From an optimization exercise on the open Yosys and OpenROAD flow, aimed at small area and a short achievable clock period; shortcuts taken in it are not production practice. RTL that was checked went through simulation tests only; none was proved equivalent to the original. Not every run is shown, and edits may drop behaviour that the tests do not exercise. The RTL of runs 12 to 17 was laid out without a check of its function.

### flow/config.mk
export PLATFORM = sky130hd
export DESIGN_NAME = butterfly_top_module_8_point
export DESIGN_NICKNAME = butterfly_top_module_8_point
export VERILOG_FILES = /design/flow/design.v
export SDC_FILE = /design/flow/constraint.sdc
export NUM_CORES = 4
export LEC_CHECK = 0
export CAP_MARGIN = 20
export CORE_MARGIN = 2
export CORE_UTILIZATION = 40
export SETUP_SLACK_MARGIN = 5
export SLEW_MARGIN = 20
### flow/constraint.sdc
create_clock -name core_clock -period 10.0 [get_ports {clk}]
set_input_delay 2.0000 -clock core_clock [delete_from_list [all_inputs] [get_ports {clk}]]
set_output_delay 2.0000 -clock core_clock [all_outputs]
set_load 0.01 [all_outputs]
### flow/design.v
`timescale 1ns / 1ps
module butterfly_top_module_8_point(
    input clk,
    input rst,
    input new_input_flag,
    input [15:0] input_real0,
    input [15:0] input_real1,
    input [15:0] input_real2,
    input [15:0] input_real3,
    input [15:0] input_real4,
    input [15:0] input_real5,
    input [15:0] input_real6,
    input [15:0] input_real7,
    input [15:0] input_imag0,
    input [15:0] input_imag1,
    input [15:0] input_imag2,
    input [15:0] input_imag3,
    input [15:0] input_imag4,
    input [15:0] input_imag5,
    input [15:0] input_imag6,
    input [15:0] input_imag7,
    output [15:0] output_real0,
    output [15:0] output_real1,
    output [15:0] output_real2,
    output [15:0] output_real3,
    output [15:0] output_real4,
    output [15:0] output_real5,
    output [15:0] output_real6,
    output [15:0] output_real7,
    output [15:0] output_imag0,
    output [15:0] output_imag1,
    output [15:0] output_imag2,
    output [15:0] output_imag3,
    output [15:0] output_imag4,
    output [15:0] output_imag5,
    output [15:0] output_imag6,
    output [15:0] output_imag7,
    output fft_ready_flag
);
  wire [15:0] x0r = input_real0;
  wire [15:0] x0i = input_imag0;
  wire [15:0] x1r = input_real1;
  wire [15:0] x1i = input_imag1;
  wire [15:0] x2r = input_real2;
  wire [15:0] x2i = input_imag2;
  wire [15:0] x3r = input_real3;
  wire [15:0] x3i = input_imag3;
  wire [15:0] x4r = input_real4;
  wire [15:0] x4i = input_imag4;
  wire [15:0] x5r = input_real5;
  wire [15:0] x5i = input_imag5;
  wire [15:0] x6r = input_real6;
  wire [15:0] x6i = input_imag6;
  wire [15:0] x7r = input_real7;
  wire [15:0] x7i = input_imag7;
  wire l1_04r_nz = |x4r[14:0];
  wire l1_04r_pos = ~x4r[15] & l1_04r_nz;
  wire l1_04r_mn = x4r[15] & ~l1_04r_nz;
  wire [15:0] l1_04r_s0 = ~(x0r ^ x4r);
  wire [15:0] l1_04r_c0 = x0r | x4r;
  wire [15:0] l1_04r_s1 = x0r ^ x4r;
  wire [15:0] l1_04r_c1 = ~x0r | x4r;
  wire [15:0] l1_04r_0;
  add16_sk u_l1_04r_0(.a(l1_04r_s0), .b({l1_04r_c0[14:0], ~l1_04r_pos}), .ci(l1_04r_mn), .y(l1_04r_0));
  wire [15:0] l1_04r_t1;
  add16_sk u_l1_04r_t1(.a(l1_04r_s1), .b({l1_04r_c1[14:0], ~l1_04r_pos}), .ci(l1_04r_mn), .y(l1_04r_t1));
  wire [15:0] l1_04r_1 = ~l1_04r_t1;
  wire l1_04i_nz = |x4i[14:0];
  wire l1_04i_pos = ~x4i[15] & l1_04i_nz;
  wire l1_04i_mn = x4i[15] & ~l1_04i_nz;
  wire [15:0] l1_04i_s0 = ~(x0i ^ x4i);
  wire [15:0] l1_04i_c0 = x0i | x4i;
  wire [15:0] l1_04i_s1 = x0i ^ x4i;
  wire [15:0] l1_04i_c1 = ~x0i | x4i;
  wire [15:0] l1_04i_0;
  add16_sk u_l1_04i_0(.a(l1_04i_s0), .b({l1_04i_c0[14:0], ~l1_04i_pos}), .ci(l1_04i_mn), .y(l1_04i_0));
  wire [15:0] l1_04i_t1;
  add16_sk u_l1_04i_t1(.a(l1_04i_s1), .b({l1_04i_c1[14:0], ~l1_04i_pos}), .ci(l1_04i_mn), .y(l1_04i_t1));
  wire [15:0] l1_04i_1 = ~l1_04i_t1;
  wire l1_26r_nz = |x6r[14:0];
  wire l1_26r_pos = ~x6r[15] & l1_26r_nz;
  wire l1_26r_mn = x6r[15] & ~l1_26r_nz;
  wire [15:0] l1_26r_s0 = ~(x2r ^ x6r);
  wire [15:0] l1_26r_c0 = x2r | x6r;
  wire [15:0] l1_26r_s1 = x2r ^ x6r;
  wire [15:0] l1_26r_c1 = ~x2r | x6r;
  wire [15:0] l1_26r_0;
  add16_sk u_l1_26r_0(.a(l1_26r_s0), .b({l1_26r_c0[14:0], ~l1_26r_pos}), .ci(l1_26r_mn), .y(l1_26r_0));
  wire [15:0] l1_26r_t1;
  add16_sk u_l1_26r_t1(.a(l1_26r_s1), .b({l1_26r_c1[14:0], ~l1_26r_pos}), .ci(l1_26r_mn), .y(l1_26r_t1));
  wire [15:0] l1_26r_1 = ~l1_26r_t1;
  wire l1_26i_nz = |x6i[14:0];
  wire l1_26i_pos = ~x6i[15] & l1_26i_nz;
  wire l1_26i_mn = x6i[15] & ~l1_26i_nz;
  wire [15:0] l1_26i_s0 = ~(x2i ^ x6i);
  wire [15:0] l1_26i_c0 = x2i | x6i;
  wire [15:0] l1_26i_s1 = x2i ^ x6i;
  wire [15:0] l1_26i_c1 = ~x2i | x6i;
  wire [15:0] l1_26i_0;
  add16_sk u_l1_26i_0(.a(l1_26i_s0), .b({l1_26i_c0[14:0], ~l1_26i_pos}), .ci(l1_26i_mn), .y(l1_26i_0));
  wire [15:0] l1_26i_t1;
  add16_sk u_l1_26i_t1(.a(l1_26i_s1), .b({l1_26i_c1[14:0], ~l1_26i_pos}), .ci(l1_26i_mn), .y(l1_26i_t1));
  wire [15:0] l1_26i_1 = ~l1_26i_t1;
  wire l1_15r_nz = |x5r[14:0];
  wire l1_15r_pos = ~x5r[15] & l1_15r_nz;
  wire l1_15r_mn = x5r[15] & ~l1_15r_nz;
  wire [15:0] l1_15r_s0 = ~(x1r ^ x5r);
  wire [15:0] l1_15r_c0 = x1r | x5r;
  wire [15:0] l1_15r_s1 = x1r ^ x5r;
  wire [15:0] l1_15r_c1 = ~x1r | x5r;
  wire [15:0] l1_15r_0;
  add16_sk u_l1_15r_0(.a(l1_15r_s0), .b({l1_15r_c0[14:0], ~l1_15r_pos}), .ci(l1_15r_mn), .y(l1_15r_0));
  wire [15:0] l1_15r_t1;
  add16_sk u_l1_15r_t1(.a(l1_15r_s1), .b({l1_15r_c1[14:0], ~l1_15r_pos}), .ci(l1_15r_mn), .y(l1_15r_t1));
  wire [15:0] l1_15r_1 = ~l1_15r_t1;
  wire l1_15i_nz = |x5i[14:0];
  wire l1_15i_pos = ~x5i[15] & l1_15i_nz;
  wire l1_15i_mn = x5i[15] & ~l1_15i_nz;
  wire [15:0] l1_15i_s0 = ~(x1i ^ x5i);
  wire [15:0] l1_15i_c0 = x1i | x5i;
  wire [15:0] l1_15i_s1 = x1i ^ x5i;
  wire [15:0] l1_15i_c1 = ~x1i | x5i;
  wire [15:0] l1_15i_0;
  add16_sk u_l1_15i_0(.a(l1_15i_s0), .b({l1_15i_c0[14:0], ~l1_15i_pos}), .ci(l1_15i_mn), .y(l1_15i_0));
  wire [15:0] l1_15i_t1;
  add16_sk u_l1_15i_t1(.a(l1_15i_s1), .b({l1_15i_c1[14:0], ~l1_15i_pos}), .ci(l1_15i_mn), .y(l1_15i_t1));
  wire [15:0] l1_15i_1 = ~l1_15i_t1;
  wire l1_37r_nz = |x7r[14:0];
  wire l1_37r_pos = ~x7r[15] & l1_37r_nz;
  wire l1_37r_mn = x7r[15] & ~l1_37r_nz;
  wire [15:0] l1_37r_s0 = ~(x3r ^ x7r);
  wire [15:0] l1_37r_c0 = x3r | x7r;
  wire [15:0] l1_37r_s1 = x3r ^ x7r;
  wire [15:0] l1_37r_c1 = ~x3r | x7r;
  wire [15:0] l1_37r_0;
  add16_sk u_l1_37r_0(.a(l1_37r_s0), .b({l1_37r_c0[14:0], ~l1_37r_pos}), .ci(l1_37r_mn), .y(l1_37r_0));
  wire [15:0] l1_37r_t1;
  add16_sk u_l1_37r_t1(.a(l1_37r_s1), .b({l1_37r_c1[14:0], ~l1_37r_pos}), .ci(l1_37r_mn), .y(l1_37r_t1));
  wire [15:0] l1_37r_1 = ~l1_37r_t1;
  wire l1_37i_nz = |x7i[14:0];
  wire l1_37i_pos = ~x7i[15] & l1_37i_nz;
  wire l1_37i_mn = x7i[15] & ~l1_37i_nz;
  wire [15:0] l1_37i_s0 = ~(x3i ^ x7i);
  wire [15:0] l1_37i_c0 = x3i | x7i;
  wire [15:0] l1_37i_s1 = x3i ^ x7i;
  wire [15:0] l1_37i_c1 = ~x3i | x7i;
  wire [15:0] l1_37i_0;
  add16_sk u_l1_37i_0(.a(l1_37i_s0), .b({l1_37i_c0[14:0], ~l1_37i_pos}), .ci(l1_37i_mn), .y(l1_37i_0));
  wire [15:0] l1_37i_t1;
  add16_sk u_l1_37i_t1(.a(l1_37i_s1), .b({l1_37i_c1[14:0], ~l1_37i_pos}), .ci(l1_37i_mn), .y(l1_37i_t1));
  wire [15:0] l1_37i_1 = ~l1_37i_t1;
  wire l2_02r_nz = |l1_26r_0_p1[14:0];
  wire l2_02r_pos = ~l1_26r_0_p1[15] & l2_02r_nz;
  wire l2_02r_mn = l1_26r_0_p1[15] & ~l2_02r_nz;
  wire [15:0] l2_02r_s0 = ~(l1_04r_0_p1 ^ l1_26r_0_p1);
  wire [15:0] l2_02r_c0 = l1_04r_0_p1 | l1_26r_0_p1;
  wire [15:0] l2_02r_s1 = l1_04r_0_p1 ^ l1_26r_0_p1;
  wire [15:0] l2_02r_c1 = ~l1_04r_0_p1 | l1_26r_0_p1;
  wire [15:0] l2_02r_0;
  add16_sk u_l2_02r_0(.a(l2_02r_s0), .b({l2_02r_c0[14:0], ~l2_02r_pos}), .ci(l2_02r_mn), .y(l2_02r_0));
  wire [15:0] l2_02r_t1;
  add16_sk u_l2_02r_t1(.a(l2_02r_s1), .b({l2_02r_c1[14:0], ~l2_02r_pos}), .ci(l2_02r_mn), .y(l2_02r_t1));
  wire [15:0] l2_02r_1 = ~l2_02r_t1;
  wire l2_02i_nz = |l1_26i_0_p1[14:0];
  wire l2_02i_pos = ~l1_26i_0_p1[15] & l2_02i_nz;
  wire l2_02i_mn = l1_26i_0_p1[15] & ~l2_02i_nz;
  wire [15:0] l2_02i_s0 = ~(l1_04i_0_p1 ^ l1_26i_0_p1);
  wire [15:0] l2_02i_c0 = l1_04i_0_p1 | l1_26i_0_p1;
  wire [15:0] l2_02i_s1 = l1_04i_0_p1 ^ l1_26i_0_p1;
  wire [15:0] l2_02i_c1 = ~l1_04i_0_p1 | l1_26i_0_p1;
  wire [15:0] l2_02i_0;
  add16_sk u_l2_02i_0(.a(l2_02i_s0), .b({l2_02i_c0[14:0], ~l2_02i_pos}), .ci(l2_02i_mn), .y(l2_02i_0));
  wire [15:0] l2_02i_t1;
  add16_sk u_l2_02i_t1(.a(l2_02i_s1), .b({l2_02i_c1[14:0], ~l2_02i_pos}), .ci(l2_02i_mn), .y(l2_02i_t1));
  wire [15:0] l2_02i_1 = ~l2_02i_t1;
  wire l2_46r_nz = |l1_26i_1_p1[14:0];
  wire l2_46r_pos = ~l1_26i_1_p1[15] & l2_46r_nz;
  wire l2_46r_mn = l1_26i_1_p1[15] & ~l2_46r_nz;
  wire [15:0] l2_46r_s0 = ~(l1_04r_1_p1 ^ l1_26i_1_p1);
  wire [15:0] l2_46r_c0 = l1_04r_1_p1 | l1_26i_1_p1;
  wire [15:0] l2_46r_s1 = l1_04r_1_p1 ^ l1_26i_1_p1;
  wire [15:0] l2_46r_c1 = ~l1_04r_1_p1 | l1_26i_1_p1;
  wire [15:0] l2_46r_0;
  add16_sk u_l2_46r_0(.a(l2_46r_s0), .b({l2_46r_c0[14:0], ~l2_46r_pos}), .ci(l2_46r_mn), .y(l2_46r_0));
  wire [15:0] l2_46r_t1;
  add16_sk u_l2_46r_t1(.a(l2_46r_s1), .b({l2_46r_c1[14:0], ~l2_46r_pos}), .ci(l2_46r_mn), .y(l2_46r_t1));
  wire [15:0] l2_46r_1 = ~l2_46r_t1;
  wire [15:0] l2_46i_0;
  add16_sk u_l2_46i_0(.a(l1_04i_1_p1), .b(~l1_26r_1_p1), .ci(~l1_26r_1_p1[15]), .y(l2_46i_0));
  wire [15:0] l2_46i_1;
  add16_sk u_l2_46i_1(.a(l1_04i_1_p1), .b(l1_26r_1_p1), .ci(l1_26r_1_p1[15]), .y(l2_46i_1));
  wire l2_13r_nz = |l1_37r_0_p1[14:0];
  wire l2_13r_pos = ~l1_37r_0_p1[15] & l2_13r_nz;
  wire l2_13r_mn = l1_37r_0_p1[15] & ~l2_13r_nz;
  wire [15:0] l2_13r_s0 = ~(l1_15r_0_p1 ^ l1_37r_0_p1);
  wire [15:0] l2_13r_c0 = l1_15r_0_p1 | l1_37r_0_p1;
  wire [15:0] l2_13r_s1 = l1_15r_0_p1 ^ l1_37r_0_p1;
  wire [15:0] l2_13r_c1 = ~l1_15r_0_p1 | l1_37r_0_p1;
  wire [15:0] l2_13r_0;
  add16_sk u_l2_13r_0(.a(l2_13r_s0), .b({l2_13r_c0[14:0], ~l2_13r_pos}), .ci(l2_13r_mn), .y(l2_13r_0));
  wire [15:0] l2_13r_t1;
  add16_sk u_l2_13r_t1(.a(l2_13r_s1), .b({l2_13r_c1[14:0], ~l2_13r_pos}), .ci(l2_13r_mn), .y(l2_13r_t1));
  wire [15:0] l2_13r_1 = ~l2_13r_t1;
  wire l2_13i_nz = |l1_37i_0_p1[14:0];
  wire l2_13i_pos = ~l1_37i_0_p1[15] & l2_13i_nz;
  wire l2_13i_mn = l1_37i_0_p1[15] & ~l2_13i_nz;
  wire [15:0] l2_13i_s0 = ~(l1_15i_0_p1 ^ l1_37i_0_p1);
  wire [15:0] l2_13i_c0 = l1_15i_0_p1 | l1_37i_0_p1;
  wire [15:0] l2_13i_s1 = l1_15i_0_p1 ^ l1_37i_0_p1;
  wire [15:0] l2_13i_c1 = ~l1_15i_0_p1 | l1_37i_0_p1;
  wire [15:0] l2_13i_0;
  add16_sk u_l2_13i_0(.a(l2_13i_s0), .b({l2_13i_c0[14:0], ~l2_13i_pos}), .ci(l2_13i_mn), .y(l2_13i_0));
  wire [15:0] l2_13i_t1;
  add16_sk u_l2_13i_t1(.a(l2_13i_s1), .b({l2_13i_c1[14:0], ~l2_13i_pos}), .ci(l2_13i_mn), .y(l2_13i_t1));
  wire [15:0] l2_13i_1 = ~l2_13i_t1;
  wire l2_57r_nz = |l1_37i_1_p1[14:0];
  wire l2_57r_pos = ~l1_37i_1_p1[15] & l2_57r_nz;
  wire l2_57r_mn = l1_37i_1_p1[15] & ~l2_57r_nz;
  wire [15:0] l2_57r_s0 = ~(l1_15r_1_p1 ^ l1_37i_1_p1);
  wire [15:0] l2_57r_c0 = l1_15r_1_p1 | l1_37i_1_p1;
  wire [15:0] l2_57r_s1 = l1_15r_1_p1 ^ l1_37i_1_p1;
  wire [15:0] l2_57r_c1 = ~l1_15r_1_p1 | l1_37i_1_p1;
  wire [15:0] l2_57r_0;
  add16_sk u_l2_57r_0(.a(l2_57r_s0), .b({l2_57r_c0[14:0], ~l2_57r_pos}), .ci(l2_57r_mn), .y(l2_57r_0));
  wire [15:0] l2_57r_t1;
  add16_sk u_l2_57r_t1(.a(l2_57r_s1), .b({l2_57r_c1[14:0], ~l2_57r_pos}), .ci(l2_57r_mn), .y(l2_57r_t1));
  wire [15:0] l2_57r_1 = ~l2_57r_t1;
  wire [15:0] l2_57i_0;
  add16_sk u_l2_57i_0(.a(l1_15i_1_p1), .b(~l1_37r_1_p1), .ci(~l1_37r_1_p1[15]), .y(l2_57i_0));
  wire [15:0] l2_57i_1;
  add16_sk u_l2_57i_1(.a(l1_15i_1_p1), .b(l1_37r_1_p1), .ci(l1_37r_1_p1[15]), .y(l2_57i_1));
  wire l3_04r_nz = |l2_13r_0_p2[14:0];
  wire l3_04r_pos = ~l2_13r_0_p2[15] & l3_04r_nz;
  wire l3_04r_mn = l2_13r_0_p2[15] & ~l3_04r_nz;
  wire [15:0] l3_04r_s0 = ~(l2_02r_0_p2 ^ l2_13r_0_p2);
  wire [15:0] l3_04r_c0 = l2_02r_0_p2 | l2_13r_0_p2;
  wire [15:0] l3_04r_s1 = l2_02r_0_p2 ^ l2_13r_0_p2;
  wire [15:0] l3_04r_c1 = ~l2_02r_0_p2 | l2_13r_0_p2;
  wire [15:0] l3_04r_0;
  add16_sk u_l3_04r_0(.a(l3_04r_s0), .b({l3_04r_c0[14:0], ~l3_04r_pos}), .ci(l3_04r_mn), .y(l3_04r_0));
  wire [15:0] l3_04r_t1;
  add16_sk u_l3_04r_t1(.a(l3_04r_s1), .b({l3_04r_c1[14:0], ~l3_04r_pos}), .ci(l3_04r_mn), .y(l3_04r_t1));
  wire [15:0] l3_04r_1 = ~l3_04r_t1;
  wire l3_04i_nz = |l2_13i_0_p2[14:0];
  wire l3_04i_pos = ~l2_13i_0_p2[15] & l3_04i_nz;
  wire l3_04i_mn = l2_13i_0_p2[15] & ~l3_04i_nz;
  wire [15:0] l3_04i_s0 = ~(l2_02i_0_p2 ^ l2_13i_0_p2);
  wire [15:0] l3_04i_c0 = l2_02i_0_p2 | l2_13i_0_p2;
  wire [15:0] l3_04i_s1 = l2_02i_0_p2 ^ l2_13i_0_p2;
  wire [15:0] l3_04i_c1 = ~l2_02i_0_p2 | l2_13i_0_p2;
  wire [15:0] l3_04i_0;
  add16_sk u_l3_04i_0(.a(l3_04i_s0), .b({l3_04i_c0[14:0], ~l3_04i_pos}), .ci(l3_04i_mn), .y(l3_04i_0));
  wire [15:0] l3_04i_t1;
  add16_sk u_l3_04i_t1(.a(l3_04i_s1), .b({l3_04i_c1[14:0], ~l3_04i_pos}), .ci(l3_04i_mn), .y(l3_04i_t1));
  wire [15:0] l3_04i_1 = ~l3_04i_t1;
  wire l3_26r_nz = |l2_13i_1_p2[14:0];
  wire l3_26r_pos = ~l2_13i_1_p2[15] & l3_26r_nz;
  wire l3_26r_mn = l2_13i_1_p2[15] & ~l3_26r_nz;
  wire [15:0] l3_26r_s0 = ~(l2_02r_1_p2 ^ l2_13i_1_p2);
  wire [15:0] l3_26r_c0 = l2_02r_1_p2 | l2_13i_1_p2;
  wire [15:0] l3_26r_s1 = l2_02r_1_p2 ^ l2_13i_1_p2;
  wire [15:0] l3_26r_c1 = ~l2_02r_1_p2 | l2_13i_1_p2;
  wire [15:0] l3_26r_0;
  add16_sk u_l3_26r_0(.a(l3_26r_s0), .b({l3_26r_c0[14:0], ~l3_26r_pos}), .ci(l3_26r_mn), .y(l3_26r_0));
  wire [15:0] l3_26r_t1;
  add16_sk u_l3_26r_t1(.a(l3_26r_s1), .b({l3_26r_c1[14:0], ~l3_26r_pos}), .ci(l3_26r_mn), .y(l3_26r_t1));
  wire [15:0] l3_26r_1 = ~l3_26r_t1;
  wire [15:0] l3_26i_0;
  add16_sk u_l3_26i_0(.a(l2_02i_1_p2), .b(~l2_13r_1_p2), .ci(~l2_13r_1_p2[15]), .y(l3_26i_0));
  wire [15:0] l3_26i_1;
  add16_sk u_l3_26i_1(.a(l2_02i_1_p2), .b(l2_13r_1_p2), .ci(l2_13r_1_p2[15]), .y(l3_26i_1));
  wire [16:0] s5 = {l2_57r_0[15],l2_57r_0} + {l2_57i_0[15],l2_57i_0};
  wire [16:0] d5 = {l2_57i_0[15],l2_57i_0} - {l2_57r_0[15],l2_57r_0};
  wire ms5_s1 = s5_p2[3] ^ s5_p2[5];
  wire ms5_c1 = s5_p2[3] & s5_p2[5];
  wire ms5_s2 = s5_p2[4] ^ s5_p2[6];
  wire ms5_c2 = s5_p2[4] & s5_p2[6];
  wire ms5_s3 = s5_p2[5] ^ s5_p2[7];
  wire ms5_c3 = s5_p2[5] & s5_p2[7];
  wire ms5_s4 = s5_p2[6] ^ s5_p2[8];
  wire ms5_c4 = s5_p2[6] & s5_p2[8];
  wire ms5_s5 = s5_p2[7] ^ s5_p2[9];
  wire ms5_c5 = s5_p2[7] & s5_p2[9];
  wire ms5_s6 = s5_p2[8] ^ s5_p2[10];
  wire ms5_c6 = s5_p2[8] & s5_p2[10];
  wire ms5_s7 = s5_p2[0] ^ s5_p2[1];
  wire ms5_c7 = s5_p2[0] & s5_p2[1];
  wire ms5_s8 = s5_p2[1] ^ s5_p2[2] ^ s5_p2[4];
  wire ms5_c8 = (s5_p2[1] & s5_p2[2]) | (s5_p2[1] & s5_p2[4]) | (s5_p2[2] & s5_p2[4]);
  wire ms5_s9 = s5_p2[0] ^ s5_p2[2] ^ s5_p2[3];
  wire ms5_c9 = (s5_p2[0] & s5_p2[2]) | (s5_p2[0] & s5_p2[3]) | (s5_p2[2] & s5_p2[3]);
  wire ms5_s10 = s5_p2[5] ^ s5_p2[7];
  wire ms5_c10 = s5_p2[5] & s5_p2[7];
  wire ms5_s11 = s5_p2[1] ^ s5_p2[3] ^ s5_p2[4];
  wire ms5_c11 = (s5_p2[1] & s5_p2[3]) | (s5_p2[1] & s5_p2[4]) | (s5_p2[3] & s5_p2[4]);
  wire ms5_s12 = s5_p2[6] ^ s5_p2[8] ^ s5_p2[14];
  wire ms5_c12 = (s5_p2[6] & s5_p2[8]) | (s5_p2[6] & s5_p2[14]) | (s5_p2[8] & s5_p2[14]);
  wire ms5_s13 = s5_p2[2] ^ s5_p2[4] ^ s5_p2[5];
  wire ms5_c13 = (s5_p2[2] & s5_p2[4]) | (s5_p2[2] & s5_p2[5]) | (s5_p2[4] & s5_p2[5]);
  wire ms5_s14 = s5_p2[7] ^ s5_p2[9] ^ s5_p2[15];
  wire ms5_c14 = (s5_p2[7] & s5_p2[9]) | (s5_p2[7] & s5_p2[15]) | (s5_p2[9] & s5_p2[15]);
  wire ms5_s15 = ms5_s1 ^ s5_p2[6] ^ s5_p2[8];
  wire ms5_c15 = (ms5_s1 & s5_p2[6]) | (ms5_s1 & s5_p2[8]) | (s5_p2[6] & s5_p2[8]);
  wire ms5_s16 = s5_p2[10] ^ ~s5_p2[16] ^ 1'b1;
  wire ms5_c16 = (s5_p2[10] & ~s5_p2[16]) | (s5_p2[10] & 1'b1) | (~s5_p2[16] & 1'b1);
  wire ms5_s17 = ms5_c1 ^ ms5_s2 ^ s5_p2[7];
  wire ms5_c17 = (ms5_c1 & ms5_s2) | (ms5_c1 & s5_p2[7]) | (ms5_s2 & s5_p2[7]);
  wire ms5_s18 = s5_p2[9] ^ s5_p2[11] ^ 1'b1;
  wire ms5_c18 = (s5_p2[9] & s5_p2[11]) | (s5_p2[9] & 1'b1) | (s5_p2[11] & 1'b1);
  wire ms5_s19 = ms5_c2 ^ ms5_s3 ^ s5_p2[8];
  wire ms5_c19 = (ms5_c2 & ms5_s3) | (ms5_c2 & s5_p2[8]) | (ms5_s3 & s5_p2[8]);
  wire ms5_s20 = s5_p2[10] ^ s5_p2[12] ^ 1'b1;
  wire ms5_c20 = (s5_p2[10] & s5_p2[12]) | (s5_p2[10] & 1'b1) | (s5_p2[12] & 1'b1);
  wire ms5_s21 = ms5_c3 ^ ms5_s4 ^ s5_p2[9];
  wire ms5_c21 = (ms5_c3 & ms5_s4) | (ms5_c3 & s5_p2[9]) | (ms5_s4 & s5_p2[9]);
  wire ms5_s22 = s5_p2[11] ^ s5_p2[13] ^ 1'b1;
  wire ms5_c22 = (s5_p2[11] & s5_p2[13]) | (s5_p2[11] & 1'b1) | (s5_p2[13] & 1'b1);
  wire ms5_s23 = ms5_c4 ^ ms5_s5 ^ s5_p2[10];
  wire ms5_c23 = (ms5_c4 & ms5_s5) | (ms5_c4 & s5_p2[10]) | (ms5_s5 & s5_p2[10]);
  wire ms5_s24 = s5_p2[12] ^ s5_p2[14] ^ 1'b1;
  wire ms5_c24 = (s5_p2[12] & s5_p2[14]) | (s5_p2[12] & 1'b1) | (s5_p2[14] & 1'b1);
  wire ms5_s25 = ms5_c5 ^ ms5_s6 ^ s5_p2[11];
  wire ms5_c25 = (ms5_c5 & ms5_s6) | (ms5_c5 & s5_p2[11]) | (ms5_s6 & s5_p2[11]);
  wire ms5_s26 = s5_p2[13] ^ s5_p2[15] ^ 1'b1;
  wire ms5_c26 = (s5_p2[13] & s5_p2[15]) | (s5_p2[13] & 1'b1) | (s5_p2[15] & 1'b1);
  wire ms5_s27 = ms5_c6 ^ s5_p2[9] ^ s5_p2[11];
  wire ms5_c27 = (ms5_c6 & s5_p2[9]) | (ms5_c6 & s5_p2[11]) | (s5_p2[9] & s5_p2[11]);
  wire ms5_s28 = s5_p2[12] ^ s5_p2[14] ^ ~s5_p2[16];
  wire ms5_c28 = (s5_p2[12] & s5_p2[14]) | (s5_p2[12] & ~s5_p2[16]) | (s5_p2[14] & ~s5_p2[16]);
  wire ms5_s29 = s5_p2[10] ^ s5_p2[12] ^ s5_p2[13];
  wire ms5_c29 = (s5_p2[10] & s5_p2[12]) | (s5_p2[10] & s5_p2[13]) | (s5_p2[12] & s5_p2[13]);
  wire ms5_s30 = s5_p2[15] ^ 1'b1;
  wire ms5_c30 = s5_p2[15] & 1'b1;
  wire ms5_s31 = s5_p2[11] ^ s5_p2[13] ^ s5_p2[14];
  wire ms5_c31 = (s5_p2[11] & s5_p2[13]) | (s5_p2[11] & s5_p2[14]) | (s5_p2[13] & s5_p2[14]);
  wire ms5_s32 = s5_p2[12] ^ s5_p2[14];
  wire ms5_c32 = s5_p2[12] & s5_p2[14];
  wire ms5_s33 = s5_p2[0] ^ s5_p2[2];
  wire ms5_c33 = s5_p2[0] & s5_p2[2];
  wire ms5_s34 = ms5_s7 ^ s5_p2[3] ^ s5_p2[5];
  wire ms5_c34 = (ms5_s7 & s5_p2[3]) | (ms5_s7 & s5_p2[5]) | (s5_p2[3] & s5_p2[5]);
  wire ms5_s35 = ms5_c7 ^ ms5_s8 ^ s5_p2[6];
  wire ms5_c35 = (ms5_c7 & ms5_s8) | (ms5_c7 & s5_p2[6]) | (ms5_s8 & s5_p2[6]);
  wire ms5_s36 = ms5_c8 ^ ms5_s9 ^ ms5_s10;
  wire ms5_c36 = (ms5_c8 & ms5_s9) | (ms5_c8 & ms5_s10) | (ms5_s9 & ms5_s10);
  wire ms5_s37 = ms5_c9 ^ ms5_c10 ^ ms5_s11;
  wire ms5_c37 = (ms5_c9 & ms5_c10) | (ms5_c9 & ms5_s11) | (ms5_c10 & ms5_s11);
  wire ms5_s38 = ms5_c11 ^ ms5_c12 ^ ms5_s13;
  wire ms5_c38 = (ms5_c11 & ms5_c12) | (ms5_c11 & ms5_s13) | (ms5_c12 & ms5_s13);
  wire ms5_s39 = ms5_c13 ^ ms5_c14 ^ ms5_s15;
  wire ms5_c39 = (ms5_c13 & ms5_c14) | (ms5_c13 & ms5_s15) | (ms5_c14 & ms5_s15);
  wire ms5_s40 = ms5_c15 ^ ms5_c16 ^ ms5_s17;
  wire ms5_c40 = (ms5_c15 & ms5_c16) | (ms5_c15 & ms5_s17) | (ms5_c16 & ms5_s17);
  wire ms5_s41 = ms5_c17 ^ ms5_c18 ^ ms5_s19;
  wire ms5_c41 = (ms5_c17 & ms5_c18) | (ms5_c17 & ms5_s19) | (ms5_c18 & ms5_s19);
  wire ms5_s42 = ms5_c19 ^ ms5_c20 ^ ms5_s21;
  wire ms5_c42 = (ms5_c19 & ms5_c20) | (ms5_c19 & ms5_s21) | (ms5_c20 & ms5_s21);
  wire ms5_s43 = ms5_c21 ^ ms5_c22 ^ ms5_s23;
  wire ms5_c43 = (ms5_c21 & ms5_c22) | (ms5_c21 & ms5_s23) | (ms5_c22 & ms5_s23);
  wire ms5_s44 = ms5_c23 ^ ms5_c24 ^ ms5_s25;
  wire ms5_c44 = (ms5_c23 & ms5_c24) | (ms5_c23 & ms5_s25) | (ms5_c24 & ms5_s25);
  wire ms5_s45 = ms5_c25 ^ ms5_c26 ^ ms5_s27;
  wire ms5_c45 = (ms5_c25 & ms5_c26) | (ms5_c25 & ms5_s27) | (ms5_c26 & ms5_s27);
  wire ms5_s46 = ms5_c27 ^ ms5_c28 ^ ms5_s29;
  wire ms5_c46 = (ms5_c27 & ms5_c28) | (ms5_c27 & ms5_s29) | (ms5_c28 & ms5_s29);
  wire ms5_s47 = ms5_c29 ^ ms5_c30 ^ ms5_s31;
  wire ms5_c47 = (ms5_c29 & ms5_c30) | (ms5_c29 & ms5_s31) | (ms5_c30 & ms5_s31);
  wire ms5_s48 = ms5_c31 ^ ms5_s32 ^ s5_p2[15];
  wire ms5_c48 = (ms5_c31 & ms5_s32) | (ms5_c31 & s5_p2[15]) | (ms5_s32 & s5_p2[15]);
  wire ms5_s49 = ms5_c32 ^ s5_p2[13] ^ s5_p2[15];
  wire ms5_c49 = (ms5_c32 & s5_p2[13]) | (ms5_c32 & s5_p2[15]) | (s5_p2[13] & s5_p2[15]);
  wire ms5_s50 = s5_p2[0] ^ s5_p2[2];
  wire ms5_c50 = s5_p2[0] & s5_p2[2];
  wire ms5_s51 = s5_p2[1] ^ s5_p2[3] ^ s5_p2[9];
  wire ms5_c51 = (s5_p2[1] & s5_p2[3]) | (s5_p2[1] & s5_p2[9]) | (s5_p2[3] & s5_p2[9]);
  wire ms5_s52 = ms5_s33 ^ s5_p2[4] ^ s5_p2[10];
  wire ms5_c52 = (ms5_s33 & s5_p2[4]) | (ms5_s33 & s5_p2[10]) | (s5_p2[4] & s5_p2[10]);
  wire ms5_s53 = ms5_c33 ^ ms5_s34 ^ s5_p2[11];
  wire ms5_c53 = (ms5_c33 & ms5_s34) | (ms5_c33 & s5_p2[11]) | (ms5_s34 & s5_p2[11]);
  wire ms5_s54 = ms5_c34 ^ ms5_s35 ^ s5_p2[12];
  wire ms5_c54 = (ms5_c34 & ms5_s35) | (ms5_c34 & s5_p2[12]) | (ms5_s35 & s5_p2[12]);
  wire ms5_s55 = ms5_c35 ^ ms5_s36 ^ s5_p2[13];
  wire ms5_c55 = (ms5_c35 & ms5_s36) | (ms5_c35 & s5_p2[13]) | (ms5_s36 & s5_p2[13]);
  wire ms5_s56 = ms5_c36 ^ ms5_s37 ^ ms5_s12;
  wire ms5_c56 = (ms5_c36 & ms5_s37) | (ms5_c36 & ms5_s12) | (ms5_s37 & ms5_s12);
  wire ms5_s57 = ms5_c37 ^ ms5_s38 ^ ms5_s14;
  wire ms5_c57 = (ms5_c37 & ms5_s38) | (ms5_c37 & ms5_s14) | (ms5_s38 & ms5_s14);
  wire ms5_s58 = ms5_c38 ^ ms5_s39 ^ ms5_s16;
  wire ms5_c58 = (ms5_c38 & ms5_s39) | (ms5_c38 & ms5_s16) | (ms5_s39 & ms5_s16);
  wire ms5_s59 = ms5_c39 ^ ms5_s40 ^ ms5_s18;
  wire ms5_c59 = (ms5_c39 & ms5_s40) | (ms5_c39 & ms5_s18) | (ms5_s40 & ms5_s18);
  wire ms5_s60 = ms5_c40 ^ ms5_s41 ^ ms5_s20;
  wire ms5_c60 = (ms5_c40 & ms5_s41) | (ms5_c40 & ms5_s20) | (ms5_s41 & ms5_s20);
  wire ms5_s61 = ms5_c41 ^ ms5_s42 ^ ms5_s22;
  wire ms5_c61 = (ms5_c41 & ms5_s42) | (ms5_c41 & ms5_s22) | (ms5_s42 & ms5_s22);
  wire ms5_s62 = ms5_c42 ^ ms5_s43 ^ ms5_s24;
  wire ms5_c62 = (ms5_c42 & ms5_s43) | (ms5_c42 & ms5_s24) | (ms5_s43 & ms5_s24);
  wire ms5_s63 = ms5_c43 ^ ms5_s44 ^ ms5_s26;
  wire ms5_c63 = (ms5_c43 & ms5_s44) | (ms5_c43 & ms5_s26) | (ms5_s44 & ms5_s26);
  wire ms5_s64 = ms5_c44 ^ ms5_s45 ^ ms5_s28;
  wire ms5_c64 = (ms5_c44 & ms5_s45) | (ms5_c44 & ms5_s28) | (ms5_s45 & ms5_s28);
  wire ms5_s65 = ms5_c45 ^ ms5_s46 ^ ms5_s30;
  wire ms5_c65 = (ms5_c45 & ms5_s46) | (ms5_c45 & ms5_s30) | (ms5_s46 & ms5_s30);
  wire ms5_s66 = ms5_c46 ^ ms5_s47 ^ ~s5_p2[16];
  wire ms5_c66 = (ms5_c46 & ms5_s47) | (ms5_c46 & ~s5_p2[16]) | (ms5_s47 & ~s5_p2[16]);
  wire ms5_s67 = ms5_c47 ^ ms5_s48 ^ 1'b1;
  wire ms5_c67 = (ms5_c47 & ms5_s48) | (ms5_c47 & 1'b1) | (ms5_s48 & 1'b1);
  wire ms5_s68 = ms5_c48 ^ ms5_s49 ^ ~s5_p2[16];
  wire ms5_c68 = (ms5_c48 & ms5_s49) | (ms5_c48 & ~s5_p2[16]) | (ms5_s49 & ~s5_p2[16]);
  wire ms5_s69 = ms5_c49 ^ s5_p2[14] ^ ~s5_p2[16];
  wire ms5_c69 = (ms5_c49 & s5_p2[14]) | (ms5_c49 & ~s5_p2[16]) | (s5_p2[14] & ~s5_p2[16]);
  wire ms5_s70 = s5_p2[15] ^ 1'b1;
  wire ms5_c70 = s5_p2[15] & 1'b1;
  wire [29:0] ms5_X = {ms5_c70, ms5_c69, ms5_c68, ms5_c67, ms5_c66, ms5_c65, ms5_c64, ms5_c63, ms5_c62, ms5_c61, ms5_c60, ms5_c59, ms5_c58, ms5_c57, ms5_c56, ms5_c55, ms5_c54, ms5_c53, ms5_c52, ms5_c51, ms5_c50, ms5_s50, s5_p2[1], s5_p2[0], s5_p2[5], s5_p2[4], s5_p2[3], s5_p2[2], s5_p2[1], s5_p2[0]};
  wire [29:0] ms5_Y = {~s5_p2[16], ms5_s70, ms5_s69, ms5_s68, ms5_s67, ms5_s66, ms5_s65, ms5_s64, ms5_s63, ms5_s62, ms5_s61, ms5_s60, ms5_s59, ms5_s58, ms5_s57, ms5_s56, ms5_s55, ms5_s54, ms5_s53, ms5_s52, ms5_s51, s5_p2[8], s5_p2[7], s5_p2[6], 1'b0, 1'b0, 1'b0, 1'b0, 1'b0, 1'b0};
  wire [14:0] ms5_lo = {1'b0, ms5_X[13:0]} + {1'b0, ms5_Y[13:0]};
  wire [0:0] ms5_c = ms5_lo[14];
  wire [15:0] ms5_xh = ms5_X[29:14];
  wire [15:0] ms5_yh = ms5_Y[29:14];
  wire md5_s1 = d5_p2[3] ^ d5_p2[5];
  wire md5_c1 = d5_p2[3] & d5_p2[5];
  wire md5_s2 = d5_p2[4] ^ d5_p2[6];
  wire md5_c2 = d5_p2[4] & d5_p2[6];
  wire md5_s3 = d5_p2[5] ^ d5_p2[7];
  wire md5_c3 = d5_p2[5] & d5_p2[7];
  wire md5_s4 = d5_p2[6] ^ d5_p2[8];
  wire md5_c4 = d5_p2[6] & d5_p2[8];
  wire md5_s5 = d5_p2[7] ^ d5_p2[9];
  wire md5_c5 = d5_p2[7] & d5_p2[9];
  wire md5_s6 = d5_p2[8] ^ d5_p2[10];
  wire md5_c6 = d5_p2[8] & d5_p2[10];
  wire md5_s7 = d5_p2[0] ^ d5_p2[1];
  wire md5_c7 = d5_p2[0] & d5_p2[1];
  wire md5_s8 = d5_p2[1] ^ d5_p2[2] ^ d5_p2[4];
  wire md5_c8 = (d5_p2[1] & d5_p2[2]) | (d5_p2[1] & d5_p2[4]) | (d5_p2[2] & d5_p2[4]);
  wire md5_s9 = d5_p2[0] ^ d5_p2[2] ^ d5_p2[3];
  wire md5_c9 = (d5_p2[0] & d5_p2[2]) | (d5_p2[0] & d5_p2[3]) | (d5_p2[2] & d5_p2[3]);
  wire md5_s10 = d5_p2[5] ^ d5_p2[7];
  wire md5_c10 = d5_p2[5] & d5_p2[7];
  wire md5_s11 = d5_p2[1] ^ d5_p2[3] ^ d5_p2[4];
  wire md5_c11 = (d5_p2[1] & d5_p2[3]) | (d5_p2[1] & d5_p2[4]) | (d5_p2[3] & d5_p2[4]);
  wire md5_s12 = d5_p2[6] ^ d5_p2[8] ^ d5_p2[14];
  wire md5_c12 = (d5_p2[6] & d5_p2[8]) | (d5_p2[6] & d5_p2[14]) | (d5_p2[8] & d5_p2[14]);
  wire md5_s13 = d5_p2[2] ^ d5_p2[4] ^ d5_p2[5];
  wire md5_c13 = (d5_p2[2] & d5_p2[4]) | (d5_p2[2] & d5_p2[5]) | (d5_p2[4] & d5_p2[5]);
  wire md5_s14 = d5_p2[7] ^ d5_p2[9] ^ d5_p2[15];
  wire md5_c14 = (d5_p2[7] & d5_p2[9]) | (d5_p2[7] & d5_p2[15]) | (d5_p2[9] & d5_p2[15]);
  wire md5_s15 = md5_s1 ^ d5_p2[6] ^ d5_p2[8];
  wire md5_c15 = (md5_s1 & d5_p2[6]) | (md5_s1 & d5_p2[8]) | (d5_p2[6] & d5_p2[8]);
  wire md5_s16 = d5_p2[10] ^ ~d5_p2[16] ^ 1'b1;
  wire md5_c16 = (d5_p2[10] & ~d5_p2[16]) | (d5_p2[10] & 1'b1) | (~d5_p2[16] & 1'b1);
  wire md5_s17 = md5_c1 ^ md5_s2 ^ d5_p2[7];
  wire md5_c17 = (md5_c1 & md5_s2) | (md5_c1 & d5_p2[7]) | (md5_s2 & d5_p2[7]);
  wire md5_s18 = d5_p2[9] ^ d5_p2[11] ^ 1'b1;
  wire md5_c18 = (d5_p2[9] & d5_p2[11]) | (d5_p2[9] & 1'b1) | (d5_p2[11] & 1'b1);
  wire md5_s19 = md5_c2 ^ md5_s3 ^ d5_p2[8];
  wire md5_c19 = (md5_c2 & md5_s3) | (md5_c2 & d5_p2[8]) | (md5_s3 & d5_p2[8]);
  wire md5_s20 = d5_p2[10] ^ d5_p2[12] ^ 1'b1;
  wire md5_c20 = (d5_p2[10] & d5_p2[12]) | (d5_p2[10] & 1'b1) | (d5_p2[12] & 1'b1);
  wire md5_s21 = md5_c3 ^ md5_s4 ^ d5_p2[9];
  wire md5_c21 = (md5_c3 & md5_s4) | (md5_c3 & d5_p2[9]) | (md5_s4 & d5_p2[9]);
  wire md5_s22 = d5_p2[11] ^ d5_p2[13] ^ 1'b1;
  wire md5_c22 = (d5_p2[11] & d5_p2[13]) | (d5_p2[11] & 1'b1) | (d5_p2[13] & 1'b1);
  wire md5_s23 = md5_c4 ^ md5_s5 ^ d5_p2[10];
  wire md5_c23 = (md5_c4 & md5_s5) | (md5_c4 & d5_p2[10]) | (md5_s5 & d5_p2[10]);
  wire md5_s24 = d5_p2[12] ^ d5_p2[14] ^ 1'b1;
  wire md5_c24 = (d5_p2[12] & d5_p2[14]) | (d5_p2[12] & 1'b1) | (d5_p2[14] & 1'b1);
  wire md5_s25 = md5_c5 ^ md5_s6 ^ d5_p2[11];
  wire md5_c25 = (md5_c5 & md5_s6) | (md5_c5 & d5_p2[11]) | (md5_s6 & d5_p2[11]);
  wire md5_s26 = d5_p2[13] ^ d5_p2[15] ^ 1'b1;
  wire md5_c26 = (d5_p2[13] & d5_p2[15]) | (d5_p2[13] & 1'b1) | (d5_p2[15] & 1'b1);
  wire md5_s27 = md5_c6 ^ d5_p2[9] ^ d5_p2[11];
  wire md5_c27 = (md5_c6 & d5_p2[9]) | (md5_c6 & d5_p2[11]) | (d5_p2[9] & d5_p2[11]);
  wire md5_s28 = d5_p2[12] ^ d5_p2[14] ^ ~d5_p2[16];
  wire md5_c28 = (d5_p2[12] & d5_p2[14]) | (d5_p2[12] & ~d5_p2[16]) | (d5_p2[14] & ~d5_p2[16]);
  wire md5_s29 = d5_p2[10] ^ d5_p2[12] ^ d5_p2[13];
  wire md5_c29 = (d5_p2[10] & d5_p2[12]) | (d5_p2[10] & d5_p2[13]) | (d5_p2[12] & d5_p2[13]);
  wire md5_s30 = d5_p2[15] ^ 1'b1;
  wire md5_c30 = d5_p2[15] & 1'b1;
  wire md5_s31 = d5_p2[11] ^ d5_p2[13] ^ d5_p2[14];
  wire md5_c31 = (d5_p2[11] & d5_p2[13]) | (d5_p2[11] & d5_p2[14]) | (d5_p2[13] & d5_p2[14]);
  wire md5_s32 = d5_p2[12] ^ d5_p2[14];
  wire md5_c32 = d5_p2[12] & d5_p2[14];
  wire md5_s33 = d5_p2[0] ^ d5_p2[2];
  wire md5_c33 = d5_p2[0] & d5_p2[2];
  wire md5_s34 = md5_s7 ^ d5_p2[3] ^ d5_p2[5];
  wire md5_c34 = (md5_s7 & d5_p2[3]) | (md5_s7 & d5_p2[5]) | (d5_p2[3] & d5_p2[5]);
  wire md5_s35 = md5_c7 ^ md5_s8 ^ d5_p2[6];
  wire md5_c35 = (md5_c7 & md5_s8) | (md5_c7 & d5_p2[6]) | (md5_s8 & d5_p2[6]);
  wire md5_s36 = md5_c8 ^ md5_s9 ^ md5_s10;
  wire md5_c36 = (md5_c8 & md5_s9) | (md5_c8 & md5_s10) | (md5_s9 & md5_s10);
  wire md5_s37 = md5_c9 ^ md5_c10 ^ md5_s11;
  wire md5_c37 = (md5_c9 & md5_c10) | (md5_c9 & md5_s11) | (md5_c10 & md5_s11);
  wire md5_s38 = md5_c11 ^ md5_c12 ^ md5_s13;
  wire md5_c38 = (md5_c11 & md5_c12) | (md5_c11 & md5_s13) | (md5_c12 & md5_s13);
  wire md5_s39 = md5_c13 ^ md5_c14 ^ md5_s15;
  wire md5_c39 = (md5_c13 & md5_c14) | (md5_c13 & md5_s15) | (md5_c14 & md5_s15);
  wire md5_s40 = md5_c15 ^ md5_c16 ^ md5_s17;
  wire md5_c40 = (md5_c15 & md5_c16) | (md5_c15 & md5_s17) | (md5_c16 & md5_s17);
  wire md5_s41 = md5_c17 ^ md5_c18 ^ md5_s19;
  wire md5_c41 = (md5_c17 & md5_c18) | (md5_c17 & md5_s19) | (md5_c18 & md5_s19);
  wire md5_s42 = md5_c19 ^ md5_c20 ^ md5_s21;
  wire md5_c42 = (md5_c19 & md5_c20) | (md5_c19 & md5_s21) | (md5_c20 & md5_s21);
  wire md5_s43 = md5_c21 ^ md5_c22 ^ md5_s23;
  wire md5_c43 = (md5_c21 & md5_c22) | (md5_c21 & md5_s23) | (md5_c22 & md5_s23);
  wire md5_s44 = md5_c23 ^ md5_c24 ^ md5_s25;
  wire md5_c44 = (md5_c23 & md5_c24) | (md5_c23 & md5_s25) | (md5_c24 & md5_s25);
  wire md5_s45 = md5_c25 ^ md5_c26 ^ md5_s27;
  wire md5_c45 = (md5_c25 & md5_c26) | (md5_c25 & md5_s27) | (md5_c26 & md5_s27);
  wire md5_s46 = md5_c27 ^ md5_c28 ^ md5_s29;
  wire md5_c46 = (md5_c27 & md5_c28) | (md5_c27 & md5_s29) | (md5_c28 & md5_s29);
  wire md5_s47 = md5_c29 ^ md5_c30 ^ md5_s31;
  wire md5_c47 = (md5_c29 & md5_c30) | (md5_c29 & md5_s31) | (md5_c30 & md5_s31);
  wire md5_s48 = md5_c31 ^ md5_s32 ^ d5_p2[15];
  wire md5_c48 = (md5_c31 & md5_s32) | (md5_c31 & d5_p2[15]) | (md5_s32 & d5_p2[15]);
  wire md5_s49 = md5_c32 ^ d5_p2[13] ^ d5_p2[15];
  wire md5_c49 = (md5_c32 & d5_p2[13]) | (md5_c32 & d5_p2[15]) | (d5_p2[13] & d5_p2[15]);
  wire md5_s50 = d5_p2[0] ^ d5_p2[2];
  wire md5_c50 = d5_p2[0] & d5_p2[2];
  wire md5_s51 = d5_p2[1] ^ d5_p2[3] ^ d5_p2[9];
  wire md5_c51 = (d5_p2[1] & d5_p2[3]) | (d5_p2[1] & d5_p2[9]) | (d5_p2[3] & d5_p2[9]);
  wire md5_s52 = md5_s33 ^ d5_p2[4] ^ d5_p2[10];
  wire md5_c52 = (md5_s33 & d5_p2[4]) | (md5_s33 & d5_p2[10]) | (d5_p2[4] & d5_p2[10]);
  wire md5_s53 = md5_c33 ^ md5_s34 ^ d5_p2[11];
  wire md5_c53 = (md5_c33 & md5_s34) | (md5_c33 & d5_p2[11]) | (md5_s34 & d5_p2[11]);
  wire md5_s54 = md5_c34 ^ md5_s35 ^ d5_p2[12];
  wire md5_c54 = (md5_c34 & md5_s35) | (md5_c34 & d5_p2[12]) | (md5_s35 & d5_p2[12]);
  wire md5_s55 = md5_c35 ^ md5_s36 ^ d5_p2[13];
  wire md5_c55 = (md5_c35 & md5_s36) | (md5_c35 & d5_p2[13]) | (md5_s36 & d5_p2[13]);
  wire md5_s56 = md5_c36 ^ md5_s37 ^ md5_s12;
  wire md5_c56 = (md5_c36 & md5_s37) | (md5_c36 & md5_s12) | (md5_s37 & md5_s12);
  wire md5_s57 = md5_c37 ^ md5_s38 ^ md5_s14;
  wire md5_c57 = (md5_c37 & md5_s38) | (md5_c37 & md5_s14) | (md5_s38 & md5_s14);
  wire md5_s58 = md5_c38 ^ md5_s39 ^ md5_s16;
  wire md5_c58 = (md5_c38 & md5_s39) | (md5_c38 & md5_s16) | (md5_s39 & md5_s16);
  wire md5_s59 = md5_c39 ^ md5_s40 ^ md5_s18;
  wire md5_c59 = (md5_c39 & md5_s40) | (md5_c39 & md5_s18) | (md5_s40 & md5_s18);
  wire md5_s60 = md5_c40 ^ md5_s41 ^ md5_s20;
  wire md5_c60 = (md5_c40 & md5_s41) | (md5_c40 & md5_s20) | (md5_s41 & md5_s20);
  wire md5_s61 = md5_c41 ^ md5_s42 ^ md5_s22;
  wire md5_c61 = (md5_c41 & md5_s42) | (md5_c41 & md5_s22) | (md5_s42 & md5_s22);
  wire md5_s62 = md5_c42 ^ md5_s43 ^ md5_s24;
  wire md5_c62 = (md5_c42 & md5_s43) | (md5_c42 & md5_s24) | (md5_s43 & md5_s24);
  wire md5_s63 = md5_c43 ^ md5_s44 ^ md5_s26;
  wire md5_c63 = (md5_c43 & md5_s44) | (md5_c43 & md5_s26) | (md5_s44 & md5_s26);
  wire md5_s64 = md5_c44 ^ md5_s45 ^ md5_s28;
  wire md5_c64 = (md5_c44 & md5_s45) | (md5_c44 & md5_s28) | (md5_s45 & md5_s28);
  wire md5_s65 = md5_c45 ^ md5_s46 ^ md5_s30;
  wire md5_c65 = (md5_c45 & md5_s46) | (md5_c45 & md5_s30) | (md5_s46 & md5_s30);
  wire md5_s66 = md5_c46 ^ md5_s47 ^ ~d5_p2[16];
  wire md5_c66 = (md5_c46 & md5_s47) | (md5_c46 & ~d5_p2[16]) | (md5_s47 & ~d5_p2[16]);
  wire md5_s67 = md5_c47 ^ md5_s48 ^ 1'b1;
  wire md5_c67 = (md5_c47 & md5_s48) | (md5_c47 & 1'b1) | (md5_s48 & 1'b1);
  wire md5_s68 = md5_c48 ^ md5_s49 ^ ~d5_p2[16];
  wire md5_c68 = (md5_c48 & md5_s49) | (md5_c48 & ~d5_p2[16]) | (md5_s49 & ~d5_p2[16]);
  wire md5_s69 = md5_c49 ^ d5_p2[14] ^ ~d5_p2[16];
  wire md5_c69 = (md5_c49 & d5_p2[14]) | (md5_c49 & ~d5_p2[16]) | (d5_p2[14] & ~d5_p2[16]);
  wire md5_s70 = d5_p2[15] ^ 1'b1;
  wire md5_c70 = d5_p2[15] & 1'b1;
  wire [29:0] md5_X = {md5_c70, md5_c69, md5_c68, md5_c67, md5_c66, md5_c65, md5_c64, md5_c63, md5_c62, md5_c61, md5_c60, md5_c59, md5_c58, md5_c57, md5_c56, md5_c55, md5_c54, md5_c53, md5_c52, md5_c51, md5_c50, md5_s50, d5_p2[1], d5_p2[0], d5_p2[5], d5_p2[4], d5_p2[3], d5_p2[2], d5_p2[1], d5_p2[0]};
  wire [29:0] md5_Y = {~d5_p2[16], md5_s70, md5_s69, md5_s68, md5_s67, md5_s66, md5_s65, md5_s64, md5_s63, md5_s62, md5_s61, md5_s60, md5_s59, md5_s58, md5_s57, md5_s56, md5_s55, md5_s54, md5_s53, md5_s52, md5_s51, d5_p2[8], d5_p2[7], d5_p2[6], 1'b0, 1'b0, 1'b0, 1'b0, 1'b0, 1'b0};
  wire [14:0] md5_lo = {1'b0, md5_X[13:0]} + {1'b0, md5_Y[13:0]};
  wire [0:0] md5_c = md5_lo[14];
  wire [15:0] md5_xh = md5_X[29:14];
  wire [15:0] md5_yh = md5_Y[29:14];
  wire [0:0] nz5 = |s5[13:0];
  wire [16:0] s7 = {l2_57r_1[15],l2_57r_1} + {l2_57i_1[15],l2_57i_1};
  wire [16:0] d7 = {l2_57i_1[15],l2_57i_1} - {l2_57r_1[15],l2_57r_1};
  wire ms7_s1 = s7_p2[3] ^ s7_p2[5];
  wire ms7_c1 = s7_p2[3] & s7_p2[5];
  wire ms7_s2 = s7_p2[4] ^ s7_p2[6];
  wire ms7_c2 = s7_p2[4] & s7_p2[6];
  wire ms7_s3 = s7_p2[5] ^ s7_p2[7];
  wire ms7_c3 = s7_p2[5] & s7_p2[7];
  wire ms7_s4 = s7_p2[6] ^ s7_p2[8];
  wire ms7_c4 = s7_p2[6] & s7_p2[8];
  wire ms7_s5 = s7_p2[7] ^ s7_p2[9];
  wire ms7_c5 = s7_p2[7] & s7_p2[9];
  wire ms7_s6 = s7_p2[8] ^ s7_p2[10];
  wire ms7_c6 = s7_p2[8] & s7_p2[10];
  wire ms7_s7 = s7_p2[0] ^ s7_p2[1];
  wire ms7_c7 = s7_p2[0] & s7_p2[1];
  wire ms7_s8 = s7_p2[1] ^ s7_p2[2] ^ s7_p2[4];
  wire ms7_c8 = (s7_p2[1] & s7_p2[2]) | (s7_p2[1] & s7_p2[4]) | (s7_p2[2] & s7_p2[4]);
  wire ms7_s9 = s7_p2[0] ^ s7_p2[2] ^ s7_p2[3];
  wire ms7_c9 = (s7_p2[0] & s7_p2[2]) | (s7_p2[0] & s7_p2[3]) | (s7_p2[2] & s7_p2[3]);
  wire ms7_s10 = s7_p2[5] ^ s7_p2[7];
  wire ms7_c10 = s7_p2[5] & s7_p2[7];
  wire ms7_s11 = s7_p2[1] ^ s7_p2[3] ^ s7_p2[4];
  wire ms7_c11 = (s7_p2[1] & s7_p2[3]) | (s7_p2[1] & s7_p2[4]) | (s7_p2[3] & s7_p2[4]);
  wire ms7_s12 = s7_p2[6] ^ s7_p2[8] ^ s7_p2[14];
  wire ms7_c12 = (s7_p2[6] & s7_p2[8]) | (s7_p2[6] & s7_p2[14]) | (s7_p2[8] & s7_p2[14]);
  wire ms7_s13 = s7_p2[2] ^ s7_p2[4] ^ s7_p2[5];
  wire ms7_c13 = (s7_p2[2] & s7_p2[4]) | (s7_p2[2] & s7_p2[5]) | (s7_p2[4] & s7_p2[5]);
  wire ms7_s14 = s7_p2[7] ^ s7_p2[9] ^ s7_p2[15];
  wire ms7_c14 = (s7_p2[7] & s7_p2[9]) | (s7_p2[7] & s7_p2[15]) | (s7_p2[9] & s7_p2[15]);
  wire ms7_s15 = ms7_s1 ^ s7_p2[6] ^ s7_p2[8];
  wire ms7_c15 = (ms7_s1 & s7_p2[6]) | (ms7_s1 & s7_p2[8]) | (s7_p2[6] & s7_p2[8]);
  wire ms7_s16 = s7_p2[10] ^ ~s7_p2[16] ^ 1'b1;
  wire ms7_c16 = (s7_p2[10] & ~s7_p2[16]) | (s7_p2[10] & 1'b1) | (~s7_p2[16] & 1'b1);
  wire ms7_s17 = ms7_c1 ^ ms7_s2 ^ s7_p2[7];
  wire ms7_c17 = (ms7_c1 & ms7_s2) | (ms7_c1 & s7_p2[7]) | (ms7_s2 & s7_p2[7]);
  wire ms7_s18 = s7_p2[9] ^ s7_p2[11] ^ 1'b1;
  wire ms7_c18 = (s7_p2[9] & s7_p2[11]) | (s7_p2[9] & 1'b1) | (s7_p2[11] & 1'b1);
  wire ms7_s19 = ms7_c2 ^ ms7_s3 ^ s7_p2[8];
  wire ms7_c19 = (ms7_c2 & ms7_s3) | (ms7_c2 & s7_p2[8]) | (ms7_s3 & s7_p2[8]);
  wire ms7_s20 = s7_p2[10] ^ s7_p2[12] ^ 1'b1;
  wire ms7_c20 = (s7_p2[10] & s7_p2[12]) | (s7_p2[10] & 1'b1) | (s7_p2[12] & 1'b1);
  wire ms7_s21 = ms7_c3 ^ ms7_s4 ^ s7_p2[9];
  wire ms7_c21 = (ms7_c3 & ms7_s4) | (ms7_c3 & s7_p2[9]) | (ms7_s4 & s7_p2[9]);
  wire ms7_s22 = s7_p2[11] ^ s7_p2[13] ^ 1'b1;
  wire ms7_c22 = (s7_p2[11] & s7_p2[13]) | (s7_p2[11] & 1'b1) | (s7_p2[13] & 1'b1);
  wire ms7_s23 = ms7_c4 ^ ms7_s5 ^ s7_p2[10];
  wire ms7_c23 = (ms7_c4 & ms7_s5) | (ms7_c4 & s7_p2[10]) | (ms7_s5 & s7_p2[10]);
  wire ms7_s24 = s7_p2[12] ^ s7_p2[14] ^ 1'b1;
  wire ms7_c24 = (s7_p2[12] & s7_p2[14]) | (s7_p2[12] & 1'b1) | (s7_p2[14] & 1'b1);
  wire ms7_s25 = ms7_c5 ^ ms7_s6 ^ s7_p2[11];
  wire ms7_c25 = (ms7_c5 & ms7_s6) | (ms7_c5 & s7_p2[11]) | (ms7_s6 & s7_p2[11]);
  wire ms7_s26 = s7_p2[13] ^ s7_p2[15] ^ 1'b1;
  wire ms7_c26 = (s7_p2[13] & s7_p2[15]) | (s7_p2[13] & 1'b1) | (s7_p2[15] & 1'b1);
  wire ms7_s27 = ms7_c6 ^ s7_p2[9] ^ s7_p2[11];
  wire ms7_c27 = (ms7_c6 & s7_p2[9]) | (ms7_c6 & s7_p2[11]) | (s7_p2[9] & s7_p2[11]);
  wire ms7_s28 = s7_p2[12] ^ s7_p2[14] ^ ~s7_p2[16];
  wire ms7_c28 = (s7_p2[12] & s7_p2[14]) | (s7_p2[12] & ~s7_p2[16]) | (s7_p2[14] & ~s7_p2[16]);
  wire ms7_s29 = s7_p2[10] ^ s7_p2[12] ^ s7_p2[13];
  wire ms7_c29 = (s7_p2[10] & s7_p2[12]) | (s7_p2[10] & s7_p2[13]) | (s7_p2[12] & s7_p2[13]);
  wire ms7_s30 = s7_p2[15] ^ 1'b1;
  wire ms7_c30 = s7_p2[15] & 1'b1;
  wire ms7_s31 = s7_p2[11] ^ s7_p2[13] ^ s7_p2[14];
  wire ms7_c31 = (s7_p2[11] & s7_p2[13]) | (s7_p2[11] & s7_p2[14]) | (s7_p2[13] & s7_p2[14]);
  wire ms7_s32 = s7_p2[12] ^ s7_p2[14];
  wire ms7_c32 = s7_p2[12] & s7_p2[14];
  wire ms7_s33 = s7_p2[0] ^ s7_p2[2];
  wire ms7_c33 = s7_p2[0] & s7_p2[2];
  wire ms7_s34 = ms7_s7 ^ s7_p2[3] ^ s7_p2[5];
  wire ms7_c34 = (ms7_s7 & s7_p2[3]) | (ms7_s7 & s7_p2[5]) | (s7_p2[3] & s7_p2[5]);
  wire ms7_s35 = ms7_c7 ^ ms7_s8 ^ s7_p2[6];
  wire ms7_c35 = (ms7_c7 & ms7_s8) | (ms7_c7 & s7_p2[6]) | (ms7_s8 & s7_p2[6]);
  wire ms7_s36 = ms7_c8 ^ ms7_s9 ^ ms7_s10;
  wire ms7_c36 = (ms7_c8 & ms7_s9) | (ms7_c8 & ms7_s10) | (ms7_s9 & ms7_s10);
  wire ms7_s37 = ms7_c9 ^ ms7_c10 ^ ms7_s11;
  wire ms7_c37 = (ms7_c9 & ms7_c10) | (ms7_c9 & ms7_s11) | (ms7_c10 & ms7_s11);
  wire ms7_s38 = ms7_c11 ^ ms7_c12 ^ ms7_s13;
  wire ms7_c38 = (ms7_c11 & ms7_c12) | (ms7_c11 & ms7_s13) | (ms7_c12 & ms7_s13);
  wire ms7_s39 = ms7_c13 ^ ms7_c14 ^ ms7_s15;
  wire ms7_c39 = (ms7_c13 & ms7_c14) | (ms7_c13 & ms7_s15) | (ms7_c14 & ms7_s15);
  wire ms7_s40 = ms7_c15 ^ ms7_c16 ^ ms7_s17;
  wire ms7_c40 = (ms7_c15 & ms7_c16) | (ms7_c15 & ms7_s17) | (ms7_c16 & ms7_s17);
  wire ms7_s41 = ms7_c17 ^ ms7_c18 ^ ms7_s19;
  wire ms7_c41 = (ms7_c17 & ms7_c18) | (ms7_c17 & ms7_s19) | (ms7_c18 & ms7_s19);
  wire ms7_s42 = ms7_c19 ^ ms7_c20 ^ ms7_s21;
  wire ms7_c42 = (ms7_c19 & ms7_c20) | (ms7_c19 & ms7_s21) | (ms7_c20 & ms7_s21);
  wire ms7_s43 = ms7_c21 ^ ms7_c22 ^ ms7_s23;
  wire ms7_c43 = (ms7_c21 & ms7_c22) | (ms7_c21 & ms7_s23) | (ms7_c22 & ms7_s23);
  wire ms7_s44 = ms7_c23 ^ ms7_c24 ^ ms7_s25;
  wire ms7_c44 = (ms7_c23 & ms7_c24) | (ms7_c23 & ms7_s25) | (ms7_c24 & ms7_s25);
  wire ms7_s45 = ms7_c25 ^ ms7_c26 ^ ms7_s27;
  wire ms7_c45 = (ms7_c25 & ms7_c26) | (ms7_c25 & ms7_s27) | (ms7_c26 & ms7_s27);
  wire ms7_s46 = ms7_c27 ^ ms7_c28 ^ ms7_s29;
  wire ms7_c46 = (ms7_c27 & ms7_c28) | (ms7_c27 & ms7_s29) | (ms7_c28 & ms7_s29);
  wire ms7_s47 = ms7_c29 ^ ms7_c30 ^ ms7_s31;
  wire ms7_c47 = (ms7_c29 & ms7_c30) | (ms7_c29 & ms7_s31) | (ms7_c30 & ms7_s31);
  wire ms7_s48 = ms7_c31 ^ ms7_s32 ^ s7_p2[15];
  wire ms7_c48 = (ms7_c31 & ms7_s32) | (ms7_c31 & s7_p2[15]) | (ms7_s32 & s7_p2[15]);
  wire ms7_s49 = ms7_c32 ^ s7_p2[13] ^ s7_p2[15];
  wire ms7_c49 = (ms7_c32 & s7_p2[13]) | (ms7_c32 & s7_p2[15]) | (s7_p2[13] & s7_p2[15]);
  wire ms7_s50 = s7_p2[0] ^ s7_p2[2];
  wire ms7_c50 = s7_p2[0] & s7_p2[2];
  wire ms7_s51 = s7_p2[1] ^ s7_p2[3] ^ s7_p2[9];
  wire ms7_c51 = (s7_p2[1] & s7_p2[3]) | (s7_p2[1] & s7_p2[9]) | (s7_p2[3] & s7_p2[9]);
  wire ms7_s52 = ms7_s33 ^ s7_p2[4] ^ s7_p2[10];
  wire ms7_c52 = (ms7_s33 & s7_p2[4]) | (ms7_s33 & s7_p2[10]) | (s7_p2[4] & s7_p2[10]);
  wire ms7_s53 = ms7_c33 ^ ms7_s34 ^ s7_p2[11];
  wire ms7_c53 = (ms7_c33 & ms7_s34) | (ms7_c33 & s7_p2[11]) | (ms7_s34 & s7_p2[11]);
  wire ms7_s54 = ms7_c34 ^ ms7_s35 ^ s7_p2[12];
  wire ms7_c54 = (ms7_c34 & ms7_s35) | (ms7_c34 & s7_p2[12]) | (ms7_s35 & s7_p2[12]);
  wire ms7_s55 = ms7_c35 ^ ms7_s36 ^ s7_p2[13];
  wire ms7_c55 = (ms7_c35 & ms7_s36) | (ms7_c35 & s7_p2[13]) | (ms7_s36 & s7_p2[13]);
  wire ms7_s56 = ms7_c36 ^ ms7_s37 ^ ms7_s12;
  wire ms7_c56 = (ms7_c36 & ms7_s37) | (ms7_c36 & ms7_s12) | (ms7_s37 & ms7_s12);
  wire ms7_s57 = ms7_c37 ^ ms7_s38 ^ ms7_s14;
  wire ms7_c57 = (ms7_c37 & ms7_s38) | (ms7_c37 & ms7_s14) | (ms7_s38 & ms7_s14);
  wire ms7_s58 = ms7_c38 ^ ms7_s39 ^ ms7_s16;
  wire ms7_c58 = (ms7_c38 & ms7_s39) | (ms7_c38 & ms7_s16) | (ms7_s39 & ms7_s16);
  wire ms7_s59 = ms7_c39 ^ ms7_s40 ^ ms7_s18;
  wire ms7_c59 = (ms7_c39 & ms7_s40) | (ms7_c39 & ms7_s18) | (ms7_s40 & ms7_s18);
  wire ms7_s60 = ms7_c40 ^ ms7_s41 ^ ms7_s20;
  wire ms7_c60 = (ms7_c40 & ms7_s41) | (ms7_c40 & ms7_s20) | (ms7_s41 & ms7_s20);
  wire ms7_s61 = ms7_c41 ^ ms7_s42 ^ ms7_s22;
  wire ms7_c61 = (ms7_c41 & ms7_s42) | (ms7_c41 & ms7_s22) | (ms7_s42 & ms7_s22);
  wire ms7_s62 = ms7_c42 ^ ms7_s43 ^ ms7_s24;
  wire ms7_c62 = (ms7_c42 & ms7_s43) | (ms7_c42 & ms7_s24) | (ms7_s43 & ms7_s24);
  wire ms7_s63 = ms7_c43 ^ ms7_s44 ^ ms7_s26;
  wire ms7_c63 = (ms7_c43 & ms7_s44) | (ms7_c43 & ms7_s26) | (ms7_s44 & ms7_s26);
  wire ms7_s64 = ms7_c44 ^ ms7_s45 ^ ms7_s28;
  wire ms7_c64 = (ms7_c44 & ms7_s45) | (ms7_c44 & ms7_s28) | (ms7_s45 & ms7_s28);
  wire ms7_s65 = ms7_c45 ^ ms7_s46 ^ ms7_s30;
  wire ms7_c65 = (ms7_c45 & ms7_s46) | (ms7_c45 & ms7_s30) | (ms7_s46 & ms7_s30);
  wire ms7_s66 = ms7_c46 ^ ms7_s47 ^ ~s7_p2[16];
  wire ms7_c66 = (ms7_c46 & ms7_s47) | (ms7_c46 & ~s7_p2[16]) | (ms7_s47 & ~s7_p2[16]);
  wire ms7_s67 = ms7_c47 ^ ms7_s48 ^ 1'b1;
  wire ms7_c67 = (ms7_c47 & ms7_s48) | (ms7_c47 & 1'b1) | (ms7_s48 & 1'b1);
  wire ms7_s68 = ms7_c48 ^ ms7_s49 ^ ~s7_p2[16];
  wire ms7_c68 = (ms7_c48 & ms7_s49) | (ms7_c48 & ~s7_p2[16]) | (ms7_s49 & ~s7_p2[16]);
  wire ms7_s69 = ms7_c49 ^ s7_p2[14] ^ ~s7_p2[16];
  wire ms7_c69 = (ms7_c49 & s7_p2[14]) | (ms7_c49 & ~s7_p2[16]) | (s7_p2[14] & ~s7_p2[16]);
  wire ms7_s70 = s7_p2[15] ^ 1'b1;
  wire ms7_c70 = s7_p2[15] & 1'b1;
  wire [29:0] ms7_X = {ms7_c70, ms7_c69, ms7_c68, ms7_c67, ms7_c66, ms7_c65, ms7_c64, ms7_c63, ms7_c62, ms7_c61, ms7_c60, ms7_c59, ms7_c58, ms7_c57, ms7_c56, ms7_c55, ms7_c54, ms7_c53, ms7_c52, ms7_c51, ms7_c50, ms7_s50, s7_p2[1], s7_p2[0], s7_p2[5], s7_p2[4], s7_p2[3], s7_p2[2], s7_p2[1], s7_p2[0]};
  wire [29:0] ms7_Y = {~s7_p2[16], ms7_s70, ms7_s69, ms7_s68, ms7_s67, ms7_s66, ms7_s65, ms7_s64, ms7_s63, ms7_s62, ms7_s61, ms7_s60, ms7_s59, ms7_s58, ms7_s57, ms7_s56, ms7_s55, ms7_s54, ms7_s53, ms7_s52, ms7_s51, s7_p2[8], s7_p2[7], s7_p2[6], 1'b0, 1'b0, 1'b0, 1'b0, 1'b0, 1'b0};
  wire [14:0] ms7_lo = {1'b0, ms7_X[13:0]} + {1'b0, ms7_Y[13:0]};
  wire [0:0] ms7_c = ms7_lo[14];
  wire [15:0] ms7_xh = ms7_X[29:14];
  wire [15:0] ms7_yh = ms7_Y[29:14];
  wire md7_s1 = d7_p2[3] ^ d7_p2[5];
  wire md7_c1 = d7_p2[3] & d7_p2[5];
  wire md7_s2 = d7_p2[4] ^ d7_p2[6];
  wire md7_c2 = d7_p2[4] & d7_p2[6];
  wire md7_s3 = d7_p2[5] ^ d7_p2[7];
  wire md7_c3 = d7_p2[5] & d7_p2[7];
  wire md7_s4 = d7_p2[6] ^ d7_p2[8];
  wire md7_c4 = d7_p2[6] & d7_p2[8];
  wire md7_s5 = d7_p2[7] ^ d7_p2[9];
  wire md7_c5 = d7_p2[7] & d7_p2[9];
  wire md7_s6 = d7_p2[8] ^ d7_p2[10];
  wire md7_c6 = d7_p2[8] & d7_p2[10];
  wire md7_s7 = d7_p2[0] ^ d7_p2[1];
  wire md7_c7 = d7_p2[0] & d7_p2[1];
  wire md7_s8 = d7_p2[1] ^ d7_p2[2] ^ d7_p2[4];
  wire md7_c8 = (d7_p2[1] & d7_p2[2]) | (d7_p2[1] & d7_p2[4]) | (d7_p2[2] & d7_p2[4]);
  wire md7_s9 = d7_p2[0] ^ d7_p2[2] ^ d7_p2[3];
  wire md7_c9 = (d7_p2[0] & d7_p2[2]) | (d7_p2[0] & d7_p2[3]) | (d7_p2[2] & d7_p2[3]);
  wire md7_s10 = d7_p2[5] ^ d7_p2[7];
  wire md7_c10 = d7_p2[5] & d7_p2[7];
  wire md7_s11 = d7_p2[1] ^ d7_p2[3] ^ d7_p2[4];
  wire md7_c11 = (d7_p2[1] & d7_p2[3]) | (d7_p2[1] & d7_p2[4]) | (d7_p2[3] & d7_p2[4]);
  wire md7_s12 = d7_p2[6] ^ d7_p2[8] ^ d7_p2[14];
  wire md7_c12 = (d7_p2[6] & d7_p2[8]) | (d7_p2[6] & d7_p2[14]) | (d7_p2[8] & d7_p2[14]);
  wire md7_s13 = d7_p2[2] ^ d7_p2[4] ^ d7_p2[5];
  wire md7_c13 = (d7_p2[2] & d7_p2[4]) | (d7_p2[2] & d7_p2[5]) | (d7_p2[4] & d7_p2[5]);
  wire md7_s14 = d7_p2[7] ^ d7_p2[9] ^ d7_p2[15];
  wire md7_c14 = (d7_p2[7] & d7_p2[9]) | (d7_p2[7] & d7_p2[15]) | (d7_p2[9] & d7_p2[15]);
  wire md7_s15 = md7_s1 ^ d7_p2[6] ^ d7_p2[8];
  wire md7_c15 = (md7_s1 & d7_p2[6]) | (md7_s1 & d7_p2[8]) | (d7_p2[6] & d7_p2[8]);
  wire md7_s16 = d7_p2[10] ^ ~d7_p2[16] ^ 1'b1;
  wire md7_c16 = (d7_p2[10] & ~d7_p2[16]) | (d7_p2[10] & 1'b1) | (~d7_p2[16] & 1'b1);
  wire md7_s17 = md7_c1 ^ md7_s2 ^ d7_p2[7];
  wire md7_c17 = (md7_c1 & md7_s2) | (md7_c1 & d7_p2[7]) | (md7_s2 & d7_p2[7]);
  wire md7_s18 = d7_p2[9] ^ d7_p2[11] ^ 1'b1;
  wire md7_c18 = (d7_p2[9] & d7_p2[11]) | (d7_p2[9] & 1'b1) | (d7_p2[11] & 1'b1);
  wire md7_s19 = md7_c2 ^ md7_s3 ^ d7_p2[8];
  wire md7_c19 = (md7_c2 & md7_s3) | (md7_c2 & d7_p2[8]) | (md7_s3 & d7_p2[8]);
  wire md7_s20 = d7_p2[10] ^ d7_p2[12] ^ 1'b1;
  wire md7_c20 = (d7_p2[10] & d7_p2[12]) | (d7_p2[10] & 1'b1) | (d7_p2[12] & 1'b1);
  wire md7_s21 = md7_c3 ^ md7_s4 ^ d7_p2[9];
  wire md7_c21 = (md7_c3 & md7_s4) | (md7_c3 & d7_p2[9]) | (md7_s4 & d7_p2[9]);
  wire md7_s22 = d7_p2[11] ^ d7_p2[13] ^ 1'b1;
  wire md7_c22 = (d7_p2[11] & d7_p2[13]) | (d7_p2[11] & 1'b1) | (d7_p2[13] & 1'b1);
  wire md7_s23 = md7_c4 ^ md7_s5 ^ d7_p2[10];
  wire md7_c23 = (md7_c4 & md7_s5) | (md7_c4 & d7_p2[10]) | (md7_s5 & d7_p2[10]);
  wire md7_s24 = d7_p2[12] ^ d7_p2[14] ^ 1'b1;
  wire md7_c24 = (d7_p2[12] & d7_p2[14]) | (d7_p2[12] & 1'b1) | (d7_p2[14] & 1'b1);
  wire md7_s25 = md7_c5 ^ md7_s6 ^ d7_p2[11];
  wire md7_c25 = (md7_c5 & md7_s6) | (md7_c5 & d7_p2[11]) | (md7_s6 & d7_p2[11]);
  wire md7_s26 = d7_p2[13] ^ d7_p2[15] ^ 1'b1;
  wire md7_c26 = (d7_p2[13] & d7_p2[15]) | (d7_p2[13] & 1'b1) | (d7_p2[15] & 1'b1);
  wire md7_s27 = md7_c6 ^ d7_p2[9] ^ d7_p2[11];
  wire md7_c27 = (md7_c6 & d7_p2[9]) | (md7_c6 & d7_p2[11]) | (d7_p2[9] & d7_p2[11]);
  wire md7_s28 = d7_p2[12] ^ d7_p2[14] ^ ~d7_p2[16];
  wire md7_c28 = (d7_p2[12] & d7_p2[14]) | (d7_p2[12] & ~d7_p2[16]) | (d7_p2[14] & ~d7_p2[16]);
  wire md7_s29 = d7_p2[10] ^ d7_p2[12] ^ d7_p2[13];
  wire md7_c29 = (d7_p2[10] & d7_p2[12]) | (d7_p2[10] & d7_p2[13]) | (d7_p2[12] & d7_p2[13]);
  wire md7_s30 = d7_p2[15] ^ 1'b1;
  wire md7_c30 = d7_p2[15] & 1'b1;
  wire md7_s31 = d7_p2[11] ^ d7_p2[13] ^ d7_p2[14];
  wire md7_c31 = (d7_p2[11] & d7_p2[13]) | (d7_p2[11] & d7_p2[14]) | (d7_p2[13] & d7_p2[14]);
  wire md7_s32 = d7_p2[12] ^ d7_p2[14];
  wire md7_c32 = d7_p2[12] & d7_p2[14];
  wire md7_s33 = d7_p2[0] ^ d7_p2[2];
  wire md7_c33 = d7_p2[0] & d7_p2[2];
  wire md7_s34 = md7_s7 ^ d7_p2[3] ^ d7_p2[5];
  wire md7_c34 = (md7_s7 & d7_p2[3]) | (md7_s7 & d7_p2[5]) | (d7_p2[3] & d7_p2[5]);
  wire md7_s35 = md7_c7 ^ md7_s8 ^ d7_p2[6];
  wire md7_c35 = (md7_c7 & md7_s8) | (md7_c7 & d7_p2[6]) | (md7_s8 & d7_p2[6]);
  wire md7_s36 = md7_c8 ^ md7_s9 ^ md7_s10;
  wire md7_c36 = (md7_c8 & md7_s9) | (md7_c8 & md7_s10) | (md7_s9 & md7_s10);
  wire md7_s37 = md7_c9 ^ md7_c10 ^ md7_s11;
  wire md7_c37 = (md7_c9 & md7_c10) | (md7_c9 & md7_s11) | (md7_c10 & md7_s11);
  wire md7_s38 = md7_c11 ^ md7_c12 ^ md7_s13;
  wire md7_c38 = (md7_c11 & md7_c12) | (md7_c11 & md7_s13) | (md7_c12 & md7_s13);
  wire md7_s39 = md7_c13 ^ md7_c14 ^ md7_s15;
  wire md7_c39 = (md7_c13 & md7_c14) | (md7_c13 & md7_s15) | (md7_c14 & md7_s15);
  wire md7_s40 = md7_c15 ^ md7_c16 ^ md7_s17;
  wire md7_c40 = (md7_c15 & md7_c16) | (md7_c15 & md7_s17) | (md7_c16 & md7_s17);
  wire md7_s41 = md7_c17 ^ md7_c18 ^ md7_s19;
  wire md7_c41 = (md7_c17 & md7_c18) | (md7_c17 & md7_s19) | (md7_c18 & md7_s19);
  wire md7_s42 = md7_c19 ^ md7_c20 ^ md7_s21;
  wire md7_c42 = (md7_c19 & md7_c20) | (md7_c19 & md7_s21) | (md7_c20 & md7_s21);
  wire md7_s43 = md7_c21 ^ md7_c22 ^ md7_s23;
  wire md7_c43 = (md7_c21 & md7_c22) | (md7_c21 & md7_s23) | (md7_c22 & md7_s23);
  wire md7_s44 = md7_c23 ^ md7_c24 ^ md7_s25;
  wire md7_c44 = (md7_c23 & md7_c24) | (md7_c23 & md7_s25) | (md7_c24 & md7_s25);
  wire md7_s45 = md7_c25 ^ md7_c26 ^ md7_s27;
  wire md7_c45 = (md7_c25 & md7_c26) | (md7_c25 & md7_s27) | (md7_c26 & md7_s27);
  wire md7_s46 = md7_c27 ^ md7_c28 ^ md7_s29;
  wire md7_c46 = (md7_c27 & md7_c28) | (md7_c27 & md7_s29) | (md7_c28 & md7_s29);
  wire md7_s47 = md7_c29 ^ md7_c30 ^ md7_s31;
  wire md7_c47 = (md7_c29 & md7_c30) | (md7_c29 & md7_s31) | (md7_c30 & md7_s31);
  wire md7_s48 = md7_c31 ^ md7_s32 ^ d7_p2[15];
  wire md7_c48 = (md7_c31 & md7_s32) | (md7_c31 & d7_p2[15]) | (md7_s32 & d7_p2[15]);
  wire md7_s49 = md7_c32 ^ d7_p2[13] ^ d7_p2[15];
  wire md7_c49 = (md7_c32 & d7_p2[13]) | (md7_c32 & d7_p2[15]) | (d7_p2[13] & d7_p2[15]);
  wire md7_s50 = d7_p2[0] ^ d7_p2[2];
  wire md7_c50 = d7_p2[0] & d7_p2[2];
  wire md7_s51 = d7_p2[1] ^ d7_p2[3] ^ d7_p2[9];
  wire md7_c51 = (d7_p2[1] & d7_p2[3]) | (d7_p2[1] & d7_p2[9]) | (d7_p2[3] & d7_p2[9]);
  wire md7_s52 = md7_s33 ^ d7_p2[4] ^ d7_p2[10];
  wire md7_c52 = (md7_s33 & d7_p2[4]) | (md7_s33 & d7_p2[10]) | (d7_p2[4] & d7_p2[10]);
  wire md7_s53 = md7_c33 ^ md7_s34 ^ d7_p2[11];
  wire md7_c53 = (md7_c33 & md7_s34) | (md7_c33 & d7_p2[11]) | (md7_s34 & d7_p2[11]);
  wire md7_s54 = md7_c34 ^ md7_s35 ^ d7_p2[12];
  wire md7_c54 = (md7_c34 & md7_s35) | (md7_c34 & d7_p2[12]) | (md7_s35 & d7_p2[12]);
  wire md7_s55 = md7_c35 ^ md7_s36 ^ d7_p2[13];
  wire md7_c55 = (md7_c35 & md7_s36) | (md7_c35 & d7_p2[13]) | (md7_s36 & d7_p2[13]);
  wire md7_s56 = md7_c36 ^ md7_s37 ^ md7_s12;
  wire md7_c56 = (md7_c36 & md7_s37) | (md7_c36 & md7_s12) | (md7_s37 & md7_s12);
  wire md7_s57 = md7_c37 ^ md7_s38 ^ md7_s14;
  wire md7_c57 = (md7_c37 & md7_s38) | (md7_c37 & md7_s14) | (md7_s38 & md7_s14);
  wire md7_s58 = md7_c38 ^ md7_s39 ^ md7_s16;
  wire md7_c58 = (md7_c38 & md7_s39) | (md7_c38 & md7_s16) | (md7_s39 & md7_s16);
  wire md7_s59 = md7_c39 ^ md7_s40 ^ md7_s18;
  wire md7_c59 = (md7_c39 & md7_s40) | (md7_c39 & md7_s18) | (md7_s40 & md7_s18);
  wire md7_s60 = md7_c40 ^ md7_s41 ^ md7_s20;
  wire md7_c60 = (md7_c40 & md7_s41) | (md7_c40 & md7_s20) | (md7_s41 & md7_s20);
  wire md7_s61 = md7_c41 ^ md7_s42 ^ md7_s22;
  wire md7_c61 = (md7_c41 & md7_s42) | (md7_c41 & md7_s22) | (md7_s42 & md7_s22);
  wire md7_s62 = md7_c42 ^ md7_s43 ^ md7_s24;
  wire md7_c62 = (md7_c42 & md7_s43) | (md7_c42 & md7_s24) | (md7_s43 & md7_s24);
  wire md7_s63 = md7_c43 ^ md7_s44 ^ md7_s26;
  wire md7_c63 = (md7_c43 & md7_s44) | (md7_c43 & md7_s26) | (md7_s44 & md7_s26);
  wire md7_s64 = md7_c44 ^ md7_s45 ^ md7_s28;
  wire md7_c64 = (md7_c44 & md7_s45) | (md7_c44 & md7_s28) | (md7_s45 & md7_s28);
  wire md7_s65 = md7_c45 ^ md7_s46 ^ md7_s30;
  wire md7_c65 = (md7_c45 & md7_s46) | (md7_c45 & md7_s30) | (md7_s46 & md7_s30);
  wire md7_s66 = md7_c46 ^ md7_s47 ^ ~d7_p2[16];
  wire md7_c66 = (md7_c46 & md7_s47) | (md7_c46 & ~d7_p2[16]) | (md7_s47 & ~d7_p2[16]);
  wire md7_s67 = md7_c47 ^ md7_s48 ^ 1'b1;
  wire md7_c67 = (md7_c47 & md7_s48) | (md7_c47 & 1'b1) | (md7_s48 & 1'b1);
  wire md7_s68 = md7_c48 ^ md7_s49 ^ ~d7_p2[16];
  wire md7_c68 = (md7_c48 & md7_s49) | (md7_c48 & ~d7_p2[16]) | (md7_s49 & ~d7_p2[16]);
  wire md7_s69 = md7_c49 ^ d7_p2[14] ^ ~d7_p2[16];
  wire md7_c69 = (md7_c49 & d7_p2[14]) | (md7_c49 & ~d7_p2[16]) | (d7_p2[14] & ~d7_p2[16]);
  wire md7_s70 = d7_p2[15] ^ 1'b1;
  wire md7_c70 = d7_p2[15] & 1'b1;
  wire [29:0] md7_X = {md7_c70, md7_c69, md7_c68, md7_c67, md7_c66, md7_c65, md7_c64, md7_c63, md7_c62, md7_c61, md7_c60, md7_c59, md7_c58, md7_c57, md7_c56, md7_c55, md7_c54, md7_c53, md7_c52, md7_c51, md7_c50, md7_s50, d7_p2[1], d7_p2[0], d7_p2[5], d7_p2[4], d7_p2[3], d7_p2[2], d7_p2[1], d7_p2[0]};
  wire [29:0] md7_Y = {~d7_p2[16], md7_s70, md7_s69, md7_s68, md7_s67, md7_s66, md7_s65, md7_s64, md7_s63, md7_s62, md7_s61, md7_s60, md7_s59, md7_s58, md7_s57, md7_s56, md7_s55, md7_s54, md7_s53, md7_s52, md7_s51, d7_p2[8], d7_p2[7], d7_p2[6], 1'b0, 1'b0, 1'b0, 1'b0, 1'b0, 1'b0};
  wire [14:0] md7_lo = {1'b0, md7_X[13:0]} + {1'b0, md7_Y[13:0]};
  wire [0:0] md7_c = md7_lo[14];
  wire [15:0] md7_xh = md7_X[29:14];
  wire [15:0] md7_yh = md7_Y[29:14];
  wire [0:0] nz7 = |s7[13:0];
  wire [15:0] y1r_rs = l2_46r_0_p2 ^ ms5_xh ^ ms5_yh;
  wire [15:0] y1r_rc = (l2_46r_0_p2 & ms5_xh) | (l2_46r_0_p2 & ms5_yh) | (ms5_xh & ms5_yh);
  wire [15:0] y1r;
  add16_sk u_y1r(.a(y1r_rs), .b({y1r_rc[14:0], ms5_c}), .ci(1'b0), .y(y1r));
  wire [15:0] y5r_rs = l2_46r_0_p2 ^ ~ms5_xh ^ ~ms5_yh;
  wire [15:0] y5r_rc = (l2_46r_0_p2 & ~ms5_xh) | (l2_46r_0_p2 & ~ms5_yh) | (~ms5_xh & ~ms5_yh);
  wire [15:0] y5r;
  add16_sk u_y5r(.a(y5r_rs), .b({y5r_rc[14:0], ~ms5_c}), .ci(1'b1), .y(y5r));
  wire [15:0] y1i_rs = l2_46i_0_p2 ^ md5_xh ^ md5_yh;
  wire [15:0] y1i_rc = (l2_46i_0_p2 & md5_xh) | (l2_46i_0_p2 & md5_yh) | (md5_xh & md5_yh);
  wire [15:0] y1i;
  add16_sk u_y1i(.a(y1i_rs), .b({y1i_rc[14:0], md5_c}), .ci(1'b0), .y(y1i));
  wire [15:0] y5i_rs = l2_46i_0_p2 ^ ~md5_xh ^ ~md5_yh;
  wire [15:0] y5i_rc = (l2_46i_0_p2 & ~md5_xh) | (l2_46i_0_p2 & ~md5_yh) | (~md5_xh & ~md5_yh);
  wire [15:0] y5i;
  add16_sk u_y5i(.a(y5i_rs), .b({y5i_rc[14:0], ~md5_c}), .ci(1'b1), .y(y5i));
  wire [15:0] y3r_rs = l2_46r_1_p2 ^ md7_xh ^ md7_yh;
  wire [15:0] y3r_rc = (l2_46r_1_p2 & md7_xh) | (l2_46r_1_p2 & md7_yh) | (md7_xh & md7_yh);
  wire [15:0] y3r;
  add16_sk u_y3r(.a(y3r_rs), .b({y3r_rc[14:0], md7_c}), .ci(1'b0), .y(y3r));
  wire [15:0] y7r_rs = l2_46r_1_p2 ^ ~md7_xh ^ ~md7_yh;
  wire [15:0] y7r_rc = (l2_46r_1_p2 & ~md7_xh) | (l2_46r_1_p2 & ~md7_yh) | (~md7_xh & ~md7_yh);
  wire [15:0] y7r;
  add16_sk u_y7r(.a(y7r_rs), .b({y7r_rc[14:0], ~md7_c}), .ci(1'b1), .y(y7r));
  wire [15:0] y3i_rs = l2_46i_1_p2 ^ ~ms7_xh ^ ~ms7_yh;
  wire [15:0] y3i_rc = (l2_46i_1_p2 & ~ms7_xh) | (l2_46i_1_p2 & ~ms7_yh) | (~ms7_xh & ~ms7_yh);
  wire [15:0] y3i;
  add16_sk u_y3i(.a(y3i_rs), .b({y3i_rc[14:0], ~ms7_c}), .ci(~nz7_p2), .y(y3i));
  wire [15:0] y7i_rs = l2_46i_1_p2 ^ ms7_xh ^ ms7_yh;
  wire [15:0] y7i_rc = (l2_46i_1_p2 & ms7_xh) | (l2_46i_1_p2 & ms7_yh) | (ms7_xh & ms7_yh);
  wire [15:0] y7i;
  add16_sk u_y7i(.a(y7i_rs), .b({y7i_rc[14:0], ms7_c}), .ci(nz7_p2), .y(y7i));
  reg [15:0] l1_04r_0_p1;
  reg [15:0] l1_26r_0_p1;
  reg [15:0] l1_04i_0_p1;
  reg [15:0] l1_26i_0_p1;
  reg [15:0] l1_04r_1_p1;
  reg [15:0] l1_26i_1_p1;
  reg [15:0] l1_26r_1_p1;
  reg [15:0] l1_04i_1_p1;
  reg [15:0] l1_15r_0_p1;
  reg [15:0] l1_37r_0_p1;
  reg [15:0] l1_15i_0_p1;
  reg [15:0] l1_37i_0_p1;
  reg [15:0] l1_15r_1_p1;
  reg [15:0] l1_37i_1_p1;
  reg [15:0] l1_37r_1_p1;
  reg [15:0] l1_15i_1_p1;
  reg [15:0] l2_02r_0_p2;
  reg [15:0] l2_13r_0_p2;
  reg [15:0] l2_02i_0_p2;
  reg [15:0] l2_13i_0_p2;
  reg [15:0] l2_02r_1_p2;
  reg [15:0] l2_13i_1_p2;
  reg [15:0] l2_13r_1_p2;
  reg [15:0] l2_02i_1_p2;
  reg [16:0] s5_p2;
  reg [16:0] d5_p2;
  reg [16:0] s7_p2;
  reg [16:0] d7_p2;
  reg [15:0] l2_46r_0_p2;
  reg [15:0] l2_46i_0_p2;
  reg [15:0] l2_46r_1_p2;
  reg [15:0] l2_46i_1_p2;
  reg [0:0] nz7_p2;
  reg [15:0] l3_04r_0_p3;
  reg [15:0] l3_04i_0_p3;
  reg [15:0] y1r_p3;
  reg [15:0] y1i_p3;
  reg [15:0] l3_26r_0_p3;
  reg [15:0] l3_26i_0_p3;
  reg [15:0] y3r_p3;
  reg [15:0] y3i_p3;
  reg [15:0] l3_04r_1_p3;
  reg [15:0] l3_04i_1_p3;
  reg [15:0] y5r_p3;
  reg [15:0] y5i_p3;
  reg [15:0] l3_26r_1_p3;
  reg [15:0] l3_26i_1_p3;
  reg [15:0] y7r_p3;
  reg [15:0] y7i_p3;
  always @(posedge clk) begin
    l1_04r_0_p1 <= l1_04r_0;
    l1_26r_0_p1 <= l1_26r_0;
    l1_04i_0_p1 <= l1_04i_0;
    l1_26i_0_p1 <= l1_26i_0;
    l1_04r_1_p1 <= l1_04r_1;
    l1_26i_1_p1 <= l1_26i_1;
    l1_26r_1_p1 <= l1_26r_1;
    l1_04i_1_p1 <= l1_04i_1;
    l1_15r_0_p1 <= l1_15r_0;
    l1_37r_0_p1 <= l1_37r_0;
    l1_15i_0_p1 <= l1_15i_0;
    l1_37i_0_p1 <= l1_37i_0;
    l1_15r_1_p1 <= l1_15r_1;
    l1_37i_1_p1 <= l1_37i_1;
    l1_37r_1_p1 <= l1_37r_1;
    l1_15i_1_p1 <= l1_15i_1;
    l2_02r_0_p2 <= l2_02r_0;
    l2_13r_0_p2 <= l2_13r_0;
    l2_02i_0_p2 <= l2_02i_0;
    l2_13i_0_p2 <= l2_13i_0;
    l2_02r_1_p2 <= l2_02r_1;
    l2_13i_1_p2 <= l2_13i_1;
    l2_13r_1_p2 <= l2_13r_1;
    l2_02i_1_p2 <= l2_02i_1;
    s5_p2 <= s5;
    d5_p2 <= d5;
    s7_p2 <= s7;
    d7_p2 <= d7;
    l2_46r_0_p2 <= l2_46r_0;
    l2_46i_0_p2 <= l2_46i_0;
    l2_46r_1_p2 <= l2_46r_1;
    l2_46i_1_p2 <= l2_46i_1;
    nz7_p2 <= nz7;
    l3_04r_0_p3 <= l3_04r_0;
    l3_04i_0_p3 <= l3_04i_0;
    y1r_p3 <= y1r;
    y1i_p3 <= y1i;
    l3_26r_0_p3 <= l3_26r_0;
    l3_26i_0_p3 <= l3_26i_0;
    y3r_p3 <= y3r;
    y3i_p3 <= y3i;
    l3_04r_1_p3 <= l3_04r_1;
    l3_04i_1_p3 <= l3_04i_1;
    y5r_p3 <= y5r;
    y5i_p3 <= y5i;
    l3_26r_1_p3 <= l3_26r_1;
    l3_26i_1_p3 <= l3_26i_1;
    y7r_p3 <= y7r;
    y7i_p3 <= y7i;
  end
  assign output_real0 = l3_04r_0_p3;
  assign output_imag0 = l3_04i_0_p3;
  assign output_real1 = y1r_p3;
  assign output_imag1 = y1i_p3;
  assign output_real2 = l3_26r_0_p3;
  assign output_imag2 = l3_26i_0_p3;
  assign output_real3 = y3r_p3;
  assign output_imag3 = y3i_p3;
  assign output_real4 = l3_04r_1_p3;
  assign output_imag4 = l3_04i_1_p3;
  assign output_real5 = y5r_p3;
  assign output_imag5 = y5i_p3;
  assign output_real6 = l3_26r_1_p3;
  assign output_imag6 = l3_26i_1_p3;
  assign output_real7 = y7r_p3;
  assign output_imag7 = y7i_p3;
  reg [2:0] valid;
  always @(posedge clk) begin
    if (rst) valid <= 0;
    else valid <= {valid[1:0], new_input_flag};
  end
  assign fft_ready_flag = valid[2];
endmodule
module add16_sk(input [15:0] a, input [15:0] b, input ci, output [15:0] y);
  wire [15:0] p0 = a ^ b;
  wire [15:0] g0 = a & b;
  wire [15:0] gg0 = {g0[15:1], g0[0] | (p0[0] & ci)};
  wire G1_1 = gg0[1] | (p0[1] & gg0[0]);
  wire P1_1 = p0[1] & p0[0];
  wire G1_3 = gg0[3] | (p0[3] & gg0[2]);
  wire P1_3 = p0[3] & p0[2];
  wire G1_5 = gg0[5] | (p0[5] & gg0[4]);
  wire P1_5 = p0[5] & p0[4];
  wire G1_7 = gg0[7] | (p0[7] & gg0[6]);
  wire P1_7 = p0[7] & p0[6];
  wire G1_9 = gg0[9] | (p0[9] & gg0[8]);
  wire P1_9 = p0[9] & p0[8];
  wire G1_11 = gg0[11] | (p0[11] & gg0[10]);
  wire P1_11 = p0[11] & p0[10];
  wire G1_13 = gg0[13] | (p0[13] & gg0[12]);
  wire P1_13 = p0[13] & p0[12];
  wire G1_15 = gg0[15] | (p0[15] & gg0[14]);
  wire P1_15 = p0[15] & p0[14];
  wire G2_2 = gg0[2] | (p0[2] & G1_1);
  wire P2_2 = p0[2] & P1_1;
  wire G2_3 = G1_3 | (P1_3 & G1_1);
  wire P2_3 = P1_3 & P1_1;
  wire G2_6 = gg0[6] | (p0[6] & G1_5);
  wire P2_6 = p0[6] & P1_5;
  wire G2_7 = G1_7 | (P1_7 & G1_5);
  wire P2_7 = P1_7 & P1_5;
  wire G2_10 = gg0[10] | (p0[10] & G1_9);
  wire P2_10 = p0[10] & P1_9;
  wire G2_11 = G1_11 | (P1_11 & G1_9);
  wire P2_11 = P1_11 & P1_9;
  wire G2_14 = gg0[14] | (p0[14] & G1_13);
  wire P2_14 = p0[14] & P1_13;
  wire G2_15 = G1_15 | (P1_15 & G1_13);
  wire P2_15 = P1_15 & P1_13;
  wire G3_4 = gg0[4] | (p0[4] & G2_3);
  wire P3_4 = p0[4] & P2_3;
  wire G3_5 = G1_5 | (P1_5 & G2_3);
  wire P3_5 = P1_5 & P2_3;
  wire G3_6 = G2_6 | (P2_6 & G2_3);
  wire P3_6 = P2_6 & P2_3;
  wire G3_7 = G2_7 | (P2_7 & G2_3);
  wire P3_7 = P2_7 & P2_3;
  wire G3_12 = gg0[12] | (p0[12] & G2_11);
  wire P3_12 = p0[12] & P2_11;
  wire G3_13 = G1_13 | (P1_13 & G2_11);
  wire P3_13 = P1_13 & P2_11;
  wire G3_14 = G2_14 | (P2_14 & G2_11);
  wire P3_14 = P2_14 & P2_11;
  wire G3_15 = G2_15 | (P2_15 & G2_11);
  wire P3_15 = P2_15 & P2_11;
  wire G4_8 = gg0[8] | (p0[8] & G3_7);
  wire P4_8 = p0[8] & P3_7;
  wire G4_9 = G1_9 | (P1_9 & G3_7);
  wire P4_9 = P1_9 & P3_7;
  wire G4_10 = G2_10 | (P2_10 & G3_7);
  wire P4_10 = P2_10 & P3_7;
  wire G4_11 = G2_11 | (P2_11 & G3_7);
  wire P4_11 = P2_11 & P3_7;
  wire G4_12 = G3_12 | (P3_12 & G3_7);
  wire P4_12 = P3_12 & P3_7;
  wire G4_13 = G3_13 | (P3_13 & G3_7);
  wire P4_13 = P3_13 & P3_7;
  wire G4_14 = G3_14 | (P3_14 & G3_7);
  wire P4_14 = P3_14 & P3_7;
  wire G4_15 = G3_15 | (P3_15 & G3_7);
  wire P4_15 = P3_15 & P3_7;
  assign y = p0 ^ {G4_14, G4_13, G4_12, G4_11, G4_10, G4_9, G4_8, G3_7, G3_6, G3_5, G3_4, G2_3, G2_2, G1_1, gg0[0], ci};
endmodule
### flow/run.sh
#!/bin/bash
# synth_recipe.tcl (not shown) runs the flow's synth.tcl, then flattens the netlist and writes it again
# the make line also repeats each setting of config.mk as NAME=value (left out here)
make -C /OpenROAD-flow-scripts/flow DESIGN_CONFIG=/design/flow/config.mk WORK_HOME=/design/flow/orfs CLKGATE_MAP_FILE= SYNTH_SCRIPT=/design/flow/synth_recipe.tcl finish
run_1/clock_map.png
Drawn at 1.5 px/um.
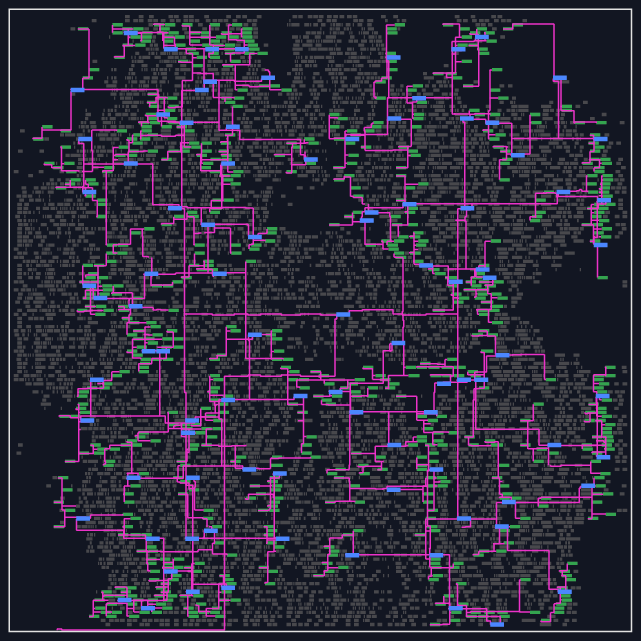
[blue] cells driving clock nets | count: 93
[green] flip-flops | count: 754
[magenta] clock wires | length: 11700 um
flops lie: all over the die
routed clock nets: 94
skew final: 0.02929 ns
clock latency on the worst-skew pair: 0.71 ns

run_1/final_routing.png
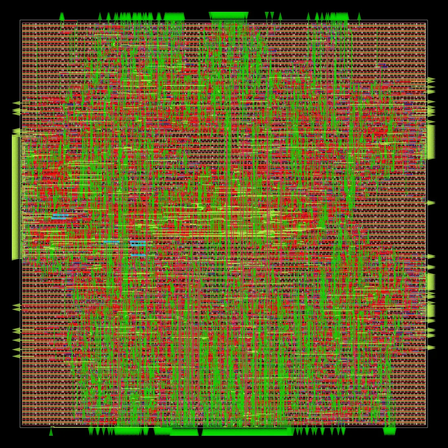
Vias: 47802
met1 WL: 79.69 mm
Detailed Route WL: 187.5 mm
metal3 WL: 7.521 mm

run_1/met3.png
Drawn at 1 px/um.
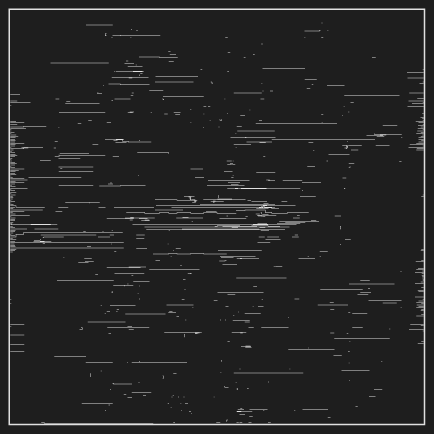
nets with wire on the layer: 478
wire length on this layer: 7520 um
grt met3 use: 0.02787

run_1/final_all.png
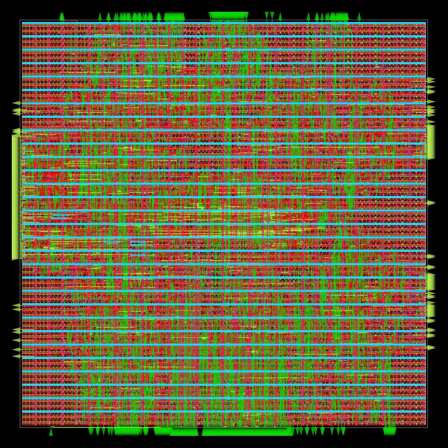
final core utilization: 0.4726
Placement Rows: 150
Final Cell Area: 78940 um^2

==> results.py, run 1 <==
metrics = {
    "drt": {
        "drc": 0,
        "drtPass1Iterations": 6,
        "met2_wirelength_mm": 91.24,
        "wl_per_cell_um": 18.75,
        "viasPerCell": 4.779,
        "first_iter_violations": 2118,
        "antenna_left": 0,
        "top_layer": "met5",
    },
    "clock_tree": {
        "clk_pin_slew_ns": 0.06,
        "cts-root-buf": "clkbuf_16",
        "hold_buffers": 0,
        "post_cts_buffers": 2,
        "htree_levels": 3,
        "cts_tree": "yes",
        "post_cts_resized": 60,
        "clockBufferDepth": 3,
        "cts-buffers-inserted": 93,
    },
    "worst_setup_path": {
        "critPathRequiredTime_ns": 10.53,
        "cp_top_family": "adder cells",
        "cp_slowest_cell": "fa_1",
        "worstReg2RegEnd": "s5_p2[13]",
        "path_cells": "inv_2 -> ha_1 -> inv_1 -> fa_1 -> fa_2 -> buf_4 -> fa_1 -> ha_1 -> o21ai_1 -> o21bai_1 -> o31a_1 -> a41o_1 -> o311ai_4 -> or4b_1 -> o311ai_1",
        "path_max_fanout": 8,
        "crit_path_end": "s5_p2[13]",
        "cp.arrival_ns": 5.46,
        "end_kind": "flip-flop",
        "startpoint": "l1_37i_1_p1[0]",
        "max_stage_delay_ns": 0.79,
        "reg2reg_from": "l1_37i_1_p1[0]",
        "worstSetupPathDepth": 15,
        "startpoint_type": "flip-flop",
        "path_class": "flip-flop to flip-flop",
    },
    "timing": {
        "tightestPinTransition_ns": 1.213,
        "fmax_mhz": 202.9,
        "setup_tns_ns": 0,
        "worst_slack_ns": 5.071,
        "maxSlewViolCount": 0,
        "max-slew-margin-rel": 0.1839,
        "rsz0062_at_grt": "true",
        "setup_viol": 0,
        "post-route-min-period_ns": 4.929,
        "fin_crit_sh": 0.4929,
    },
    "floorplanning": {
        "io_pins": 516,
        "fp.coreArea_um2": 167000,
        "die_w_um": 413.8,
        "initial_core_util": 0.4021,
    },
    "final_layout": {
        "num-clock-buffers": 119,
        "seq_share": 0.1921,
        "stdcell_count": 10002,
        "final_common_cell": "inv_1",
        "n_all_buffers": 531,
        "nNonClkInverters": 1926,
        "drive_gt1_frac": 0.05690,
        "top_regs": "d5_p2 x17, d7_p2 x17",
        "final_cell_mix": "inv_1 (1916), ha_1 (1288), dfxtp_1 (721)",
        "diodes": 12,
        "multi_input_area_um2": 45270,
        "area_delta_synth_final_pct": 17.54,
        "buffer_area_frac": 0.06683,
        "finalNetCount": 9824,
        "largest_class": "multi-input gates",
    },
    "synthesis": {
        "syn-num-nets": 9231,
        "synth_commonest_cells": "inv_1 (1925), ha_1 (1296), dfxtp_1 (754), fa_1 (558), xnor2_1 (367)",
        "syn_area_per_cell_um2": 9.435,
        "synth_ff_type": "dfxtp_1",
        "synth.area.mux_share": 0.0001490,
        "synthXorXnorAreaFrac": 0.06990,
        "synth_top_area_share": 0.2414,
        "synth_fa_ha_area_frac": 0.4078,
        "async_flop_share": 0,
        "synthCells": 7118,
        "syn_area_um2": 67160,
        "synth_edf_count": 0,
        "synth_compound_area_frac": 0.1099,
        "synth_top_family_by_area": "adder cells",
        "yosys-top-cells-area": "ha_1 (24%), dfxtp_1 (22%), fa_1 (17%)",
        "yosysMostFrequentCell": "inv_1",
        "yosysTopAreaCell": "ha_1",
    },
    "placement": {
        "post-dp-hpwl_mm": 164.5,
        "port_buffers": 515,
        "dp_slack_ns": 3.866,
        "placed_area_um2": 74870,
        "routabilityCongestion": 0.9540,
    },
    "status": {
        "outcome": "finished clean",
    },
    "global_routing": {
        "grt_pass1_vias": 49713,
        "grt_antenna_before_repair": 24,
        "grt_first_pass_wirelength_mm": 284.6,
        "grtUsageTotal": 0.2190,
        "globalRouteOverflowTotal": 0,
        "met1_usage": 0.2662,
        "grt_start_max_net_pins": 16,
    },
    "worst_hold_path": {
        "hold_depth": 1,
    },
}
run_1/pins.png
Drawn at 1 px/um. Pins as bars across the die edge, other pins in grey.
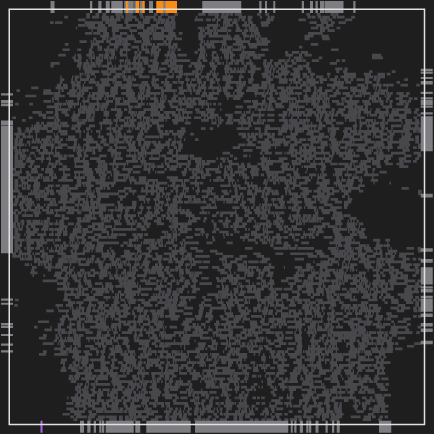

==> run 1 -> run 2 <==
--- a/flow/config.mk
+++ b/flow/config.mk
@@ -7,6 +7,6 @@
 export LEC_CHECK = 0
 export CAP_MARGIN = 20
 export CORE_MARGIN = 2
-export CORE_UTILIZATION = 40
+export CORE_UTILIZATION = 60
 export SETUP_SLACK_MARGIN = 5
 export SLEW_MARGIN = 20
run_2/pins.png
Drawn at 1.5 px/um. Pins as bars across the die edge, other pins in grey.
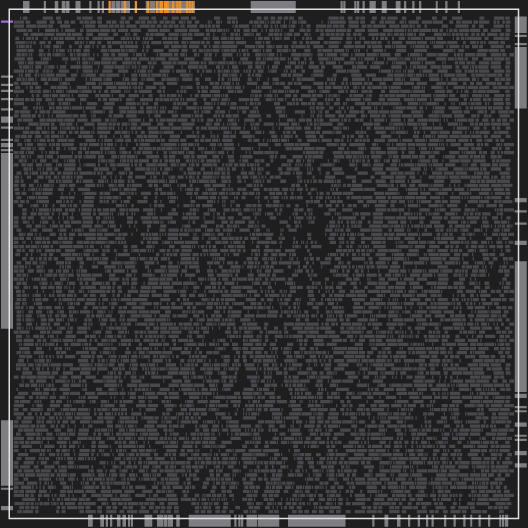
[purple] clk | pins: 1 | direction: input | edge: west
[orange] output_imag2 | pins: 16 | direction: output | edge: north
all pins by edge: 144 south, 135 west, 122 east, 115 north
Port Buffers: 515
Die Width: 338.6 um
Die Ht: 338.6 um

run_2/clock_map.png
Drawn at 1.5 px/um.
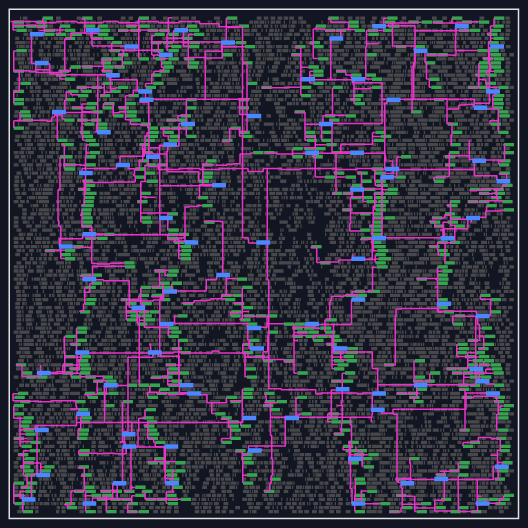
[magenta] clock wires | length: 10900 um
[green] flip-flops | count: 754
[blue] cells driving clock nets | count: 90
routed clock nets: 91
skew final: 0.02828 ns

run_2/final_all.png
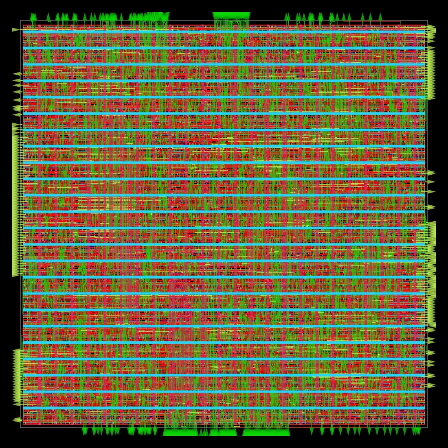
Final Cell Area: 77930 um^2
I/O pin count: 516

==> results.py, run 2 <==
metrics = {
    "synthesis": {
        "syn_area_per_cell_um2": 9.435,
        "synth_edf_count": 0,
        "synthCells": 7118,
        "synthXorXnorAreaFrac": 0.06990,
        "synth.area.mux_share": 0.0001490,
        "yosysMostFrequentCell": "inv_1",
        "async_flop_share": 0,
        "synth_ff_type": "dfxtp_1",
        "syn-num-nets": 9231,
        "yosys-top-cells-area": "ha_1 (24%), dfxtp_1 (22%), fa_1 (17%)",
    },
    "worst_hold_path": {
        "hold_depth": 1,
    },
    "drt": {
        "wl_per_cell_um": 18.79,
        "drt-met1-wl_mm": 76.68,
        "antenna_left": 0,
        "vias": 47987,
        "routed-wl-met3_mm": 7.785,
        "first_iter_violations": 2238,
        "drtPass1Iterations": 5,
        "top_layer": "met4",
        "wirelength_mm": 174.6,
        "met2_wirelength_mm": 80.62,
    },
    "placement": {
        "placed_area_um2": 73970,
        "routabilityCongestion": 0.9696,
        "dp_slack_ns": 3.710,
    },
    "final_layout": {
        "finalNetCount": 9839,
        "final_common_cell": "inv_1",
        "num-clock-buffers": 121,
        "top_regs": "d5_p2 x17, d7_p2 x17",
        "buffer_area_frac": 0.06950,
        "multi_input_area_um2": 45210,
        "final_cell_mix": "inv_1 (1916), ha_1 (1289), dfxtp_1 (717)",
        "drive_gt1_frac": 0.05781,
        "nNonClkInverters": 1926,
        "stdcell_count": 9292,
        "utilization": 0.7032,
        "largest_class": "multi-input gates",
    },
    "worst_setup_path": {
        "worstReg2RegEnd": "y3r_p3[9]",
        "crit_path_end": "y3r_p3[9]",
        "path_max_fanout": 4,
        "cp_slowest_cell": "fa_2",
        "critPathRequiredTime_ns": 10.57,
        "path_class": "flip-flop to flip-flop",
        "path_cells": "ha_1 -> fa_1 -> inv_1 -> fa_1 -> inv_1 -> fa_2 -> inv_1 -> fa_2 -> ha_1 -> nor2b_1 -> o31a_1 -> o41ai_4 -> nand2b_1 -> fa_1 -> xor2_1",
        "end_kind": "flip-flop",
        "cp_top_family": "adder cells",
        "startpoint": "d7_p2[3]",
        "startpoint_type": "flip-flop",
        "reg2reg_from": "d7_p2[3]",
    },
    "clock_tree": {
        "clockBufferDepth": 3,
        "cts-buffers-inserted": 90,
        "cts_tree": "yes",
        "hold_buffers": 0,
        "clk_latency_ns": 0.70,
        "cts-root-buf": "clkbuf_16",
        "htree_levels": 3,
        "post_cts_buffers": 6,
    },
    "timing": {
        "worst_slack_ns": 5.115,
        "setup_viol": 0,
        "rsz0062_at_grt": "true",
        "tightestPinTransition_ns": 0.7582,
        "fin_crit_sh": 0.4885,
        "setup_tns_ns": 0,
        "fmax_mhz": 204.7,
        "max-slew-margin-rel": 0.4866,
        "maxSlewViolCount": 0,
    },
    "global_routing": {
        "grt_first_pass_wirelength_mm": 272.1,
        "globalRouteOverflowTotal": 0,
        "grt_pass1_vias": 49971,
        "grtUsageTotal": 0.3042,
        "met1_usage": 0.3907,
        "grt_antenna_before_repair": 5,
        "gr-usage-met3": 0.03819,
    },
    "status": {
        "outcome": "finished clean",
    },
}
run_2/met3.png
Drawn at 1.5 px/um.
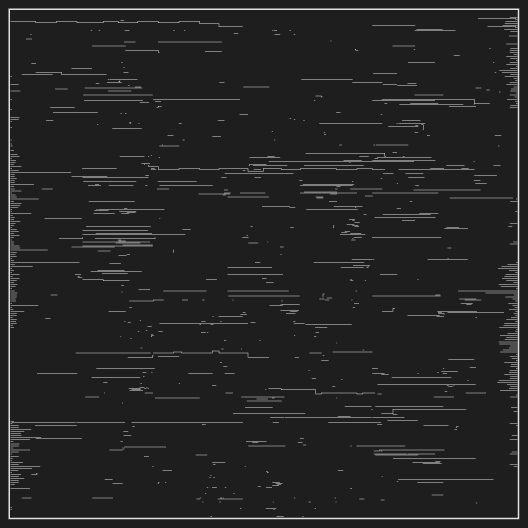

==> run 2 -> run 3 <==
==> flow/flow/run.sh (new file) <==
#!/bin/bash
set -euo pipefail
bash standard.sh SETUP_SLACK_MARGIN=6.5 finish > standard_sh.log 2>&1
==> flow/standard.sh (new file) <==
#!/bin/bash
# synth_recipe.tcl (not shown) runs the flow's synth.tcl, then flattens the netlist and writes it again
# the make line also repeats each setting of config.mk as NAME=value (left out here)
make -C /OpenROAD-flow-scripts/flow DESIGN_CONFIG=/design/flow/config.mk WORK_HOME=/design/flow/orfs CLKGATE_MAP_FILE= SYNTH_SCRIPT=/design/flow/synth_recipe.tcl "${@:-finish}"
--- a/flow/config.mk
+++ b/flow/config.mk
@@ -7,6 +7,5 @@
 export LEC_CHECK = 0
 export CAP_MARGIN = 20
 export CORE_MARGIN = 2
-export CORE_UTILIZATION = 60
-export SETUP_SLACK_MARGIN = 5
+export CORE_UTILIZATION = 40
 export SLEW_MARGIN = 20
removed: flow/run.sh
run_3/met3.png
Drawn at 1 px/um.
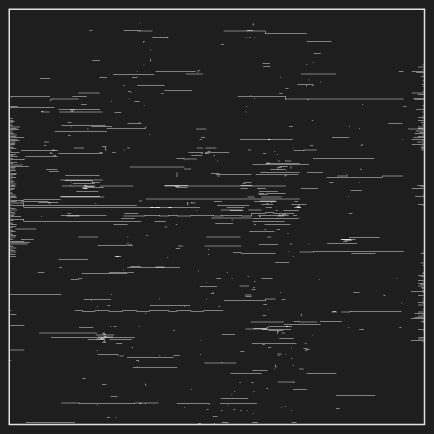
grt met3 use: 0.02575
Vias: 49753
Detailed Route WL: 202.6 mm

run_3/final_all.png
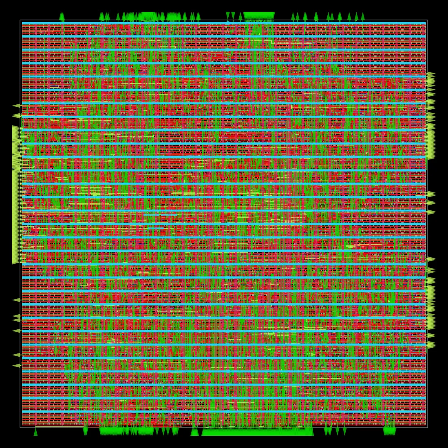
Final Cell Area: 87030 um^2
final core utilization: 0.5210
Die Ht: 413.8 um
final std cells w/o fill: 10332

run_3/pins.png
Drawn at 1 px/um. Pins as bars across the die edge, other pins in grey.
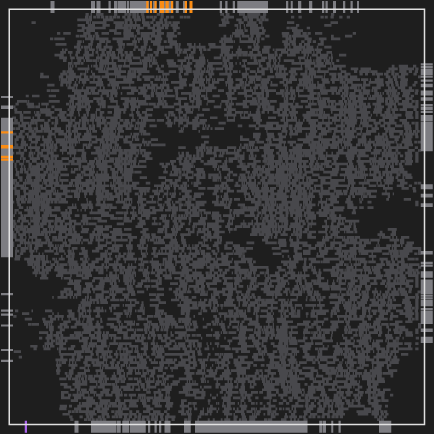
Die Width: 413.8 um

==> results.py, run 3 <==
metrics = {
    "status": {
        "outcome": "finished clean",
    },
    "final_layout": {
        "num-clock-buffers": 119,
        "fillerInstances": 15174,
        "top_regs": "d5_p2 x17, d7_p2 x17",
        "nNonClkInverters": 1926,
        "multi_input_area_um2": 50740,
        "final_common_cell": "inv_1",
        "drive_gt1_frac": 0.2123,
        "largest_class": "multi-input gates",
        "finalNetCount": 10145,
        "buffer_area_frac": 0.08860,
        "n_all_buffers": 852,
        "final_cell_mix": "inv_1 (1824), ha_1 (1164), dfxtp_1 (675)",
    },
    "placement": {
        "dp_slack_ns": 4.182,
        "routabilityCongestion": 0.9349,
        "port_buffers": 515,
        "dp.cells": 9805,
        "placed_area_um2": 76200,
    },
    "drt": {
        "top_layer": "met5",
        "drc": 0,
        "viasPerCell": 4.815,
        "drt-met1-wl_mm": 86.63,
        "met2_wirelength_mm": 98.50,
        "routed-wl-met3_mm": 7.387,
        "drtPass1Iterations": 5,
        "first_iter_violations": 2084,
        "antenna_left": 0,
        "wl_per_cell_um": 19.61,
    },
    "clock_tree": {
        "hold_buffers": 0,
        "htree_levels": 3,
        "cts-buffers-inserted": 93,
        "cts_tree": "yes",
        "cts-root-buf": "clkbuf_16",
        "post_cts_buffers": 217,
        "clockBufferDepth": 3,
        "clk_latency_ns": 0.72,
    },
    "floorplanning": {
        "initial_core_util": 0.4021,
        "io_pins": 516,
        "rows": 150,
    },
    "timing": {
        "rsz0062_at_grt": "true",
        "tightestPinTransition_ns": 0.7414,
        "max-slew-margin-rel": 0.5022,
        "finClkSkew_ns": 0.03437,
        "worst_slack_ns": 5.304,
        "fmax_mhz": 213.0,
        "post-route-min-period_ns": 4.696,
        "maxSlewViolCount": 0,
        "setup_viol": 0,
        "setup_tns_ns": 0,
        "fin_crit_sh": 0.4696,
        "whs_ns": 0.4460,
    },
    "worst_setup_path": {
        "r2r_slack_ns": 5.30,
        "cp.arrival_ns": 5.31,
        "reg2reg_from": "l1_37i_1_p1[14]",
        "worstReg2RegEnd": "s5_p2[13]",
        "path_class": "flip-flop to flip-flop",
        "critPathRequiredTime_ns": 10.61,
        "crit_path_end": "s5_p2[13]",
        "startpoint_type": "flip-flop",
        "cp_slowest_cell": "fa_2",
        "startpoint": "l1_37i_1_p1[14]",
        "path_max_fanout": 5,
        "cp_top_family": "adder cells",
        "path_cells": "nor4_2 -> nand4_1 -> nand2_2 -> buf_6 -> buf_6 -> fa_2 -> fa_2 -> a211oi_4 -> o21ai_2 -> a21oi_2 -> o21bai_1 -> fa_2 -> ha_4 -> inv_2 -> o21bai_1 -> a41o_1 -> o311ai_4 -> or4b_1 -> o311ai_1",
        "end_kind": "flip-flop",
    },
    "synthesis": {
        "synth_ff_type": "dfxtp_1",
        "yosysSeqAreaShare": 0.2248,
        "synthXorXnorAreaFrac": 0.06990,
        "syn-num-nets": 9231,
        "yosysMostFrequentCell": "inv_1",
        "synth_seq_cells": 754,
        "async_flop_share": 0,
        "synth_top_family_by_area": "adder cells",
        "synth_cell_types": 77,
        "synthCells": 7118,
        "synth_fa_ha_area_frac": 0.4078,
        "syn_area_um2": 67160,
        "synth.area.mux_share": 0.0001490,
        "yosys-top-cells-area": "ha_1 (24%), dfxtp_1 (22%), fa_1 (17%)",
        "yosys.area_share.simple": 0.07674,
        "syn_area_per_cell_um2": 9.435,
        "synth_edf_count": 0,
    },
    "global_routing": {
        "globalRouteOverflowTotal": 0,
        "grt_pass1_vias": 51729,
        "grt_start_max_net_pins": 15,
        "grt_antenna_before_repair": 25,
        "grtUsageTotal": 0.2325,
        "met1_usage": 0.2890,
        "grt_first_pass_wirelength_mm": 300.7,
    },
    "job": {
        "cap_violations": 0,
    },
    "worst_hold_path": {
        "holdPathEnd": "valid[2]",
        "hold_depth": 1,
        "hold_path_class": "flip-flop to flip-flop",
    },
}
run_3/clock_map.png
Drawn at 1.5 px/um.
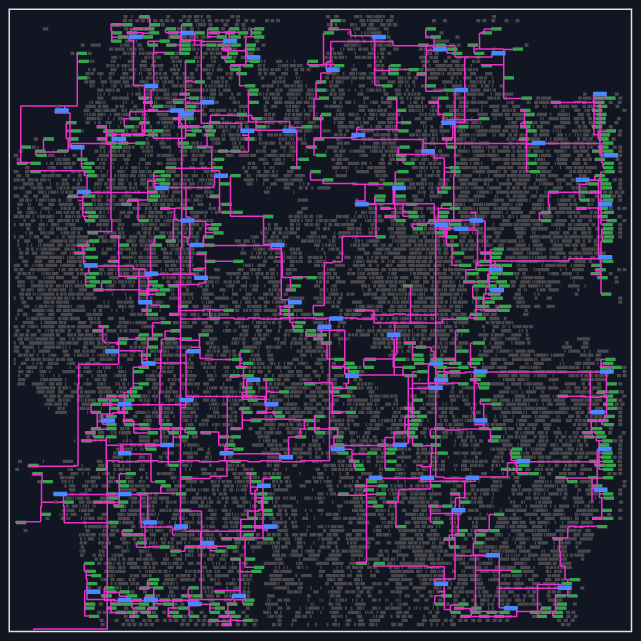

==> run 3 -> run 4 <==
--- a/flow/design.v
+++ b/flow/design.v
@@ -54,8 +54,10 @@
   wire [15:0] x7r = input_real7;
   wire [15:0] x7i = input_imag7;
   wire l1_04r_nz = |x4r[14:0];
-  wire l1_04r_pos = ~x4r[15] & l1_04r_nz;
-  wire l1_04r_mn = x4r[15] & ~l1_04r_nz;
+  wire [0:0] l1_04r_pos0 = ~x4r[15] & l1_04r_nz;
+  wire [0:0] l1_04r_mn0 = x4r[15] & ~l1_04r_nz;
+  wire l1_04r_pos = l1_04r_pos0;
+  wire l1_04r_mn = l1_04r_mn0;
   wire [15:0] l1_04r_s0 = ~(x0r ^ x4r);
   wire [15:0] l1_04r_c0 = x0r | x4r;
   wire [15:0] l1_04r_s1 = x0r ^ x4r;
@@ -66,8 +68,10 @@
   add16_sk u_l1_04r_t1(.a(l1_04r_s1), .b({l1_04r_c1[14:0], ~l1_04r_pos}), .ci(l1_04r_mn), .y(l1_04r_t1));
   wire [15:0] l1_04r_1 = ~l1_04r_t1;
   wire l1_04i_nz = |x4i[14:0];
-  wire l1_04i_pos = ~x4i[15] & l1_04i_nz;
-  wire l1_04i_mn = x4i[15] & ~l1_04i_nz;
+  wire [0:0] l1_04i_pos0 = ~x4i[15] & l1_04i_nz;
+  wire [0:0] l1_04i_mn0 = x4i[15] & ~l1_04i_nz;
+  wire l1_04i_pos = l1_04i_pos0;
+  wire l1_04i_mn = l1_04i_mn0;
   wire [15:0] l1_04i_s0 = ~(x0i ^ x4i);
   wire [15:0] l1_04i_c0 = x0i | x4i;
   wire [15:0] l1_04i_s1 = x0i ^ x4i;
@@ -78,8 +82,10 @@
   add16_sk u_l1_04i_t1(.a(l1_04i_s1), .b({l1_04i_c1[14:0], ~l1_04i_pos}), .ci(l1_04i_mn), .y(l1_04i_t1));
   wire [15:0] l1_04i_1 = ~l1_04i_t1;
   wire l1_26r_nz = |x6r[14:0];
-  wire l1_26r_pos = ~x6r[15] & l1_26r_nz;
-  wire l1_26r_mn = x6r[15] & ~l1_26r_nz;
+  wire [0:0] l1_26r_pos0 = ~x6r[15] & l1_26r_nz;
+  wire [0:0] l1_26r_mn0 = x6r[15] & ~l1_26r_nz;
+  wire l1_26r_pos = l1_26r_pos0;
+  wire l1_26r_mn = l1_26r_mn0;
   wire [15:0] l1_26r_s0 = ~(x2r ^ x6r);
   wire [15:0] l1_26r_c0 = x2r | x6r;
   wire [15:0] l1_26r_s1 = x2r ^ x6r;
@@ -90,8 +96,10 @@
   add16_sk u_l1_26r_t1(.a(l1_26r_s1), .b({l1_26r_c1[14:0], ~l1_26r_pos}), .ci(l1_26r_mn), .y(l1_26r_t1));
   wire [15:0] l1_26r_1 = ~l1_26r_t1;
   wire l1_26i_nz = |x6i[14:0];
-  wire l1_26i_pos = ~x6i[15] & l1_26i_nz;
-  wire l1_26i_mn = x6i[15] & ~l1_26i_nz;
+  wire [0:0] l1_26i_pos0 = ~x6i[15] & l1_26i_nz;
+  wire [0:0] l1_26i_mn0 = x6i[15] & ~l1_26i_nz;
+  wire l1_26i_pos = l1_26i_pos0;
+  wire l1_26i_mn = l1_26i_mn0;
   wire [15:0] l1_26i_s0 = ~(x2i ^ x6i);
   wire [15:0] l1_26i_c0 = x2i | x6i;
   wire [15:0] l1_26i_s1 = x2i ^ x6i;
@@ -102,8 +110,10 @@
   add16_sk u_l1_26i_t1(.a(l1_26i_s1), .b({l1_26i_c1[14:0], ~l1_26i_pos}), .ci(l1_26i_mn), .y(l1_26i_t1));
   wire [15:0] l1_26i_1 = ~l1_26i_t1;
   wire l1_15r_nz = |x5r[14:0];
-  wire l1_15r_pos = ~x5r[15] & l1_15r_nz;
-  wire l1_15r_mn = x5r[15] & ~l1_15r_nz;
+  wire [0:0] l1_15r_pos0 = ~x5r[15] & l1_15r_nz;
+  wire [0:0] l1_15r_mn0 = x5r[15] & ~l1_15r_nz;
+  wire l1_15r_pos = l1_15r_pos0;
+  wire l1_15r_mn = l1_15r_mn0;
   wire [15:0] l1_15r_s0 = ~(x1r ^ x5r);
   wire [15:0] l1_15r_c0 = x1r | x5r;
   wire [15:0] l1_15r_s1 = x1r ^ x5r;
@@ -114,8 +124,10 @@
   add16_sk u_l1_15r_t1(.a(l1_15r_s1), .b({l1_15r_c1[14:0], ~l1_15r_pos}), .ci(l1_15r_mn), .y(l1_15r_t1));
   wire [15:0] l1_15r_1 = ~l1_15r_t1;
   wire l1_15i_nz = |x5i[14:0];
-  wire l1_15i_pos = ~x5i[15] & l1_15i_nz;
-  wire l1_15i_mn = x5i[15] & ~l1_15i_nz;
+  wire [0:0] l1_15i_pos0 = ~x5i[15] & l1_15i_nz;
+  wire [0:0] l1_15i_mn0 = x5i[15] & ~l1_15i_nz;
+  wire l1_15i_pos = l1_15i_pos0;
+  wire l1_15i_mn = l1_15i_mn0;
   wire [15:0] l1_15i_s0 = ~(x1i ^ x5i);
   wire [15:0] l1_15i_c0 = x1i | x5i;
   wire [15:0] l1_15i_s1 = x1i ^ x5i;
@@ -126,8 +138,10 @@
   add16_sk u_l1_15i_t1(.a(l1_15i_s1), .b({l1_15i_c1[14:0], ~l1_15i_pos}), .ci(l1_15i_mn), .y(l1_15i_t1));
   wire [15:0] l1_15i_1 = ~l1_15i_t1;
   wire l1_37r_nz = |x7r[14:0];
-  wire l1_37r_pos = ~x7r[15] & l1_37r_nz;
-  wire l1_37r_mn = x7r[15] & ~l1_37r_nz;
+  wire [0:0] l1_37r_pos0 = ~x7r[15] & l1_37r_nz;
+  wire [0:0] l1_37r_mn0 = x7r[15] & ~l1_37r_nz;
+  wire l1_37r_pos = l1_37r_pos0;
+  wire l1_37r_mn = l1_37r_mn0;
   wire [15:0] l1_37r_s0 = ~(x3r ^ x7r);
   wire [15:0] l1_37r_c0 = x3r | x7r;
   wire [15:0] l1_37r_s1 = x3r ^ x7r;
@@ -138,8 +152,10 @@
   add16_sk u_l1_37r_t1(.a(l1_37r_s1), .b({l1_37r_c1[14:0], ~l1_37r_pos}), .ci(l1_37r_mn), .y(l1_37r_t1));
   wire [15:0] l1_37r_1 = ~l1_37r_t1;
   wire l1_37i_nz = |x7i[14:0];
-  wire l1_37i_pos = ~x7i[15] & l1_37i_nz;
-  wire l1_37i_mn = x7i[15] & ~l1_37i_nz;
+  wire [0:0] l1_37i_pos0 = ~x7i[15] & l1_37i_nz;
+  wire [0:0] l1_37i_mn0 = x7i[15] & ~l1_37i_nz;
+  wire l1_37i_pos = l1_37i_pos0;
+  wire l1_37i_mn = l1_37i_mn0;
   wire [15:0] l1_37i_s0 = ~(x3i ^ x7i);
   wire [15:0] l1_37i_c0 = x3i | x7i;
   wire [15:0] l1_37i_s1 = x3i ^ x7i;
@@ -150,8 +166,10 @@
   add16_sk u_l1_37i_t1(.a(l1_37i_s1), .b({l1_37i_c1[14:0], ~l1_37i_pos}), .ci(l1_37i_mn), .y(l1_37i_t1));
   wire [15:0] l1_37i_1 = ~l1_37i_t1;
   wire l2_02r_nz = |l1_26r_0_p1[14:0];
-  wire l2_02r_pos = ~l1_26r_0_p1[15] & l2_02r_nz;
-  wire l2_02r_mn = l1_26r_0_p1[15] & ~l2_02r_nz;
+  wire [0:0] l2_02r_pos0 = ~l1_26r_0_p1[15] & l2_02r_nz;
+  wire [0:0] l2_02r_mn0 = l1_26r_0_p1[15] & ~l2_02r_nz;
+  wire l2_02r_pos = l2_02r_pos0;
+  wire l2_02r_mn = l2_02r_mn0;
   wire [15:0] l2_02r_s0 = ~(l1_04r_0_p1 ^ l1_26r_0_p1);
   wire [15:0] l2_02r_c0 = l1_04r_0_p1 | l1_26r_0_p1;
   wire [15:0] l2_02r_s1 = l1_04r_0_p1 ^ l1_26r_0_p1;
@@ -162,8 +180,10 @@
   add16_sk u_l2_02r_t1(.a(l2_02r_s1), .b({l2_02r_c1[14:0], ~l2_02r_pos}), .ci(l2_02r_mn), .y(l2_02r_t1));
   wire [15:0] l2_02r_1 = ~l2_02r_t1;
   wire l2_02i_nz = |l1_26i_0_p1[14:0];
-  wire l2_02i_pos = ~l1_26i_0_p1[15] & l2_02i_nz;
-  wire l2_02i_mn = l1_26i_0_p1[15] & ~l2_02i_nz;
+  wire [0:0] l2_02i_pos0 = ~l1_26i_0_p1[15] & l2_02i_nz;
+  wire [0:0] l2_02i_mn0 = l1_26i_0_p1[15] & ~l2_02i_nz;
+  wire l2_02i_pos = l2_02i_pos0;
+  wire l2_02i_mn = l2_02i_mn0;
   wire [15:0] l2_02i_s0 = ~(l1_04i_0_p1 ^ l1_26i_0_p1);
   wire [15:0] l2_02i_c0 = l1_04i_0_p1 | l1_26i_0_p1;
   wire [15:0] l2_02i_s1 = l1_04i_0_p1 ^ l1_26i_0_p1;
@@ -174,8 +194,10 @@
   add16_sk u_l2_02i_t1(.a(l2_02i_s1), .b({l2_02i_c1[14:0], ~l2_02i_pos}), .ci(l2_02i_mn), .y(l2_02i_t1));
   wire [15:0] l2_02i_1 = ~l2_02i_t1;
   wire l2_46r_nz = |l1_26i_1_p1[14:0];
-  wire l2_46r_pos = ~l1_26i_1_p1[15] & l2_46r_nz;
-  wire l2_46r_mn = l1_26i_1_p1[15] & ~l2_46r_nz;
+  wire [0:0] l2_46r_pos0 = ~l1_26i_1_p1[15] & l2_46r_nz;
+  wire [0:0] l2_46r_mn0 = l1_26i_1_p1[15] & ~l2_46r_nz;
+  wire l2_46r_pos = l2_46r_pos0;
+  wire l2_46r_mn = l2_46r_mn0;
   wire [15:0] l2_46r_s0 = ~(l1_04r_1_p1 ^ l1_26i_1_p1);
   wire [15:0] l2_46r_c0 = l1_04r_1_p1 | l1_26i_1_p1;
   wire [15:0] l2_46r_s1 = l1_04r_1_p1 ^ l1_26i_1_p1;
@@ -190,8 +212,10 @@
   wire [15:0] l2_46i_1;
   add16_sk u_l2_46i_1(.a(l1_04i_1_p1), .b(l1_26r_1_p1), .ci(l1_26r_1_p1[15]), .y(l2_46i_1));
   wire l2_13r_nz = |l1_37r_0_p1[14:0];
-  wire l2_13r_pos = ~l1_37r_0_p1[15] & l2_13r_nz;
-  wire l2_13r_mn = l1_37r_0_p1[15] & ~l2_13r_nz;
+  wire [0:0] l2_13r_pos0 = ~l1_37r_0_p1[15] & l2_13r_nz;
+  wire [0:0] l2_13r_mn0 = l1_37r_0_p1[15] & ~l2_13r_nz;
+  wire l2_13r_pos = l2_13r_pos0;
+  wire l2_13r_mn = l2_13r_mn0;
   wire [15:0] l2_13r_s0 = ~(l1_15r_0_p1 ^ l1_37r_0_p1);
   wire [15:0] l2_13r_c0 = l1_15r_0_p1 | l1_37r_0_p1;
   wire [15:0] l2_13r_s1 = l1_15r_0_p1 ^ l1_37r_0_p1;
@@ -202,8 +226,10 @@
   add16_sk u_l2_13r_t1(.a(l2_13r_s1), .b({l2_13r_c1[14:0], ~l2_13r_pos}), .ci(l2_13r_mn), .y(l2_13r_t1));
   wire [15:0] l2_13r_1 = ~l2_13r_t1;
   wire l2_13i_nz = |l1_37i_0_p1[14:0];
-  wire l2_13i_pos = ~l1_37i_0_p1[15] & l2_13i_nz;
-  wire l2_13i_mn = l1_37i_0_p1[15] & ~l2_13i_nz;
+  wire [0:0] l2_13i_pos0 = ~l1_37i_0_p1[15] & l2_13i_nz;
+  wire [0:0] l2_13i_mn0 = l1_37i_0_p1[15] & ~l2_13i_nz;
+  wire l2_13i_pos = l2_13i_pos0;
+  wire l2_13i_mn = l2_13i_mn0;
   wire [15:0] l2_13i_s0 = ~(l1_15i_0_p1 ^ l1_37i_0_p1);
   wire [15:0] l2_13i_c0 = l1_15i_0_p1 | l1_37i_0_p1;
   wire [15:0] l2_13i_s1 = l1_15i_0_p1 ^ l1_37i_0_p1;
@@ -214,8 +240,10 @@
   add16_sk u_l2_13i_t1(.a(l2_13i_s1), .b({l2_13i_c1[14:0], ~l2_13i_pos}), .ci(l2_13i_mn), .y(l2_13i_t1));
   wire [15:0] l2_13i_1 = ~l2_13i_t1;
   wire l2_57r_nz = |l1_37i_1_p1[14:0];
-  wire l2_57r_pos = ~l1_37i_1_p1[15] & l2_57r_nz;
-  wire l2_57r_mn = l1_37i_1_p1[15] & ~l2_57r_nz;
+  wire [0:0] l2_57r_pos0 = ~l1_37i_1_p1[15] & l2_57r_nz;
+  wire [0:0] l2_57r_mn0 = l1_37i_1_p1[15] & ~l2_57r_nz;
+  wire l2_57r_pos = l2_57r_pos0;
+  wire l2_57r_mn = l2_57r_mn0;
   wire [15:0] l2_57r_s0 = ~(l1_15r_1_p1 ^ l1_37i_1_p1);
   wire [15:0] l2_57r_c0 = l1_15r_1_p1 | l1_37i_1_p1;
   wire [15:0] l2_57r_s1 = l1_15r_1_p1 ^ l1_37i_1_p1;
@@ -229,42 +257,30 @@
   add16_sk u_l2_57i_0(.a(l1_15i_1_p1), .b(~l1_37r_1_p1), .ci(~l1_37r_1_p1[15]), .y(l2_57i_0));
   wire [15:0] l2_57i_1;
   add16_sk u_l2_57i_1(.a(l1_15i_1_p1), .b(l1_37r_1_p1), .ci(l1_37r_1_p1[15]), .y(l2_57i_1));
-  wire l3_04r_nz = |l2_13r_0_p2[14:0];
-  wire l3_04r_pos = ~l2_13r_0_p2[15] & l3_04r_nz;
-  wire l3_04r_mn = l2_13r_0_p2[15] & ~l3_04r_nz;
-  wire [15:0] l3_04r_s0 = ~(l2_02r_0_p2 ^ l2_13r_0_p2);
-  wire [15:0] l3_04r_c0 = l2_02r_0_p2 | l2_13r_0_p2;
-  wire [15:0] l3_04r_s1 = l2_02r_0_p2 ^ l2_13r_0_p2;
-  wire [15:0] l3_04r_c1 = ~l2_02r_0_p2 | l2_13r_0_p2;
+  wire l3_04r_g_nz = |l2_13r_0_p2[14:0];
+  wire l3_04r_g_pos = ~l2_13r_0_p2[15] & l3_04r_g_nz;
+  wire l3_04r_g_mn = l2_13r_0_p2[15] & ~l3_04r_g_nz;
+  wire [15:0] l3_04r_g = {l2_13r_0_p2[15] ^ (l3_04r_g_pos & ~|l2_13r_0_p2[14:0]), l2_13r_0_p2[14] ^ (l3_04r_g_pos & ~|l2_13r_0_p2[13:0]), l2_13r_0_p2[13] ^ (l3_04r_g_pos & ~|l2_13r_0_p2[12:0]), l2_13r_0_p2[12] ^ (l3_04r_g_pos & ~|l2_13r_0_p2[11:0]), l2_13r_0_p2[11] ^ (l3_04r_g_pos & ~|l2_13r_0_p2[10:0]), l2_13r_0_p2[10] ^ (l3_04r_g_pos & ~|l2_13r_0_p2[9:0]), l2_13r_0_p2[9] ^ (l3_04r_g_pos & ~|l2_13r_0_p2[8:0]), l2_13r_0_p2[8] ^ (l3_04r_g_pos & ~|l2_13r_0_p2[7:0]), l2_13r_0_p2[7] ^ (l3_04r_g_pos & ~|l2_13r_0_p2[6:0]), l2_13r_0_p2[6] ^ (l3_04r_g_pos & ~|l2_13r_0_p2[5:0]), l2_13r_0_p2[5] ^ (l3_04r_g_pos & ~|l2_13r_0_p2[4:0]), l2_13r_0_p2[4] ^ (l3_04r_g_pos & ~|l2_13r_0_p2[3:0]), l2_13r_0_p2[3] ^ (l3_04r_g_pos & ~|l2_13r_0_p2[2:0]), l2_13r_0_p2[2] ^ (l3_04r_g_pos & ~|l2_13r_0_p2[1:0]), l2_13r_0_p2[1] ^ (l3_04r_g_pos & ~|l2_13r_0_p2[0:0]), l2_13r_0_p2[0] ^ (l3_04r_g_pos | l3_04r_g_mn)};
   wire [15:0] l3_04r_0;
-  add16_sk u_l3_04r_0(.a(l3_04r_s0), .b({l3_04r_c0[14:0], ~l3_04r_pos}), .ci(l3_04r_mn), .y(l3_04r_0));
-  wire [15:0] l3_04r_t1;
-  add16_sk u_l3_04r_t1(.a(l3_04r_s1), .b({l3_04r_c1[14:0], ~l3_04r_pos}), .ci(l3_04r_mn), .y(l3_04r_t1));
-  wire [15:0] l3_04r_1 = ~l3_04r_t1;
-  wire l3_04i_nz = |l2_13i_0_p2[14:0];
-  wire l3_04i_pos = ~l2_13i_0_p2[15] & l3_04i_nz;
-  wire l3_04i_mn = l2_13i_0_p2[15] & ~l3_04i_nz;
-  wire [15:0] l3_04i_s0 = ~(l2_02i_0_p2 ^ l2_13i_0_p2);
-  wire [15:0] l3_04i_c0 = l2_02i_0_p2 | l2_13i_0_p2;
-  wire [15:0] l3_04i_s1 = l2_02i_0_p2 ^ l2_13i_0_p2;
-  wire [15:0] l3_04i_c1 = ~l2_02i_0_p2 | l2_13i_0_p2;
+  add16_sk u_l3_04r_0(.a(l2_02r_0_p2), .b(l3_04r_g), .ci(1'b0), .y(l3_04r_0));
+  wire [15:0] l3_04r_1;
+  add16_sk u_l3_04r_1(.a(l2_02r_0_p2), .b(~l3_04r_g), .ci(1'b1), .y(l3_04r_1));
+  wire l3_04i_g_nz = |l2_13i_0_p2[14:0];
+  wire l3_04i_g_pos = ~l2_13i_0_p2[15] & l3_04i_g_nz;
+  wire l3_04i_g_mn = l2_13i_0_p2[15] & ~l3_04i_g_nz;
+  wire [15:0] l3_04i_g = {l2_13i_0_p2[15] ^ (l3_04i_g_pos & ~|l2_13i_0_p2[14:0]), l2_13i_0_p2[14] ^ (l3_04i_g_pos & ~|l2_13i_0_p2[13:0]), l2_13i_0_p2[13] ^ (l3_04i_g_pos & ~|l2_13i_0_p2[12:0]), l2_13i_0_p2[12] ^ (l3_04i_g_pos & ~|l2_13i_0_p2[11:0]), l2_13i_0_p2[11] ^ (l3_04i_g_pos & ~|l2_13i_0_p2[10:0]), l2_13i_0_p2[10] ^ (l3_04i_g_pos & ~|l2_13i_0_p2[9:0]), l2_13i_0_p2[9] ^ (l3_04i_g_pos & ~|l2_13i_0_p2[8:0]), l2_13i_0_p2[8] ^ (l3_04i_g_pos & ~|l2_13i_0_p2[7:0]), l2_13i_0_p2[7] ^ (l3_04i_g_pos & ~|l2_13i_0_p2[6:0]), l2_13i_0_p2[6] ^ (l3_04i_g_pos & ~|l2_13i_0_p2[5:0]), l2_13i_0_p2[5] ^ (l3_04i_g_pos & ~|l2_13i_0_p2[4:0]), l2_13i_0_p2[4] ^ (l3_04i_g_pos & ~|l2_13i_0_p2[3:0]), l2_13i_0_p2[3] ^ (l3_04i_g_pos & ~|l2_13i_0_p2[2:0]), l2_13i_0_p2[2] ^ (l3_04i_g_pos & ~|l2_13i_0_p2[1:0]), l2_13i_0_p2[1] ^ (l3_04i_g_pos & ~|l2_13i_0_p2[0:0]), l2_13i_0_p2[0] ^ (l3_04i_g_pos | l3_04i_g_mn)};
   wire [15:0] l3_04i_0;
-  add16_sk u_l3_04i_0(.a(l3_04i_s0), .b({l3_04i_c0[14:0], ~l3_04i_pos}), .ci(l3_04i_mn), .y(l3_04i_0));
-  wire [15:0] l3_04i_t1;
-  add16_sk u_l3_04i_t1(.a(l3_04i_s1), .b({l3_04i_c1[14:0], ~l3_04i_pos}), .ci(l3_04i_mn), .y(l3_04i_t1));
-  wire [15:0] l3_04i_1 = ~l3_04i_t1;
-  wire l3_26r_nz = |l2_13i_1_p2[14:0];
-  wire l3_26r_pos = ~l2_13i_1_p2[15] & l3_26r_nz;
-  wire l3_26r_mn = l2_13i_1_p2[15] & ~l3_26r_nz;
-  wire [15:0] l3_26r_s0 = ~(l2_02r_1_p2 ^ l2_13i_1_p2);
-  wire [15:0] l3_26r_c0 = l2_02r_1_p2 | l2_13i_1_p2;
-  wire [15:0] l3_26r_s1 = l2_02r_1_p2 ^ l2_13i_1_p2;
-  wire [15:0] l3_26r_c1 = ~l2_02r_1_p2 | l2_13i_1_p2;
+  add16_sk u_l3_04i_0(.a(l2_02i_0_p2), .b(l3_04i_g), .ci(1'b0), .y(l3_04i_0));
+  wire [15:0] l3_04i_1;
+  add16_sk u_l3_04i_1(.a(l2_02i_0_p2), .b(~l3_04i_g), .ci(1'b1), .y(l3_04i_1));
+  wire l3_26r_g_nz = |l2_13i_1_p2[14:0];
+  wire l3_26r_g_pos = ~l2_13i_1_p2[15] & l3_26r_g_nz;
+  wire l3_26r_g_mn = l2_13i_1_p2[15] & ~l3_26r_g_nz;
+  wire [15:0] l3_26r_g = {l2_13i_1_p2[15] ^ (l3_26r_g_pos & ~|l2_13i_1_p2[14:0]), l2_13i_1_p2[14] ^ (l3_26r_g_pos & ~|l2_13i_1_p2[13:0]), l2_13i_1_p2[13] ^ (l3_26r_g_pos & ~|l2_13i_1_p2[12:0]), l2_13i_1_p2[12] ^ (l3_26r_g_pos & ~|l2_13i_1_p2[11:0]), l2_13i_1_p2[11] ^ (l3_26r_g_pos & ~|l2_13i_1_p2[10:0]), l2_13i_1_p2[10] ^ (l3_26r_g_pos & ~|l2_13i_1_p2[9:0]), l2_13i_1_p2[9] ^ (l3_26r_g_pos & ~|l2_13i_1_p2[8:0]), l2_13i_1_p2[8] ^ (l3_26r_g_pos & ~|l2_13i_1_p2[7:0]), l2_13i_1_p2[7] ^ (l3_26r_g_pos & ~|l2_13i_1_p2[6:0]), l2_13i_1_p2[6] ^ (l3_26r_g_pos & ~|l2_13i_1_p2[5:0]), l2_13i_1_p2[5] ^ (l3_26r_g_pos & ~|l2_13i_1_p2[4:0]), l2_13i_1_p2[4] ^ (l3_26r_g_pos & ~|l2_13i_1_p2[3:0]), l2_13i_1_p2[3] ^ (l3_26r_g_pos & ~|l2_13i_1_p2[2:0]), l2_13i_1_p2[2] ^ (l3_26r_g_pos & ~|l2_13i_1_p2[1:0]), l2_13i_1_p2[1] ^ (l3_26r_g_pos & ~|l2_13i_1_p2[0:0]), l2_13i_1_p2[0] ^ (l3_26r_g_pos | l3_26r_g_mn)};
   wire [15:0] l3_26r_0;
-  add16_sk u_l3_26r_0(.a(l3_26r_s0), .b({l3_26r_c0[14:0], ~l3_26r_pos}), .ci(l3_26r_mn), .y(l3_26r_0));
-  wire [15:0] l3_26r_t1;
-  add16_sk u_l3_26r_t1(.a(l3_26r_s1), .b({l3_26r_c1[14:0], ~l3_26r_pos}), .ci(l3_26r_mn), .y(l3_26r_t1));
-  wire [15:0] l3_26r_1 = ~l3_26r_t1;
+  add16_sk u_l3_26r_0(.a(l2_02r_1_p2), .b(l3_26r_g), .ci(1'b0), .y(l3_26r_0));
+  wire [15:0] l3_26r_1;
+  add16_sk u_l3_26r_1(.a(l2_02r_1_p2), .b(~l3_26r_g), .ci(1'b1), .y(l3_26r_1));
   wire [15:0] l3_26i_0;
   add16_sk u_l3_26i_0(.a(l2_02i_1_p2), .b(~l2_13r_1_p2), .ci(~l2_13r_1_p2[15]), .y(l3_26i_0));
   wire [15:0] l3_26i_1;
@@ -563,7 +579,7 @@
   wire [0:0] md5_c = md5_lo[14];
   wire [15:0] md5_xh = md5_X[29:14];
   wire [15:0] md5_yh = md5_Y[29:14];
-  wire [0:0] nz5 = |s5[13:0];
+  wire [0:0] nz5 = |s5_p2[13:0];
   wire [16:0] s7 = {l2_57r_1[15],l2_57r_1} + {l2_57i_1[15],l2_57i_1};
   wire [16:0] d7 = {l2_57i_1[15],l2_57i_1} - {l2_57r_1[15],l2_57r_1};
   wire ms7_s1 = s7_p2[3] ^ s7_p2[5];
@@ -858,7 +874,7 @@
   wire [0:0] md7_c = md7_lo[14];
   wire [15:0] md7_xh = md7_X[29:14];
   wire [15:0] md7_yh = md7_Y[29:14];
-  wire [0:0] nz7 = |s7[13:0];
+  wire [0:0] nz7 = |s7_p2[13:0];
   wire [15:0] y1r_rs = l2_46r_0_p2 ^ ms5_xh ^ ms5_yh;
   wire [15:0] y1r_rc = (l2_46r_0_p2 & ms5_xh) | (l2_46r_0_p2 & ms5_yh) | (ms5_xh & ms5_yh);
   wire [15:0] y1r;
@@ -886,11 +902,11 @@
   wire [15:0] y3i_rs = l2_46i_1_p2 ^ ~ms7_xh ^ ~ms7_yh;
   wire [15:0] y3i_rc = (l2_46i_1_p2 & ~ms7_xh) | (l2_46i_1_p2 & ~ms7_yh) | (~ms7_xh & ~ms7_yh);
   wire [15:0] y3i;
-  add16_sk u_y3i(.a(y3i_rs), .b({y3i_rc[14:0], ~ms7_c}), .ci(~nz7_p2), .y(y3i));
+  add16_sk u_y3i(.a(y3i_rs), .b({y3i_rc[14:0], ~ms7_c}), .ci(~nz7), .y(y3i));
   wire [15:0] y7i_rs = l2_46i_1_p2 ^ ms7_xh ^ ms7_yh;
   wire [15:0] y7i_rc = (l2_46i_1_p2 & ms7_xh) | (l2_46i_1_p2 & ms7_yh) | (ms7_xh & ms7_yh);
   wire [15:0] y7i;
-  add16_sk u_y7i(.a(y7i_rs), .b({y7i_rc[14:0], ms7_c}), .ci(nz7_p2), .y(y7i));
+  add16_sk u_y7i(.a(y7i_rs), .b({y7i_rc[14:0], ms7_c}), .ci(nz7), .y(y7i));
   reg [15:0] l1_04r_0_p1;
   reg [15:0] l1_26r_0_p1;
   reg [15:0] l1_04i_0_p1;
@@ -907,12 +923,12 @@
   reg [15:0] l1_37i_1_p1;
   reg [15:0] l1_37r_1_p1;
   reg [15:0] l1_15i_1_p1;
-  reg [15:0] l2_02r_0_p2;
   reg [15:0] l2_13r_0_p2;
-  reg [15:0] l2_02i_0_p2;
+  reg [15:0] l2_02r_0_p2;
   reg [15:0] l2_13i_0_p2;
-  reg [15:0] l2_02r_1_p2;
+  reg [15:0] l2_02i_0_p2;
   reg [15:0] l2_13i_1_p2;
+  reg [15:0] l2_02r_1_p2;
   reg [15:0] l2_13r_1_p2;
   reg [15:0] l2_02i_1_p2;
   reg [16:0] s5_p2;
@@ -923,7 +939,6 @@
   reg [15:0] l2_46i_0_p2;
   reg [15:0] l2_46r_1_p2;
   reg [15:0] l2_46i_1_p2;
-  reg [0:0] nz7_p2;
   reg [15:0] l3_04r_0_p3;
   reg [15:0] l3_04i_0_p3;
   reg [15:0] y1r_p3;
@@ -957,12 +972,12 @@
     l1_37i_1_p1 <= l1_37i_1;
     l1_37r_1_p1 <= l1_37r_1;
     l1_15i_1_p1 <= l1_15i_1;
-    l2_02r_0_p2 <= l2_02r_0;
     l2_13r_0_p2 <= l2_13r_0;
-    l2_02i_0_p2 <= l2_02i_0;
+    l2_02r_0_p2 <= l2_02r_0;
     l2_13i_0_p2 <= l2_13i_0;
-    l2_02r_1_p2 <= l2_02r_1;
+    l2_02i_0_p2 <= l2_02i_0;
     l2_13i_1_p2 <= l2_13i_1;
+    l2_02r_1_p2 <= l2_02r_1;
     l2_13r_1_p2 <= l2_13r_1;
     l2_02i_1_p2 <= l2_02i_1;
     s5_p2 <= s5;
@@ -973,7 +988,6 @@
     l2_46i_0_p2 <= l2_46i_0;
     l2_46r_1_p2 <= l2_46r_1;
     l2_46i_1_p2 <= l2_46i_1;
-    nz7_p2 <= nz7;
     l3_04r_0_p3 <= l3_04r_0;
     l3_04i_0_p3 <= l3_04i_0;
     y1r_p3 <= y1r;
==> flow/flow/run.sh (replaced) <==
#!/bin/bash
# The standard layout (standard.sh), with the ports buffered by buf_1 cells instead of
# the larger clkdlybuf4s50_1 that buffer_ports picks on its own; every port still gets a buffer.
set -euo pipefail
bash standard.sh "BUFFER_PORTS_ARGS=-buffer_cell sky130_fd_sc_hd__buf_1" finish > standard_sh.log 2>&1
--- a/flow/config.mk
+++ b/flow/config.mk
@@ -7,5 +7,6 @@
 export LEC_CHECK = 0
 export CAP_MARGIN = 20
 export CORE_MARGIN = 2
-export CORE_UTILIZATION = 40
+export CORE_UTILIZATION = 75
+export SETUP_SLACK_MARGIN = 5
 export SLEW_MARGIN = 20
run_4/clock_map.png
Drawn at 2 px/um.
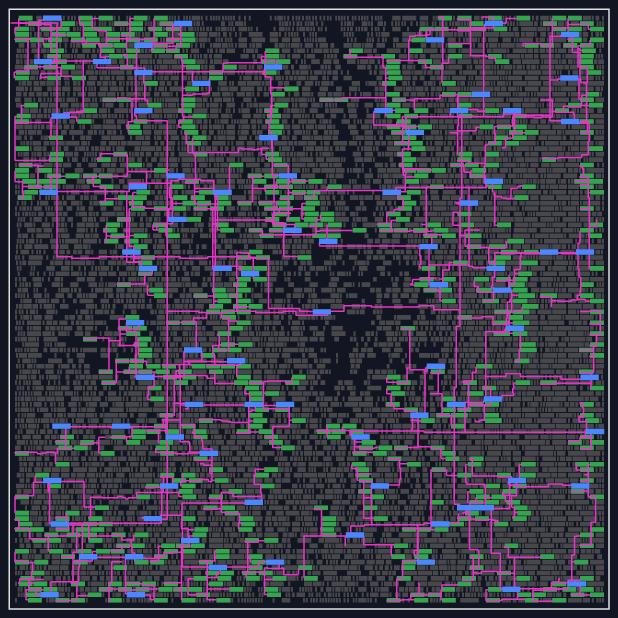
[blue] cells driving clock nets | count: 84
[magenta] clock wires | length: 9970 um
[green] flip-flops | count: 754
flops lie: all over the die
routed clock nets: 85
skew final: 0.02448 ns
clock latency on the worst-skew pair: 0.68 ns

run_4/met3.png
Drawn at 1.5 px/um.
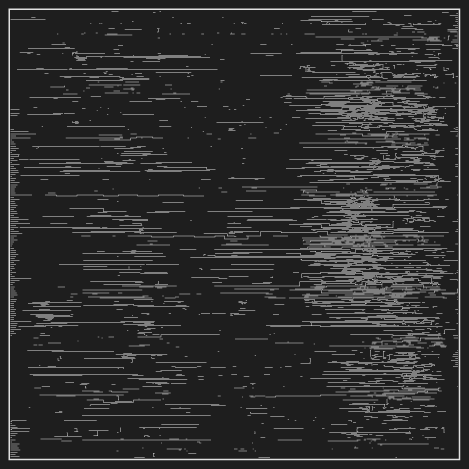
nets with wire on the layer: 1352
main direction: horizontal
wire length on this layer: 19600 um
longest straight run: 121 um
Detailed Route WL: 204.0 mm
grt met3 use: 0.06494
Vias: 52419

==> results.py, run 4 <==
metrics = {
    "final_layout": {
        "largest_class": "multi-input gates",
        "buffer_area_frac": 0.03338,
        "utilization": 0.8408,
        "top_regs": "d5_p2 x17, d7_p2 x17",
        "finalNetCount": 9606,
        "nNonClkInverters": 1798,
        "drive_gt1_frac": 0.05726,
        "stdcell_count": 8810,
        "final_common_cell": "inv_1",
        "multi_input_area_um2": 44010,
        "final_area_um2": 72830,
    },
    "drt": {
        "drc": 0,
        "routed-wl-met3_mm": 19.59,
        "antenna_left": 0,
        "drtPass1Iterations": 13,
        "first_iter_violations": 4966,
        "viasPerCell": 5.950,
        "met2_wirelength_mm": 92.98,
        "wl_per_cell_um": 23.16,
        "top_layer": "met5",
    },
    "global_routing": {
        "grt_start_max_net_pins": 18,
        "met1_usage": 0.4738,
        "globalRouteOverflowTotal": 0,
        "grt_first_pass_wirelength_mm": 283.8,
        "grt_antenna_before_repair": 14,
    },
    "synthesis": {
        "syn_area_per_cell_um2": 9.400,
        "yosysSeqAreaShare": 0.2310,
        "synthXorXnorAreaFrac": 0.08363,
        "synth_ff_type": "dfxtp_1",
        "synth_seq_cells": 754,
        "yosys-top-cells-area": "ha_1 (23%), dfxtp_1 (23%), fa_1 (17%)",
        "synth_top_family_by_area": "adder cells",
        "synth.area.mux_share": 0.0001532,
        "synth_cell_types": 71,
        "yosysMostFrequentCell": "inv_1",
        "yosys.area_share.simple": 0.07662,
        "synth_fa_ha_area_frac": 0.4019,
        "syn-num-nets": 8979,
        "synth_edf_count": 0,
    },
    "clock_tree": {
        "post_cts_buffers": 18,
        "hold_buffers": 0,
        "htree_levels": 3,
        "clockBufferDepth": 3,
        "cts-root-buf": "clkbuf_16",
        "cts-buffers-inserted": 84,
    },
    "worst_setup_path": {
        "path_cells": "buf_4 -> fa_1 -> ha_1 -> nor2b_1 -> o21ai_0 -> nand2b_1 -> a21oi_1 -> o21ai_4 -> ha_1 -> fa_2 -> a211oi_2 -> or3_4 -> a21oi_2 -> o21ai_1 -> nand2b_1 -> a221oi_1 -> xnor2_1",
        "startpoint": "s5_p2[1]",
        "end_kind": "flip-flop",
        "cp_top_family": "compound AO/OA/AOI/OAI gates",
        "reg2reg_from": "s5_p2[1]",
        "critPathRequiredTime_ns": 10.57,
        "path_class": "flip-flop to flip-flop",
        "r2r_slack_ns": 3.81,
        "crit_path_end": "y1r_p3[11]",
        "cp_slowest_cell": "o21ai_0",
        "cp.arrival_ns": 6.76,
    },
    "floorplanning": {
        "initial_core_util": 0.7544,
        "rows": 108,
    },
    "timing": {
        "tightestPinTransition_ns": 1.566,
        "worst_slack_ns": 3.812,
        "max-slew-margin-rel": -0.05494,
        "fin_crit_sh": 0.6188,
        "post-route-min-period_ns": 6.188,
        "fmax_mhz": 161.6,
        "setup_tns_ns": 0,
        "maxSlewViolCount": 2,
    },
    "status": {
        "so_faults": "capacitance limit, slew limit",
        "outcome": "failed layout checks",
    },
    "placement": {
        "port_buffers": 515,
        "routabilityCongestion": 1.059,
    },
    "worst_hold_path": {
        "holdPathEnd": "valid[2]",
        "hold_depth": 1,
    },
    "job": {
        "cap_violations": 1,
    },
}
run_4/pins.png
Drawn at 1.5 px/um. Pins as bars across the die edge, other pins in grey.
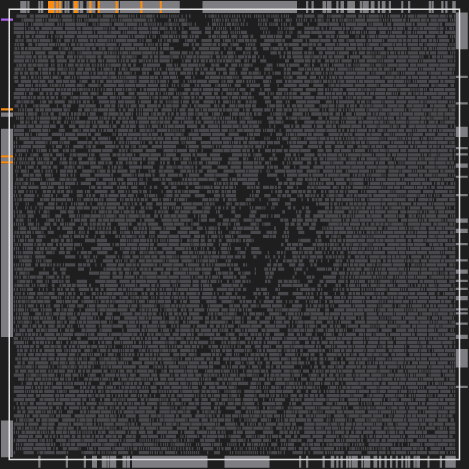
Die Ht: 299.2 um
Die Width: 299.2 um

run_4/final_all.png
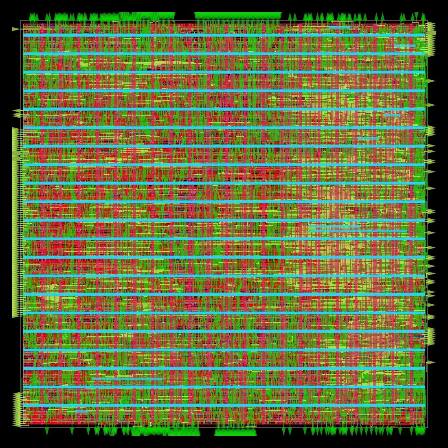

==> run 4 -> run 5 <==
--- a/flow/config.mk
+++ b/flow/config.mk
@@ -7,6 +7,6 @@
 export LEC_CHECK = 0
 export CAP_MARGIN = 20
 export CORE_MARGIN = 2
-export CORE_UTILIZATION = 75
+export CORE_UTILIZATION = 66
 export SETUP_SLACK_MARGIN = 5
 export SLEW_MARGIN = 20
run_5/final_all.png
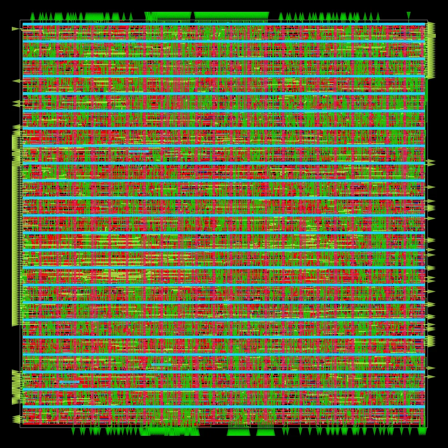
Die Width: 318.7 um
Die Ht: 318.7 um
final std cells w/o fill: 8889

run_5/final_routing.png
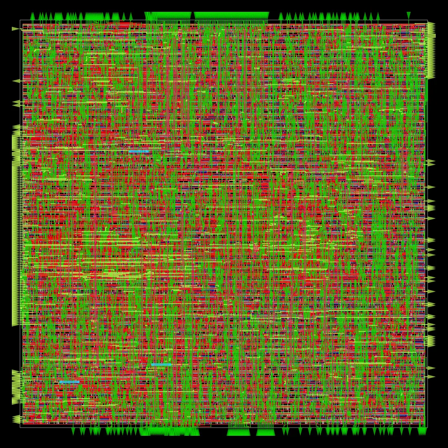
met1 WL: 70.90 mm
Detailed Route WL: 169.3 mm

run_5/met3.png
Drawn at 1.5 px/um.
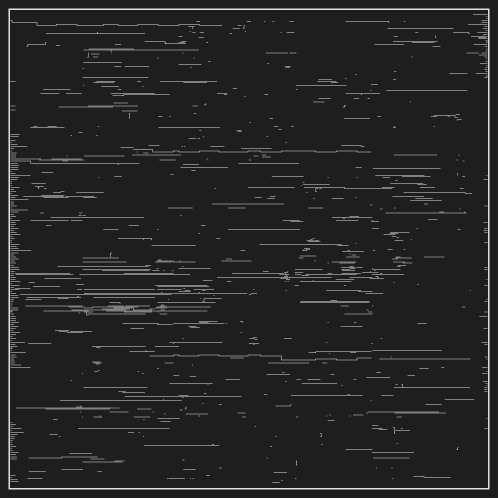
share of all routed wire: 4.7%
longest straight run: 109 um
main direction: horizontal
Vias: 47631
grt met3 use: 0.04274

==> results.py, run 5 <==
metrics = {
    "floorplanning": {
        "rows": 115,
        "initial_core_util": 0.6650,
    },
    "job": {
        "cap_violations": 0,
    },
    "status": {
        "outcome": "finished clean",
    },
    "synthesis": {
        "synth_cell_types": 71,
        "synth.area.mux_share": 0.0001532,
        "synth_edf_count": 0,
        "synth_top_family_by_area": "adder cells",
        "synthXorXnorAreaFrac": 0.08363,
        "synth_seq_cells": 754,
        "yosys-top-cells-area": "ha_1 (23%), dfxtp_1 (23%), fa_1 (17%)",
        "synth_ff_type": "dfxtp_1",
        "synth_fa_ha_area_frac": 0.4019,
        "yosys.area_share.simple": 0.07662,
        "syn-num-nets": 8979,
        "syn_area_per_cell_um2": 9.400,
    },
    "worst_hold_path": {
        "hold_depth": 1,
        "holdPathEnd": "valid[2]",
    },
    "worst_setup_path": {
        "startpoint": "d5_p2[7]",
        "cp_top_family": "adder cells",
        "cp.arrival_ns": 5.46,
        "end_kind": "flip-flop",
        "path_cells": "ha_1 -> fa_1 -> inv_1 -> fa_1 -> inv_1 -> fa_1 -> inv_1 -> fa_1 -> ha_4 -> o21ai_0 -> nand2b_1 -> a31o_2 -> a311oi_4 -> buf_4 -> nor2_1 -> nor2_1 -> xnor2_1",
        "crit_path_end": "y1i_p3[13]",
        "cp_slowest_cell": "fa_1",
        "critPathRequiredTime_ns": 10.60,
        "path_class": "flip-flop to flip-flop",
    },
    "clock_tree": {
        "clk_latency_ns": 0.68,
        "cts-buffers-inserted": 84,
        "hold_buffers": 0,
        "htree_levels": 3,
        "post_cts_buffers": 8,
    },
    "drt": {
        "wl_per_cell_um": 19.05,
        "viasPerCell": 5.358,
        "met2_wirelength_mm": 82.56,
        "first_iter_violations": 2746,
        "antenna_left": 0,
        "drc": 0,
    },
    "global_routing": {
        "grt_antenna_before_repair": 13,
        "globalRouteOverflowTotal": 0,
        "grt_start_max_net_pins": 18,
    },
    "placement": {
        "routabilityCongestion": 0.9967,
    },
    "final_layout": {
        "utilization": 0.7366,
        "multi_input_area_um2": 43820,
        "largest_class": "multi-input gates",
        "final_area_um2": 72390,
        "drive_gt1_frac": 0.04502,
    },
    "timing": {
        "worst_slack_ns": 5.142,
        "fin_crit_sh": 0.4858,
        "maxSlewViolCount": 0,
        "tightestPinTransition_ns": 0.8150,
        "finClkSkew_ns": 0.02460,
    },
}
run_5/clock_map.png
Drawn at 2 px/um.
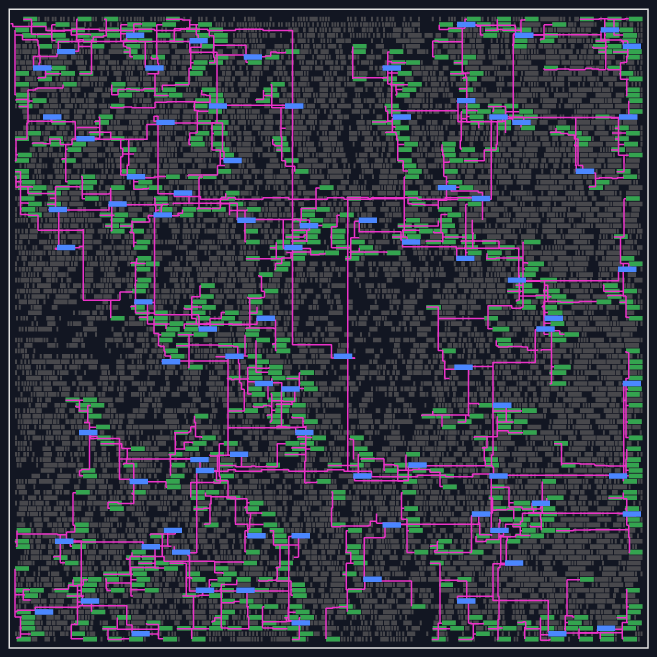

==> run 5 -> run 6 <==
--- a/flow/config.mk
+++ b/flow/config.mk
@@ -7,6 +7,6 @@
 export LEC_CHECK = 0
 export CAP_MARGIN = 20
 export CORE_MARGIN = 2
-export CORE_UTILIZATION = 66
+export CORE_UTILIZATION = 60
 export SETUP_SLACK_MARGIN = 5
 export SLEW_MARGIN = 20
run_6/clock_map.png
Drawn at 1.5 px/um.
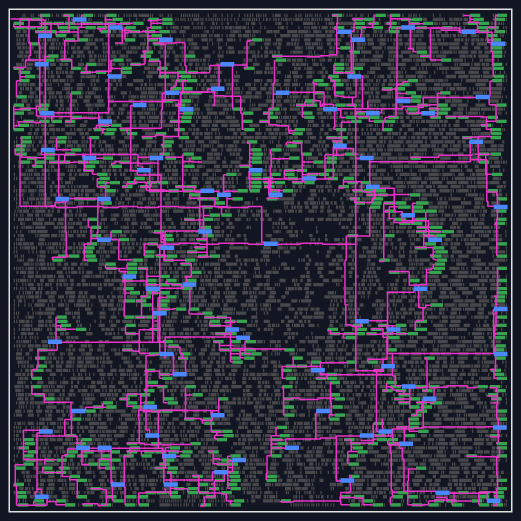
[green] flip-flops | count: 754
[blue] cells driving clock nets | count: 87
[magenta] clock wires | length: 10400 um
routed clock nets: 88
flops lie: all over the die

run_6/pins.png
Drawn at 1.5 px/um. Pins as bars across the die edge, other pins in grey.
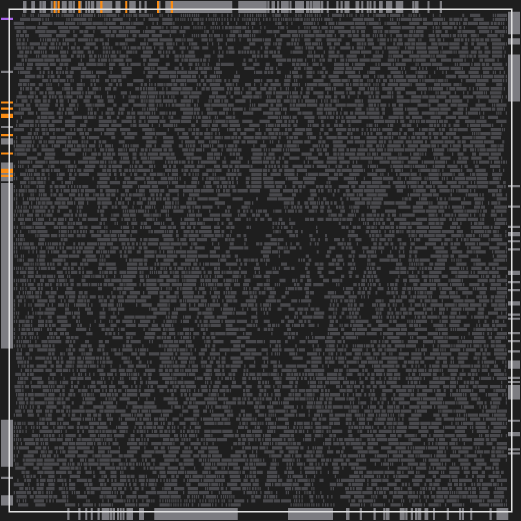
Die Ht: 334.0 um
Die Width: 334.0 um

run_6/final_routing.png
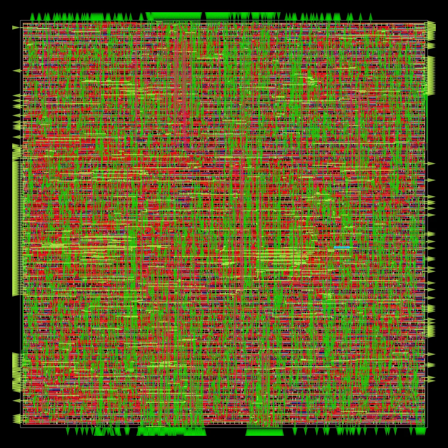
metal3 WL: 7.023 mm
Vias: 46915

==> results.py, run 6 <==
metrics = {
    "timing": {
        "fin_crit_sh": 0.4848,
        "worst_slack_ns": 5.152,
        "maxSlewViolCount": 0,
    },
    "global_routing": {
        "globalRouteOverflowTotal": 0,
        "grt_start_max_net_pins": 18,
        "grt_antenna_before_repair": 11,
        "gr-usage-met3": 0.02905,
    },
    "final_layout": {
        "stdcell_count": 9032,
        "largest_class": "multi-input gates",
        "drive_gt1_frac": 0.04532,
        "multi_input_area_um2": 43790,
    },
    "worst_setup_path": {
        "cp.arrival_ns": 5.44,
        "cp_top_family": "adder cells",
        "end_kind": "flip-flop",
        "path_class": "flip-flop to flip-flop",
        "crit_path_end": "y7i_p3[15]",
        "critPathRequiredTime_ns": 10.59,
        "cp_slowest_cell": "fa_1",
        "startpoint": "s7_p2[3]",
        "path_cells": "inv_1 -> fa_1 -> fa_1 -> inv_1 -> fa_1 -> fa_1 -> inv_1 -> fa_2 -> fa_2 -> a21o_1 -> a21o_1 -> a21o_1 -> nand3_2 -> a21oi_2 -> or2_1 -> o211ai_1",
    },
    "worst_hold_path": {
        "hold_depth": 1,
        "holdPathEnd": "valid[2]",
    },
    "synthesis": {
        "syn_area_per_cell_um2": 9.400,
        "synth_seq_cells": 754,
        "synth_top_family_by_area": "adder cells",
        "synth_edf_count": 0,
        "synth_fa_ha_area_frac": 0.4019,
        "synth.area.mux_share": 0.0001532,
        "synthXorXnorAreaFrac": 0.08363,
        "synth_cell_types": 71,
    },
    "drt": {
        "viasPerCell": 5.194,
        "drt-met1-wl_mm": 74.61,
        "antenna_left": 0,
        "first_iter_violations": 2502,
        "drc": 0,
    },
    "floorplanning": {
        "rows": 121,
    },
    "placement": {
        "routabilityCongestion": 1.022,
        "dp.cells": 8845,
    },
    "job": {
        "cap_violations": 0,
    },
    "clock_tree": {
        "hold_buffers": 0,
        "clk_latency_ns": 0.68,
    },
    "status": {
        "outcome": "finished clean",
    },
}
run_6/met3.png
Drawn at 1.5 px/um.
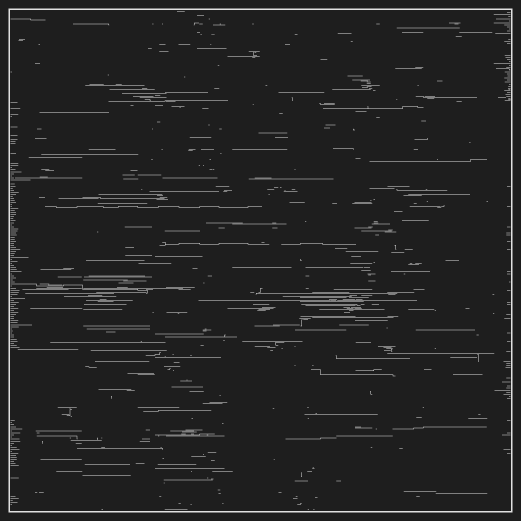

==> run 6 -> run 7 <==
--- a/flow/config.mk
+++ b/flow/config.mk
@@ -10,3 +10,4 @@
 export CORE_UTILIZATION = 60
 export SETUP_SLACK_MARGIN = 5
 export SLEW_MARGIN = 20
+export TNS_END_PERCENT = 0
run_7/met3.png
Drawn at 1.5 px/um.
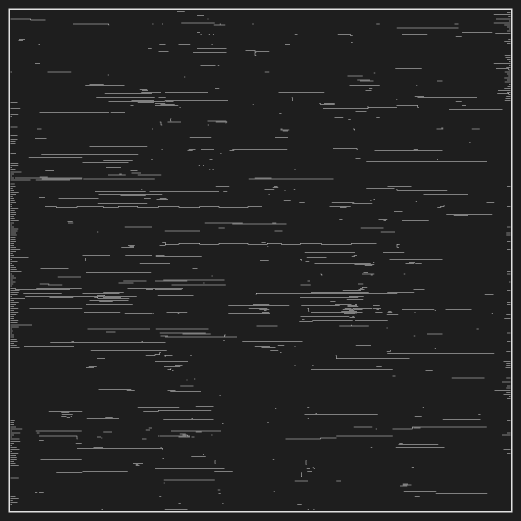
longest straight run: 93.8 um
nets with wire on the layer: 541
Vias: 46796
Detailed Route WL: 169.8 mm
grt met3 use: 0.02859

run_7/clock_map.png
Drawn at 1.5 px/um.
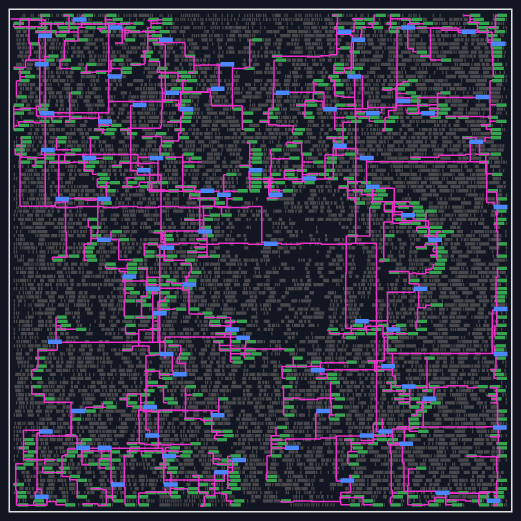
[green] flip-flops | count: 754
[blue] cells driving clock nets | count: 87
[magenta] clock wires | length: 10400 um
routed clock nets: 88
skew final: 0.02354 ns
clock latency on the worst-skew pair: 0.69 ns

==> results.py, run 7 <==
metrics = {
    "final_layout": {
        "num-clock-buffers": 120,
        "multi_input_area_um2": 43540,
        "fillerInstances": 9144,
        "final-seq-area_um2": 15140,
        "largest_class": "multi-input gates",
        "finalNetCount": 9559,
        "nMultiInputCombCells": 4364,
        "buffer_area_frac": 0.02798,
        "top_regs": "d5_p2 x17, d7_p2 x17",
        "nNonClkInverters": 1798,
        "n_all_buffers": 527,
        "utilization": 0.6671,
        "drive_gt1_frac": 0.03683,
        "multi_input_area_share": 0.6021,
        "final_common_cell": "inv_1",
    },
    "floorplanning": {
        "rows": 121,
        "taps": 1414,
        "io_pins": 516,
        "dieHeight_um": 334.0,
        "die_w_um": 334.0,
    },
    "drt": {
        "first_iter_violations": 2489,
        "met2_wirelength_mm": 82.40,
        "drc": 0,
        "routed-wl-met3_mm": 6.838,
        "top_layer": "met5",
        "wl_per_cell_um": 18.82,
        "viasPerCell": 5.188,
        "antenna_left": 0,
        "drt-met1-wl_mm": 74.69,
    },
    "worst_hold_path": {
        "holdPathEnd": "valid[2]",
        "hold_depth": 1,
    },
    "synthesis": {
        "synth_top_family_by_area": "adder cells",
        "synth.area.mux_share": 0.0001532,
        "synth_top_area_share": 0.2328,
        "yosys.area_share.simple": 0.07662,
        "syn-num-nets": 8979,
        "synthXorXnorAreaFrac": 0.08363,
        "syn_area_per_cell_um2": 9.400,
        "synth_edf_count": 0,
        "synth_ff_type": "dfxtp_1",
        "yosysSeqAreaShare": 0.2310,
        "ys.warnings.count": 1,
        "synth_cell_types": 71,
        "synth_fa_ha_area_frac": 0.4019,
        "synth_seq_cells": 754,
        "yosys-top-cells-area": "ha_1 (23%), dfxtp_1 (23%), fa_1 (17%)",
        "synth_commonest_cells": "inv_1 (1797), ha_1 (1216), dfxtp_1 (754), fa_1 (552), xnor2_1 (443)",
        "yosysMostFrequentCell": "inv_1",
        "async_flop_share": 0,
        "synthCells": 6952,
    },
    "clock_tree": {
        "clk_pin_slew_ns": 0.06,
        "post_cts_resized": 30,
        "htree_levels": 3,
        "hold_buffers": 0,
        "cts_sinks": 754,
        "cts-buffers-inserted": 87,
        "clockBufferDepth": 3,
        "cts_tree": "yes",
    },
    "placement": {
        "routabilityCongestion": 1.022,
        "post-dp-hpwl_mm": 146.8,
        "dp_slack_ns": 4.192,
        "dp.cells": 8845,
        "placed_area_um2": 68880,
    },
    "timing": {
        "worst_slack_ns": 5.028,
        "fin_crit_sh": 0.4972,
        "setup_viol": 0,
        "whs_ns": 0.4411,
        "maxSlewViolCount": 0,
        "post-route-min-period_ns": 4.972,
        "tightestPinTransition_ns": 0.8759,
        "max-slew-margin-rel": 0.4107,
    },
    "worst_setup_path": {
        "worstSetupPathDepth": 16,
        "path_cells": "inv_1 -> fa_1 -> fa_1 -> inv_1 -> fa_1 -> fa_1 -> inv_1 -> fa_1 -> fa_2 -> a21o_1 -> a21o_1 -> a21o_1 -> nand3_2 -> a21oi_1 -> or2_1 -> o211ai_1",
        "reg2reg_depth": 16,
        "crit_path_end": "y7i_p3[15]",
        "cp_top_family": "adder cells",
        "end_kind": "flip-flop",
        "startpoint": "s7_p2[3]",
        "cp_slowest_cell": "fa_1",
        "r2r_slack_ns": 5.03,
        "path_class": "flip-flop to flip-flop",
        "critical_path.most_common_cell": "fa_1",
        "cp.arrival_ns": 5.57,
        "critPathRequiredTime_ns": 10.60,
    },
    "global_routing": {
        "grt_pass1_vias": 47346,
        "grt_start_max_net_pins": 18,
        "grt_antenna_before_repair": 11,
        "globalRouteOverflowTotal": 0,
    },
    "status": {
        "outcome": "finished clean",
    },
    "job": {
        "cap_violations": 0,
    },
}
run_7/final_all.png
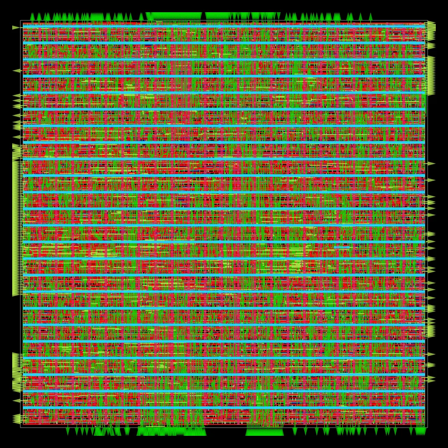
die area: 111600 um^2
final std cells w/o fill: 9020
Final Cell Area: 72310 um^2

run_7/pins.png
Drawn at 1.5 px/um. Pins as bars across the die edge, other pins in grey.
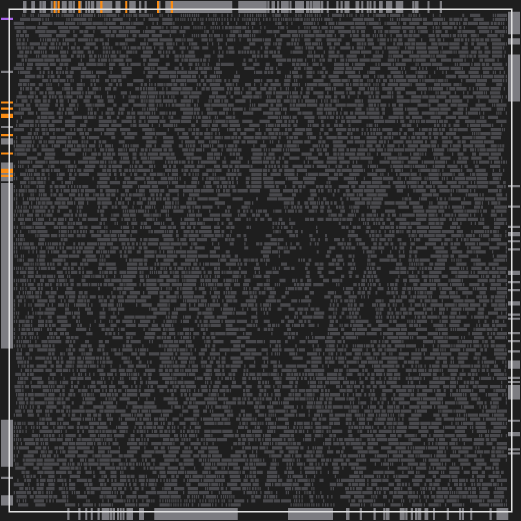

==> run 7 -> run 8 <==
==> flow/flow/run.sh (replaced) <==
#!/bin/bash
set -euo pipefail
bash standard.sh "BUFFER_PORTS_ARGS=-buffer_cell sky130_fd_sc_hd__buf_1" SETUP_SLACK_MARGIN=5.8 finish > standard_sh.log 2>&1
--- a/flow/config.mk
+++ b/flow/config.mk
@@ -8,6 +8,5 @@
 export CAP_MARGIN = 20
 export CORE_MARGIN = 2
 export CORE_UTILIZATION = 60
-export SETUP_SLACK_MARGIN = 5
 export SLEW_MARGIN = 20
 export TNS_END_PERCENT = 0
run_8/pins.png
Drawn at 1.5 px/um. Pins as bars across the die edge, other pins in grey.
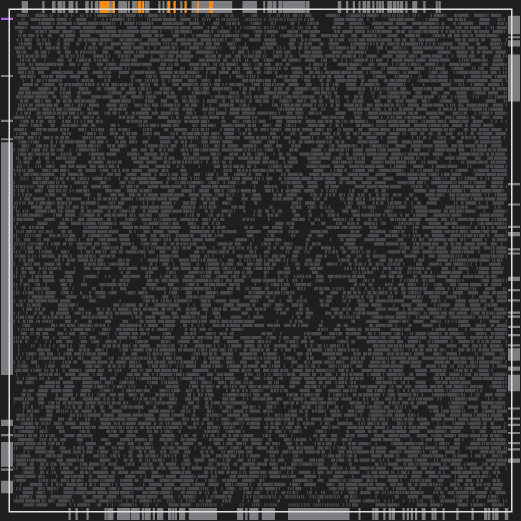
[orange] output_imag2 | pins: 16 | direction: output | edge: north
[purple] clk | pins: 1 | direction: input | edge: west
all pins by edge: 152 south, 147 north, 141 west, 76 east

run_8/final_all.png
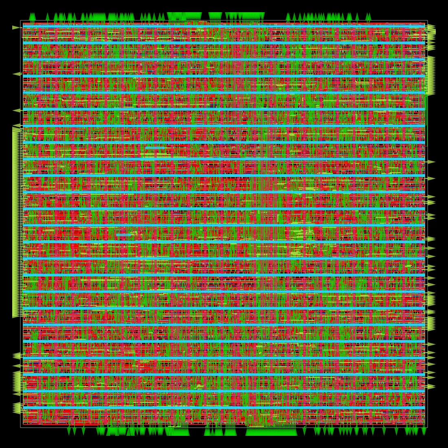
final core utilization: 0.6771
final std cells w/o fill: 9055
Detailed Route WL: 170.1 mm
Placement Rows: 121

run_8/final_routing.png
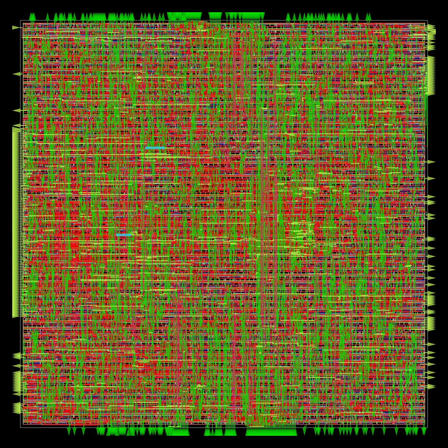
met2 WL: 81.56 mm
drt wl/cell: 18.78 um
Vias: 47251

==> results.py, run 8 <==
metrics = {
    "timing": {
        "worst_slack_ns": 5.236,
        "maxSlewViolCount": 0,
        "whs_ns": 0.4603,
        "fin_crit_sh": 0.4764,
    },
    "worst_setup_path": {
        "startpoint": "s5_p2[3]",
        "cp_top_family": "adder cells",
        "worstSetupPathDepth": 19,
        "critPathRequiredTime_ns": 10.59,
        "crit_path_end": "y5r_p3[13]",
    },
    "clock_tree": {
        "htree_levels": 3,
        "post_cts_resized": 118,
        "clk_pin_slew_ns": 0.06,
        "clockBufferDepth": 3,
        "clk_latency_ns": 0.69,
    },
    "final_layout": {
        "final_area_um2": 73400,
        "final_common_cell": "inv_1",
        "final-seq-area_um2": 15200,
        "fillerInstances": 9004,
        "n_all_buffers": 557,
        "largest_class": "multi-input gates",
        "drive_gt1_frac": 0.06222,
    },
    "status": {
        "outcome": "finished clean",
    },
    "synthesis": {
        "yosysSeqAreaShare": 0.2310,
        "yosys-top-cells-area": "ha_1 (23%), dfxtp_1 (23%), fa_1 (17%)",
        "synth_edf_count": 0,
        "synth_commonest_cells": "inv_1 (1797), ha_1 (1216), dfxtp_1 (754), fa_1 (552), xnor2_1 (443)",
        "synth.area.mux_share": 0.0001532,
        "synthXorXnorAreaFrac": 0.08363,
        "synth_top_family_by_area": "adder cells",
        "synthCells": 6952,
        "ys.warnings.count": 1,
        "synth_top_area_share": 0.2328,
        "yosysMostFrequentCell": "inv_1",
    },
    "placement": {
        "routabilityCongestion": 1.077,
        "placed_area_um2": 69250,
    },
    "floorplanning": {
        "taps": 1414,
        "die_w_um": 334.0,
        "dieHeight_um": 334.0,
    },
    "worst_hold_path": {
        "hold_depth": 1,
    },
    "global_routing": {
        "grt_pass1_vias": 48136,
        "grt_antenna_before_repair": 9,
        "gr-usage-met3": 0.03033,
    },
    "drt": {
        "antenna_left": 0,
        "drt-met1-wl_mm": 74.48,
        "top_layer": "met5",
    },
}
run_8/met3.png
Drawn at 1.5 px/um.
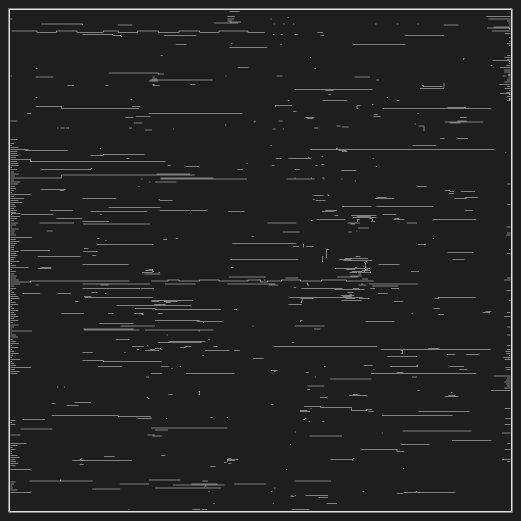

==> run 8 -> run 9 <==
--- a/flow/config.mk
+++ b/flow/config.mk
@@ -7,6 +7,6 @@
 export LEC_CHECK = 0
 export CAP_MARGIN = 20
 export CORE_MARGIN = 2
-export CORE_UTILIZATION = 60
+export CORE_UTILIZATION = 66
 export SLEW_MARGIN = 20
 export TNS_END_PERCENT = 0
run_9/met3.png
Drawn at 1.5 px/um.
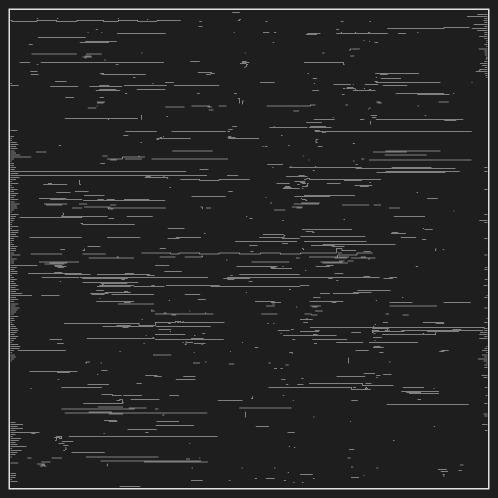
Detailed Route WL: 168.9 mm
Vias: 47723

run_9/clock_map.png
Drawn at 2 px/um.
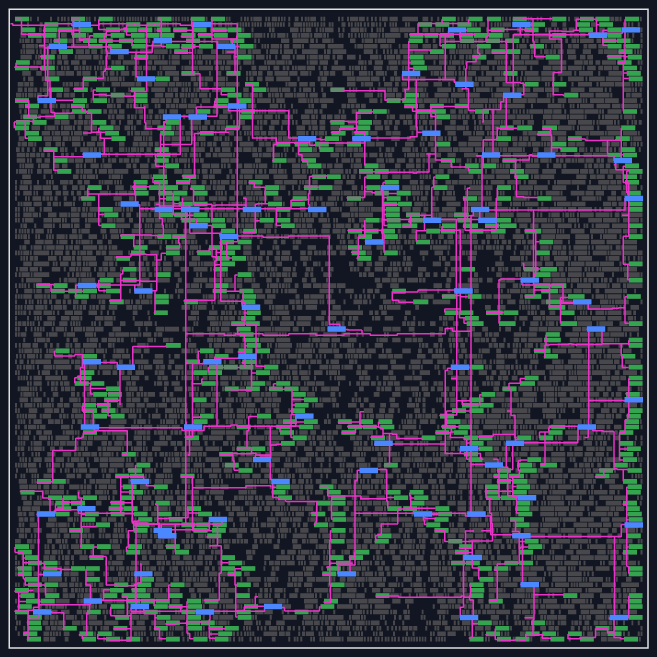
[magenta] clock wires | length: 10100 um
[blue] cells driving clock nets | count: 86
[green] flip-flops | count: 754
flops lie: all over the die
routed clock nets: 87
skew final: 0.03447 ns
clock latency on the worst-skew pair: 0.68 ns

==> results.py, run 9 <==
metrics = {
    "final_layout": {
        "nFlopsAndLatches": 754,
        "fillerInstances": 7310,
        "buffer_area_frac": 0.03023,
        "nNonClkInverters": 1798,
        "final_area_um2": 73020,
        "top_regs": "d5_p2 x17, d7_p2 x17",
        "multi_input_area_share": 0.6046,
        "drive_gt1_frac": 0.06007,
        "utilization": 0.7430,
        "clk_share": 0.04229,
        "seq_share": 0.2081,
        "final-seq-area_um2": 15200,
        "final_common_cell": "inv_1",
        "stdcell_count": 8915,
        "largest_class": "multi-input gates",
        "num-clock-buffers": 109,
        "n_all_buffers": 551,
        "finalNetCount": 9582,
        "final_cell_mix": "inv_1 (1784), ha_1 (1197), dfxtp_1 (715)",
    },
    "global_routing": {
        "grt_start_max_net_pins": 18,
        "grt_antenna_before_repair": 12,
        "grtUsageMet2": 0.5759,
        "grtUsageTotal": 0.3334,
        "gr-usage-met3": 0.04032,
        "grt_first_pass_wirelength_mm": 262.8,
        "met1_usage": 0.4175,
        "grt_pass1_vias": 48761,
        "top_usage_layer": "met2",
    },
    "floorplanning": {
        "taps": 1287,
        "rows": 115,
        "die_area_um2": 101500,
    },
    "worst_setup_path": {
        "path_cells": "ha_1 -> fa_1 -> inv_1 -> fa_1 -> inv_1 -> fa_1 -> inv_1 -> fa_1 -> ha_1 -> o21ai_1 -> nand2b_1 -> a31o_2 -> a311oi_2 -> buf_4 -> nor2_1 -> nor2_1 -> xnor2_1",
        "reg2reg_from": "s5_p2[8]",
        "worstReg2RegEnd": "y5r_p3[13]",
        "max_stage_delay_ns": 0.55,
        "startpoint_type": "flip-flop",
        "reg2reg_depth": 17,
        "startpoint": "s5_p2[8]",
        "path_class": "flip-flop to flip-flop",
        "worstSetupPathDepth": 17,
        "cp_slowest_cell": "fa_1",
        "critPathRequiredTime_ns": 10.59,
        "crit_path_end": "y5r_p3[13]",
        "r2r_slack_ns": 5.19,
        "end_kind": "flip-flop",
        "cp_top_family": "adder cells",
        "path_max_fanout": 6,
        "cp.arrival_ns": 5.39,
        "critical_path.most_common_cell": "fa_1",
    },
    "synthesis": {
        "yosys.area_share.simple": 0.07662,
        "synth.area.mux_share": 0.0001532,
        "synth_cell_types": 71,
        "ys.warnings.count": 1,
        "synth_top_family_by_area": "adder cells",
        "syn-num-nets": 8979,
        "yosysTopAreaCell": "ha_1",
        "synth_top_area_share": 0.2328,
        "synth_commonest_cells": "inv_1 (1797), ha_1 (1216), dfxtp_1 (754), fa_1 (552), xnor2_1 (443)",
        "yosysMostFrequentCell": "inv_1",
        "yosysSeqAreaShare": 0.2310,
        "synthXorXnorAreaFrac": 0.08363,
        "async_flop_share": 0,
        "synthCells": 6952,
        "syn_area_um2": 65350,
        "synth_ff_type": "dfxtp_1",
        "synth_edf_count": 0,
        "yosys-top-cells-area": "ha_1 (23%), dfxtp_1 (23%), fa_1 (17%)",
    },
    "clock_tree": {
        "clockBufferDepth": 3,
        "cts-buffers-inserted": 86,
        "post_cts_buffers": 34,
        "post_cts_resized": 136,
        "cts_tree": "yes",
        "cts-root-buf": "clkbuf_16",
        "htree_levels": 3,
        "clk_pin_slew_ns": 0.06,
    },
    "drt": {
        "antenna_left": 0,
        "drt-met1-wl_mm": 70.93,
        "met2_wirelength_mm": 81.37,
        "viasPerCell": 5.353,
        "top_layer": "met5",
        "wl_per_cell_um": 18.94,
    },
    "job": {
        "cap_violations": 0,
    },
    "timing": {
        "rsz0062_at_grt": "true",
        "worst_slack_ns": 5.194,
        "setup_tns_ns": 0,
        "fmax_mhz": 208.1,
        "whs_ns": 0.4437,
        "maxSlewViolCount": 0,
        "tightestPinTransition_ns": 0.8254,
        "setup_viol": 0,
        "fin_crit_sh": 0.4806,
    },
    "placement": {
        "port_buffers": 515,
        "routabilityCongestion": 0.9871,
        "dp_slack_ns": 4.289,
        "placed_area_um2": 69090,
        "post-dp-hpwl_mm": 144.2,
    },
    "status": {
        "outcome": "finished clean",
    },
    "worst_hold_path": {
        "hold_path_class": "flip-flop to flip-flop",
        "hold_depth": 1,
    },
}
run_9/pins.png
Drawn at 1.5 px/um. Pins as bars across the die edge, other pins in grey.
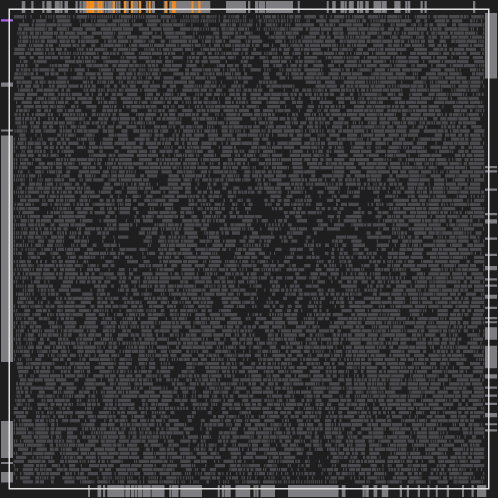
[orange] output_imag2 | pins: 16 | direction: output | edge: north
[purple] clk | pins: 1 | direction: input | edge: west
all pins by edge: 154 north, 148 south, 139 west, 75 east
Die Width: 318.7 um
Die Ht: 318.7 um

run_9/final_all.png
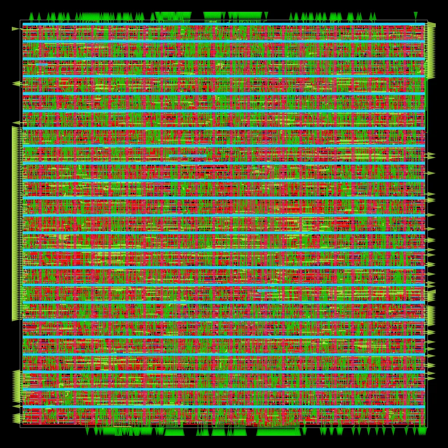

==> run 9 -> run 10 <==
--- a/flow/config.mk
+++ b/flow/config.mk
@@ -7,6 +7,6 @@
 export LEC_CHECK = 0
 export CAP_MARGIN = 20
 export CORE_MARGIN = 2
-export CORE_UTILIZATION = 66
+export CORE_UTILIZATION = 55
 export SLEW_MARGIN = 20
 export TNS_END_PERCENT = 0
run_10/final_all.png
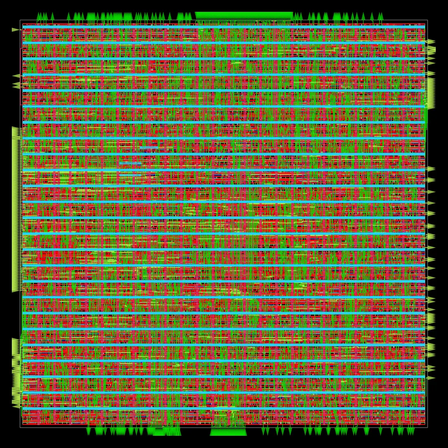
Die Ht: 348.7 um
Die Width: 348.7 um
Final Cell Area: 73490 um^2

run_10/clock_map.png
Drawn at 1.5 px/um.
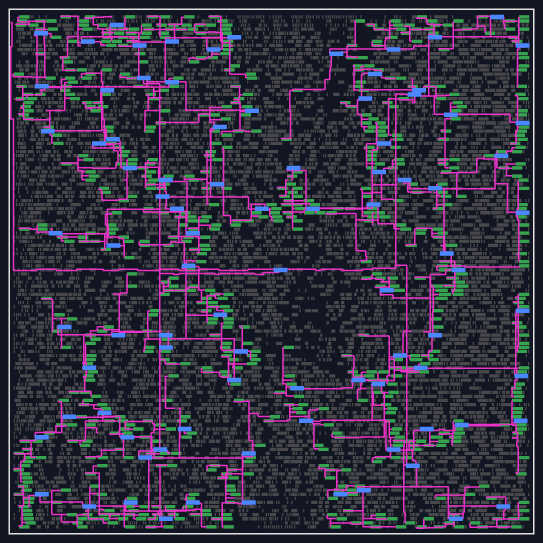
[magenta] clock wires | length: 10700 um
[green] flip-flops | count: 754
[blue] cells driving clock nets | count: 90
routed clock nets: 91
flops lie: all over the die
skew final: 0.03392 ns
clock latency on the worst-skew pair: 0.71 ns

==> results.py, run 10 <==
metrics = {
    "synthesis": {
        "synth_edf_count": 0,
        "yosysSeqAreaShare": 0.2310,
        "yosys-top-cells-area": "ha_1 (23%), dfxtp_1 (23%), fa_1 (17%)",
        "synth_cell_types": 71,
        "yosysMostFrequentCell": "inv_1",
        "yosys.area_share.simple": 0.07662,
        "synth_commonest_cells": "inv_1 (1797), ha_1 (1216), dfxtp_1 (754), fa_1 (552), xnor2_1 (443)",
        "synthCells": 6952,
    },
    "final_layout": {
        "num-clock-buffers": 120,
        "seq_share": 0.2068,
        "final-seq-area_um2": 15200,
        "utilization": 0.6232,
        "multi_input_area_share": 0.6009,
        "finalNetCount": 9589,
        "buffer_area_frac": 0.03029,
        "top_regs": "d5_p2 x17, d7_p2 x17",
        "nFlopsAndLatches": 754,
        "final_common_cell": "inv_1",
    },
    "placement": {
        "dp_slack_ns": 4.345,
        "post-dp-hpwl_mm": 150.3,
        "placed_area_um2": 69390,
        "routabilityCongestion": 1.020,
    },
    "clock_tree": {
        "htree_levels": 3,
        "clockBufferDepth": 3,
    },
    "worst_setup_path": {
        "r2r_slack_ns": 5.22,
        "startpoint": "s7_p2[5]",
        "path_max_fanout": 4,
        "crit_path_end": "y3i_p3[14]",
        "end_kind": "flip-flop",
        "startpoint_type": "flip-flop",
        "critical_path.most_common_cell": "fa_1",
        "cp_slowest_cell": "fa_1",
        "cp_top_family": "adder cells",
        "path_cells": "ha_1 -> fa_1 -> fa_1 -> fa_1 -> inv_1 -> fa_1 -> ha_1 -> a21o_1 -> nand2_1 -> nand3_2 -> a311oi_4 -> o21bai_4 -> a21oi_2 -> xnor2_2",
    },
    "status": {
        "outcome": "finished clean",
    },
    "drt": {
        "drt-met1-wl_mm": 75.48,
        "wl_per_cell_um": 18.84,
        "top_layer": "met5",
    },
    "global_routing": {
        "grtUsageMet2": 0.5022,
        "grt_first_pass_wirelength_mm": 266.9,
        "grtUsageTotal": 0.2860,
        "met1_usage": 0.3665,
        "grt_antenna_before_repair": 25,
    },
    "worst_hold_path": {
        "hold_depth": 1,
    },
    "timing": {
        "worst_slack_ns": 5.220,
        "setup_tns_ns": 0,
        "rsz0062_at_grt": "true",
        "fmax_mhz": 209.2,
    },
    "job": {
        "cap_violations": 0,
    },
    "floorplanning": {
        "die_area_um2": 121600,
        "rows": 126,
    },
}
run_10/final_routing.png
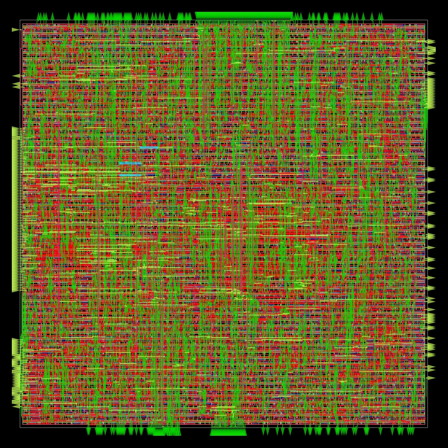
Detailed Route WL: 173.0 mm
met2 WL: 84.87 mm
metal3 WL: 6.903 mm

run_10/met3.png
Drawn at 1.5 px/um.
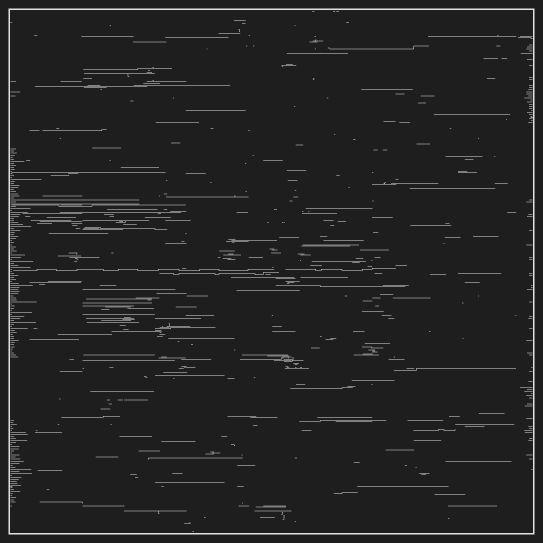

==> run 10 -> run 11 <==
--- a/flow/config.mk
+++ b/flow/config.mk
@@ -7,6 +7,7 @@
 export LEC_CHECK = 0
 export CAP_MARGIN = 20
 export CORE_MARGIN = 2
-export CORE_UTILIZATION = 55
+export CORE_UTILIZATION = 60
+export CTS_BUF_LIST = sky130_fd_sc_hd__clkbuf_4 sky130_fd_sc_hd__clkbuf_8
 export SLEW_MARGIN = 20
 export TNS_END_PERCENT = 0
run_11/met3.png
Drawn at 1.5 px/um.
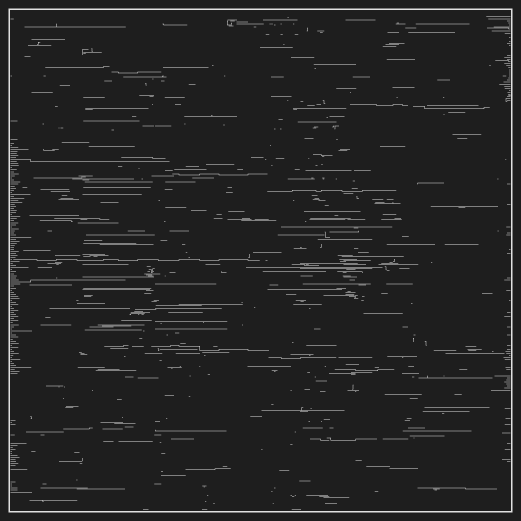
Vias: 47462
grt met3 use: 0.04059
Detailed Route WL: 170.0 mm

run_11/pins.png
Drawn at 1.5 px/um. Pins as bars across the die edge, other pins in grey.
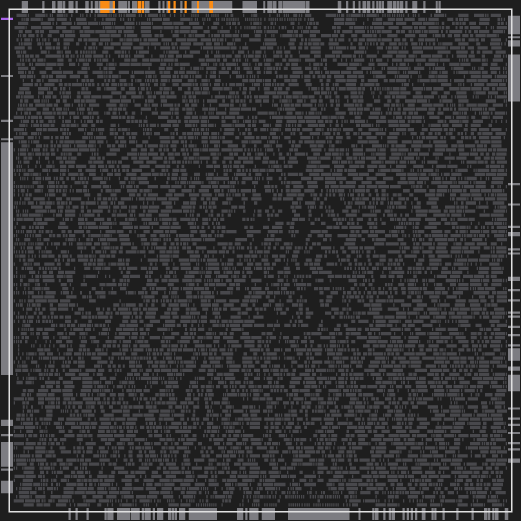
[orange] output_imag2 | pins: 16 | direction: output | edge: north
[purple] clk | pins: 1 | direction: input | edge: west
Die Ht: 334.0 um
Die Width: 334.0 um

==> results.py, run 11 <==
metrics = {
    "floorplanning": {
        "die_area_um2": 111600,
        "initial_core_util": 0.6029,
        "rows": 121,
        "io_pins": 516,
    },
    "placement": {
        "post-dp-hpwl_mm": 146.5,
        "dp_slack_ns": 4.470,
        "routabilityCongestion": 1.077,
        "placed_area_um2": 69250,
    },
    "synthesis": {
        "synth_edf_count": 0,
        "yosys-top-cells-area": "ha_1 (23%), dfxtp_1 (23%), fa_1 (17%)",
        "yosysSeqAreaShare": 0.2310,
        "synthCells": 6952,
        "synth_commonest_cells": "inv_1 (1797), ha_1 (1216), dfxtp_1 (754), fa_1 (552), xnor2_1 (443)",
        "synth_cell_types": 71,
        "yosys.area_share.simple": 0.07662,
        "yosysMostFrequentCell": "inv_1",
    },
    "worst_setup_path": {
        "end_kind": "flip-flop",
        "startpoint": "d7_p2[6]",
        "critical_path.most_common_cell": "fa_1",
        "startpoint_type": "flip-flop",
        "cp_slowest_cell": "fa_1",
        "path_cells": "ha_1 -> fa_1 -> fa_1 -> fa_1 -> inv_1 -> fa_1 -> ha_1 -> o21ai_0 -> or3_4 -> a21oi_2 -> nor2_1 -> fa_1 -> xnor2_1",
        "crit_path_end": "y7r_p3[9]",
        "r2r_slack_ns": 5.23,
        "path_max_fanout": 6,
        "cp_top_family": "adder cells",
    },
    "global_routing": {
        "grtUsageTotal": 0.3072,
        "grtUsageMet2": 0.5222,
        "grt_first_pass_wirelength_mm": 263.6,
        "met1_usage": 0.3918,
        "grt_antenna_before_repair": 11,
    },
    "final_layout": {
        "final_cell_mix": "inv_1 (1784), ha_1 (1199), dfxtp_1 (717)",
        "nFlopsAndLatches": 754,
        "num-clock-buffers": 195,
        "final_common_cell": "inv_1",
        "finalNetCount": 9634,
        "utilization": 0.6763,
        "clk_share": 0.04436,
        "final-seq-area_um2": 15190,
        "buffer_area_frac": 0.03016,
        "final_area_um2": 73310,
        "multi_input_area_share": 0.6018,
        "stdcell_count": 9139,
        "seq_share": 0.2072,
        "top_regs": "d5_p2 x17, d7_p2 x17",
        "drive_gt1_frac": 0.07153,
        "multi_input_area_um2": 44120,
    },
    "worst_hold_path": {
        "hold_depth": 1,
    },
    "clock_tree": {
        "clockBufferDepth": 3,
        "post_cts_resized": 105,
        "htree_levels": 4,
        "cts_tree": "yes",
    },
    "timing": {
        "worst_slack_ns": 5.231,
        "rsz0062_at_grt": "true",
        "setup_viol": 0,
        "fmax_mhz": 209.7,
        "setup_tns_ns": 0,
        "max-slew-margin-rel": 0.3415,
    },
    "drt": {
        "routed-wl-met3_mm": 7.274,
        "drt-met1-wl_mm": 73.86,
        "drc": 0,
        "met2_wirelength_mm": 80.94,
        "wl_per_cell_um": 18.61,
        "top_layer": "met5",
    },
    "job": {
        "cap_violations": 0,
    },
    "status": {
        "outcome": "finished clean",
    },
}
run_11/clock_map.png
Drawn at 1.5 px/um.
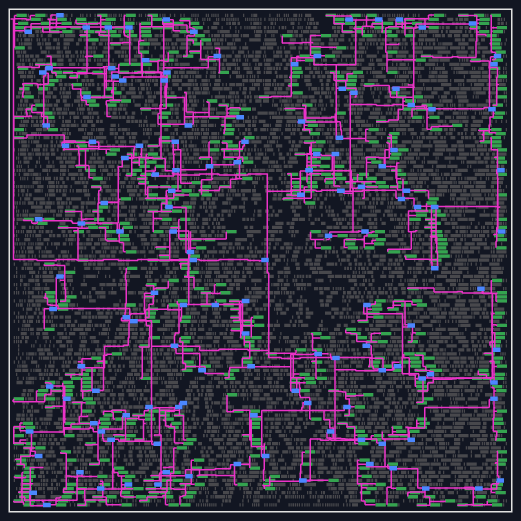
[green] flip-flops | count: 754
[magenta] clock wires | length: 11300 um
[blue] cells driving clock nets | count: 137
routed clock nets: 138
skew final: 0.05732 ns
clock latency on the worst-skew pair: 0.87 ns

run_11/final_all.png
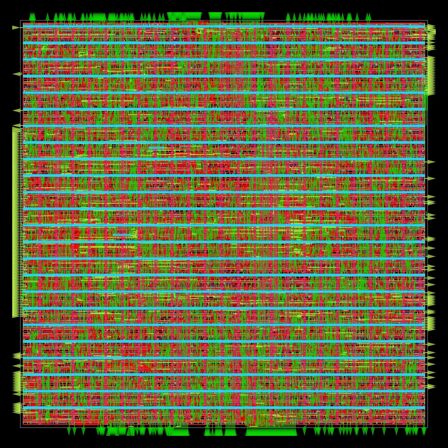

==> run 11 -> run 12 <==
--- a/flow/design.v
+++ b/flow/design.v
@@ -262,29 +262,29 @@
   wire l3_04r_g_mn = l2_13r_0_p2[15] & ~l3_04r_g_nz;
   wire [15:0] l3_04r_g = {l2_13r_0_p2[15] ^ (l3_04r_g_pos & ~|l2_13r_0_p2[14:0]), l2_13r_0_p2[14] ^ (l3_04r_g_pos & ~|l2_13r_0_p2[13:0]), l2_13r_0_p2[13] ^ (l3_04r_g_pos & ~|l2_13r_0_p2[12:0]), l2_13r_0_p2[12] ^ (l3_04r_g_pos & ~|l2_13r_0_p2[11:0]), l2_13r_0_p2[11] ^ (l3_04r_g_pos & ~|l2_13r_0_p2[10:0]), l2_13r_0_p2[10] ^ (l3_04r_g_pos & ~|l2_13r_0_p2[9:0]), l2_13r_0_p2[9] ^ (l3_04r_g_pos & ~|l2_13r_0_p2[8:0]), l2_13r_0_p2[8] ^ (l3_04r_g_pos & ~|l2_13r_0_p2[7:0]), l2_13r_0_p2[7] ^ (l3_04r_g_pos & ~|l2_13r_0_p2[6:0]), l2_13r_0_p2[6] ^ (l3_04r_g_pos & ~|l2_13r_0_p2[5:0]), l2_13r_0_p2[5] ^ (l3_04r_g_pos & ~|l2_13r_0_p2[4:0]), l2_13r_0_p2[4] ^ (l3_04r_g_pos & ~|l2_13r_0_p2[3:0]), l2_13r_0_p2[3] ^ (l3_04r_g_pos & ~|l2_13r_0_p2[2:0]), l2_13r_0_p2[2] ^ (l3_04r_g_pos & ~|l2_13r_0_p2[1:0]), l2_13r_0_p2[1] ^ (l3_04r_g_pos & ~|l2_13r_0_p2[0:0]), l2_13r_0_p2[0] ^ (l3_04r_g_pos | l3_04r_g_mn)};
   wire [15:0] l3_04r_0;
-  add16_sk u_l3_04r_0(.a(l2_02r_0_p2), .b(l3_04r_g), .ci(1'b0), .y(l3_04r_0));
+  add16_bk u_l3_04r_0(.a(l2_02r_0_p2), .b(l3_04r_g), .ci(1'b0), .y(l3_04r_0));
   wire [15:0] l3_04r_1;
-  add16_sk u_l3_04r_1(.a(l2_02r_0_p2), .b(~l3_04r_g), .ci(1'b1), .y(l3_04r_1));
+  add16_bk u_l3_04r_1(.a(l2_02r_0_p2), .b(~l3_04r_g), .ci(1'b1), .y(l3_04r_1));
   wire l3_04i_g_nz = |l2_13i_0_p2[14:0];
   wire l3_04i_g_pos = ~l2_13i_0_p2[15] & l3_04i_g_nz;
   wire l3_04i_g_mn = l2_13i_0_p2[15] & ~l3_04i_g_nz;
   wire [15:0] l3_04i_g = {l2_13i_0_p2[15] ^ (l3_04i_g_pos & ~|l2_13i_0_p2[14:0]), l2_13i_0_p2[14] ^ (l3_04i_g_pos & ~|l2_13i_0_p2[13:0]), l2_13i_0_p2[13] ^ (l3_04i_g_pos & ~|l2_13i_0_p2[12:0]), l2_13i_0_p2[12] ^ (l3_04i_g_pos & ~|l2_13i_0_p2[11:0]), l2_13i_0_p2[11] ^ (l3_04i_g_pos & ~|l2_13i_0_p2[10:0]), l2_13i_0_p2[10] ^ (l3_04i_g_pos & ~|l2_13i_0_p2[9:0]), l2_13i_0_p2[9] ^ (l3_04i_g_pos & ~|l2_13i_0_p2[8:0]), l2_13i_0_p2[8] ^ (l3_04i_g_pos & ~|l2_13i_0_p2[7:0]), l2_13i_0_p2[7] ^ (l3_04i_g_pos & ~|l2_13i_0_p2[6:0]), l2_13i_0_p2[6] ^ (l3_04i_g_pos & ~|l2_13i_0_p2[5:0]), l2_13i_0_p2[5] ^ (l3_04i_g_pos & ~|l2_13i_0_p2[4:0]), l2_13i_0_p2[4] ^ (l3_04i_g_pos & ~|l2_13i_0_p2[3:0]), l2_13i_0_p2[3] ^ (l3_04i_g_pos & ~|l2_13i_0_p2[2:0]), l2_13i_0_p2[2] ^ (l3_04i_g_pos & ~|l2_13i_0_p2[1:0]), l2_13i_0_p2[1] ^ (l3_04i_g_pos & ~|l2_13i_0_p2[0:0]), l2_13i_0_p2[0] ^ (l3_04i_g_pos | l3_04i_g_mn)};
   wire [15:0] l3_04i_0;
-  add16_sk u_l3_04i_0(.a(l2_02i_0_p2), .b(l3_04i_g), .ci(1'b0), .y(l3_04i_0));
+  add16_bk u_l3_04i_0(.a(l2_02i_0_p2), .b(l3_04i_g), .ci(1'b0), .y(l3_04i_0));
   wire [15:0] l3_04i_1;
-  add16_sk u_l3_04i_1(.a(l2_02i_0_p2), .b(~l3_04i_g), .ci(1'b1), .y(l3_04i_1));
+  add16_bk u_l3_04i_1(.a(l2_02i_0_p2), .b(~l3_04i_g), .ci(1'b1), .y(l3_04i_1));
   wire l3_26r_g_nz = |l2_13i_1_p2[14:0];
   wire l3_26r_g_pos = ~l2_13i_1_p2[15] & l3_26r_g_nz;
   wire l3_26r_g_mn = l2_13i_1_p2[15] & ~l3_26r_g_nz;
   wire [15:0] l3_26r_g = {l2_13i_1_p2[15] ^ (l3_26r_g_pos & ~|l2_13i_1_p2[14:0]), l2_13i_1_p2[14] ^ (l3_26r_g_pos & ~|l2_13i_1_p2[13:0]), l2_13i_1_p2[13] ^ (l3_26r_g_pos & ~|l2_13i_1_p2[12:0]), l2_13i_1_p2[12] ^ (l3_26r_g_pos & ~|l2_13i_1_p2[11:0]), l2_13i_1_p2[11] ^ (l3_26r_g_pos & ~|l2_13i_1_p2[10:0]), l2_13i_1_p2[10] ^ (l3_26r_g_pos & ~|l2_13i_1_p2[9:0]), l2_13i_1_p2[9] ^ (l3_26r_g_pos & ~|l2_13i_1_p2[8:0]), l2_13i_1_p2[8] ^ (l3_26r_g_pos & ~|l2_13i_1_p2[7:0]), l2_13i_1_p2[7] ^ (l3_26r_g_pos & ~|l2_13i_1_p2[6:0]), l2_13i_1_p2[6] ^ (l3_26r_g_pos & ~|l2_13i_1_p2[5:0]), l2_13i_1_p2[5] ^ (l3_26r_g_pos & ~|l2_13i_1_p2[4:0]), l2_13i_1_p2[4] ^ (l3_26r_g_pos & ~|l2_13i_1_p2[3:0]), l2_13i_1_p2[3] ^ (l3_26r_g_pos & ~|l2_13i_1_p2[2:0]), l2_13i_1_p2[2] ^ (l3_26r_g_pos & ~|l2_13i_1_p2[1:0]), l2_13i_1_p2[1] ^ (l3_26r_g_pos & ~|l2_13i_1_p2[0:0]), l2_13i_1_p2[0] ^ (l3_26r_g_pos | l3_26r_g_mn)};
   wire [15:0] l3_26r_0;
-  add16_sk u_l3_26r_0(.a(l2_02r_1_p2), .b(l3_26r_g), .ci(1'b0), .y(l3_26r_0));
+  add16_bk u_l3_26r_0(.a(l2_02r_1_p2), .b(l3_26r_g), .ci(1'b0), .y(l3_26r_0));
   wire [15:0] l3_26r_1;
-  add16_sk u_l3_26r_1(.a(l2_02r_1_p2), .b(~l3_26r_g), .ci(1'b1), .y(l3_26r_1));
+  add16_bk u_l3_26r_1(.a(l2_02r_1_p2), .b(~l3_26r_g), .ci(1'b1), .y(l3_26r_1));
   wire [15:0] l3_26i_0;
-  add16_sk u_l3_26i_0(.a(l2_02i_1_p2), .b(~l2_13r_1_p2), .ci(~l2_13r_1_p2[15]), .y(l3_26i_0));
+  add16_bk u_l3_26i_0(.a(l2_02i_1_p2), .b(~l2_13r_1_p2), .ci(~l2_13r_1_p2[15]), .y(l3_26i_0));
   wire [15:0] l3_26i_1;
-  add16_sk u_l3_26i_1(.a(l2_02i_1_p2), .b(l2_13r_1_p2), .ci(l2_13r_1_p2[15]), .y(l3_26i_1));
+  add16_bk u_l3_26i_1(.a(l2_02i_1_p2), .b(l2_13r_1_p2), .ci(l2_13r_1_p2[15]), .y(l3_26i_1));
   wire [16:0] s5 = {l2_57r_0[15],l2_57r_0} + {l2_57i_0[15],l2_57i_0};
   wire [16:0] d5 = {l2_57i_0[15],l2_57i_0} - {l2_57r_0[15],l2_57r_0};
   wire ms5_s1 = s5_p2[3] ^ s5_p2[5];
@@ -1028,6 +1028,64 @@
   end
   assign fft_ready_flag = valid[2];
 endmodule
+module add16_bk(input [15:0] a, input [15:0] b, input ci, output [15:0] y);
+  wire [15:0] p0 = a ^ b;
+  wire [15:0] g0 = a & b;
+  wire [15:0] gg0 = {g0[15:1], g0[0] | (p0[0] & ci)};
+  wire G1_1 = gg0[1] | (p0[1] & gg0[0]);
+  wire P1_1 = p0[1] & p0[0];
+  wire G1_3 = gg0[3] | (p0[3] & gg0[2]);
+  wire P1_3 = p0[3] & p0[2];
+  wire G1_5 = gg0[5] | (p0[5] & gg0[4]);
+  wire P1_5 = p0[5] & p0[4];
+  wire G1_7 = gg0[7] | (p0[7] & gg0[6]);
+  wire P1_7 = p0[7] & p0[6];
+  wire G1_9 = gg0[9] | (p0[9] & gg0[8]);
+  wire P1_9 = p0[9] & p0[8];
+  wire G1_11 = gg0[11] | (p0[11] & gg0[10]);
+  wire P1_11 = p0[11] & p0[10];
+  wire G1_13 = gg0[13] | (p0[13] & gg0[12]);
+  wire P1_13 = p0[13] & p0[12];
+  wire G1_15 = gg0[15] | (p0[15] & gg0[14]);
+  wire P1_15 = p0[15] & p0[14];
+  wire G2_3 = G1_3 | (P1_3 & G1_1);
+  wire P2_3 = P1_3 & P1_1;
+  wire G2_7 = G1_7 | (P1_7 & G1_5);
+  wire P2_7 = P1_7 & P1_5;
+  wire G2_11 = G1_11 | (P1_11 & G1_9);
+  wire P2_11 = P1_11 & P1_9;
+  wire G2_15 = G1_15 | (P1_15 & G1_13);
+  wire P2_15 = P1_15 & P1_13;
+  wire G3_7 = G2_7 | (P2_7 & G2_3);
+  wire P3_7 = P2_7 & P2_3;
+  wire G3_15 = G2_15 | (P2_15 & G2_11);
+  wire P3_15 = P2_15 & P2_11;
+  wire G4_15 = G3_15 | (P3_15 & G3_7);
+  wire P4_15 = P3_15 & P3_7;
+  wire G6_11 = G2_11 | (P2_11 & G3_7);
+  wire P6_11 = P2_11 & P3_7;
+  wire G7_5 = G1_5 | (P1_5 & G2_3);
+  wire P7_5 = P1_5 & P2_3;
+  wire G7_9 = G1_9 | (P1_9 & G3_7);
+  wire P7_9 = P1_9 & P3_7;
+  wire G7_13 = G1_13 | (P1_13 & G6_11);
+  wire P7_13 = P1_13 & P6_11;
+  wire G8_2 = gg0[2] | (p0[2] & G1_1);
+  wire P8_2 = p0[2] & P1_1;
+  wire G8_4 = gg0[4] | (p0[4] & G2_3);
+  wire P8_4 = p0[4] & P2_3;
+  wire G8_6 = gg0[6] | (p0[6] & G7_5);
+  wire P8_6 = p0[6] & P7_5;
+  wire G8_8 = gg0[8] | (p0[8] & G3_7);
+  wire P8_8 = p0[8] & P3_7;
+  wire G8_10 = gg0[10] | (p0[10] & G7_9);
+  wire P8_10 = p0[10] & P7_9;
+  wire G8_12 = gg0[12] | (p0[12] & G6_11);
+  wire P8_12 = p0[12] & P6_11;
+  wire G8_14 = gg0[14] | (p0[14] & G7_13);
+  wire P8_14 = p0[14] & P7_13;
+  assign y = p0 ^ {G8_14, G7_13, G8_12, G6_11, G8_10, G7_9, G8_8, G3_7, G8_6, G7_5, G8_4, G2_3, G8_2, G1_1, gg0[0], ci};
+endmodule
 module add16_sk(input [15:0] a, input [15:0] b, input ci, output [15:0] y);
   wire [15:0] p0 = a ^ b;
   wire [15:0] g0 = a & b;
--- a/flow/config.mk
+++ b/flow/config.mk
@@ -8,6 +8,5 @@
 export CAP_MARGIN = 20
 export CORE_MARGIN = 2
 export CORE_UTILIZATION = 60
-export CTS_BUF_LIST = sky130_fd_sc_hd__clkbuf_4 sky130_fd_sc_hd__clkbuf_8
 export SLEW_MARGIN = 20
 export TNS_END_PERCENT = 0
run_12/final_all.png
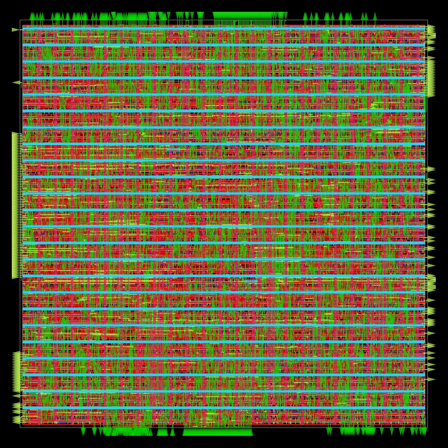
Detailed Route WL: 174.7 mm
Die Width: 336.2 um
final core utilization: 0.6752

run_12/met3.png
Drawn at 1.5 px/um.
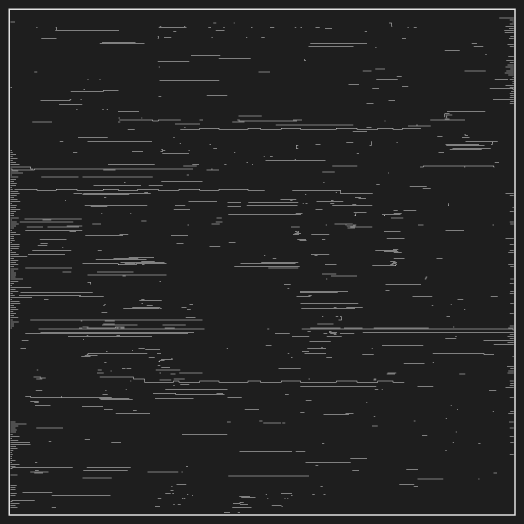
longest straight run: 141 um
main direction: horizontal
nets with wire on the layer: 545
share of all routed wire: 4.0%
wire length on this layer: 7030 um
Vias: 47911
grt met3 use: 0.03720

==> results.py, run 12 <==
metrics = {
    "status": {
        "outcome": "finished clean",
    },
    "global_routing": {
        "top_usage_layer": "met2",
        "grt_antenna_before_repair": 8,
        "grt_pass1_vias": 48639,
        "globalRouteOverflowTotal": 0,
        "grtUsageMet2": 0.5270,
        "met1_usage": 0.3944,
        "grt_first_pass_wirelength_mm": 268.5,
    },
    "placement": {
        "dp_slack_ns": 4.223,
        "post-dp-hpwl_mm": 150.9,
        "routabilityCongestion": 1.021,
        "dp.cells": 9061,
        "placed_area_um2": 70000,
    },
    "clock_tree": {
        "clk_latency_ns": 0.69,
        "cts-buffers-inserted": 88,
        "cts_tree": "yes",
        "cts_sinks": 754,
        "htree_levels": 3,
        "clockBufferDepth": 3,
        "post_cts_resized": 46,
        "cts-root-buf": "clkbuf_16",
        "post_cts_buffers": 11,
    },
    "floorplanning": {
        "io_pins": 516,
        "die_area_um2": 113000,
        "fp.coreArea_um2": 109200,
        "initial_core_util": 0.6064,
        "rows": 121,
    },
    "final_layout": {
        "seq_share": 0.2056,
        "fillerInstances": 8941,
        "n_all_buffers": 547,
        "top_regs": "d7_p2 x17, s5_p2 x17",
        "multi_input_area_share": 0.6036,
        "nNonClkInverters": 1847,
        "area_delta_synth_final_pct": 11.33,
        "nFlopsAndLatches": 754,
        "stdcell_count": 9257,
        "diodes": 4,
        "num-clock-buffers": 107,
        "final_area_um2": 73700,
        "final_common_cell": "inv_1",
        "drive_gt1_frac": 0.05028,
        "clk_share": 0.04193,
        "final-seq-area_um2": 15150,
        "finalNetCount": 9757,
        "multi_input_area_um2": 44490,
        "buffer_area_frac": 0.02949,
        "final_cell_mix": "inv_1 (1836), ha_1 (1198), dfxtp_1 (727)",
    },
    "worst_setup_path": {
        "max_stage_delay_ns": 0.53,
        "reg2reg_from": "s5_p2[3]",
        "end_kind": "flip-flop",
        "path_class": "flip-flop to flip-flop",
        "worstSetupPathDepth": 19,
        "cp_top_family": "adder cells",
        "startpoint": "s5_p2[3]",
        "startpoint_type": "flip-flop",
        "critPathRequiredTime_ns": 10.63,
        "cp.arrival_ns": 5.68,
        "r2r_slack_ns": 4.95,
        "cp_slowest_cell": "fa_1",
        "path_max_fanout": 4,
        "crit_path_end": "y5r_p3[15]",
        "path_cells": "inv_2 -> fa_1 -> inv_1 -> fa_1 -> fa_1 -> inv_1 -> fa_1 -> inv_1 -> ha_1 -> inv_1 -> fa_2 -> a211o_1 -> a2111oi_4 -> nor3_2 -> o41ai_2 -> buf_4 -> a21oi_2 -> nor4_2 -> a311o_1",
        "reg2reg_depth": 19,
    },
    "timing": {
        "maxSlewViolCount": 0,
        "post-route-min-period_ns": 5.053,
        "max-slew-margin-rel": 0.3142,
        "setup_tns_ns": 0,
        "worst_slack_ns": 4.947,
        "rsz0062_at_grt": "true",
        "setup_viol": 0,
        "finClkSkew_ns": 0.02386,
        "fmax_mhz": 197.9,
    },
    "synthesis": {
        "synthXorXnorAreaFrac": 0.07410,
        "synth_top_family_by_area": "adder cells",
        "synth_cell_types": 85,
        "yosysSeqAreaShare": 0.2280,
        "yosysTopAreaCell": "ha_1",
        "ys.warnings.count": 1,
        "synth_fa_ha_area_frac": 0.4050,
        "synthCells": 7112,
        "synth.area.mux_share": 0.0001512,
        "yosys-top-cells-area": "ha_1 (23%), dfxtp_1 (23%), fa_1 (18%)",
        "yosys.area_share.simple": 0.08604,
        "synth_commonest_cells": "inv_1 (1845), ha_1 (1208), dfxtp_1 (754), fa_1 (584), xnor2_1 (391)",
        "yosysMostFrequentCell": "inv_1",
        "synth_edf_count": 0,
        "syn_area_per_cell_um2": 9.307,
    },
    "drt": {
        "top_layer": "met5",
        "drc": 0,
        "antenna_left": 0,
        "drt-met1-wl_mm": 75.56,
        "drtPass1Iterations": 5,
        "met2_wirelength_mm": 82.49,
    },
    "job": {
        "cap_violations": 0,
    },
    "worst_hold_path": {
        "hold_depth": 1,
        "holdPathEnd": "valid[2]",
        "hp-start": "valid[1]",
        "hold_path_class": "flip-flop to flip-flop",
    },
}
run_12/final_routing.png
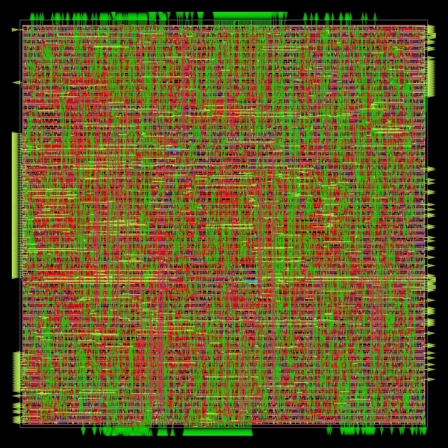
Total GRT Usage: 0.3108
drt wl/cell: 18.87 um
metal3 WL: 7.031 mm

run_12/clock_map.png
Drawn at 1.5 px/um.
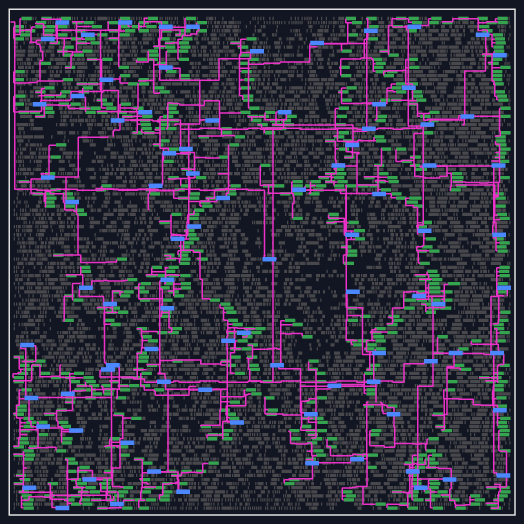

--- run 13: outline of the changes from run 12 ---
flow/design.v: 1158 -> 900 lines; modules unchanged: 0
  butterfly_top_module_8_point: edited, 1029 -> 899 lines
  removed: add16_bk, add16_sk
==> flow/run.sh (new file) <==
#!/bin/bash
# synth_recipe.tcl (not shown) runs the flow's synth.tcl, then flattens the netlist and writes it again
# the make line also repeats each setting of config.mk as NAME=value (left out here)
make -C /OpenROAD-flow-scripts/flow DESIGN_CONFIG=/design/flow/config.mk WORK_HOME=/design/flow/orfs CLKGATE_MAP_FILE= SYNTH_SCRIPT=/design/flow/synth_recipe.tcl finish
--- a/flow/config.mk
+++ b/flow/config.mk
@@ -8,5 +8,5 @@
 export CAP_MARGIN = 20
 export CORE_MARGIN = 2
-export CORE_UTILIZATION = 60
+export CORE_UTILIZATION = 40
+export SETUP_SLACK_MARGIN = 5
 export SLEW_MARGIN = 20
-export TNS_END_PERCENT = 0
removed: flow/flow/run.sh
removed: flow/standard.sh
run_13/clock_map.png
Drawn at 1.5 px/um.
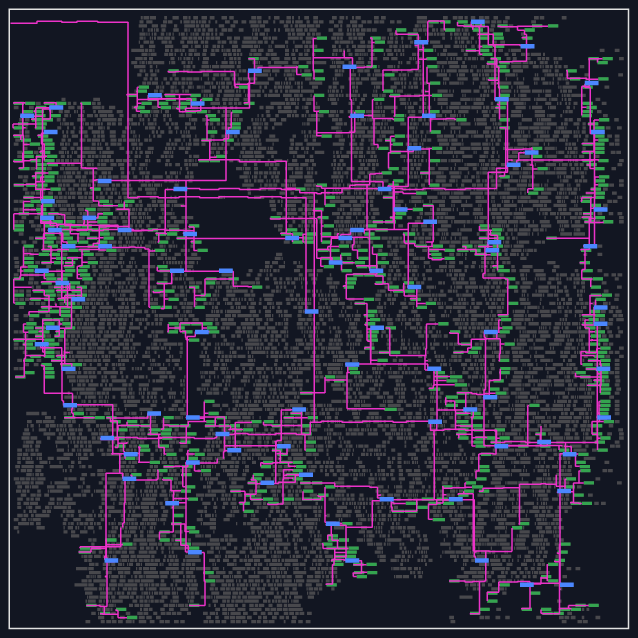
[green] flip-flops | count: 757
[magenta] clock wires | length: 11600 um
[blue] cells driving clock nets | count: 90
flops lie: all over the die
routed clock nets: 91
clock latency on the worst-skew pair: 0.73 ns
skew final: 0.05047 ns

run_13/final_routing.png
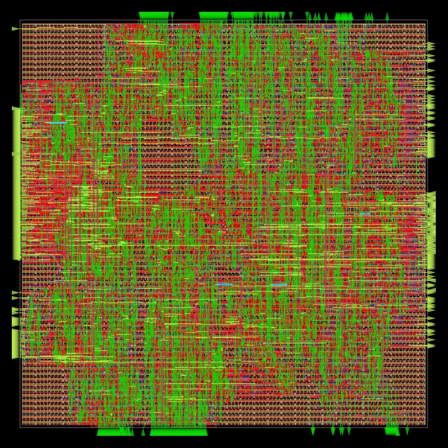
metal3 WL: 11.74 mm
drt wl/cell: 20.31 um
Vias: 56482

run_13/pins.png
Drawn at 1 px/um. Pins as bars across the die edge, other pins in grey.
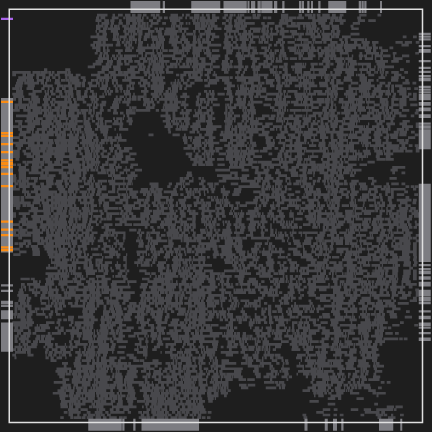
[purple] clk | pins: 1 | direction: input | edge: west
[orange] output_imag2 | pins: 16 | direction: output | edge: west
all pins by edge: 146 west, 126 north, 125 east, 119 south
Die Width: 411.8 um
Die Ht: 411.8 um

==> results.py, run 13 <==
metrics = {
    "placement": {
        "routabilityCongestion": 0.9395,
        "dp.cells": 10121,
    },
    "worst_setup_path": {
        "path_max_fanout": 6,
        "critPathRequiredTime_ns": 10.58,
        "path_class": "input pin to flip-flop",
        "worstSetupPathDepth": 19,
        "r2r_slack_ns": 4.31,
        "crit_path_end": "l2_13r_g_p1[4]",
        "startpoint": "input_real7[10]",
        "reg2reg_depth": 27,
        "max_stage_delay_ns": 0.54,
        "cp.arrival_ns": 6.50,
        "end_kind": "flip-flop",
        "path_cells": "buf_6 -> or4_4 -> or4_4 -> nor4_4 -> buf_4 -> xnor2_2 -> o21ai_2 -> ha_2 -> fa_2 -> a21o_1 -> a211o_1 -> a31o_4 -> o21a_4 -> o311ai_4 -> nor4_4 -> a41oi_4 -> nand4_4 -> buf_6 -> xor2_1",
    },
    "status": {
        "outcome": "finished clean",
    },
    "final_layout": {
        "diodes": 6,
        "n_all_buffers": 1154,
        "finalNetCount": 10219,
        "area_delta_synth_final_pct": 36.28,
        "buffer_area_frac": 0.1151,
        "final_cell_mix": "inv_1 (1076), ha_1 (742), dfxtp_1 (706)",
        "final_area_um2": 90660,
    },
    "drt": {
        "drt-met1-wl_mm": 99.19,
        "drtPass1Iterations": 6,
        "antenna_left": 0,
        "drc": 0,
        "top_layer": "met5",
        "met2_wirelength_mm": 104.0,
    },
    "clock_tree": {
        "cts-root-buf": "clkbuf_16",
        "cts-buffers-inserted": 90,
        "htree_levels": 3,
        "clockBufferDepth": 3,
    },
    "synthesis": {
        "synth_commonest_cells": "inv_1 (1153), ha_1 (902), dfxtp_1 (757), xnor2_1 (651), nor2_1 (542)",
        "synth_fa_ha_area_frac": 0.2882,
        "synth.area.mux_share": 0.003649,
        "synthCells": 7572,
        "yosys.area_share.simple": 0.1360,
    },
    "timing": {
        "post-route-min-period_ns": 5.918,
        "rsz0062_at_grt": "true",
    },
    "global_routing": {
        "met1_usage": 0.3329,
        "grt_antenna_before_repair": 29,
        "grt_first_pass_wirelength_mm": 326.4,
    },
    "worst_hold_path": {
        "hp-start": "l3_26r_0_p2[2]",
    },
    "floorplanning": {
        "fp.coreArea_um2": 165000,
    },
}
run_13/met3.png
Drawn at 1 px/um.
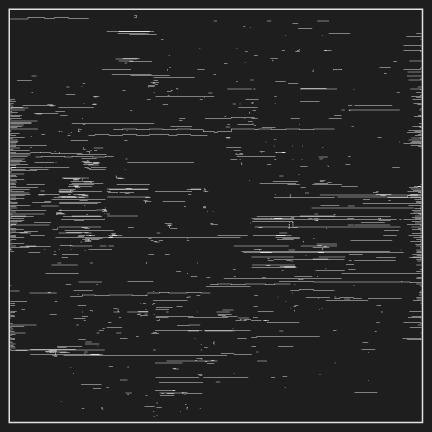

==> run 14: too many edits to list; what changed since run 13 <==
flow/design.v: 900 -> 1018 lines; modules unchanged: 0
  butterfly_top_module_8_point: edited, 899 -> 947 lines
  add16_sk: new, 70 lines
==> module add16_sk as of run 14 <==
module add16_sk(input [15:0] a, input [15:0] b, input ci, output [15:0] y);
  wire [15:0] p0 = a ^ b;
  wire [15:0] g0 = a & b;
  wire [15:0] gg0 = {g0[15:1], g0[0] | (p0[0] & ci)};
  wire G1_1 = gg0[1] | (p0[1] & gg0[0]);
  wire P1_1 = p0[1] & p0[0];
  wire G1_3 = gg0[3] | (p0[3] & gg0[2]);
  wire P1_3 = p0[3] & p0[2];
  wire G1_5 = gg0[5] | (p0[5] & gg0[4]);
  wire P1_5 = p0[5] & p0[4];
  wire G1_7 = gg0[7] | (p0[7] & gg0[6]);
  wire P1_7 = p0[7] & p0[6];
  wire G1_9 = gg0[9] | (p0[9] & gg0[8]);
  wire P1_9 = p0[9] & p0[8];
  wire G1_11 = gg0[11] | (p0[11] & gg0[10]);
  wire P1_11 = p0[11] & p0[10];
  wire G1_13 = gg0[13] | (p0[13] & gg0[12]);
  wire P1_13 = p0[13] & p0[12];
  wire G1_15 = gg0[15] | (p0[15] & gg0[14]);
  wire P1_15 = p0[15] & p0[14];
  wire G2_2 = gg0[2] | (p0[2] & G1_1);
  wire P2_2 = p0[2] & P1_1;
  wire G2_3 = G1_3 | (P1_3 & G1_1);
  wire P2_3 = P1_3 & P1_1;
  wire G2_6 = gg0[6] | (p0[6] & G1_5);
  wire P2_6 = p0[6] & P1_5;
  wire G2_7 = G1_7 | (P1_7 & G1_5);
  wire P2_7 = P1_7 & P1_5;
  wire G2_10 = gg0[10] | (p0[10] & G1_9);
  wire P2_10 = p0[10] & P1_9;
  wire G2_11 = G1_11 | (P1_11 & G1_9);
  wire P2_11 = P1_11 & P1_9;
  wire G2_14 = gg0[14] | (p0[14] & G1_13);
  wire P2_14 = p0[14] & P1_13;
  wire G2_15 = G1_15 | (P1_15 & G1_13);
  wire P2_15 = P1_15 & P1_13;
  wire G3_4 = gg0[4] | (p0[4] & G2_3);
  wire P3_4 = p0[4] & P2_3;
  wire G3_5 = G1_5 | (P1_5 & G2_3);
  wire P3_5 = P1_5 & P2_3;
  wire G3_6 = G2_6 | (P2_6 & G2_3);
  wire P3_6 = P2_6 & P2_3;
  wire G3_7 = G2_7 | (P2_7 & G2_3);
  wire P3_7 = P2_7 & P2_3;
  wire G3_12 = gg0[12] | (p0[12] & G2_11);
  wire P3_12 = p0[12] & P2_11;
  wire G3_13 = G1_13 | (P1_13 & G2_11);
  wire P3_13 = P1_13 & P2_11;
  wire G3_14 = G2_14 | (P2_14 & G2_11);
  wire P3_14 = P2_14 & P2_11;
  wire G3_15 = G2_15 | (P2_15 & G2_11);
  wire P3_15 = P2_15 & P2_11;
  wire G4_8 = gg0[8] | (p0[8] & G3_7);
  wire P4_8 = p0[8] & P3_7;
  wire G4_9 = G1_9 | (P1_9 & G3_7);
  wire P4_9 = P1_9 & P3_7;
  wire G4_10 = G2_10 | (P2_10 & G3_7);
  wire P4_10 = P2_10 & P3_7;
  wire G4_11 = G2_11 | (P2_11 & G3_7);
  wire P4_11 = P2_11 & P3_7;
  wire G4_12 = G3_12 | (P3_12 & G3_7);
  wire P4_12 = P3_12 & P3_7;
  wire G4_13 = G3_13 | (P3_13 & G3_7);
  wire P4_13 = P3_13 & P3_7;
  wire G4_14 = G3_14 | (P3_14 & G3_7);
  wire P4_14 = P3_14 & P3_7;
  wire G4_15 = G3_15 | (P3_15 & G3_7);
  wire P4_15 = P3_15 & P3_7;
  assign y = p0 ^ {G4_14, G4_13, G4_12, G4_11, G4_10, G4_9, G4_8, G3_7, G3_6, G3_5, G3_4, G2_3, G2_2, G1_1, gg0[0], ci};
endmodule
==> flow/flow/run.sh (new file) <==
#!/bin/bash
# The standard layout (standard.sh), with the ports buffered by buf_1 cells instead of
# the larger clkdlybuf4s50_1 that buffer_ports picks on its own; every port still gets a buffer.
set -euo pipefail
bash standard.sh "BUFFER_PORTS_ARGS=-buffer_cell sky130_fd_sc_hd__buf_1" finish > standard_sh.log 2>&1
==> flow/standard.sh (new file) <==
#!/bin/bash
# synth_recipe.tcl (not shown) runs the flow's synth.tcl, then flattens the netlist and writes it again
# the make line also repeats each setting of config.mk as NAME=value (left out here)
make -C /OpenROAD-flow-scripts/flow DESIGN_CONFIG=/design/flow/config.mk WORK_HOME=/design/flow/orfs CLKGATE_MAP_FILE= SYNTH_SCRIPT=/design/flow/synth_recipe.tcl "${@:-finish}"
--- a/flow/config.mk
+++ b/flow/config.mk
@@ -8,5 +8,5 @@
 export CAP_MARGIN = 20
 export CORE_MARGIN = 2
-export CORE_UTILIZATION = 40
+export CORE_UTILIZATION = 60
 export SETUP_SLACK_MARGIN = 5
 export SLEW_MARGIN = 20
removed: flow/run.sh
run_14/met3.png
Drawn at 1.5 px/um.
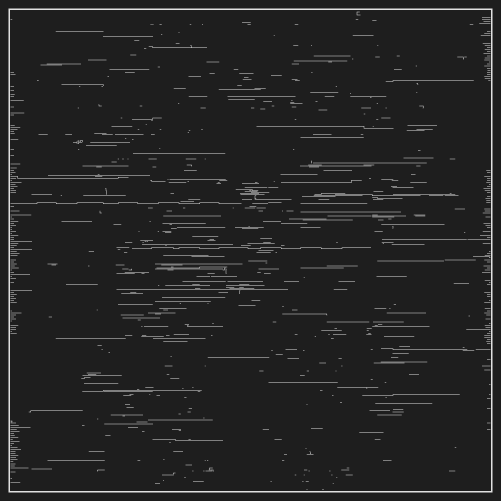
longest straight run: 114 um
nets with wire on the layer: 557
wire length on this layer: 6520 um
share of all routed wire: 4.1%
Detailed Route WL: 160.5 mm
Vias: 44234
grt met3 use: 0.03100

run_14/final_routing.png
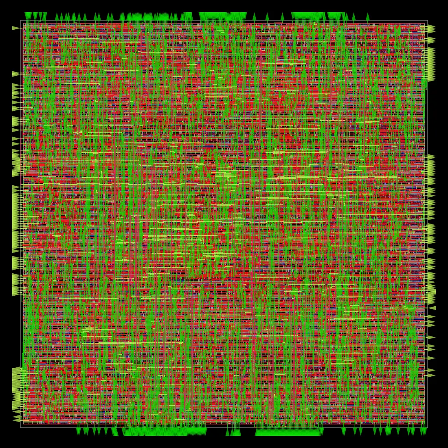
drt wl/cell: 19.28 um
metal3 WL: 6.524 mm
met2 WL: 77.88 mm
Max Used Layer: met4

==> results.py, run 14 <==
metrics = {
    "status": {
        "outcome": "finished clean",
    },
    "synthesis": {
        "synth_edf_count": 0,
        "synth_compound_area_frac": 0.09941,
        "synthCells": 6335,
        "syn-num-nets": 7957,
        "yosys.area_share.simple": 0.1065,
        "yosysMostFrequentCell": "inv_1",
        "synth_seq_cells": 754,
        "syn_area_per_cell_um2": 9.495,
        "synth_fa_ha_area_frac": 0.3489,
        "async_flop_share": 0,
        "synth_commonest_cells": "inv_1 (1113), ha_1 (839), dfxtp_1 (754), fa_1 (524), xnor2_1 (524)",
        "synth_ff_type": "dfxtp_1",
        "yosysSeqAreaShare": 0.2510,
        "yosysTopAreaCell": "dfxtp_1",
        "synth.area.mux_share": 0.0003328,
    },
    "final_layout": {
        "nFlopsAndLatches": 754,
        "final-seq-area_um2": 15210,
        "buffer_area_frac": 0.04117,
        "largest_class": "multi-input gates",
        "drive_gt1_frac": 0.1049,
        "nNonClkInverters": 1116,
        "final_area_um2": 69710,
        "final_cell_mix": "inv_1 (1091), ha_1 (780), dfxtp_1 (708)",
        "final_common_cell": "inv_1",
        "fillerInstances": 7946,
        "nMultiInputCombCells": 4374,
        "diodes": 5,
        "finalNetCount": 8579,
        "area_delta_synth_final_pct": 15.90,
        "n_all_buffers": 626,
        "seq_share": 0.2182,
    },
    "worst_setup_path": {
        "max_stage_delay_ns": 0.39,
        "reg2reg_from": "l1_37i_1_p1[5]",
        "critPathRequiredTime_ns": 10.58,
        "cp_top_family": "compound AO/OA/AOI/OAI gates",
        "reg2reg_depth": 22,
        "critical_path.most_common_cell": "or3_4",
        "cp.arrival_ns": 5.77,
        "r2r_slack_ns": 4.97,
        "startpoint": "input_real4[6]",
        "end_kind": "flip-flop",
        "worstSetupPathDepth": 17,
        "crit_path_end": "l1_04r_1_p1[15]",
        "cp_slowest_cell": "or3_4",
        "path_class": "input pin to flip-flop",
        "path_cells": "buf_6 -> or3_4 -> or3_4 -> nor2_4 -> nand4b_1 -> ha_4 -> xnor2_2 -> ha_2 -> inv_2 -> fa_2 -> nor2b_4 -> o311a_1 -> o21a_4 -> a211oi_4 -> o31ai_4 -> a2111o_1 -> o211ai_1",
        "path_max_fanout": 2,
    },
    "timing": {
        "hold_violations": 0,
        "worst_slack_ns": 4.815,
        "setup_viol": 0,
        "post-route-min-period_ns": 5.185,
        "rsz0062_at_grt": "true",
        "finClkSkew_ns": 0.02633,
        "fmax_mhz": 192.9,
    },
    "worst_hold_path": {
        "holdPathEnd": "valid[2]",
        "hp-start": "valid[1]",
        "hold_depth": 1,
    },
    "drt": {
        "drc": 0,
        "drtPass1Iterations": 6,
        "antenna_left": 0,
        "viasPerCell": 5.312,
        "drt-met1-wl_mm": 68.35,
        "first_iter_violations": 2301,
    },
    "floorplanning": {
        "taps": 1298,
        "io_pins": 516,
        "fp.coreArea_um2": 99710,
        "initial_core_util": 0.6032,
        "die_area_um2": 102800,
        "rows": 116,
    },
    "clock_tree": {
        "post_cts_resized": 148,
        "cts-buffers-inserted": 85,
        "hold_buffers": 0,
        "post_cts_buffers": 29,
        "cts_tree": "yes",
        "cts-root-buf": "clkbuf_16",
        "clk_latency_ns": 0.68,
        "clockBufferDepth": 3,
        "htree_levels": 3,
    },
    "global_routing": {
        "globalRouteOverflowTotal": 0,
        "met1_usage": 0.3895,
        "grt_first_pass_wirelength_mm": 243.9,
        "grt_pass1_vias": 43978,
        "grtUsageMet2": 0.5316,
        "grt_antenna_before_repair": 4,
    },
    "placement": {
        "port_buffers": 515,
        "post-dp-hpwl_mm": 133.6,
        "routabilityCongestion": 0.9596,
        "dp_slack_ns": 3.979,
        "dp.cells": 8058,
    },
    "job": {
        "cap_violations": 0,
    },
}
run_14/pins.png
Drawn at 1.5 px/um. Pins as bars across the die edge, other pins in grey.
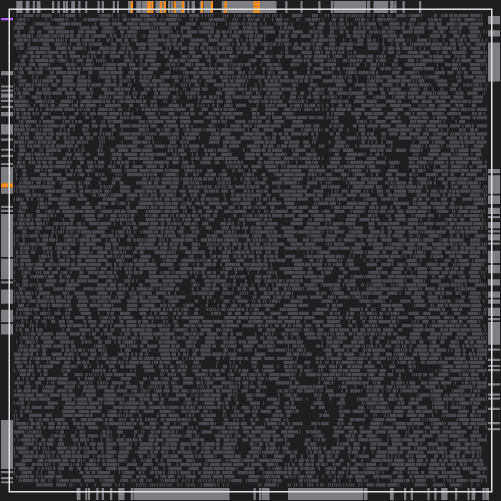
Die Ht: 320.6 um
Die Width: 320.6 um

run_14/clock_map.png
Drawn at 2 px/um.
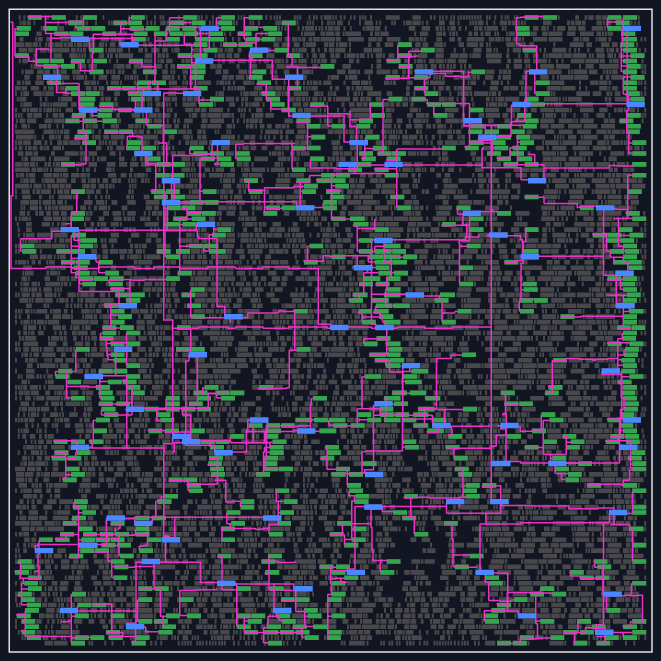

==> run 14 -> run 15 <==
==> flow/run.sh (new file) <==
#!/bin/bash
# synth_recipe.tcl (not shown) runs the flow's synth.tcl, then flattens the netlist and writes it again
# the make line also repeats each setting of config.mk as NAME=value (left out here)
make -C /OpenROAD-flow-scripts/flow DESIGN_CONFIG=/design/flow/config.mk WORK_HOME=/design/flow/orfs CLKGATE_MAP_FILE= SYNTH_SCRIPT=/design/flow/synth_recipe.tcl finish
removed: flow/flow/run.sh
removed: flow/standard.sh
run_15/clock_map.png
Drawn at 2 px/um.
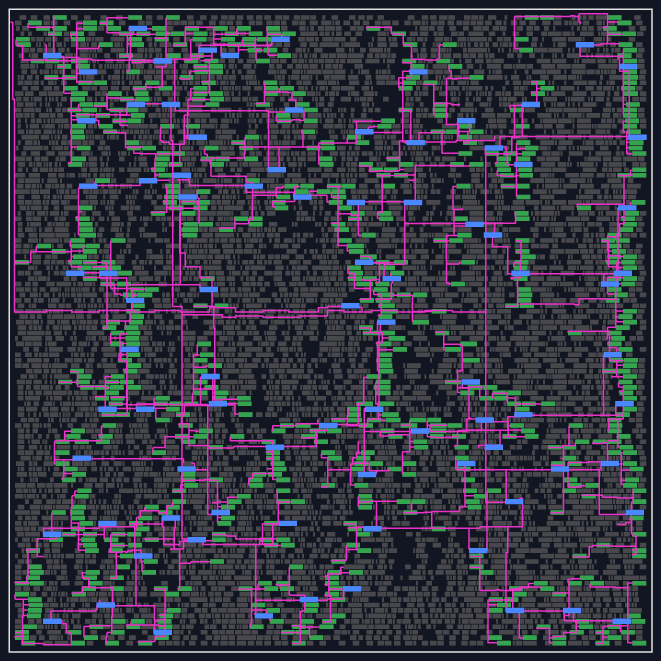
[green] flip-flops | count: 754
[blue] cells driving clock nets | count: 86
[magenta] clock wires | length: 9830 um
flops lie: all over the die
clock latency on the worst-skew pair: 0.68 ns

run_15/met3.png
Drawn at 1.5 px/um.
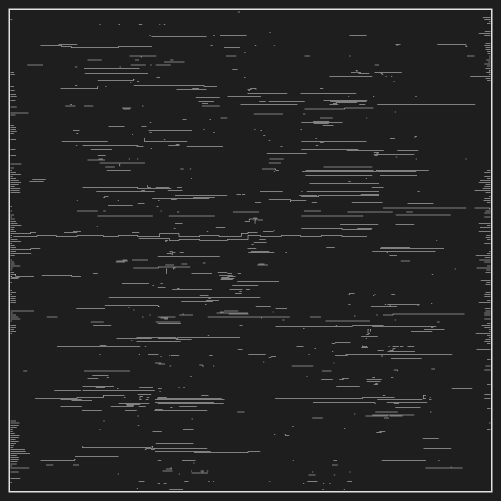
main direction: horizontal
share of all routed wire: 4.3%
Detailed Route WL: 162.9 mm
grt met3 use: 0.03359
Vias: 44654

==> results.py, run 15 <==
metrics = {
    "worst_hold_path": {
        "hold_depth": 1,
        "hp-start": "valid[1]",
    },
    "timing": {
        "hold_violations": 0,
        "finClkSkew_ns": 0.03300,
        "worst_slack_ns": 4.878,
        "setup_viol": 0,
        "fmax_mhz": 195.2,
        "post-route-min-period_ns": 5.122,
    },
    "worst_setup_path": {
        "critical_path.most_common_cell": "or3_4",
        "worstSetupPathDepth": 17,
        "cp_slowest_cell": "or4_1",
        "path_max_fanout": 6,
        "cp_top_family": "simple AND/OR/NAND/NOR gates",
        "crit_path_end": "l1_04r_1_p1[15]",
        "r2r_slack_ns": 4.94,
        "end_kind": "flip-flop",
        "path_class": "input pin to flip-flop",
        "reg2reg_depth": 20,
        "reg2reg_from": "l1_37i_1_p1[1]",
        "cp.arrival_ns": 5.71,
    },
    "synthesis": {
        "synthCells": 6335,
        "async_flop_share": 0,
        "syn-num-nets": 7957,
        "yosysSeqAreaShare": 0.2510,
        "synth_compound_area_frac": 0.09941,
        "yosys.area_share.simple": 0.1065,
        "synth_edf_count": 0,
        "synth_seq_cells": 754,
        "synth.area.mux_share": 0.0003328,
        "yosysTopAreaCell": "dfxtp_1",
    },
    "final_layout": {
        "area_delta_synth_final_pct": 22.15,
        "final_common_cell": "inv_1",
        "nMultiInputCombCells": 4374,
        "final-seq-area_um2": 15240,
        "finalNetCount": 8637,
        "seq_share": 0.2074,
        "largest_class": "multi-input gates",
        "final_area_um2": 73470,
        "drive_gt1_frac": 0.1237,
        "fillerInstances": 7450,
        "buffer_area_frac": 0.08764,
        "nFlopsAndLatches": 754,
    },
    "drt": {
        "viasPerCell": 5.328,
        "met2_wirelength_mm": 79.90,
        "wl_per_cell_um": 19.44,
        "top_layer": "met5",
        "drtPass1Iterations": 5,
        "first_iter_violations": 2353,
        "drt-met1-wl_mm": 67.17,
        "antenna_left": 0,
    },
    "clock_tree": {
        "clockBufferDepth": 3,
        "post_cts_buffers": 95,
        "htree_levels": 3,
        "cts_tree": "yes",
        "post_cts_resized": 359,
        "cts-root-buf": "clkbuf_16",
    },
    "placement": {
        "routabilityCongestion": 0.9576,
        "dp_slack_ns": 3.634,
        "post-dp-hpwl_mm": 134.6,
        "dp.cells": 8057,
    },
    "floorplanning": {
        "taps": 1298,
        "fp.coreArea_um2": 99710,
        "initial_core_util": 0.6032,
        "dieHeight_um": 320.6,
        "io_pins": 516,
        "die_w_um": 320.6,
        "rows": 116,
    },
    "status": {
        "outcome": "finished clean",
    },
    "global_routing": {
        "grt_first_pass_wirelength_mm": 247.8,
        "grtUsageMet2": 0.5460,
    },
}
run_15/pins.png
Drawn at 1.5 px/um. Pins as bars across the die edge, other pins in grey.
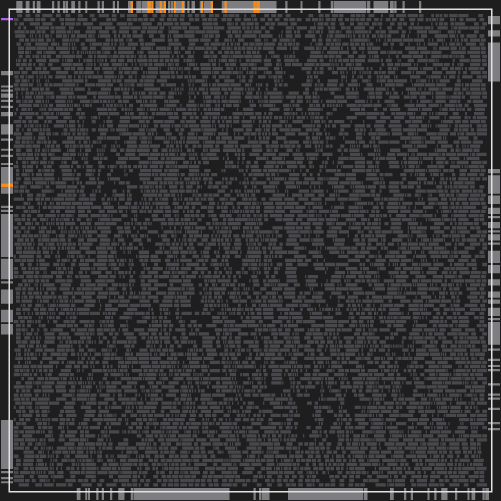

run_15/final_routing.png
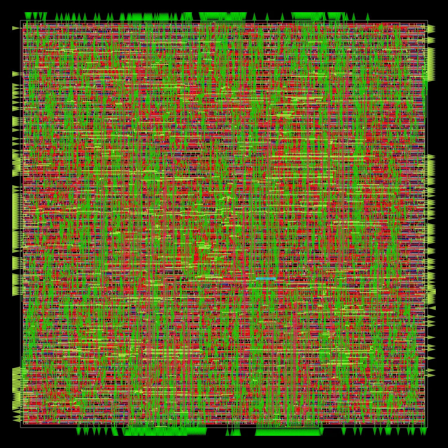

==> run 15 -> run 16 <==
==> flow/flow/run.sh (new file) <==
#!/bin/bash
set -euo pipefail
bash standard.sh "BUFFER_PORTS_ARGS=-buffer_cell sky130_fd_sc_hd__buf_1" SETUP_SLACK_MARGIN=5.5 finish > standard_sh.log 2>&1
==> flow/standard.sh (new file) <==
#!/bin/bash
# synth_recipe.tcl (not shown) runs the flow's synth.tcl, then flattens the netlist and writes it again
# the make line also repeats each setting of config.mk as NAME=value (left out here)
make -C /OpenROAD-flow-scripts/flow DESIGN_CONFIG=/design/flow/config.mk WORK_HOME=/design/flow/orfs CLKGATE_MAP_FILE= SYNTH_SCRIPT=/design/flow/synth_recipe.tcl "${@:-finish}"
--- a/flow/config.mk
+++ b/flow/config.mk
@@ -8,5 +8,4 @@
 export CAP_MARGIN = 20
 export CORE_MARGIN = 2
 export CORE_UTILIZATION = 60
-export SETUP_SLACK_MARGIN = 5
 export SLEW_MARGIN = 20
removed: flow/run.sh
run_16/final_routing.png
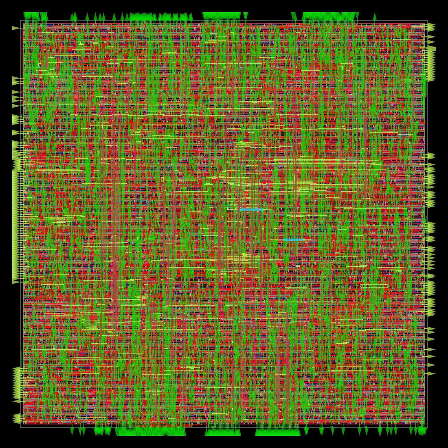
met1 WL: 70.55 mm
drt wl/cell: 19.88 um

run_16/final_all.png
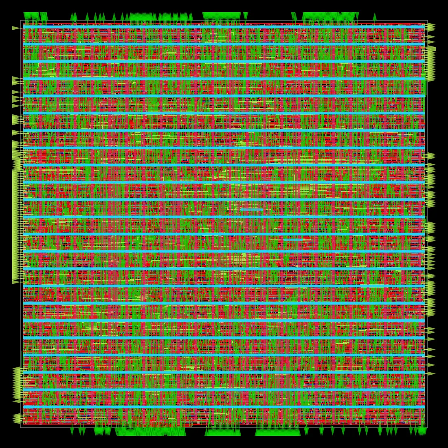
Detailed Route WL: 171.8 mm
Final Cell Area: 76870 um^2

run_16/pins.png
Drawn at 1.5 px/um. Pins as bars across the die edge, other pins in grey.
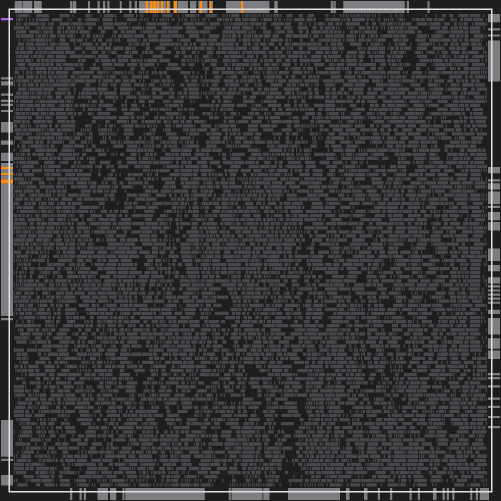
[orange] output_imag2 | pins: 16 | direction: output | edge: 12 north, 4 west
[purple] clk | pins: 1 | direction: input | edge: west
all pins by edge: 157 south, 149 north, 119 west, 91 east

==> results.py, run 16 <==
metrics = {
    "synthesis": {
        "yosys.area_share.simple": 0.1065,
        "synthCells": 6335,
        "syn-num-nets": 7957,
        "yosysTopAreaCell": "dfxtp_1",
        "synth.area.mux_share": 0.0003328,
        "synth_edf_count": 0,
        "synth_seq_cells": 754,
        "synth_cell_types": 76,
        "async_flop_share": 0,
        "synth_compound_area_frac": 0.09941,
    },
    "final_layout": {
        "area_delta_synth_final_pct": 27.80,
        "finalNetCount": 8891,
        "seq_share": 0.1992,
        "fillerInstances": 6843,
        "buffer_area_frac": 0.07660,
        "n_all_buffers": 937,
        "nMultiInputCombCells": 4374,
        "nFlopsAndLatches": 754,
        "largest_class": "multi-input gates",
        "final_common_cell": "inv_1",
        "multi_input_area_share": 0.6095,
        "drive_gt1_frac": 0.2288,
        "final-seq-area_um2": 15310,
    },
    "drt": {
        "routed-wl-met3_mm": 7.146,
        "viasPerCell": 5.370,
        "vias": 46399,
        "top_layer": "met5",
        "drtPass1Iterations": 5,
        "first_iter_violations": 2413,
        "antenna_left": 0,
        "met2_wirelength_mm": 84.23,
    },
    "clock_tree": {
        "post_cts_resized": 662,
        "clockBufferDepth": 3,
        "post_cts_buffers": 228,
        "cts-root-buf": "clkbuf_16",
        "clk_latency_ns": 0.68,
        "cts_tree": "yes",
        "htree_levels": 3,
    },
    "worst_setup_path": {
        "cp.arrival_ns": 5.75,
        "reg2reg_from": "l1_37i_1_p1[4]",
        "cp_top_family": "adder cells",
        "startpoint_type": "input pin",
        "reg2reg_depth": 23,
        "critical_path.most_common_cell": "buf_6",
        "worstSetupPathDepth": 18,
        "path_class": "input pin to flip-flop",
        "end_kind": "flip-flop",
        "crit_buf_inv": 5,
        "max_stage_delay_ns": 0.39,
        "path_max_fanout": 2,
        "r2r_slack_ns": 4.95,
        "cp_slowest_cell": "or3_4",
        "crit_path_end": "l1_04r_1_p1[9]",
    },
    "global_routing": {
        "gr-usage-met3": 0.03852,
        "grt_pass1_vias": 46163,
        "grt_first_pass_wirelength_mm": 254.0,
        "grtUsageMet2": 0.5512,
    },
    "floorplanning": {
        "io_pins": 516,
        "dieHeight_um": 320.6,
        "fp.coreArea_um2": 99710,
        "initial_core_util": 0.6032,
        "rows": 116,
        "die_w_um": 320.6,
        "taps": 1298,
    },
    "placement": {
        "dp_slack_ns": 4.003,
        "post-dp-hpwl_mm": 133.4,
        "dp.cells": 8058,
        "routabilityCongestion": 0.9900,
    },
    "worst_hold_path": {
        "hold_depth": 1,
        "hp-start": "valid[0]",
    },
    "timing": {
        "hold_violations": 0,
        "setup_viol": 0,
        "post-route-min-period_ns": 5.175,
        "maxSlewViolCount": 0,
        "fmax_mhz": 193.2,
        "finClkSkew_ns": 0.02690,
        "worst_slack_ns": 4.825,
    },
    "status": {
        "outcome": "finished clean",
    },
}
run_16/met3.png
Drawn at 1.5 px/um.
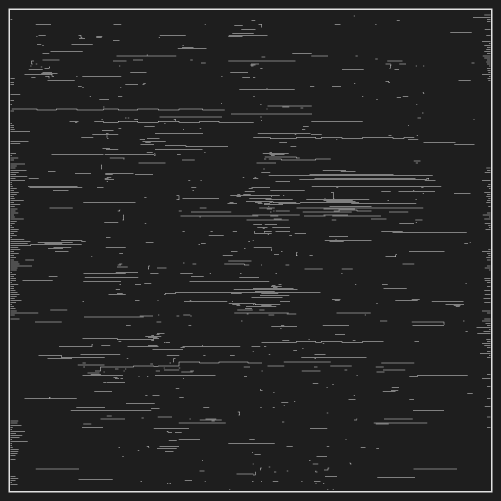

==> run 16 -> run 17 <==
--- a/flow/design.v
+++ b/flow/design.v
@@ -495,7 +495,7 @@
   wire [0:0] md5_c = md5_lo[14];
   wire [15:0] md5_xh = md5_X[29:14];
   wire [15:0] md5_yh = md5_Y[29:14];
-  wire [0:0] nz5 = |s5[13:0];
+  wire [0:0] nz5 = |s5_p2[13:0];
   wire [16:0] s7 = {l2_57r_1[15],l2_57r_1} + {l2_57i_1[15],l2_57i_1};
   wire [16:0] d7 = {l2_57i_1[15],l2_57i_1} - {l2_57r_1[15],l2_57r_1};
   wire ms7_s1 = s7_p2[3] ^ s7_p2[5];
@@ -790,7 +790,7 @@
   wire [0:0] md7_c = md7_lo[14];
   wire [15:0] md7_xh = md7_X[29:14];
   wire [15:0] md7_yh = md7_Y[29:14];
-  wire [0:0] nz7 = |s7[13:0];
+  wire [0:0] nz7 = |s7_p2[13:0];
   wire [15:0] y1r_rs = l2_46r_0_p2 ^ ms5_xh ^ ms5_yh;
   wire [15:0] y1r_rc = (l2_46r_0_p2 & ms5_xh) | (l2_46r_0_p2 & ms5_yh) | (ms5_xh & ms5_yh);
   wire [15:0] y1r;
@@ -818,11 +818,11 @@
   wire [15:0] y3i_rs = l2_46i_1_p2 ^ ~ms7_xh ^ ~ms7_yh;
   wire [15:0] y3i_rc = (l2_46i_1_p2 & ~ms7_xh) | (l2_46i_1_p2 & ~ms7_yh) | (~ms7_xh & ~ms7_yh);
   wire [15:0] y3i;
-  add16_sk u_y3i(.a(y3i_rs), .b({y3i_rc[14:0], ~ms7_c}), .ci(~nz7_p2), .y(y3i));
+  add16_sk u_y3i(.a(y3i_rs), .b({y3i_rc[14:0], ~ms7_c}), .ci(~nz7), .y(y3i));
   wire [15:0] y7i_rs = l2_46i_1_p2 ^ ms7_xh ^ ms7_yh;
   wire [15:0] y7i_rc = (l2_46i_1_p2 & ms7_xh) | (l2_46i_1_p2 & ms7_yh) | (ms7_xh & ms7_yh);
   wire [15:0] y7i;
-  add16_sk u_y7i(.a(y7i_rs), .b({y7i_rc[14:0], ms7_c}), .ci(nz7_p2), .y(y7i));
+  add16_sk u_y7i(.a(y7i_rs), .b({y7i_rc[14:0], ms7_c}), .ci(nz7), .y(y7i));
   reg [15:0] l1_26r_0_p1;
   reg [15:0] l1_04r_0_p1;
   reg [15:0] l1_26i_0_p1;
@@ -855,7 +855,6 @@
   reg [15:0] l2_46i_0_p2;
   reg [15:0] l2_46r_1_p2;
   reg [15:0] l2_46i_1_p2;
-  reg [0:0] nz7_p2;
   reg [15:0] l3_04r_0_p3;
   reg [15:0] l3_04i_0_p3;
   reg [15:0] y1r_p3;
@@ -905,7 +904,6 @@
     l2_46i_0_p2 <= l2_46i_0;
     l2_46r_1_p2 <= l2_46r_1;
     l2_46i_1_p2 <= l2_46i_1;
-    nz7_p2 <= nz7;
     l3_04r_0_p3 <= l3_04r_0;
     l3_04i_0_p3 <= l3_04i_0;
     y1r_p3 <= y1r;
==> flow/flow/run.sh (replaced) <==
#!/bin/bash
# The standard layout (standard.sh), with the ports buffered by buf_1 cells instead of
# the larger clkdlybuf4s50_1 that buffer_ports picks on its own; every port still gets a buffer.
set -euo pipefail
bash standard.sh "BUFFER_PORTS_ARGS=-buffer_cell sky130_fd_sc_hd__buf_1" finish > standard_sh.log 2>&1
--- a/flow/config.mk
+++ b/flow/config.mk
@@ -8,4 +8,5 @@
 export CAP_MARGIN = 20
 export CORE_MARGIN = 2
 export CORE_UTILIZATION = 60
+export SETUP_SLACK_MARGIN = 5
 export SLEW_MARGIN = 20
run_17/met3.png
Drawn at 1.5 px/um.
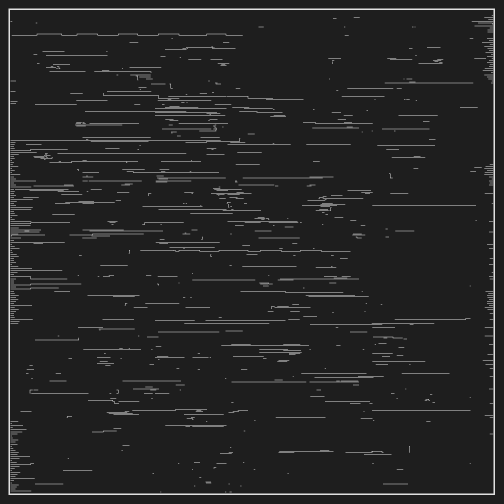
Vias: 45729
Detailed Route WL: 169.1 mm
grt met3 use: 0.04301

run_17/final_routing.png
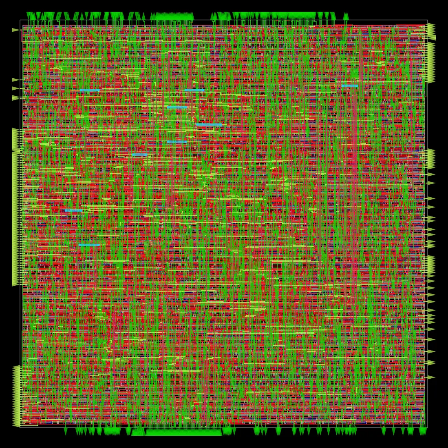
Total GRT Usage: 0.3205
met2 WL: 83.21 mm
met1 WL: 70.33 mm
drt wl/cell: 19.91 um

run_17/clock_map.png
Drawn at 2 px/um.
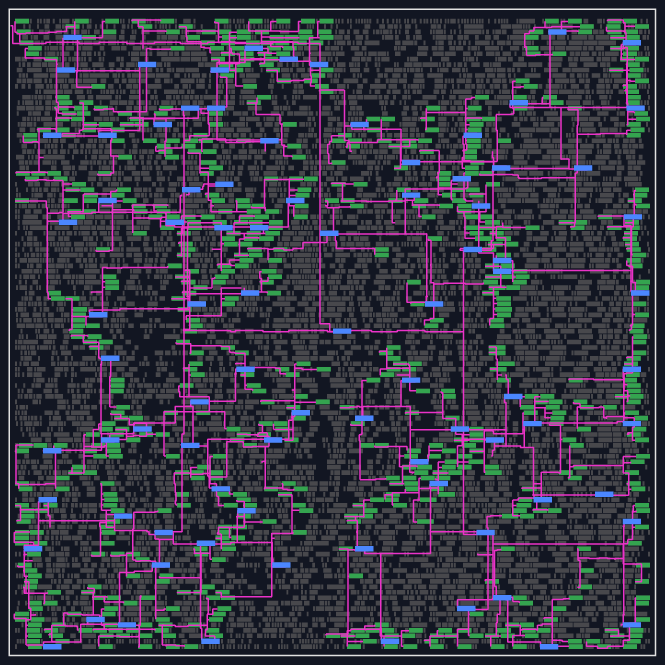
[green] flip-flops | count: 754
[blue] cells driving clock nets | count: 86
[magenta] clock wires | length: 10500 um
flops lie: all over the die
routed clock nets: 87
skew final: 0.02682 ns

==> results.py, run 17 <==
metrics = {
    "status": {
        "outcome": "finished clean",
    },
    "worst_setup_path": {
        "cp.arrival_ns": 5.83,
        "reg2reg_depth": 21,
        "startpoint_type": "flip-flop",
        "critical_path.most_common_cell": "fa_1",
        "end_kind": "flip-flop",
        "reg2reg_from": "s7_p2[1]",
        "worstReg2RegEnd": "y7i_p3[13]",
        "cp_slowest_cell": "fa_1",
        "path_cells": "inv_4 -> fa_1 -> inv_2 -> fa_1 -> inv_1 -> fa_1 -> inv_1 -> ha_1 -> or3_4 -> o21ai_4 -> a21oi_4 -> fa_2 -> fa_2 -> a21o_1 -> a311oi_4 -> a211oi_2 -> o221a_2 -> buf_4 -> o21a_1 -> nor2_2 -> xnor2_1",
        "crit_buf_inv": 5,
        "max_stage_delay_ns": 0.55,
        "worstSetupPathDepth": 21,
        "path_max_fanout": 2,
        "cp_top_family": "adder cells",
        "crit_path_end": "y7i_p3[13]",
        "r2r_slack_ns": 4.77,
        "path_class": "flip-flop to flip-flop",
    },
    "timing": {
        "whs_ns": 0.4439,
        "maxSlewViolCount": 0,
        "worst_slack_ns": 4.767,
        "fmax_mhz": 191.1,
        "setup_viol": 0,
        "hold_violations": 0,
        "rsz0062_at_grt": "true",
        "post-route-min-period_ns": 5.233,
        "tightestPinTransition_ns": 1.013,
        "max-slew-margin-rel": 0.3200,
    },
    "final_layout": {
        "stdcell_count": 8496,
        "final-seq-area_um2": 15180,
        "n_all_buffers": 615,
        "seq_share": 0.2149,
        "final_area_um2": 70620,
        "buffer_area_frac": 0.03875,
        "finalNetCount": 8682,
        "num-clock-buffers": 98,
        "final_common_cell": "inv_1",
        "largest_class": "multi-input gates",
        "multi_input_area_share": 0.6160,
        "top_regs": "d5_p2 x17, d7_p2 x17",
        "nMultiInputCombCells": 4434,
        "final_cell_mix": "inv_1 (1134), ha_1 (785), dfxtp_1 (717)",
        "nFlopsAndLatches": 754,
        "area_delta_synth_final_pct": 16.10,
        "fillerInstances": 7993,
        "drive_gt1_frac": 0.1063,
    },
    "drt": {
        "drtPass1Iterations": 5,
        "antenna_left": 0,
        "first_iter_violations": 2314,
        "routed-wl-met3_mm": 7.775,
        "top_layer": "met5",
        "drc": 0,
        "viasPerCell": 5.382,
    },
    "synthesis": {
        "synth.area.mux_share": 0.0008227,
        "synth_ff_type": "dfxtp_1",
        "async_flop_share": 0,
        "synthCells": 6422,
        "synth_top_area_share": 0.2481,
        "synth_edf_count": 0,
        "yosysTopAreaCell": "dfxtp_1",
        "synth_seq_cells": 754,
        "synth_compound_area_frac": 0.1103,
        "synth_cell_types": 80,
        "syn-num-nets": 8046,
        "yosys.area_share.simple": 0.1016,
        "synth_top_family_by_area": "adder cells",
    },
    "global_routing": {
        "grt_pass1_vias": 45898,
        "grtUsageMet2": 0.5597,
        "grt_antenna_before_repair": 17,
        "grt_first_pass_wirelength_mm": 256.2,
        "met1_usage": 0.3984,
    },
    "floorplanning": {
        "fp.coreArea_um2": 100300,
        "io_pins": 516,
        "die_w_um": 322.4,
        "die_area_um2": 103900,
        "dieHeight_um": 322.4,
        "initial_core_util": 0.6066,
        "rows": 116,
        "taps": 1357,
    },
    "placement": {
        "routabilityCongestion": 0.9446,
        "dp_slack_ns": 3.838,
        "post-dp-hpwl_mm": 140.5,
        "placed_area_um2": 64870,
        "dp.cells": 8229,
    },
    "clock_tree": {
        "cts-root-buf": "clkbuf_16",
        "post_cts_buffers": 32,
        "cts_tree": "yes",
        "clockBufferDepth": 3,
        "htree_levels": 3,
        "clk_pin_slew_ns": 0.06,
        "hold_buffers": 0,
        "post_cts_resized": 167,
        "clk_latency_ns": 0.68,
    },
    "worst_hold_path": {
        "hold_depth": 1,
        "hp-start": "valid[1]",
        "hold_path_class": "flip-flop to flip-flop",
        "holdPathEnd": "valid[2]",
    },
    "job": {
        "cap_violations": 0,
    },
}

port drivers added, routing unchanged:
How much do the figures lean on ideal ports? The routed layouts below were timed once more, with nothing changed but the port constraints.
Step 1: set_driving_cell puts a clkbuf_16 on clk and a buf_2 on each other input, an assumption about the parent block.
Step 2 times the ports against the registers' clock, not the clock port: input delays grow and output delays shrink by t, the midpoint of the rising clock arrivals with the driver on.
a / b / c = no drivers / after step 1 / after step 2; a / b = the first two.
| run | t, ns | slack for setup (ns) | worst register clock-pin slew, ns | pins driven straight from the clock port |
|---|---|---|---|---|
| run 1 | 0.769 | 5.071 / 5.071 / 4.406 | 0.07 / 0.07 | 1 |
| run 2 | 0.756 | 5.115 / 5.115 / 4.411 | 0.07 / 0.07 | 1 |
| run 3 | 0.786 | 5.304 / 5.304 / 4.979 | 0.07 / 0.07 | 1 |
| run 4 | 0.748 | 3.812 / 3.812 / 3.812 | 0.07 / 0.07 | 1 |
| run 5 | 0.754 | 5.142 / 5.142 / 4.519 | 0.07 / 0.07 | 1 |
| run 6 | 0.746 | 5.152 / 5.152 / 4.471 | 0.07 / 0.07 | 1 |
| run 7 | 0.748 | 5.028 / 5.028 / 4.446 | 0.07 / 0.07 | 1 |
| run 8 | 0.752 | 5.236 / 5.236 / 4.636 | 0.06 / 0.06 | 1 |
| run 9 | 0.740 | 5.194 / 5.194 / 4.521 | 0.07 / 0.07 | 1 |
| run 10 | 0.772 | 5.220 / 5.220 / 4.533 | 0.07 / 0.07 | 1 |
| run 11 | 0.913 | 5.231 / 5.231 / 4.496 | 0.07 / 0.07 | 1 |
| run 12 | 0.756 | 4.947 / 4.947 / 4.248 | 0.07 / 0.07 | 1 |
| run 13 | 0.785 | 4.082 / 4.120 / 3.335 | 0.07 / 0.07 | 1 |
| run 14 | 0.740 | 4.815 / 4.852 / 4.113 | 0.07 / 0.07 | 1 |
| run 15 | 0.742 | 4.878 / 4.915 / 4.174 | 0.07 / 0.07 | 1 |
| run 16 | 0.750 | 4.825 / 4.857 / 4.107 | 0.07 / 0.07 | 1 |
| run 17 | 0.744 | 4.767 / 4.767 / 4.196 | 0.07 / 0.07 | 1 |
The setup slack of run 13, which loses most, moves by +0.038 ns with the drivers and by -0.747 ns with both steps.
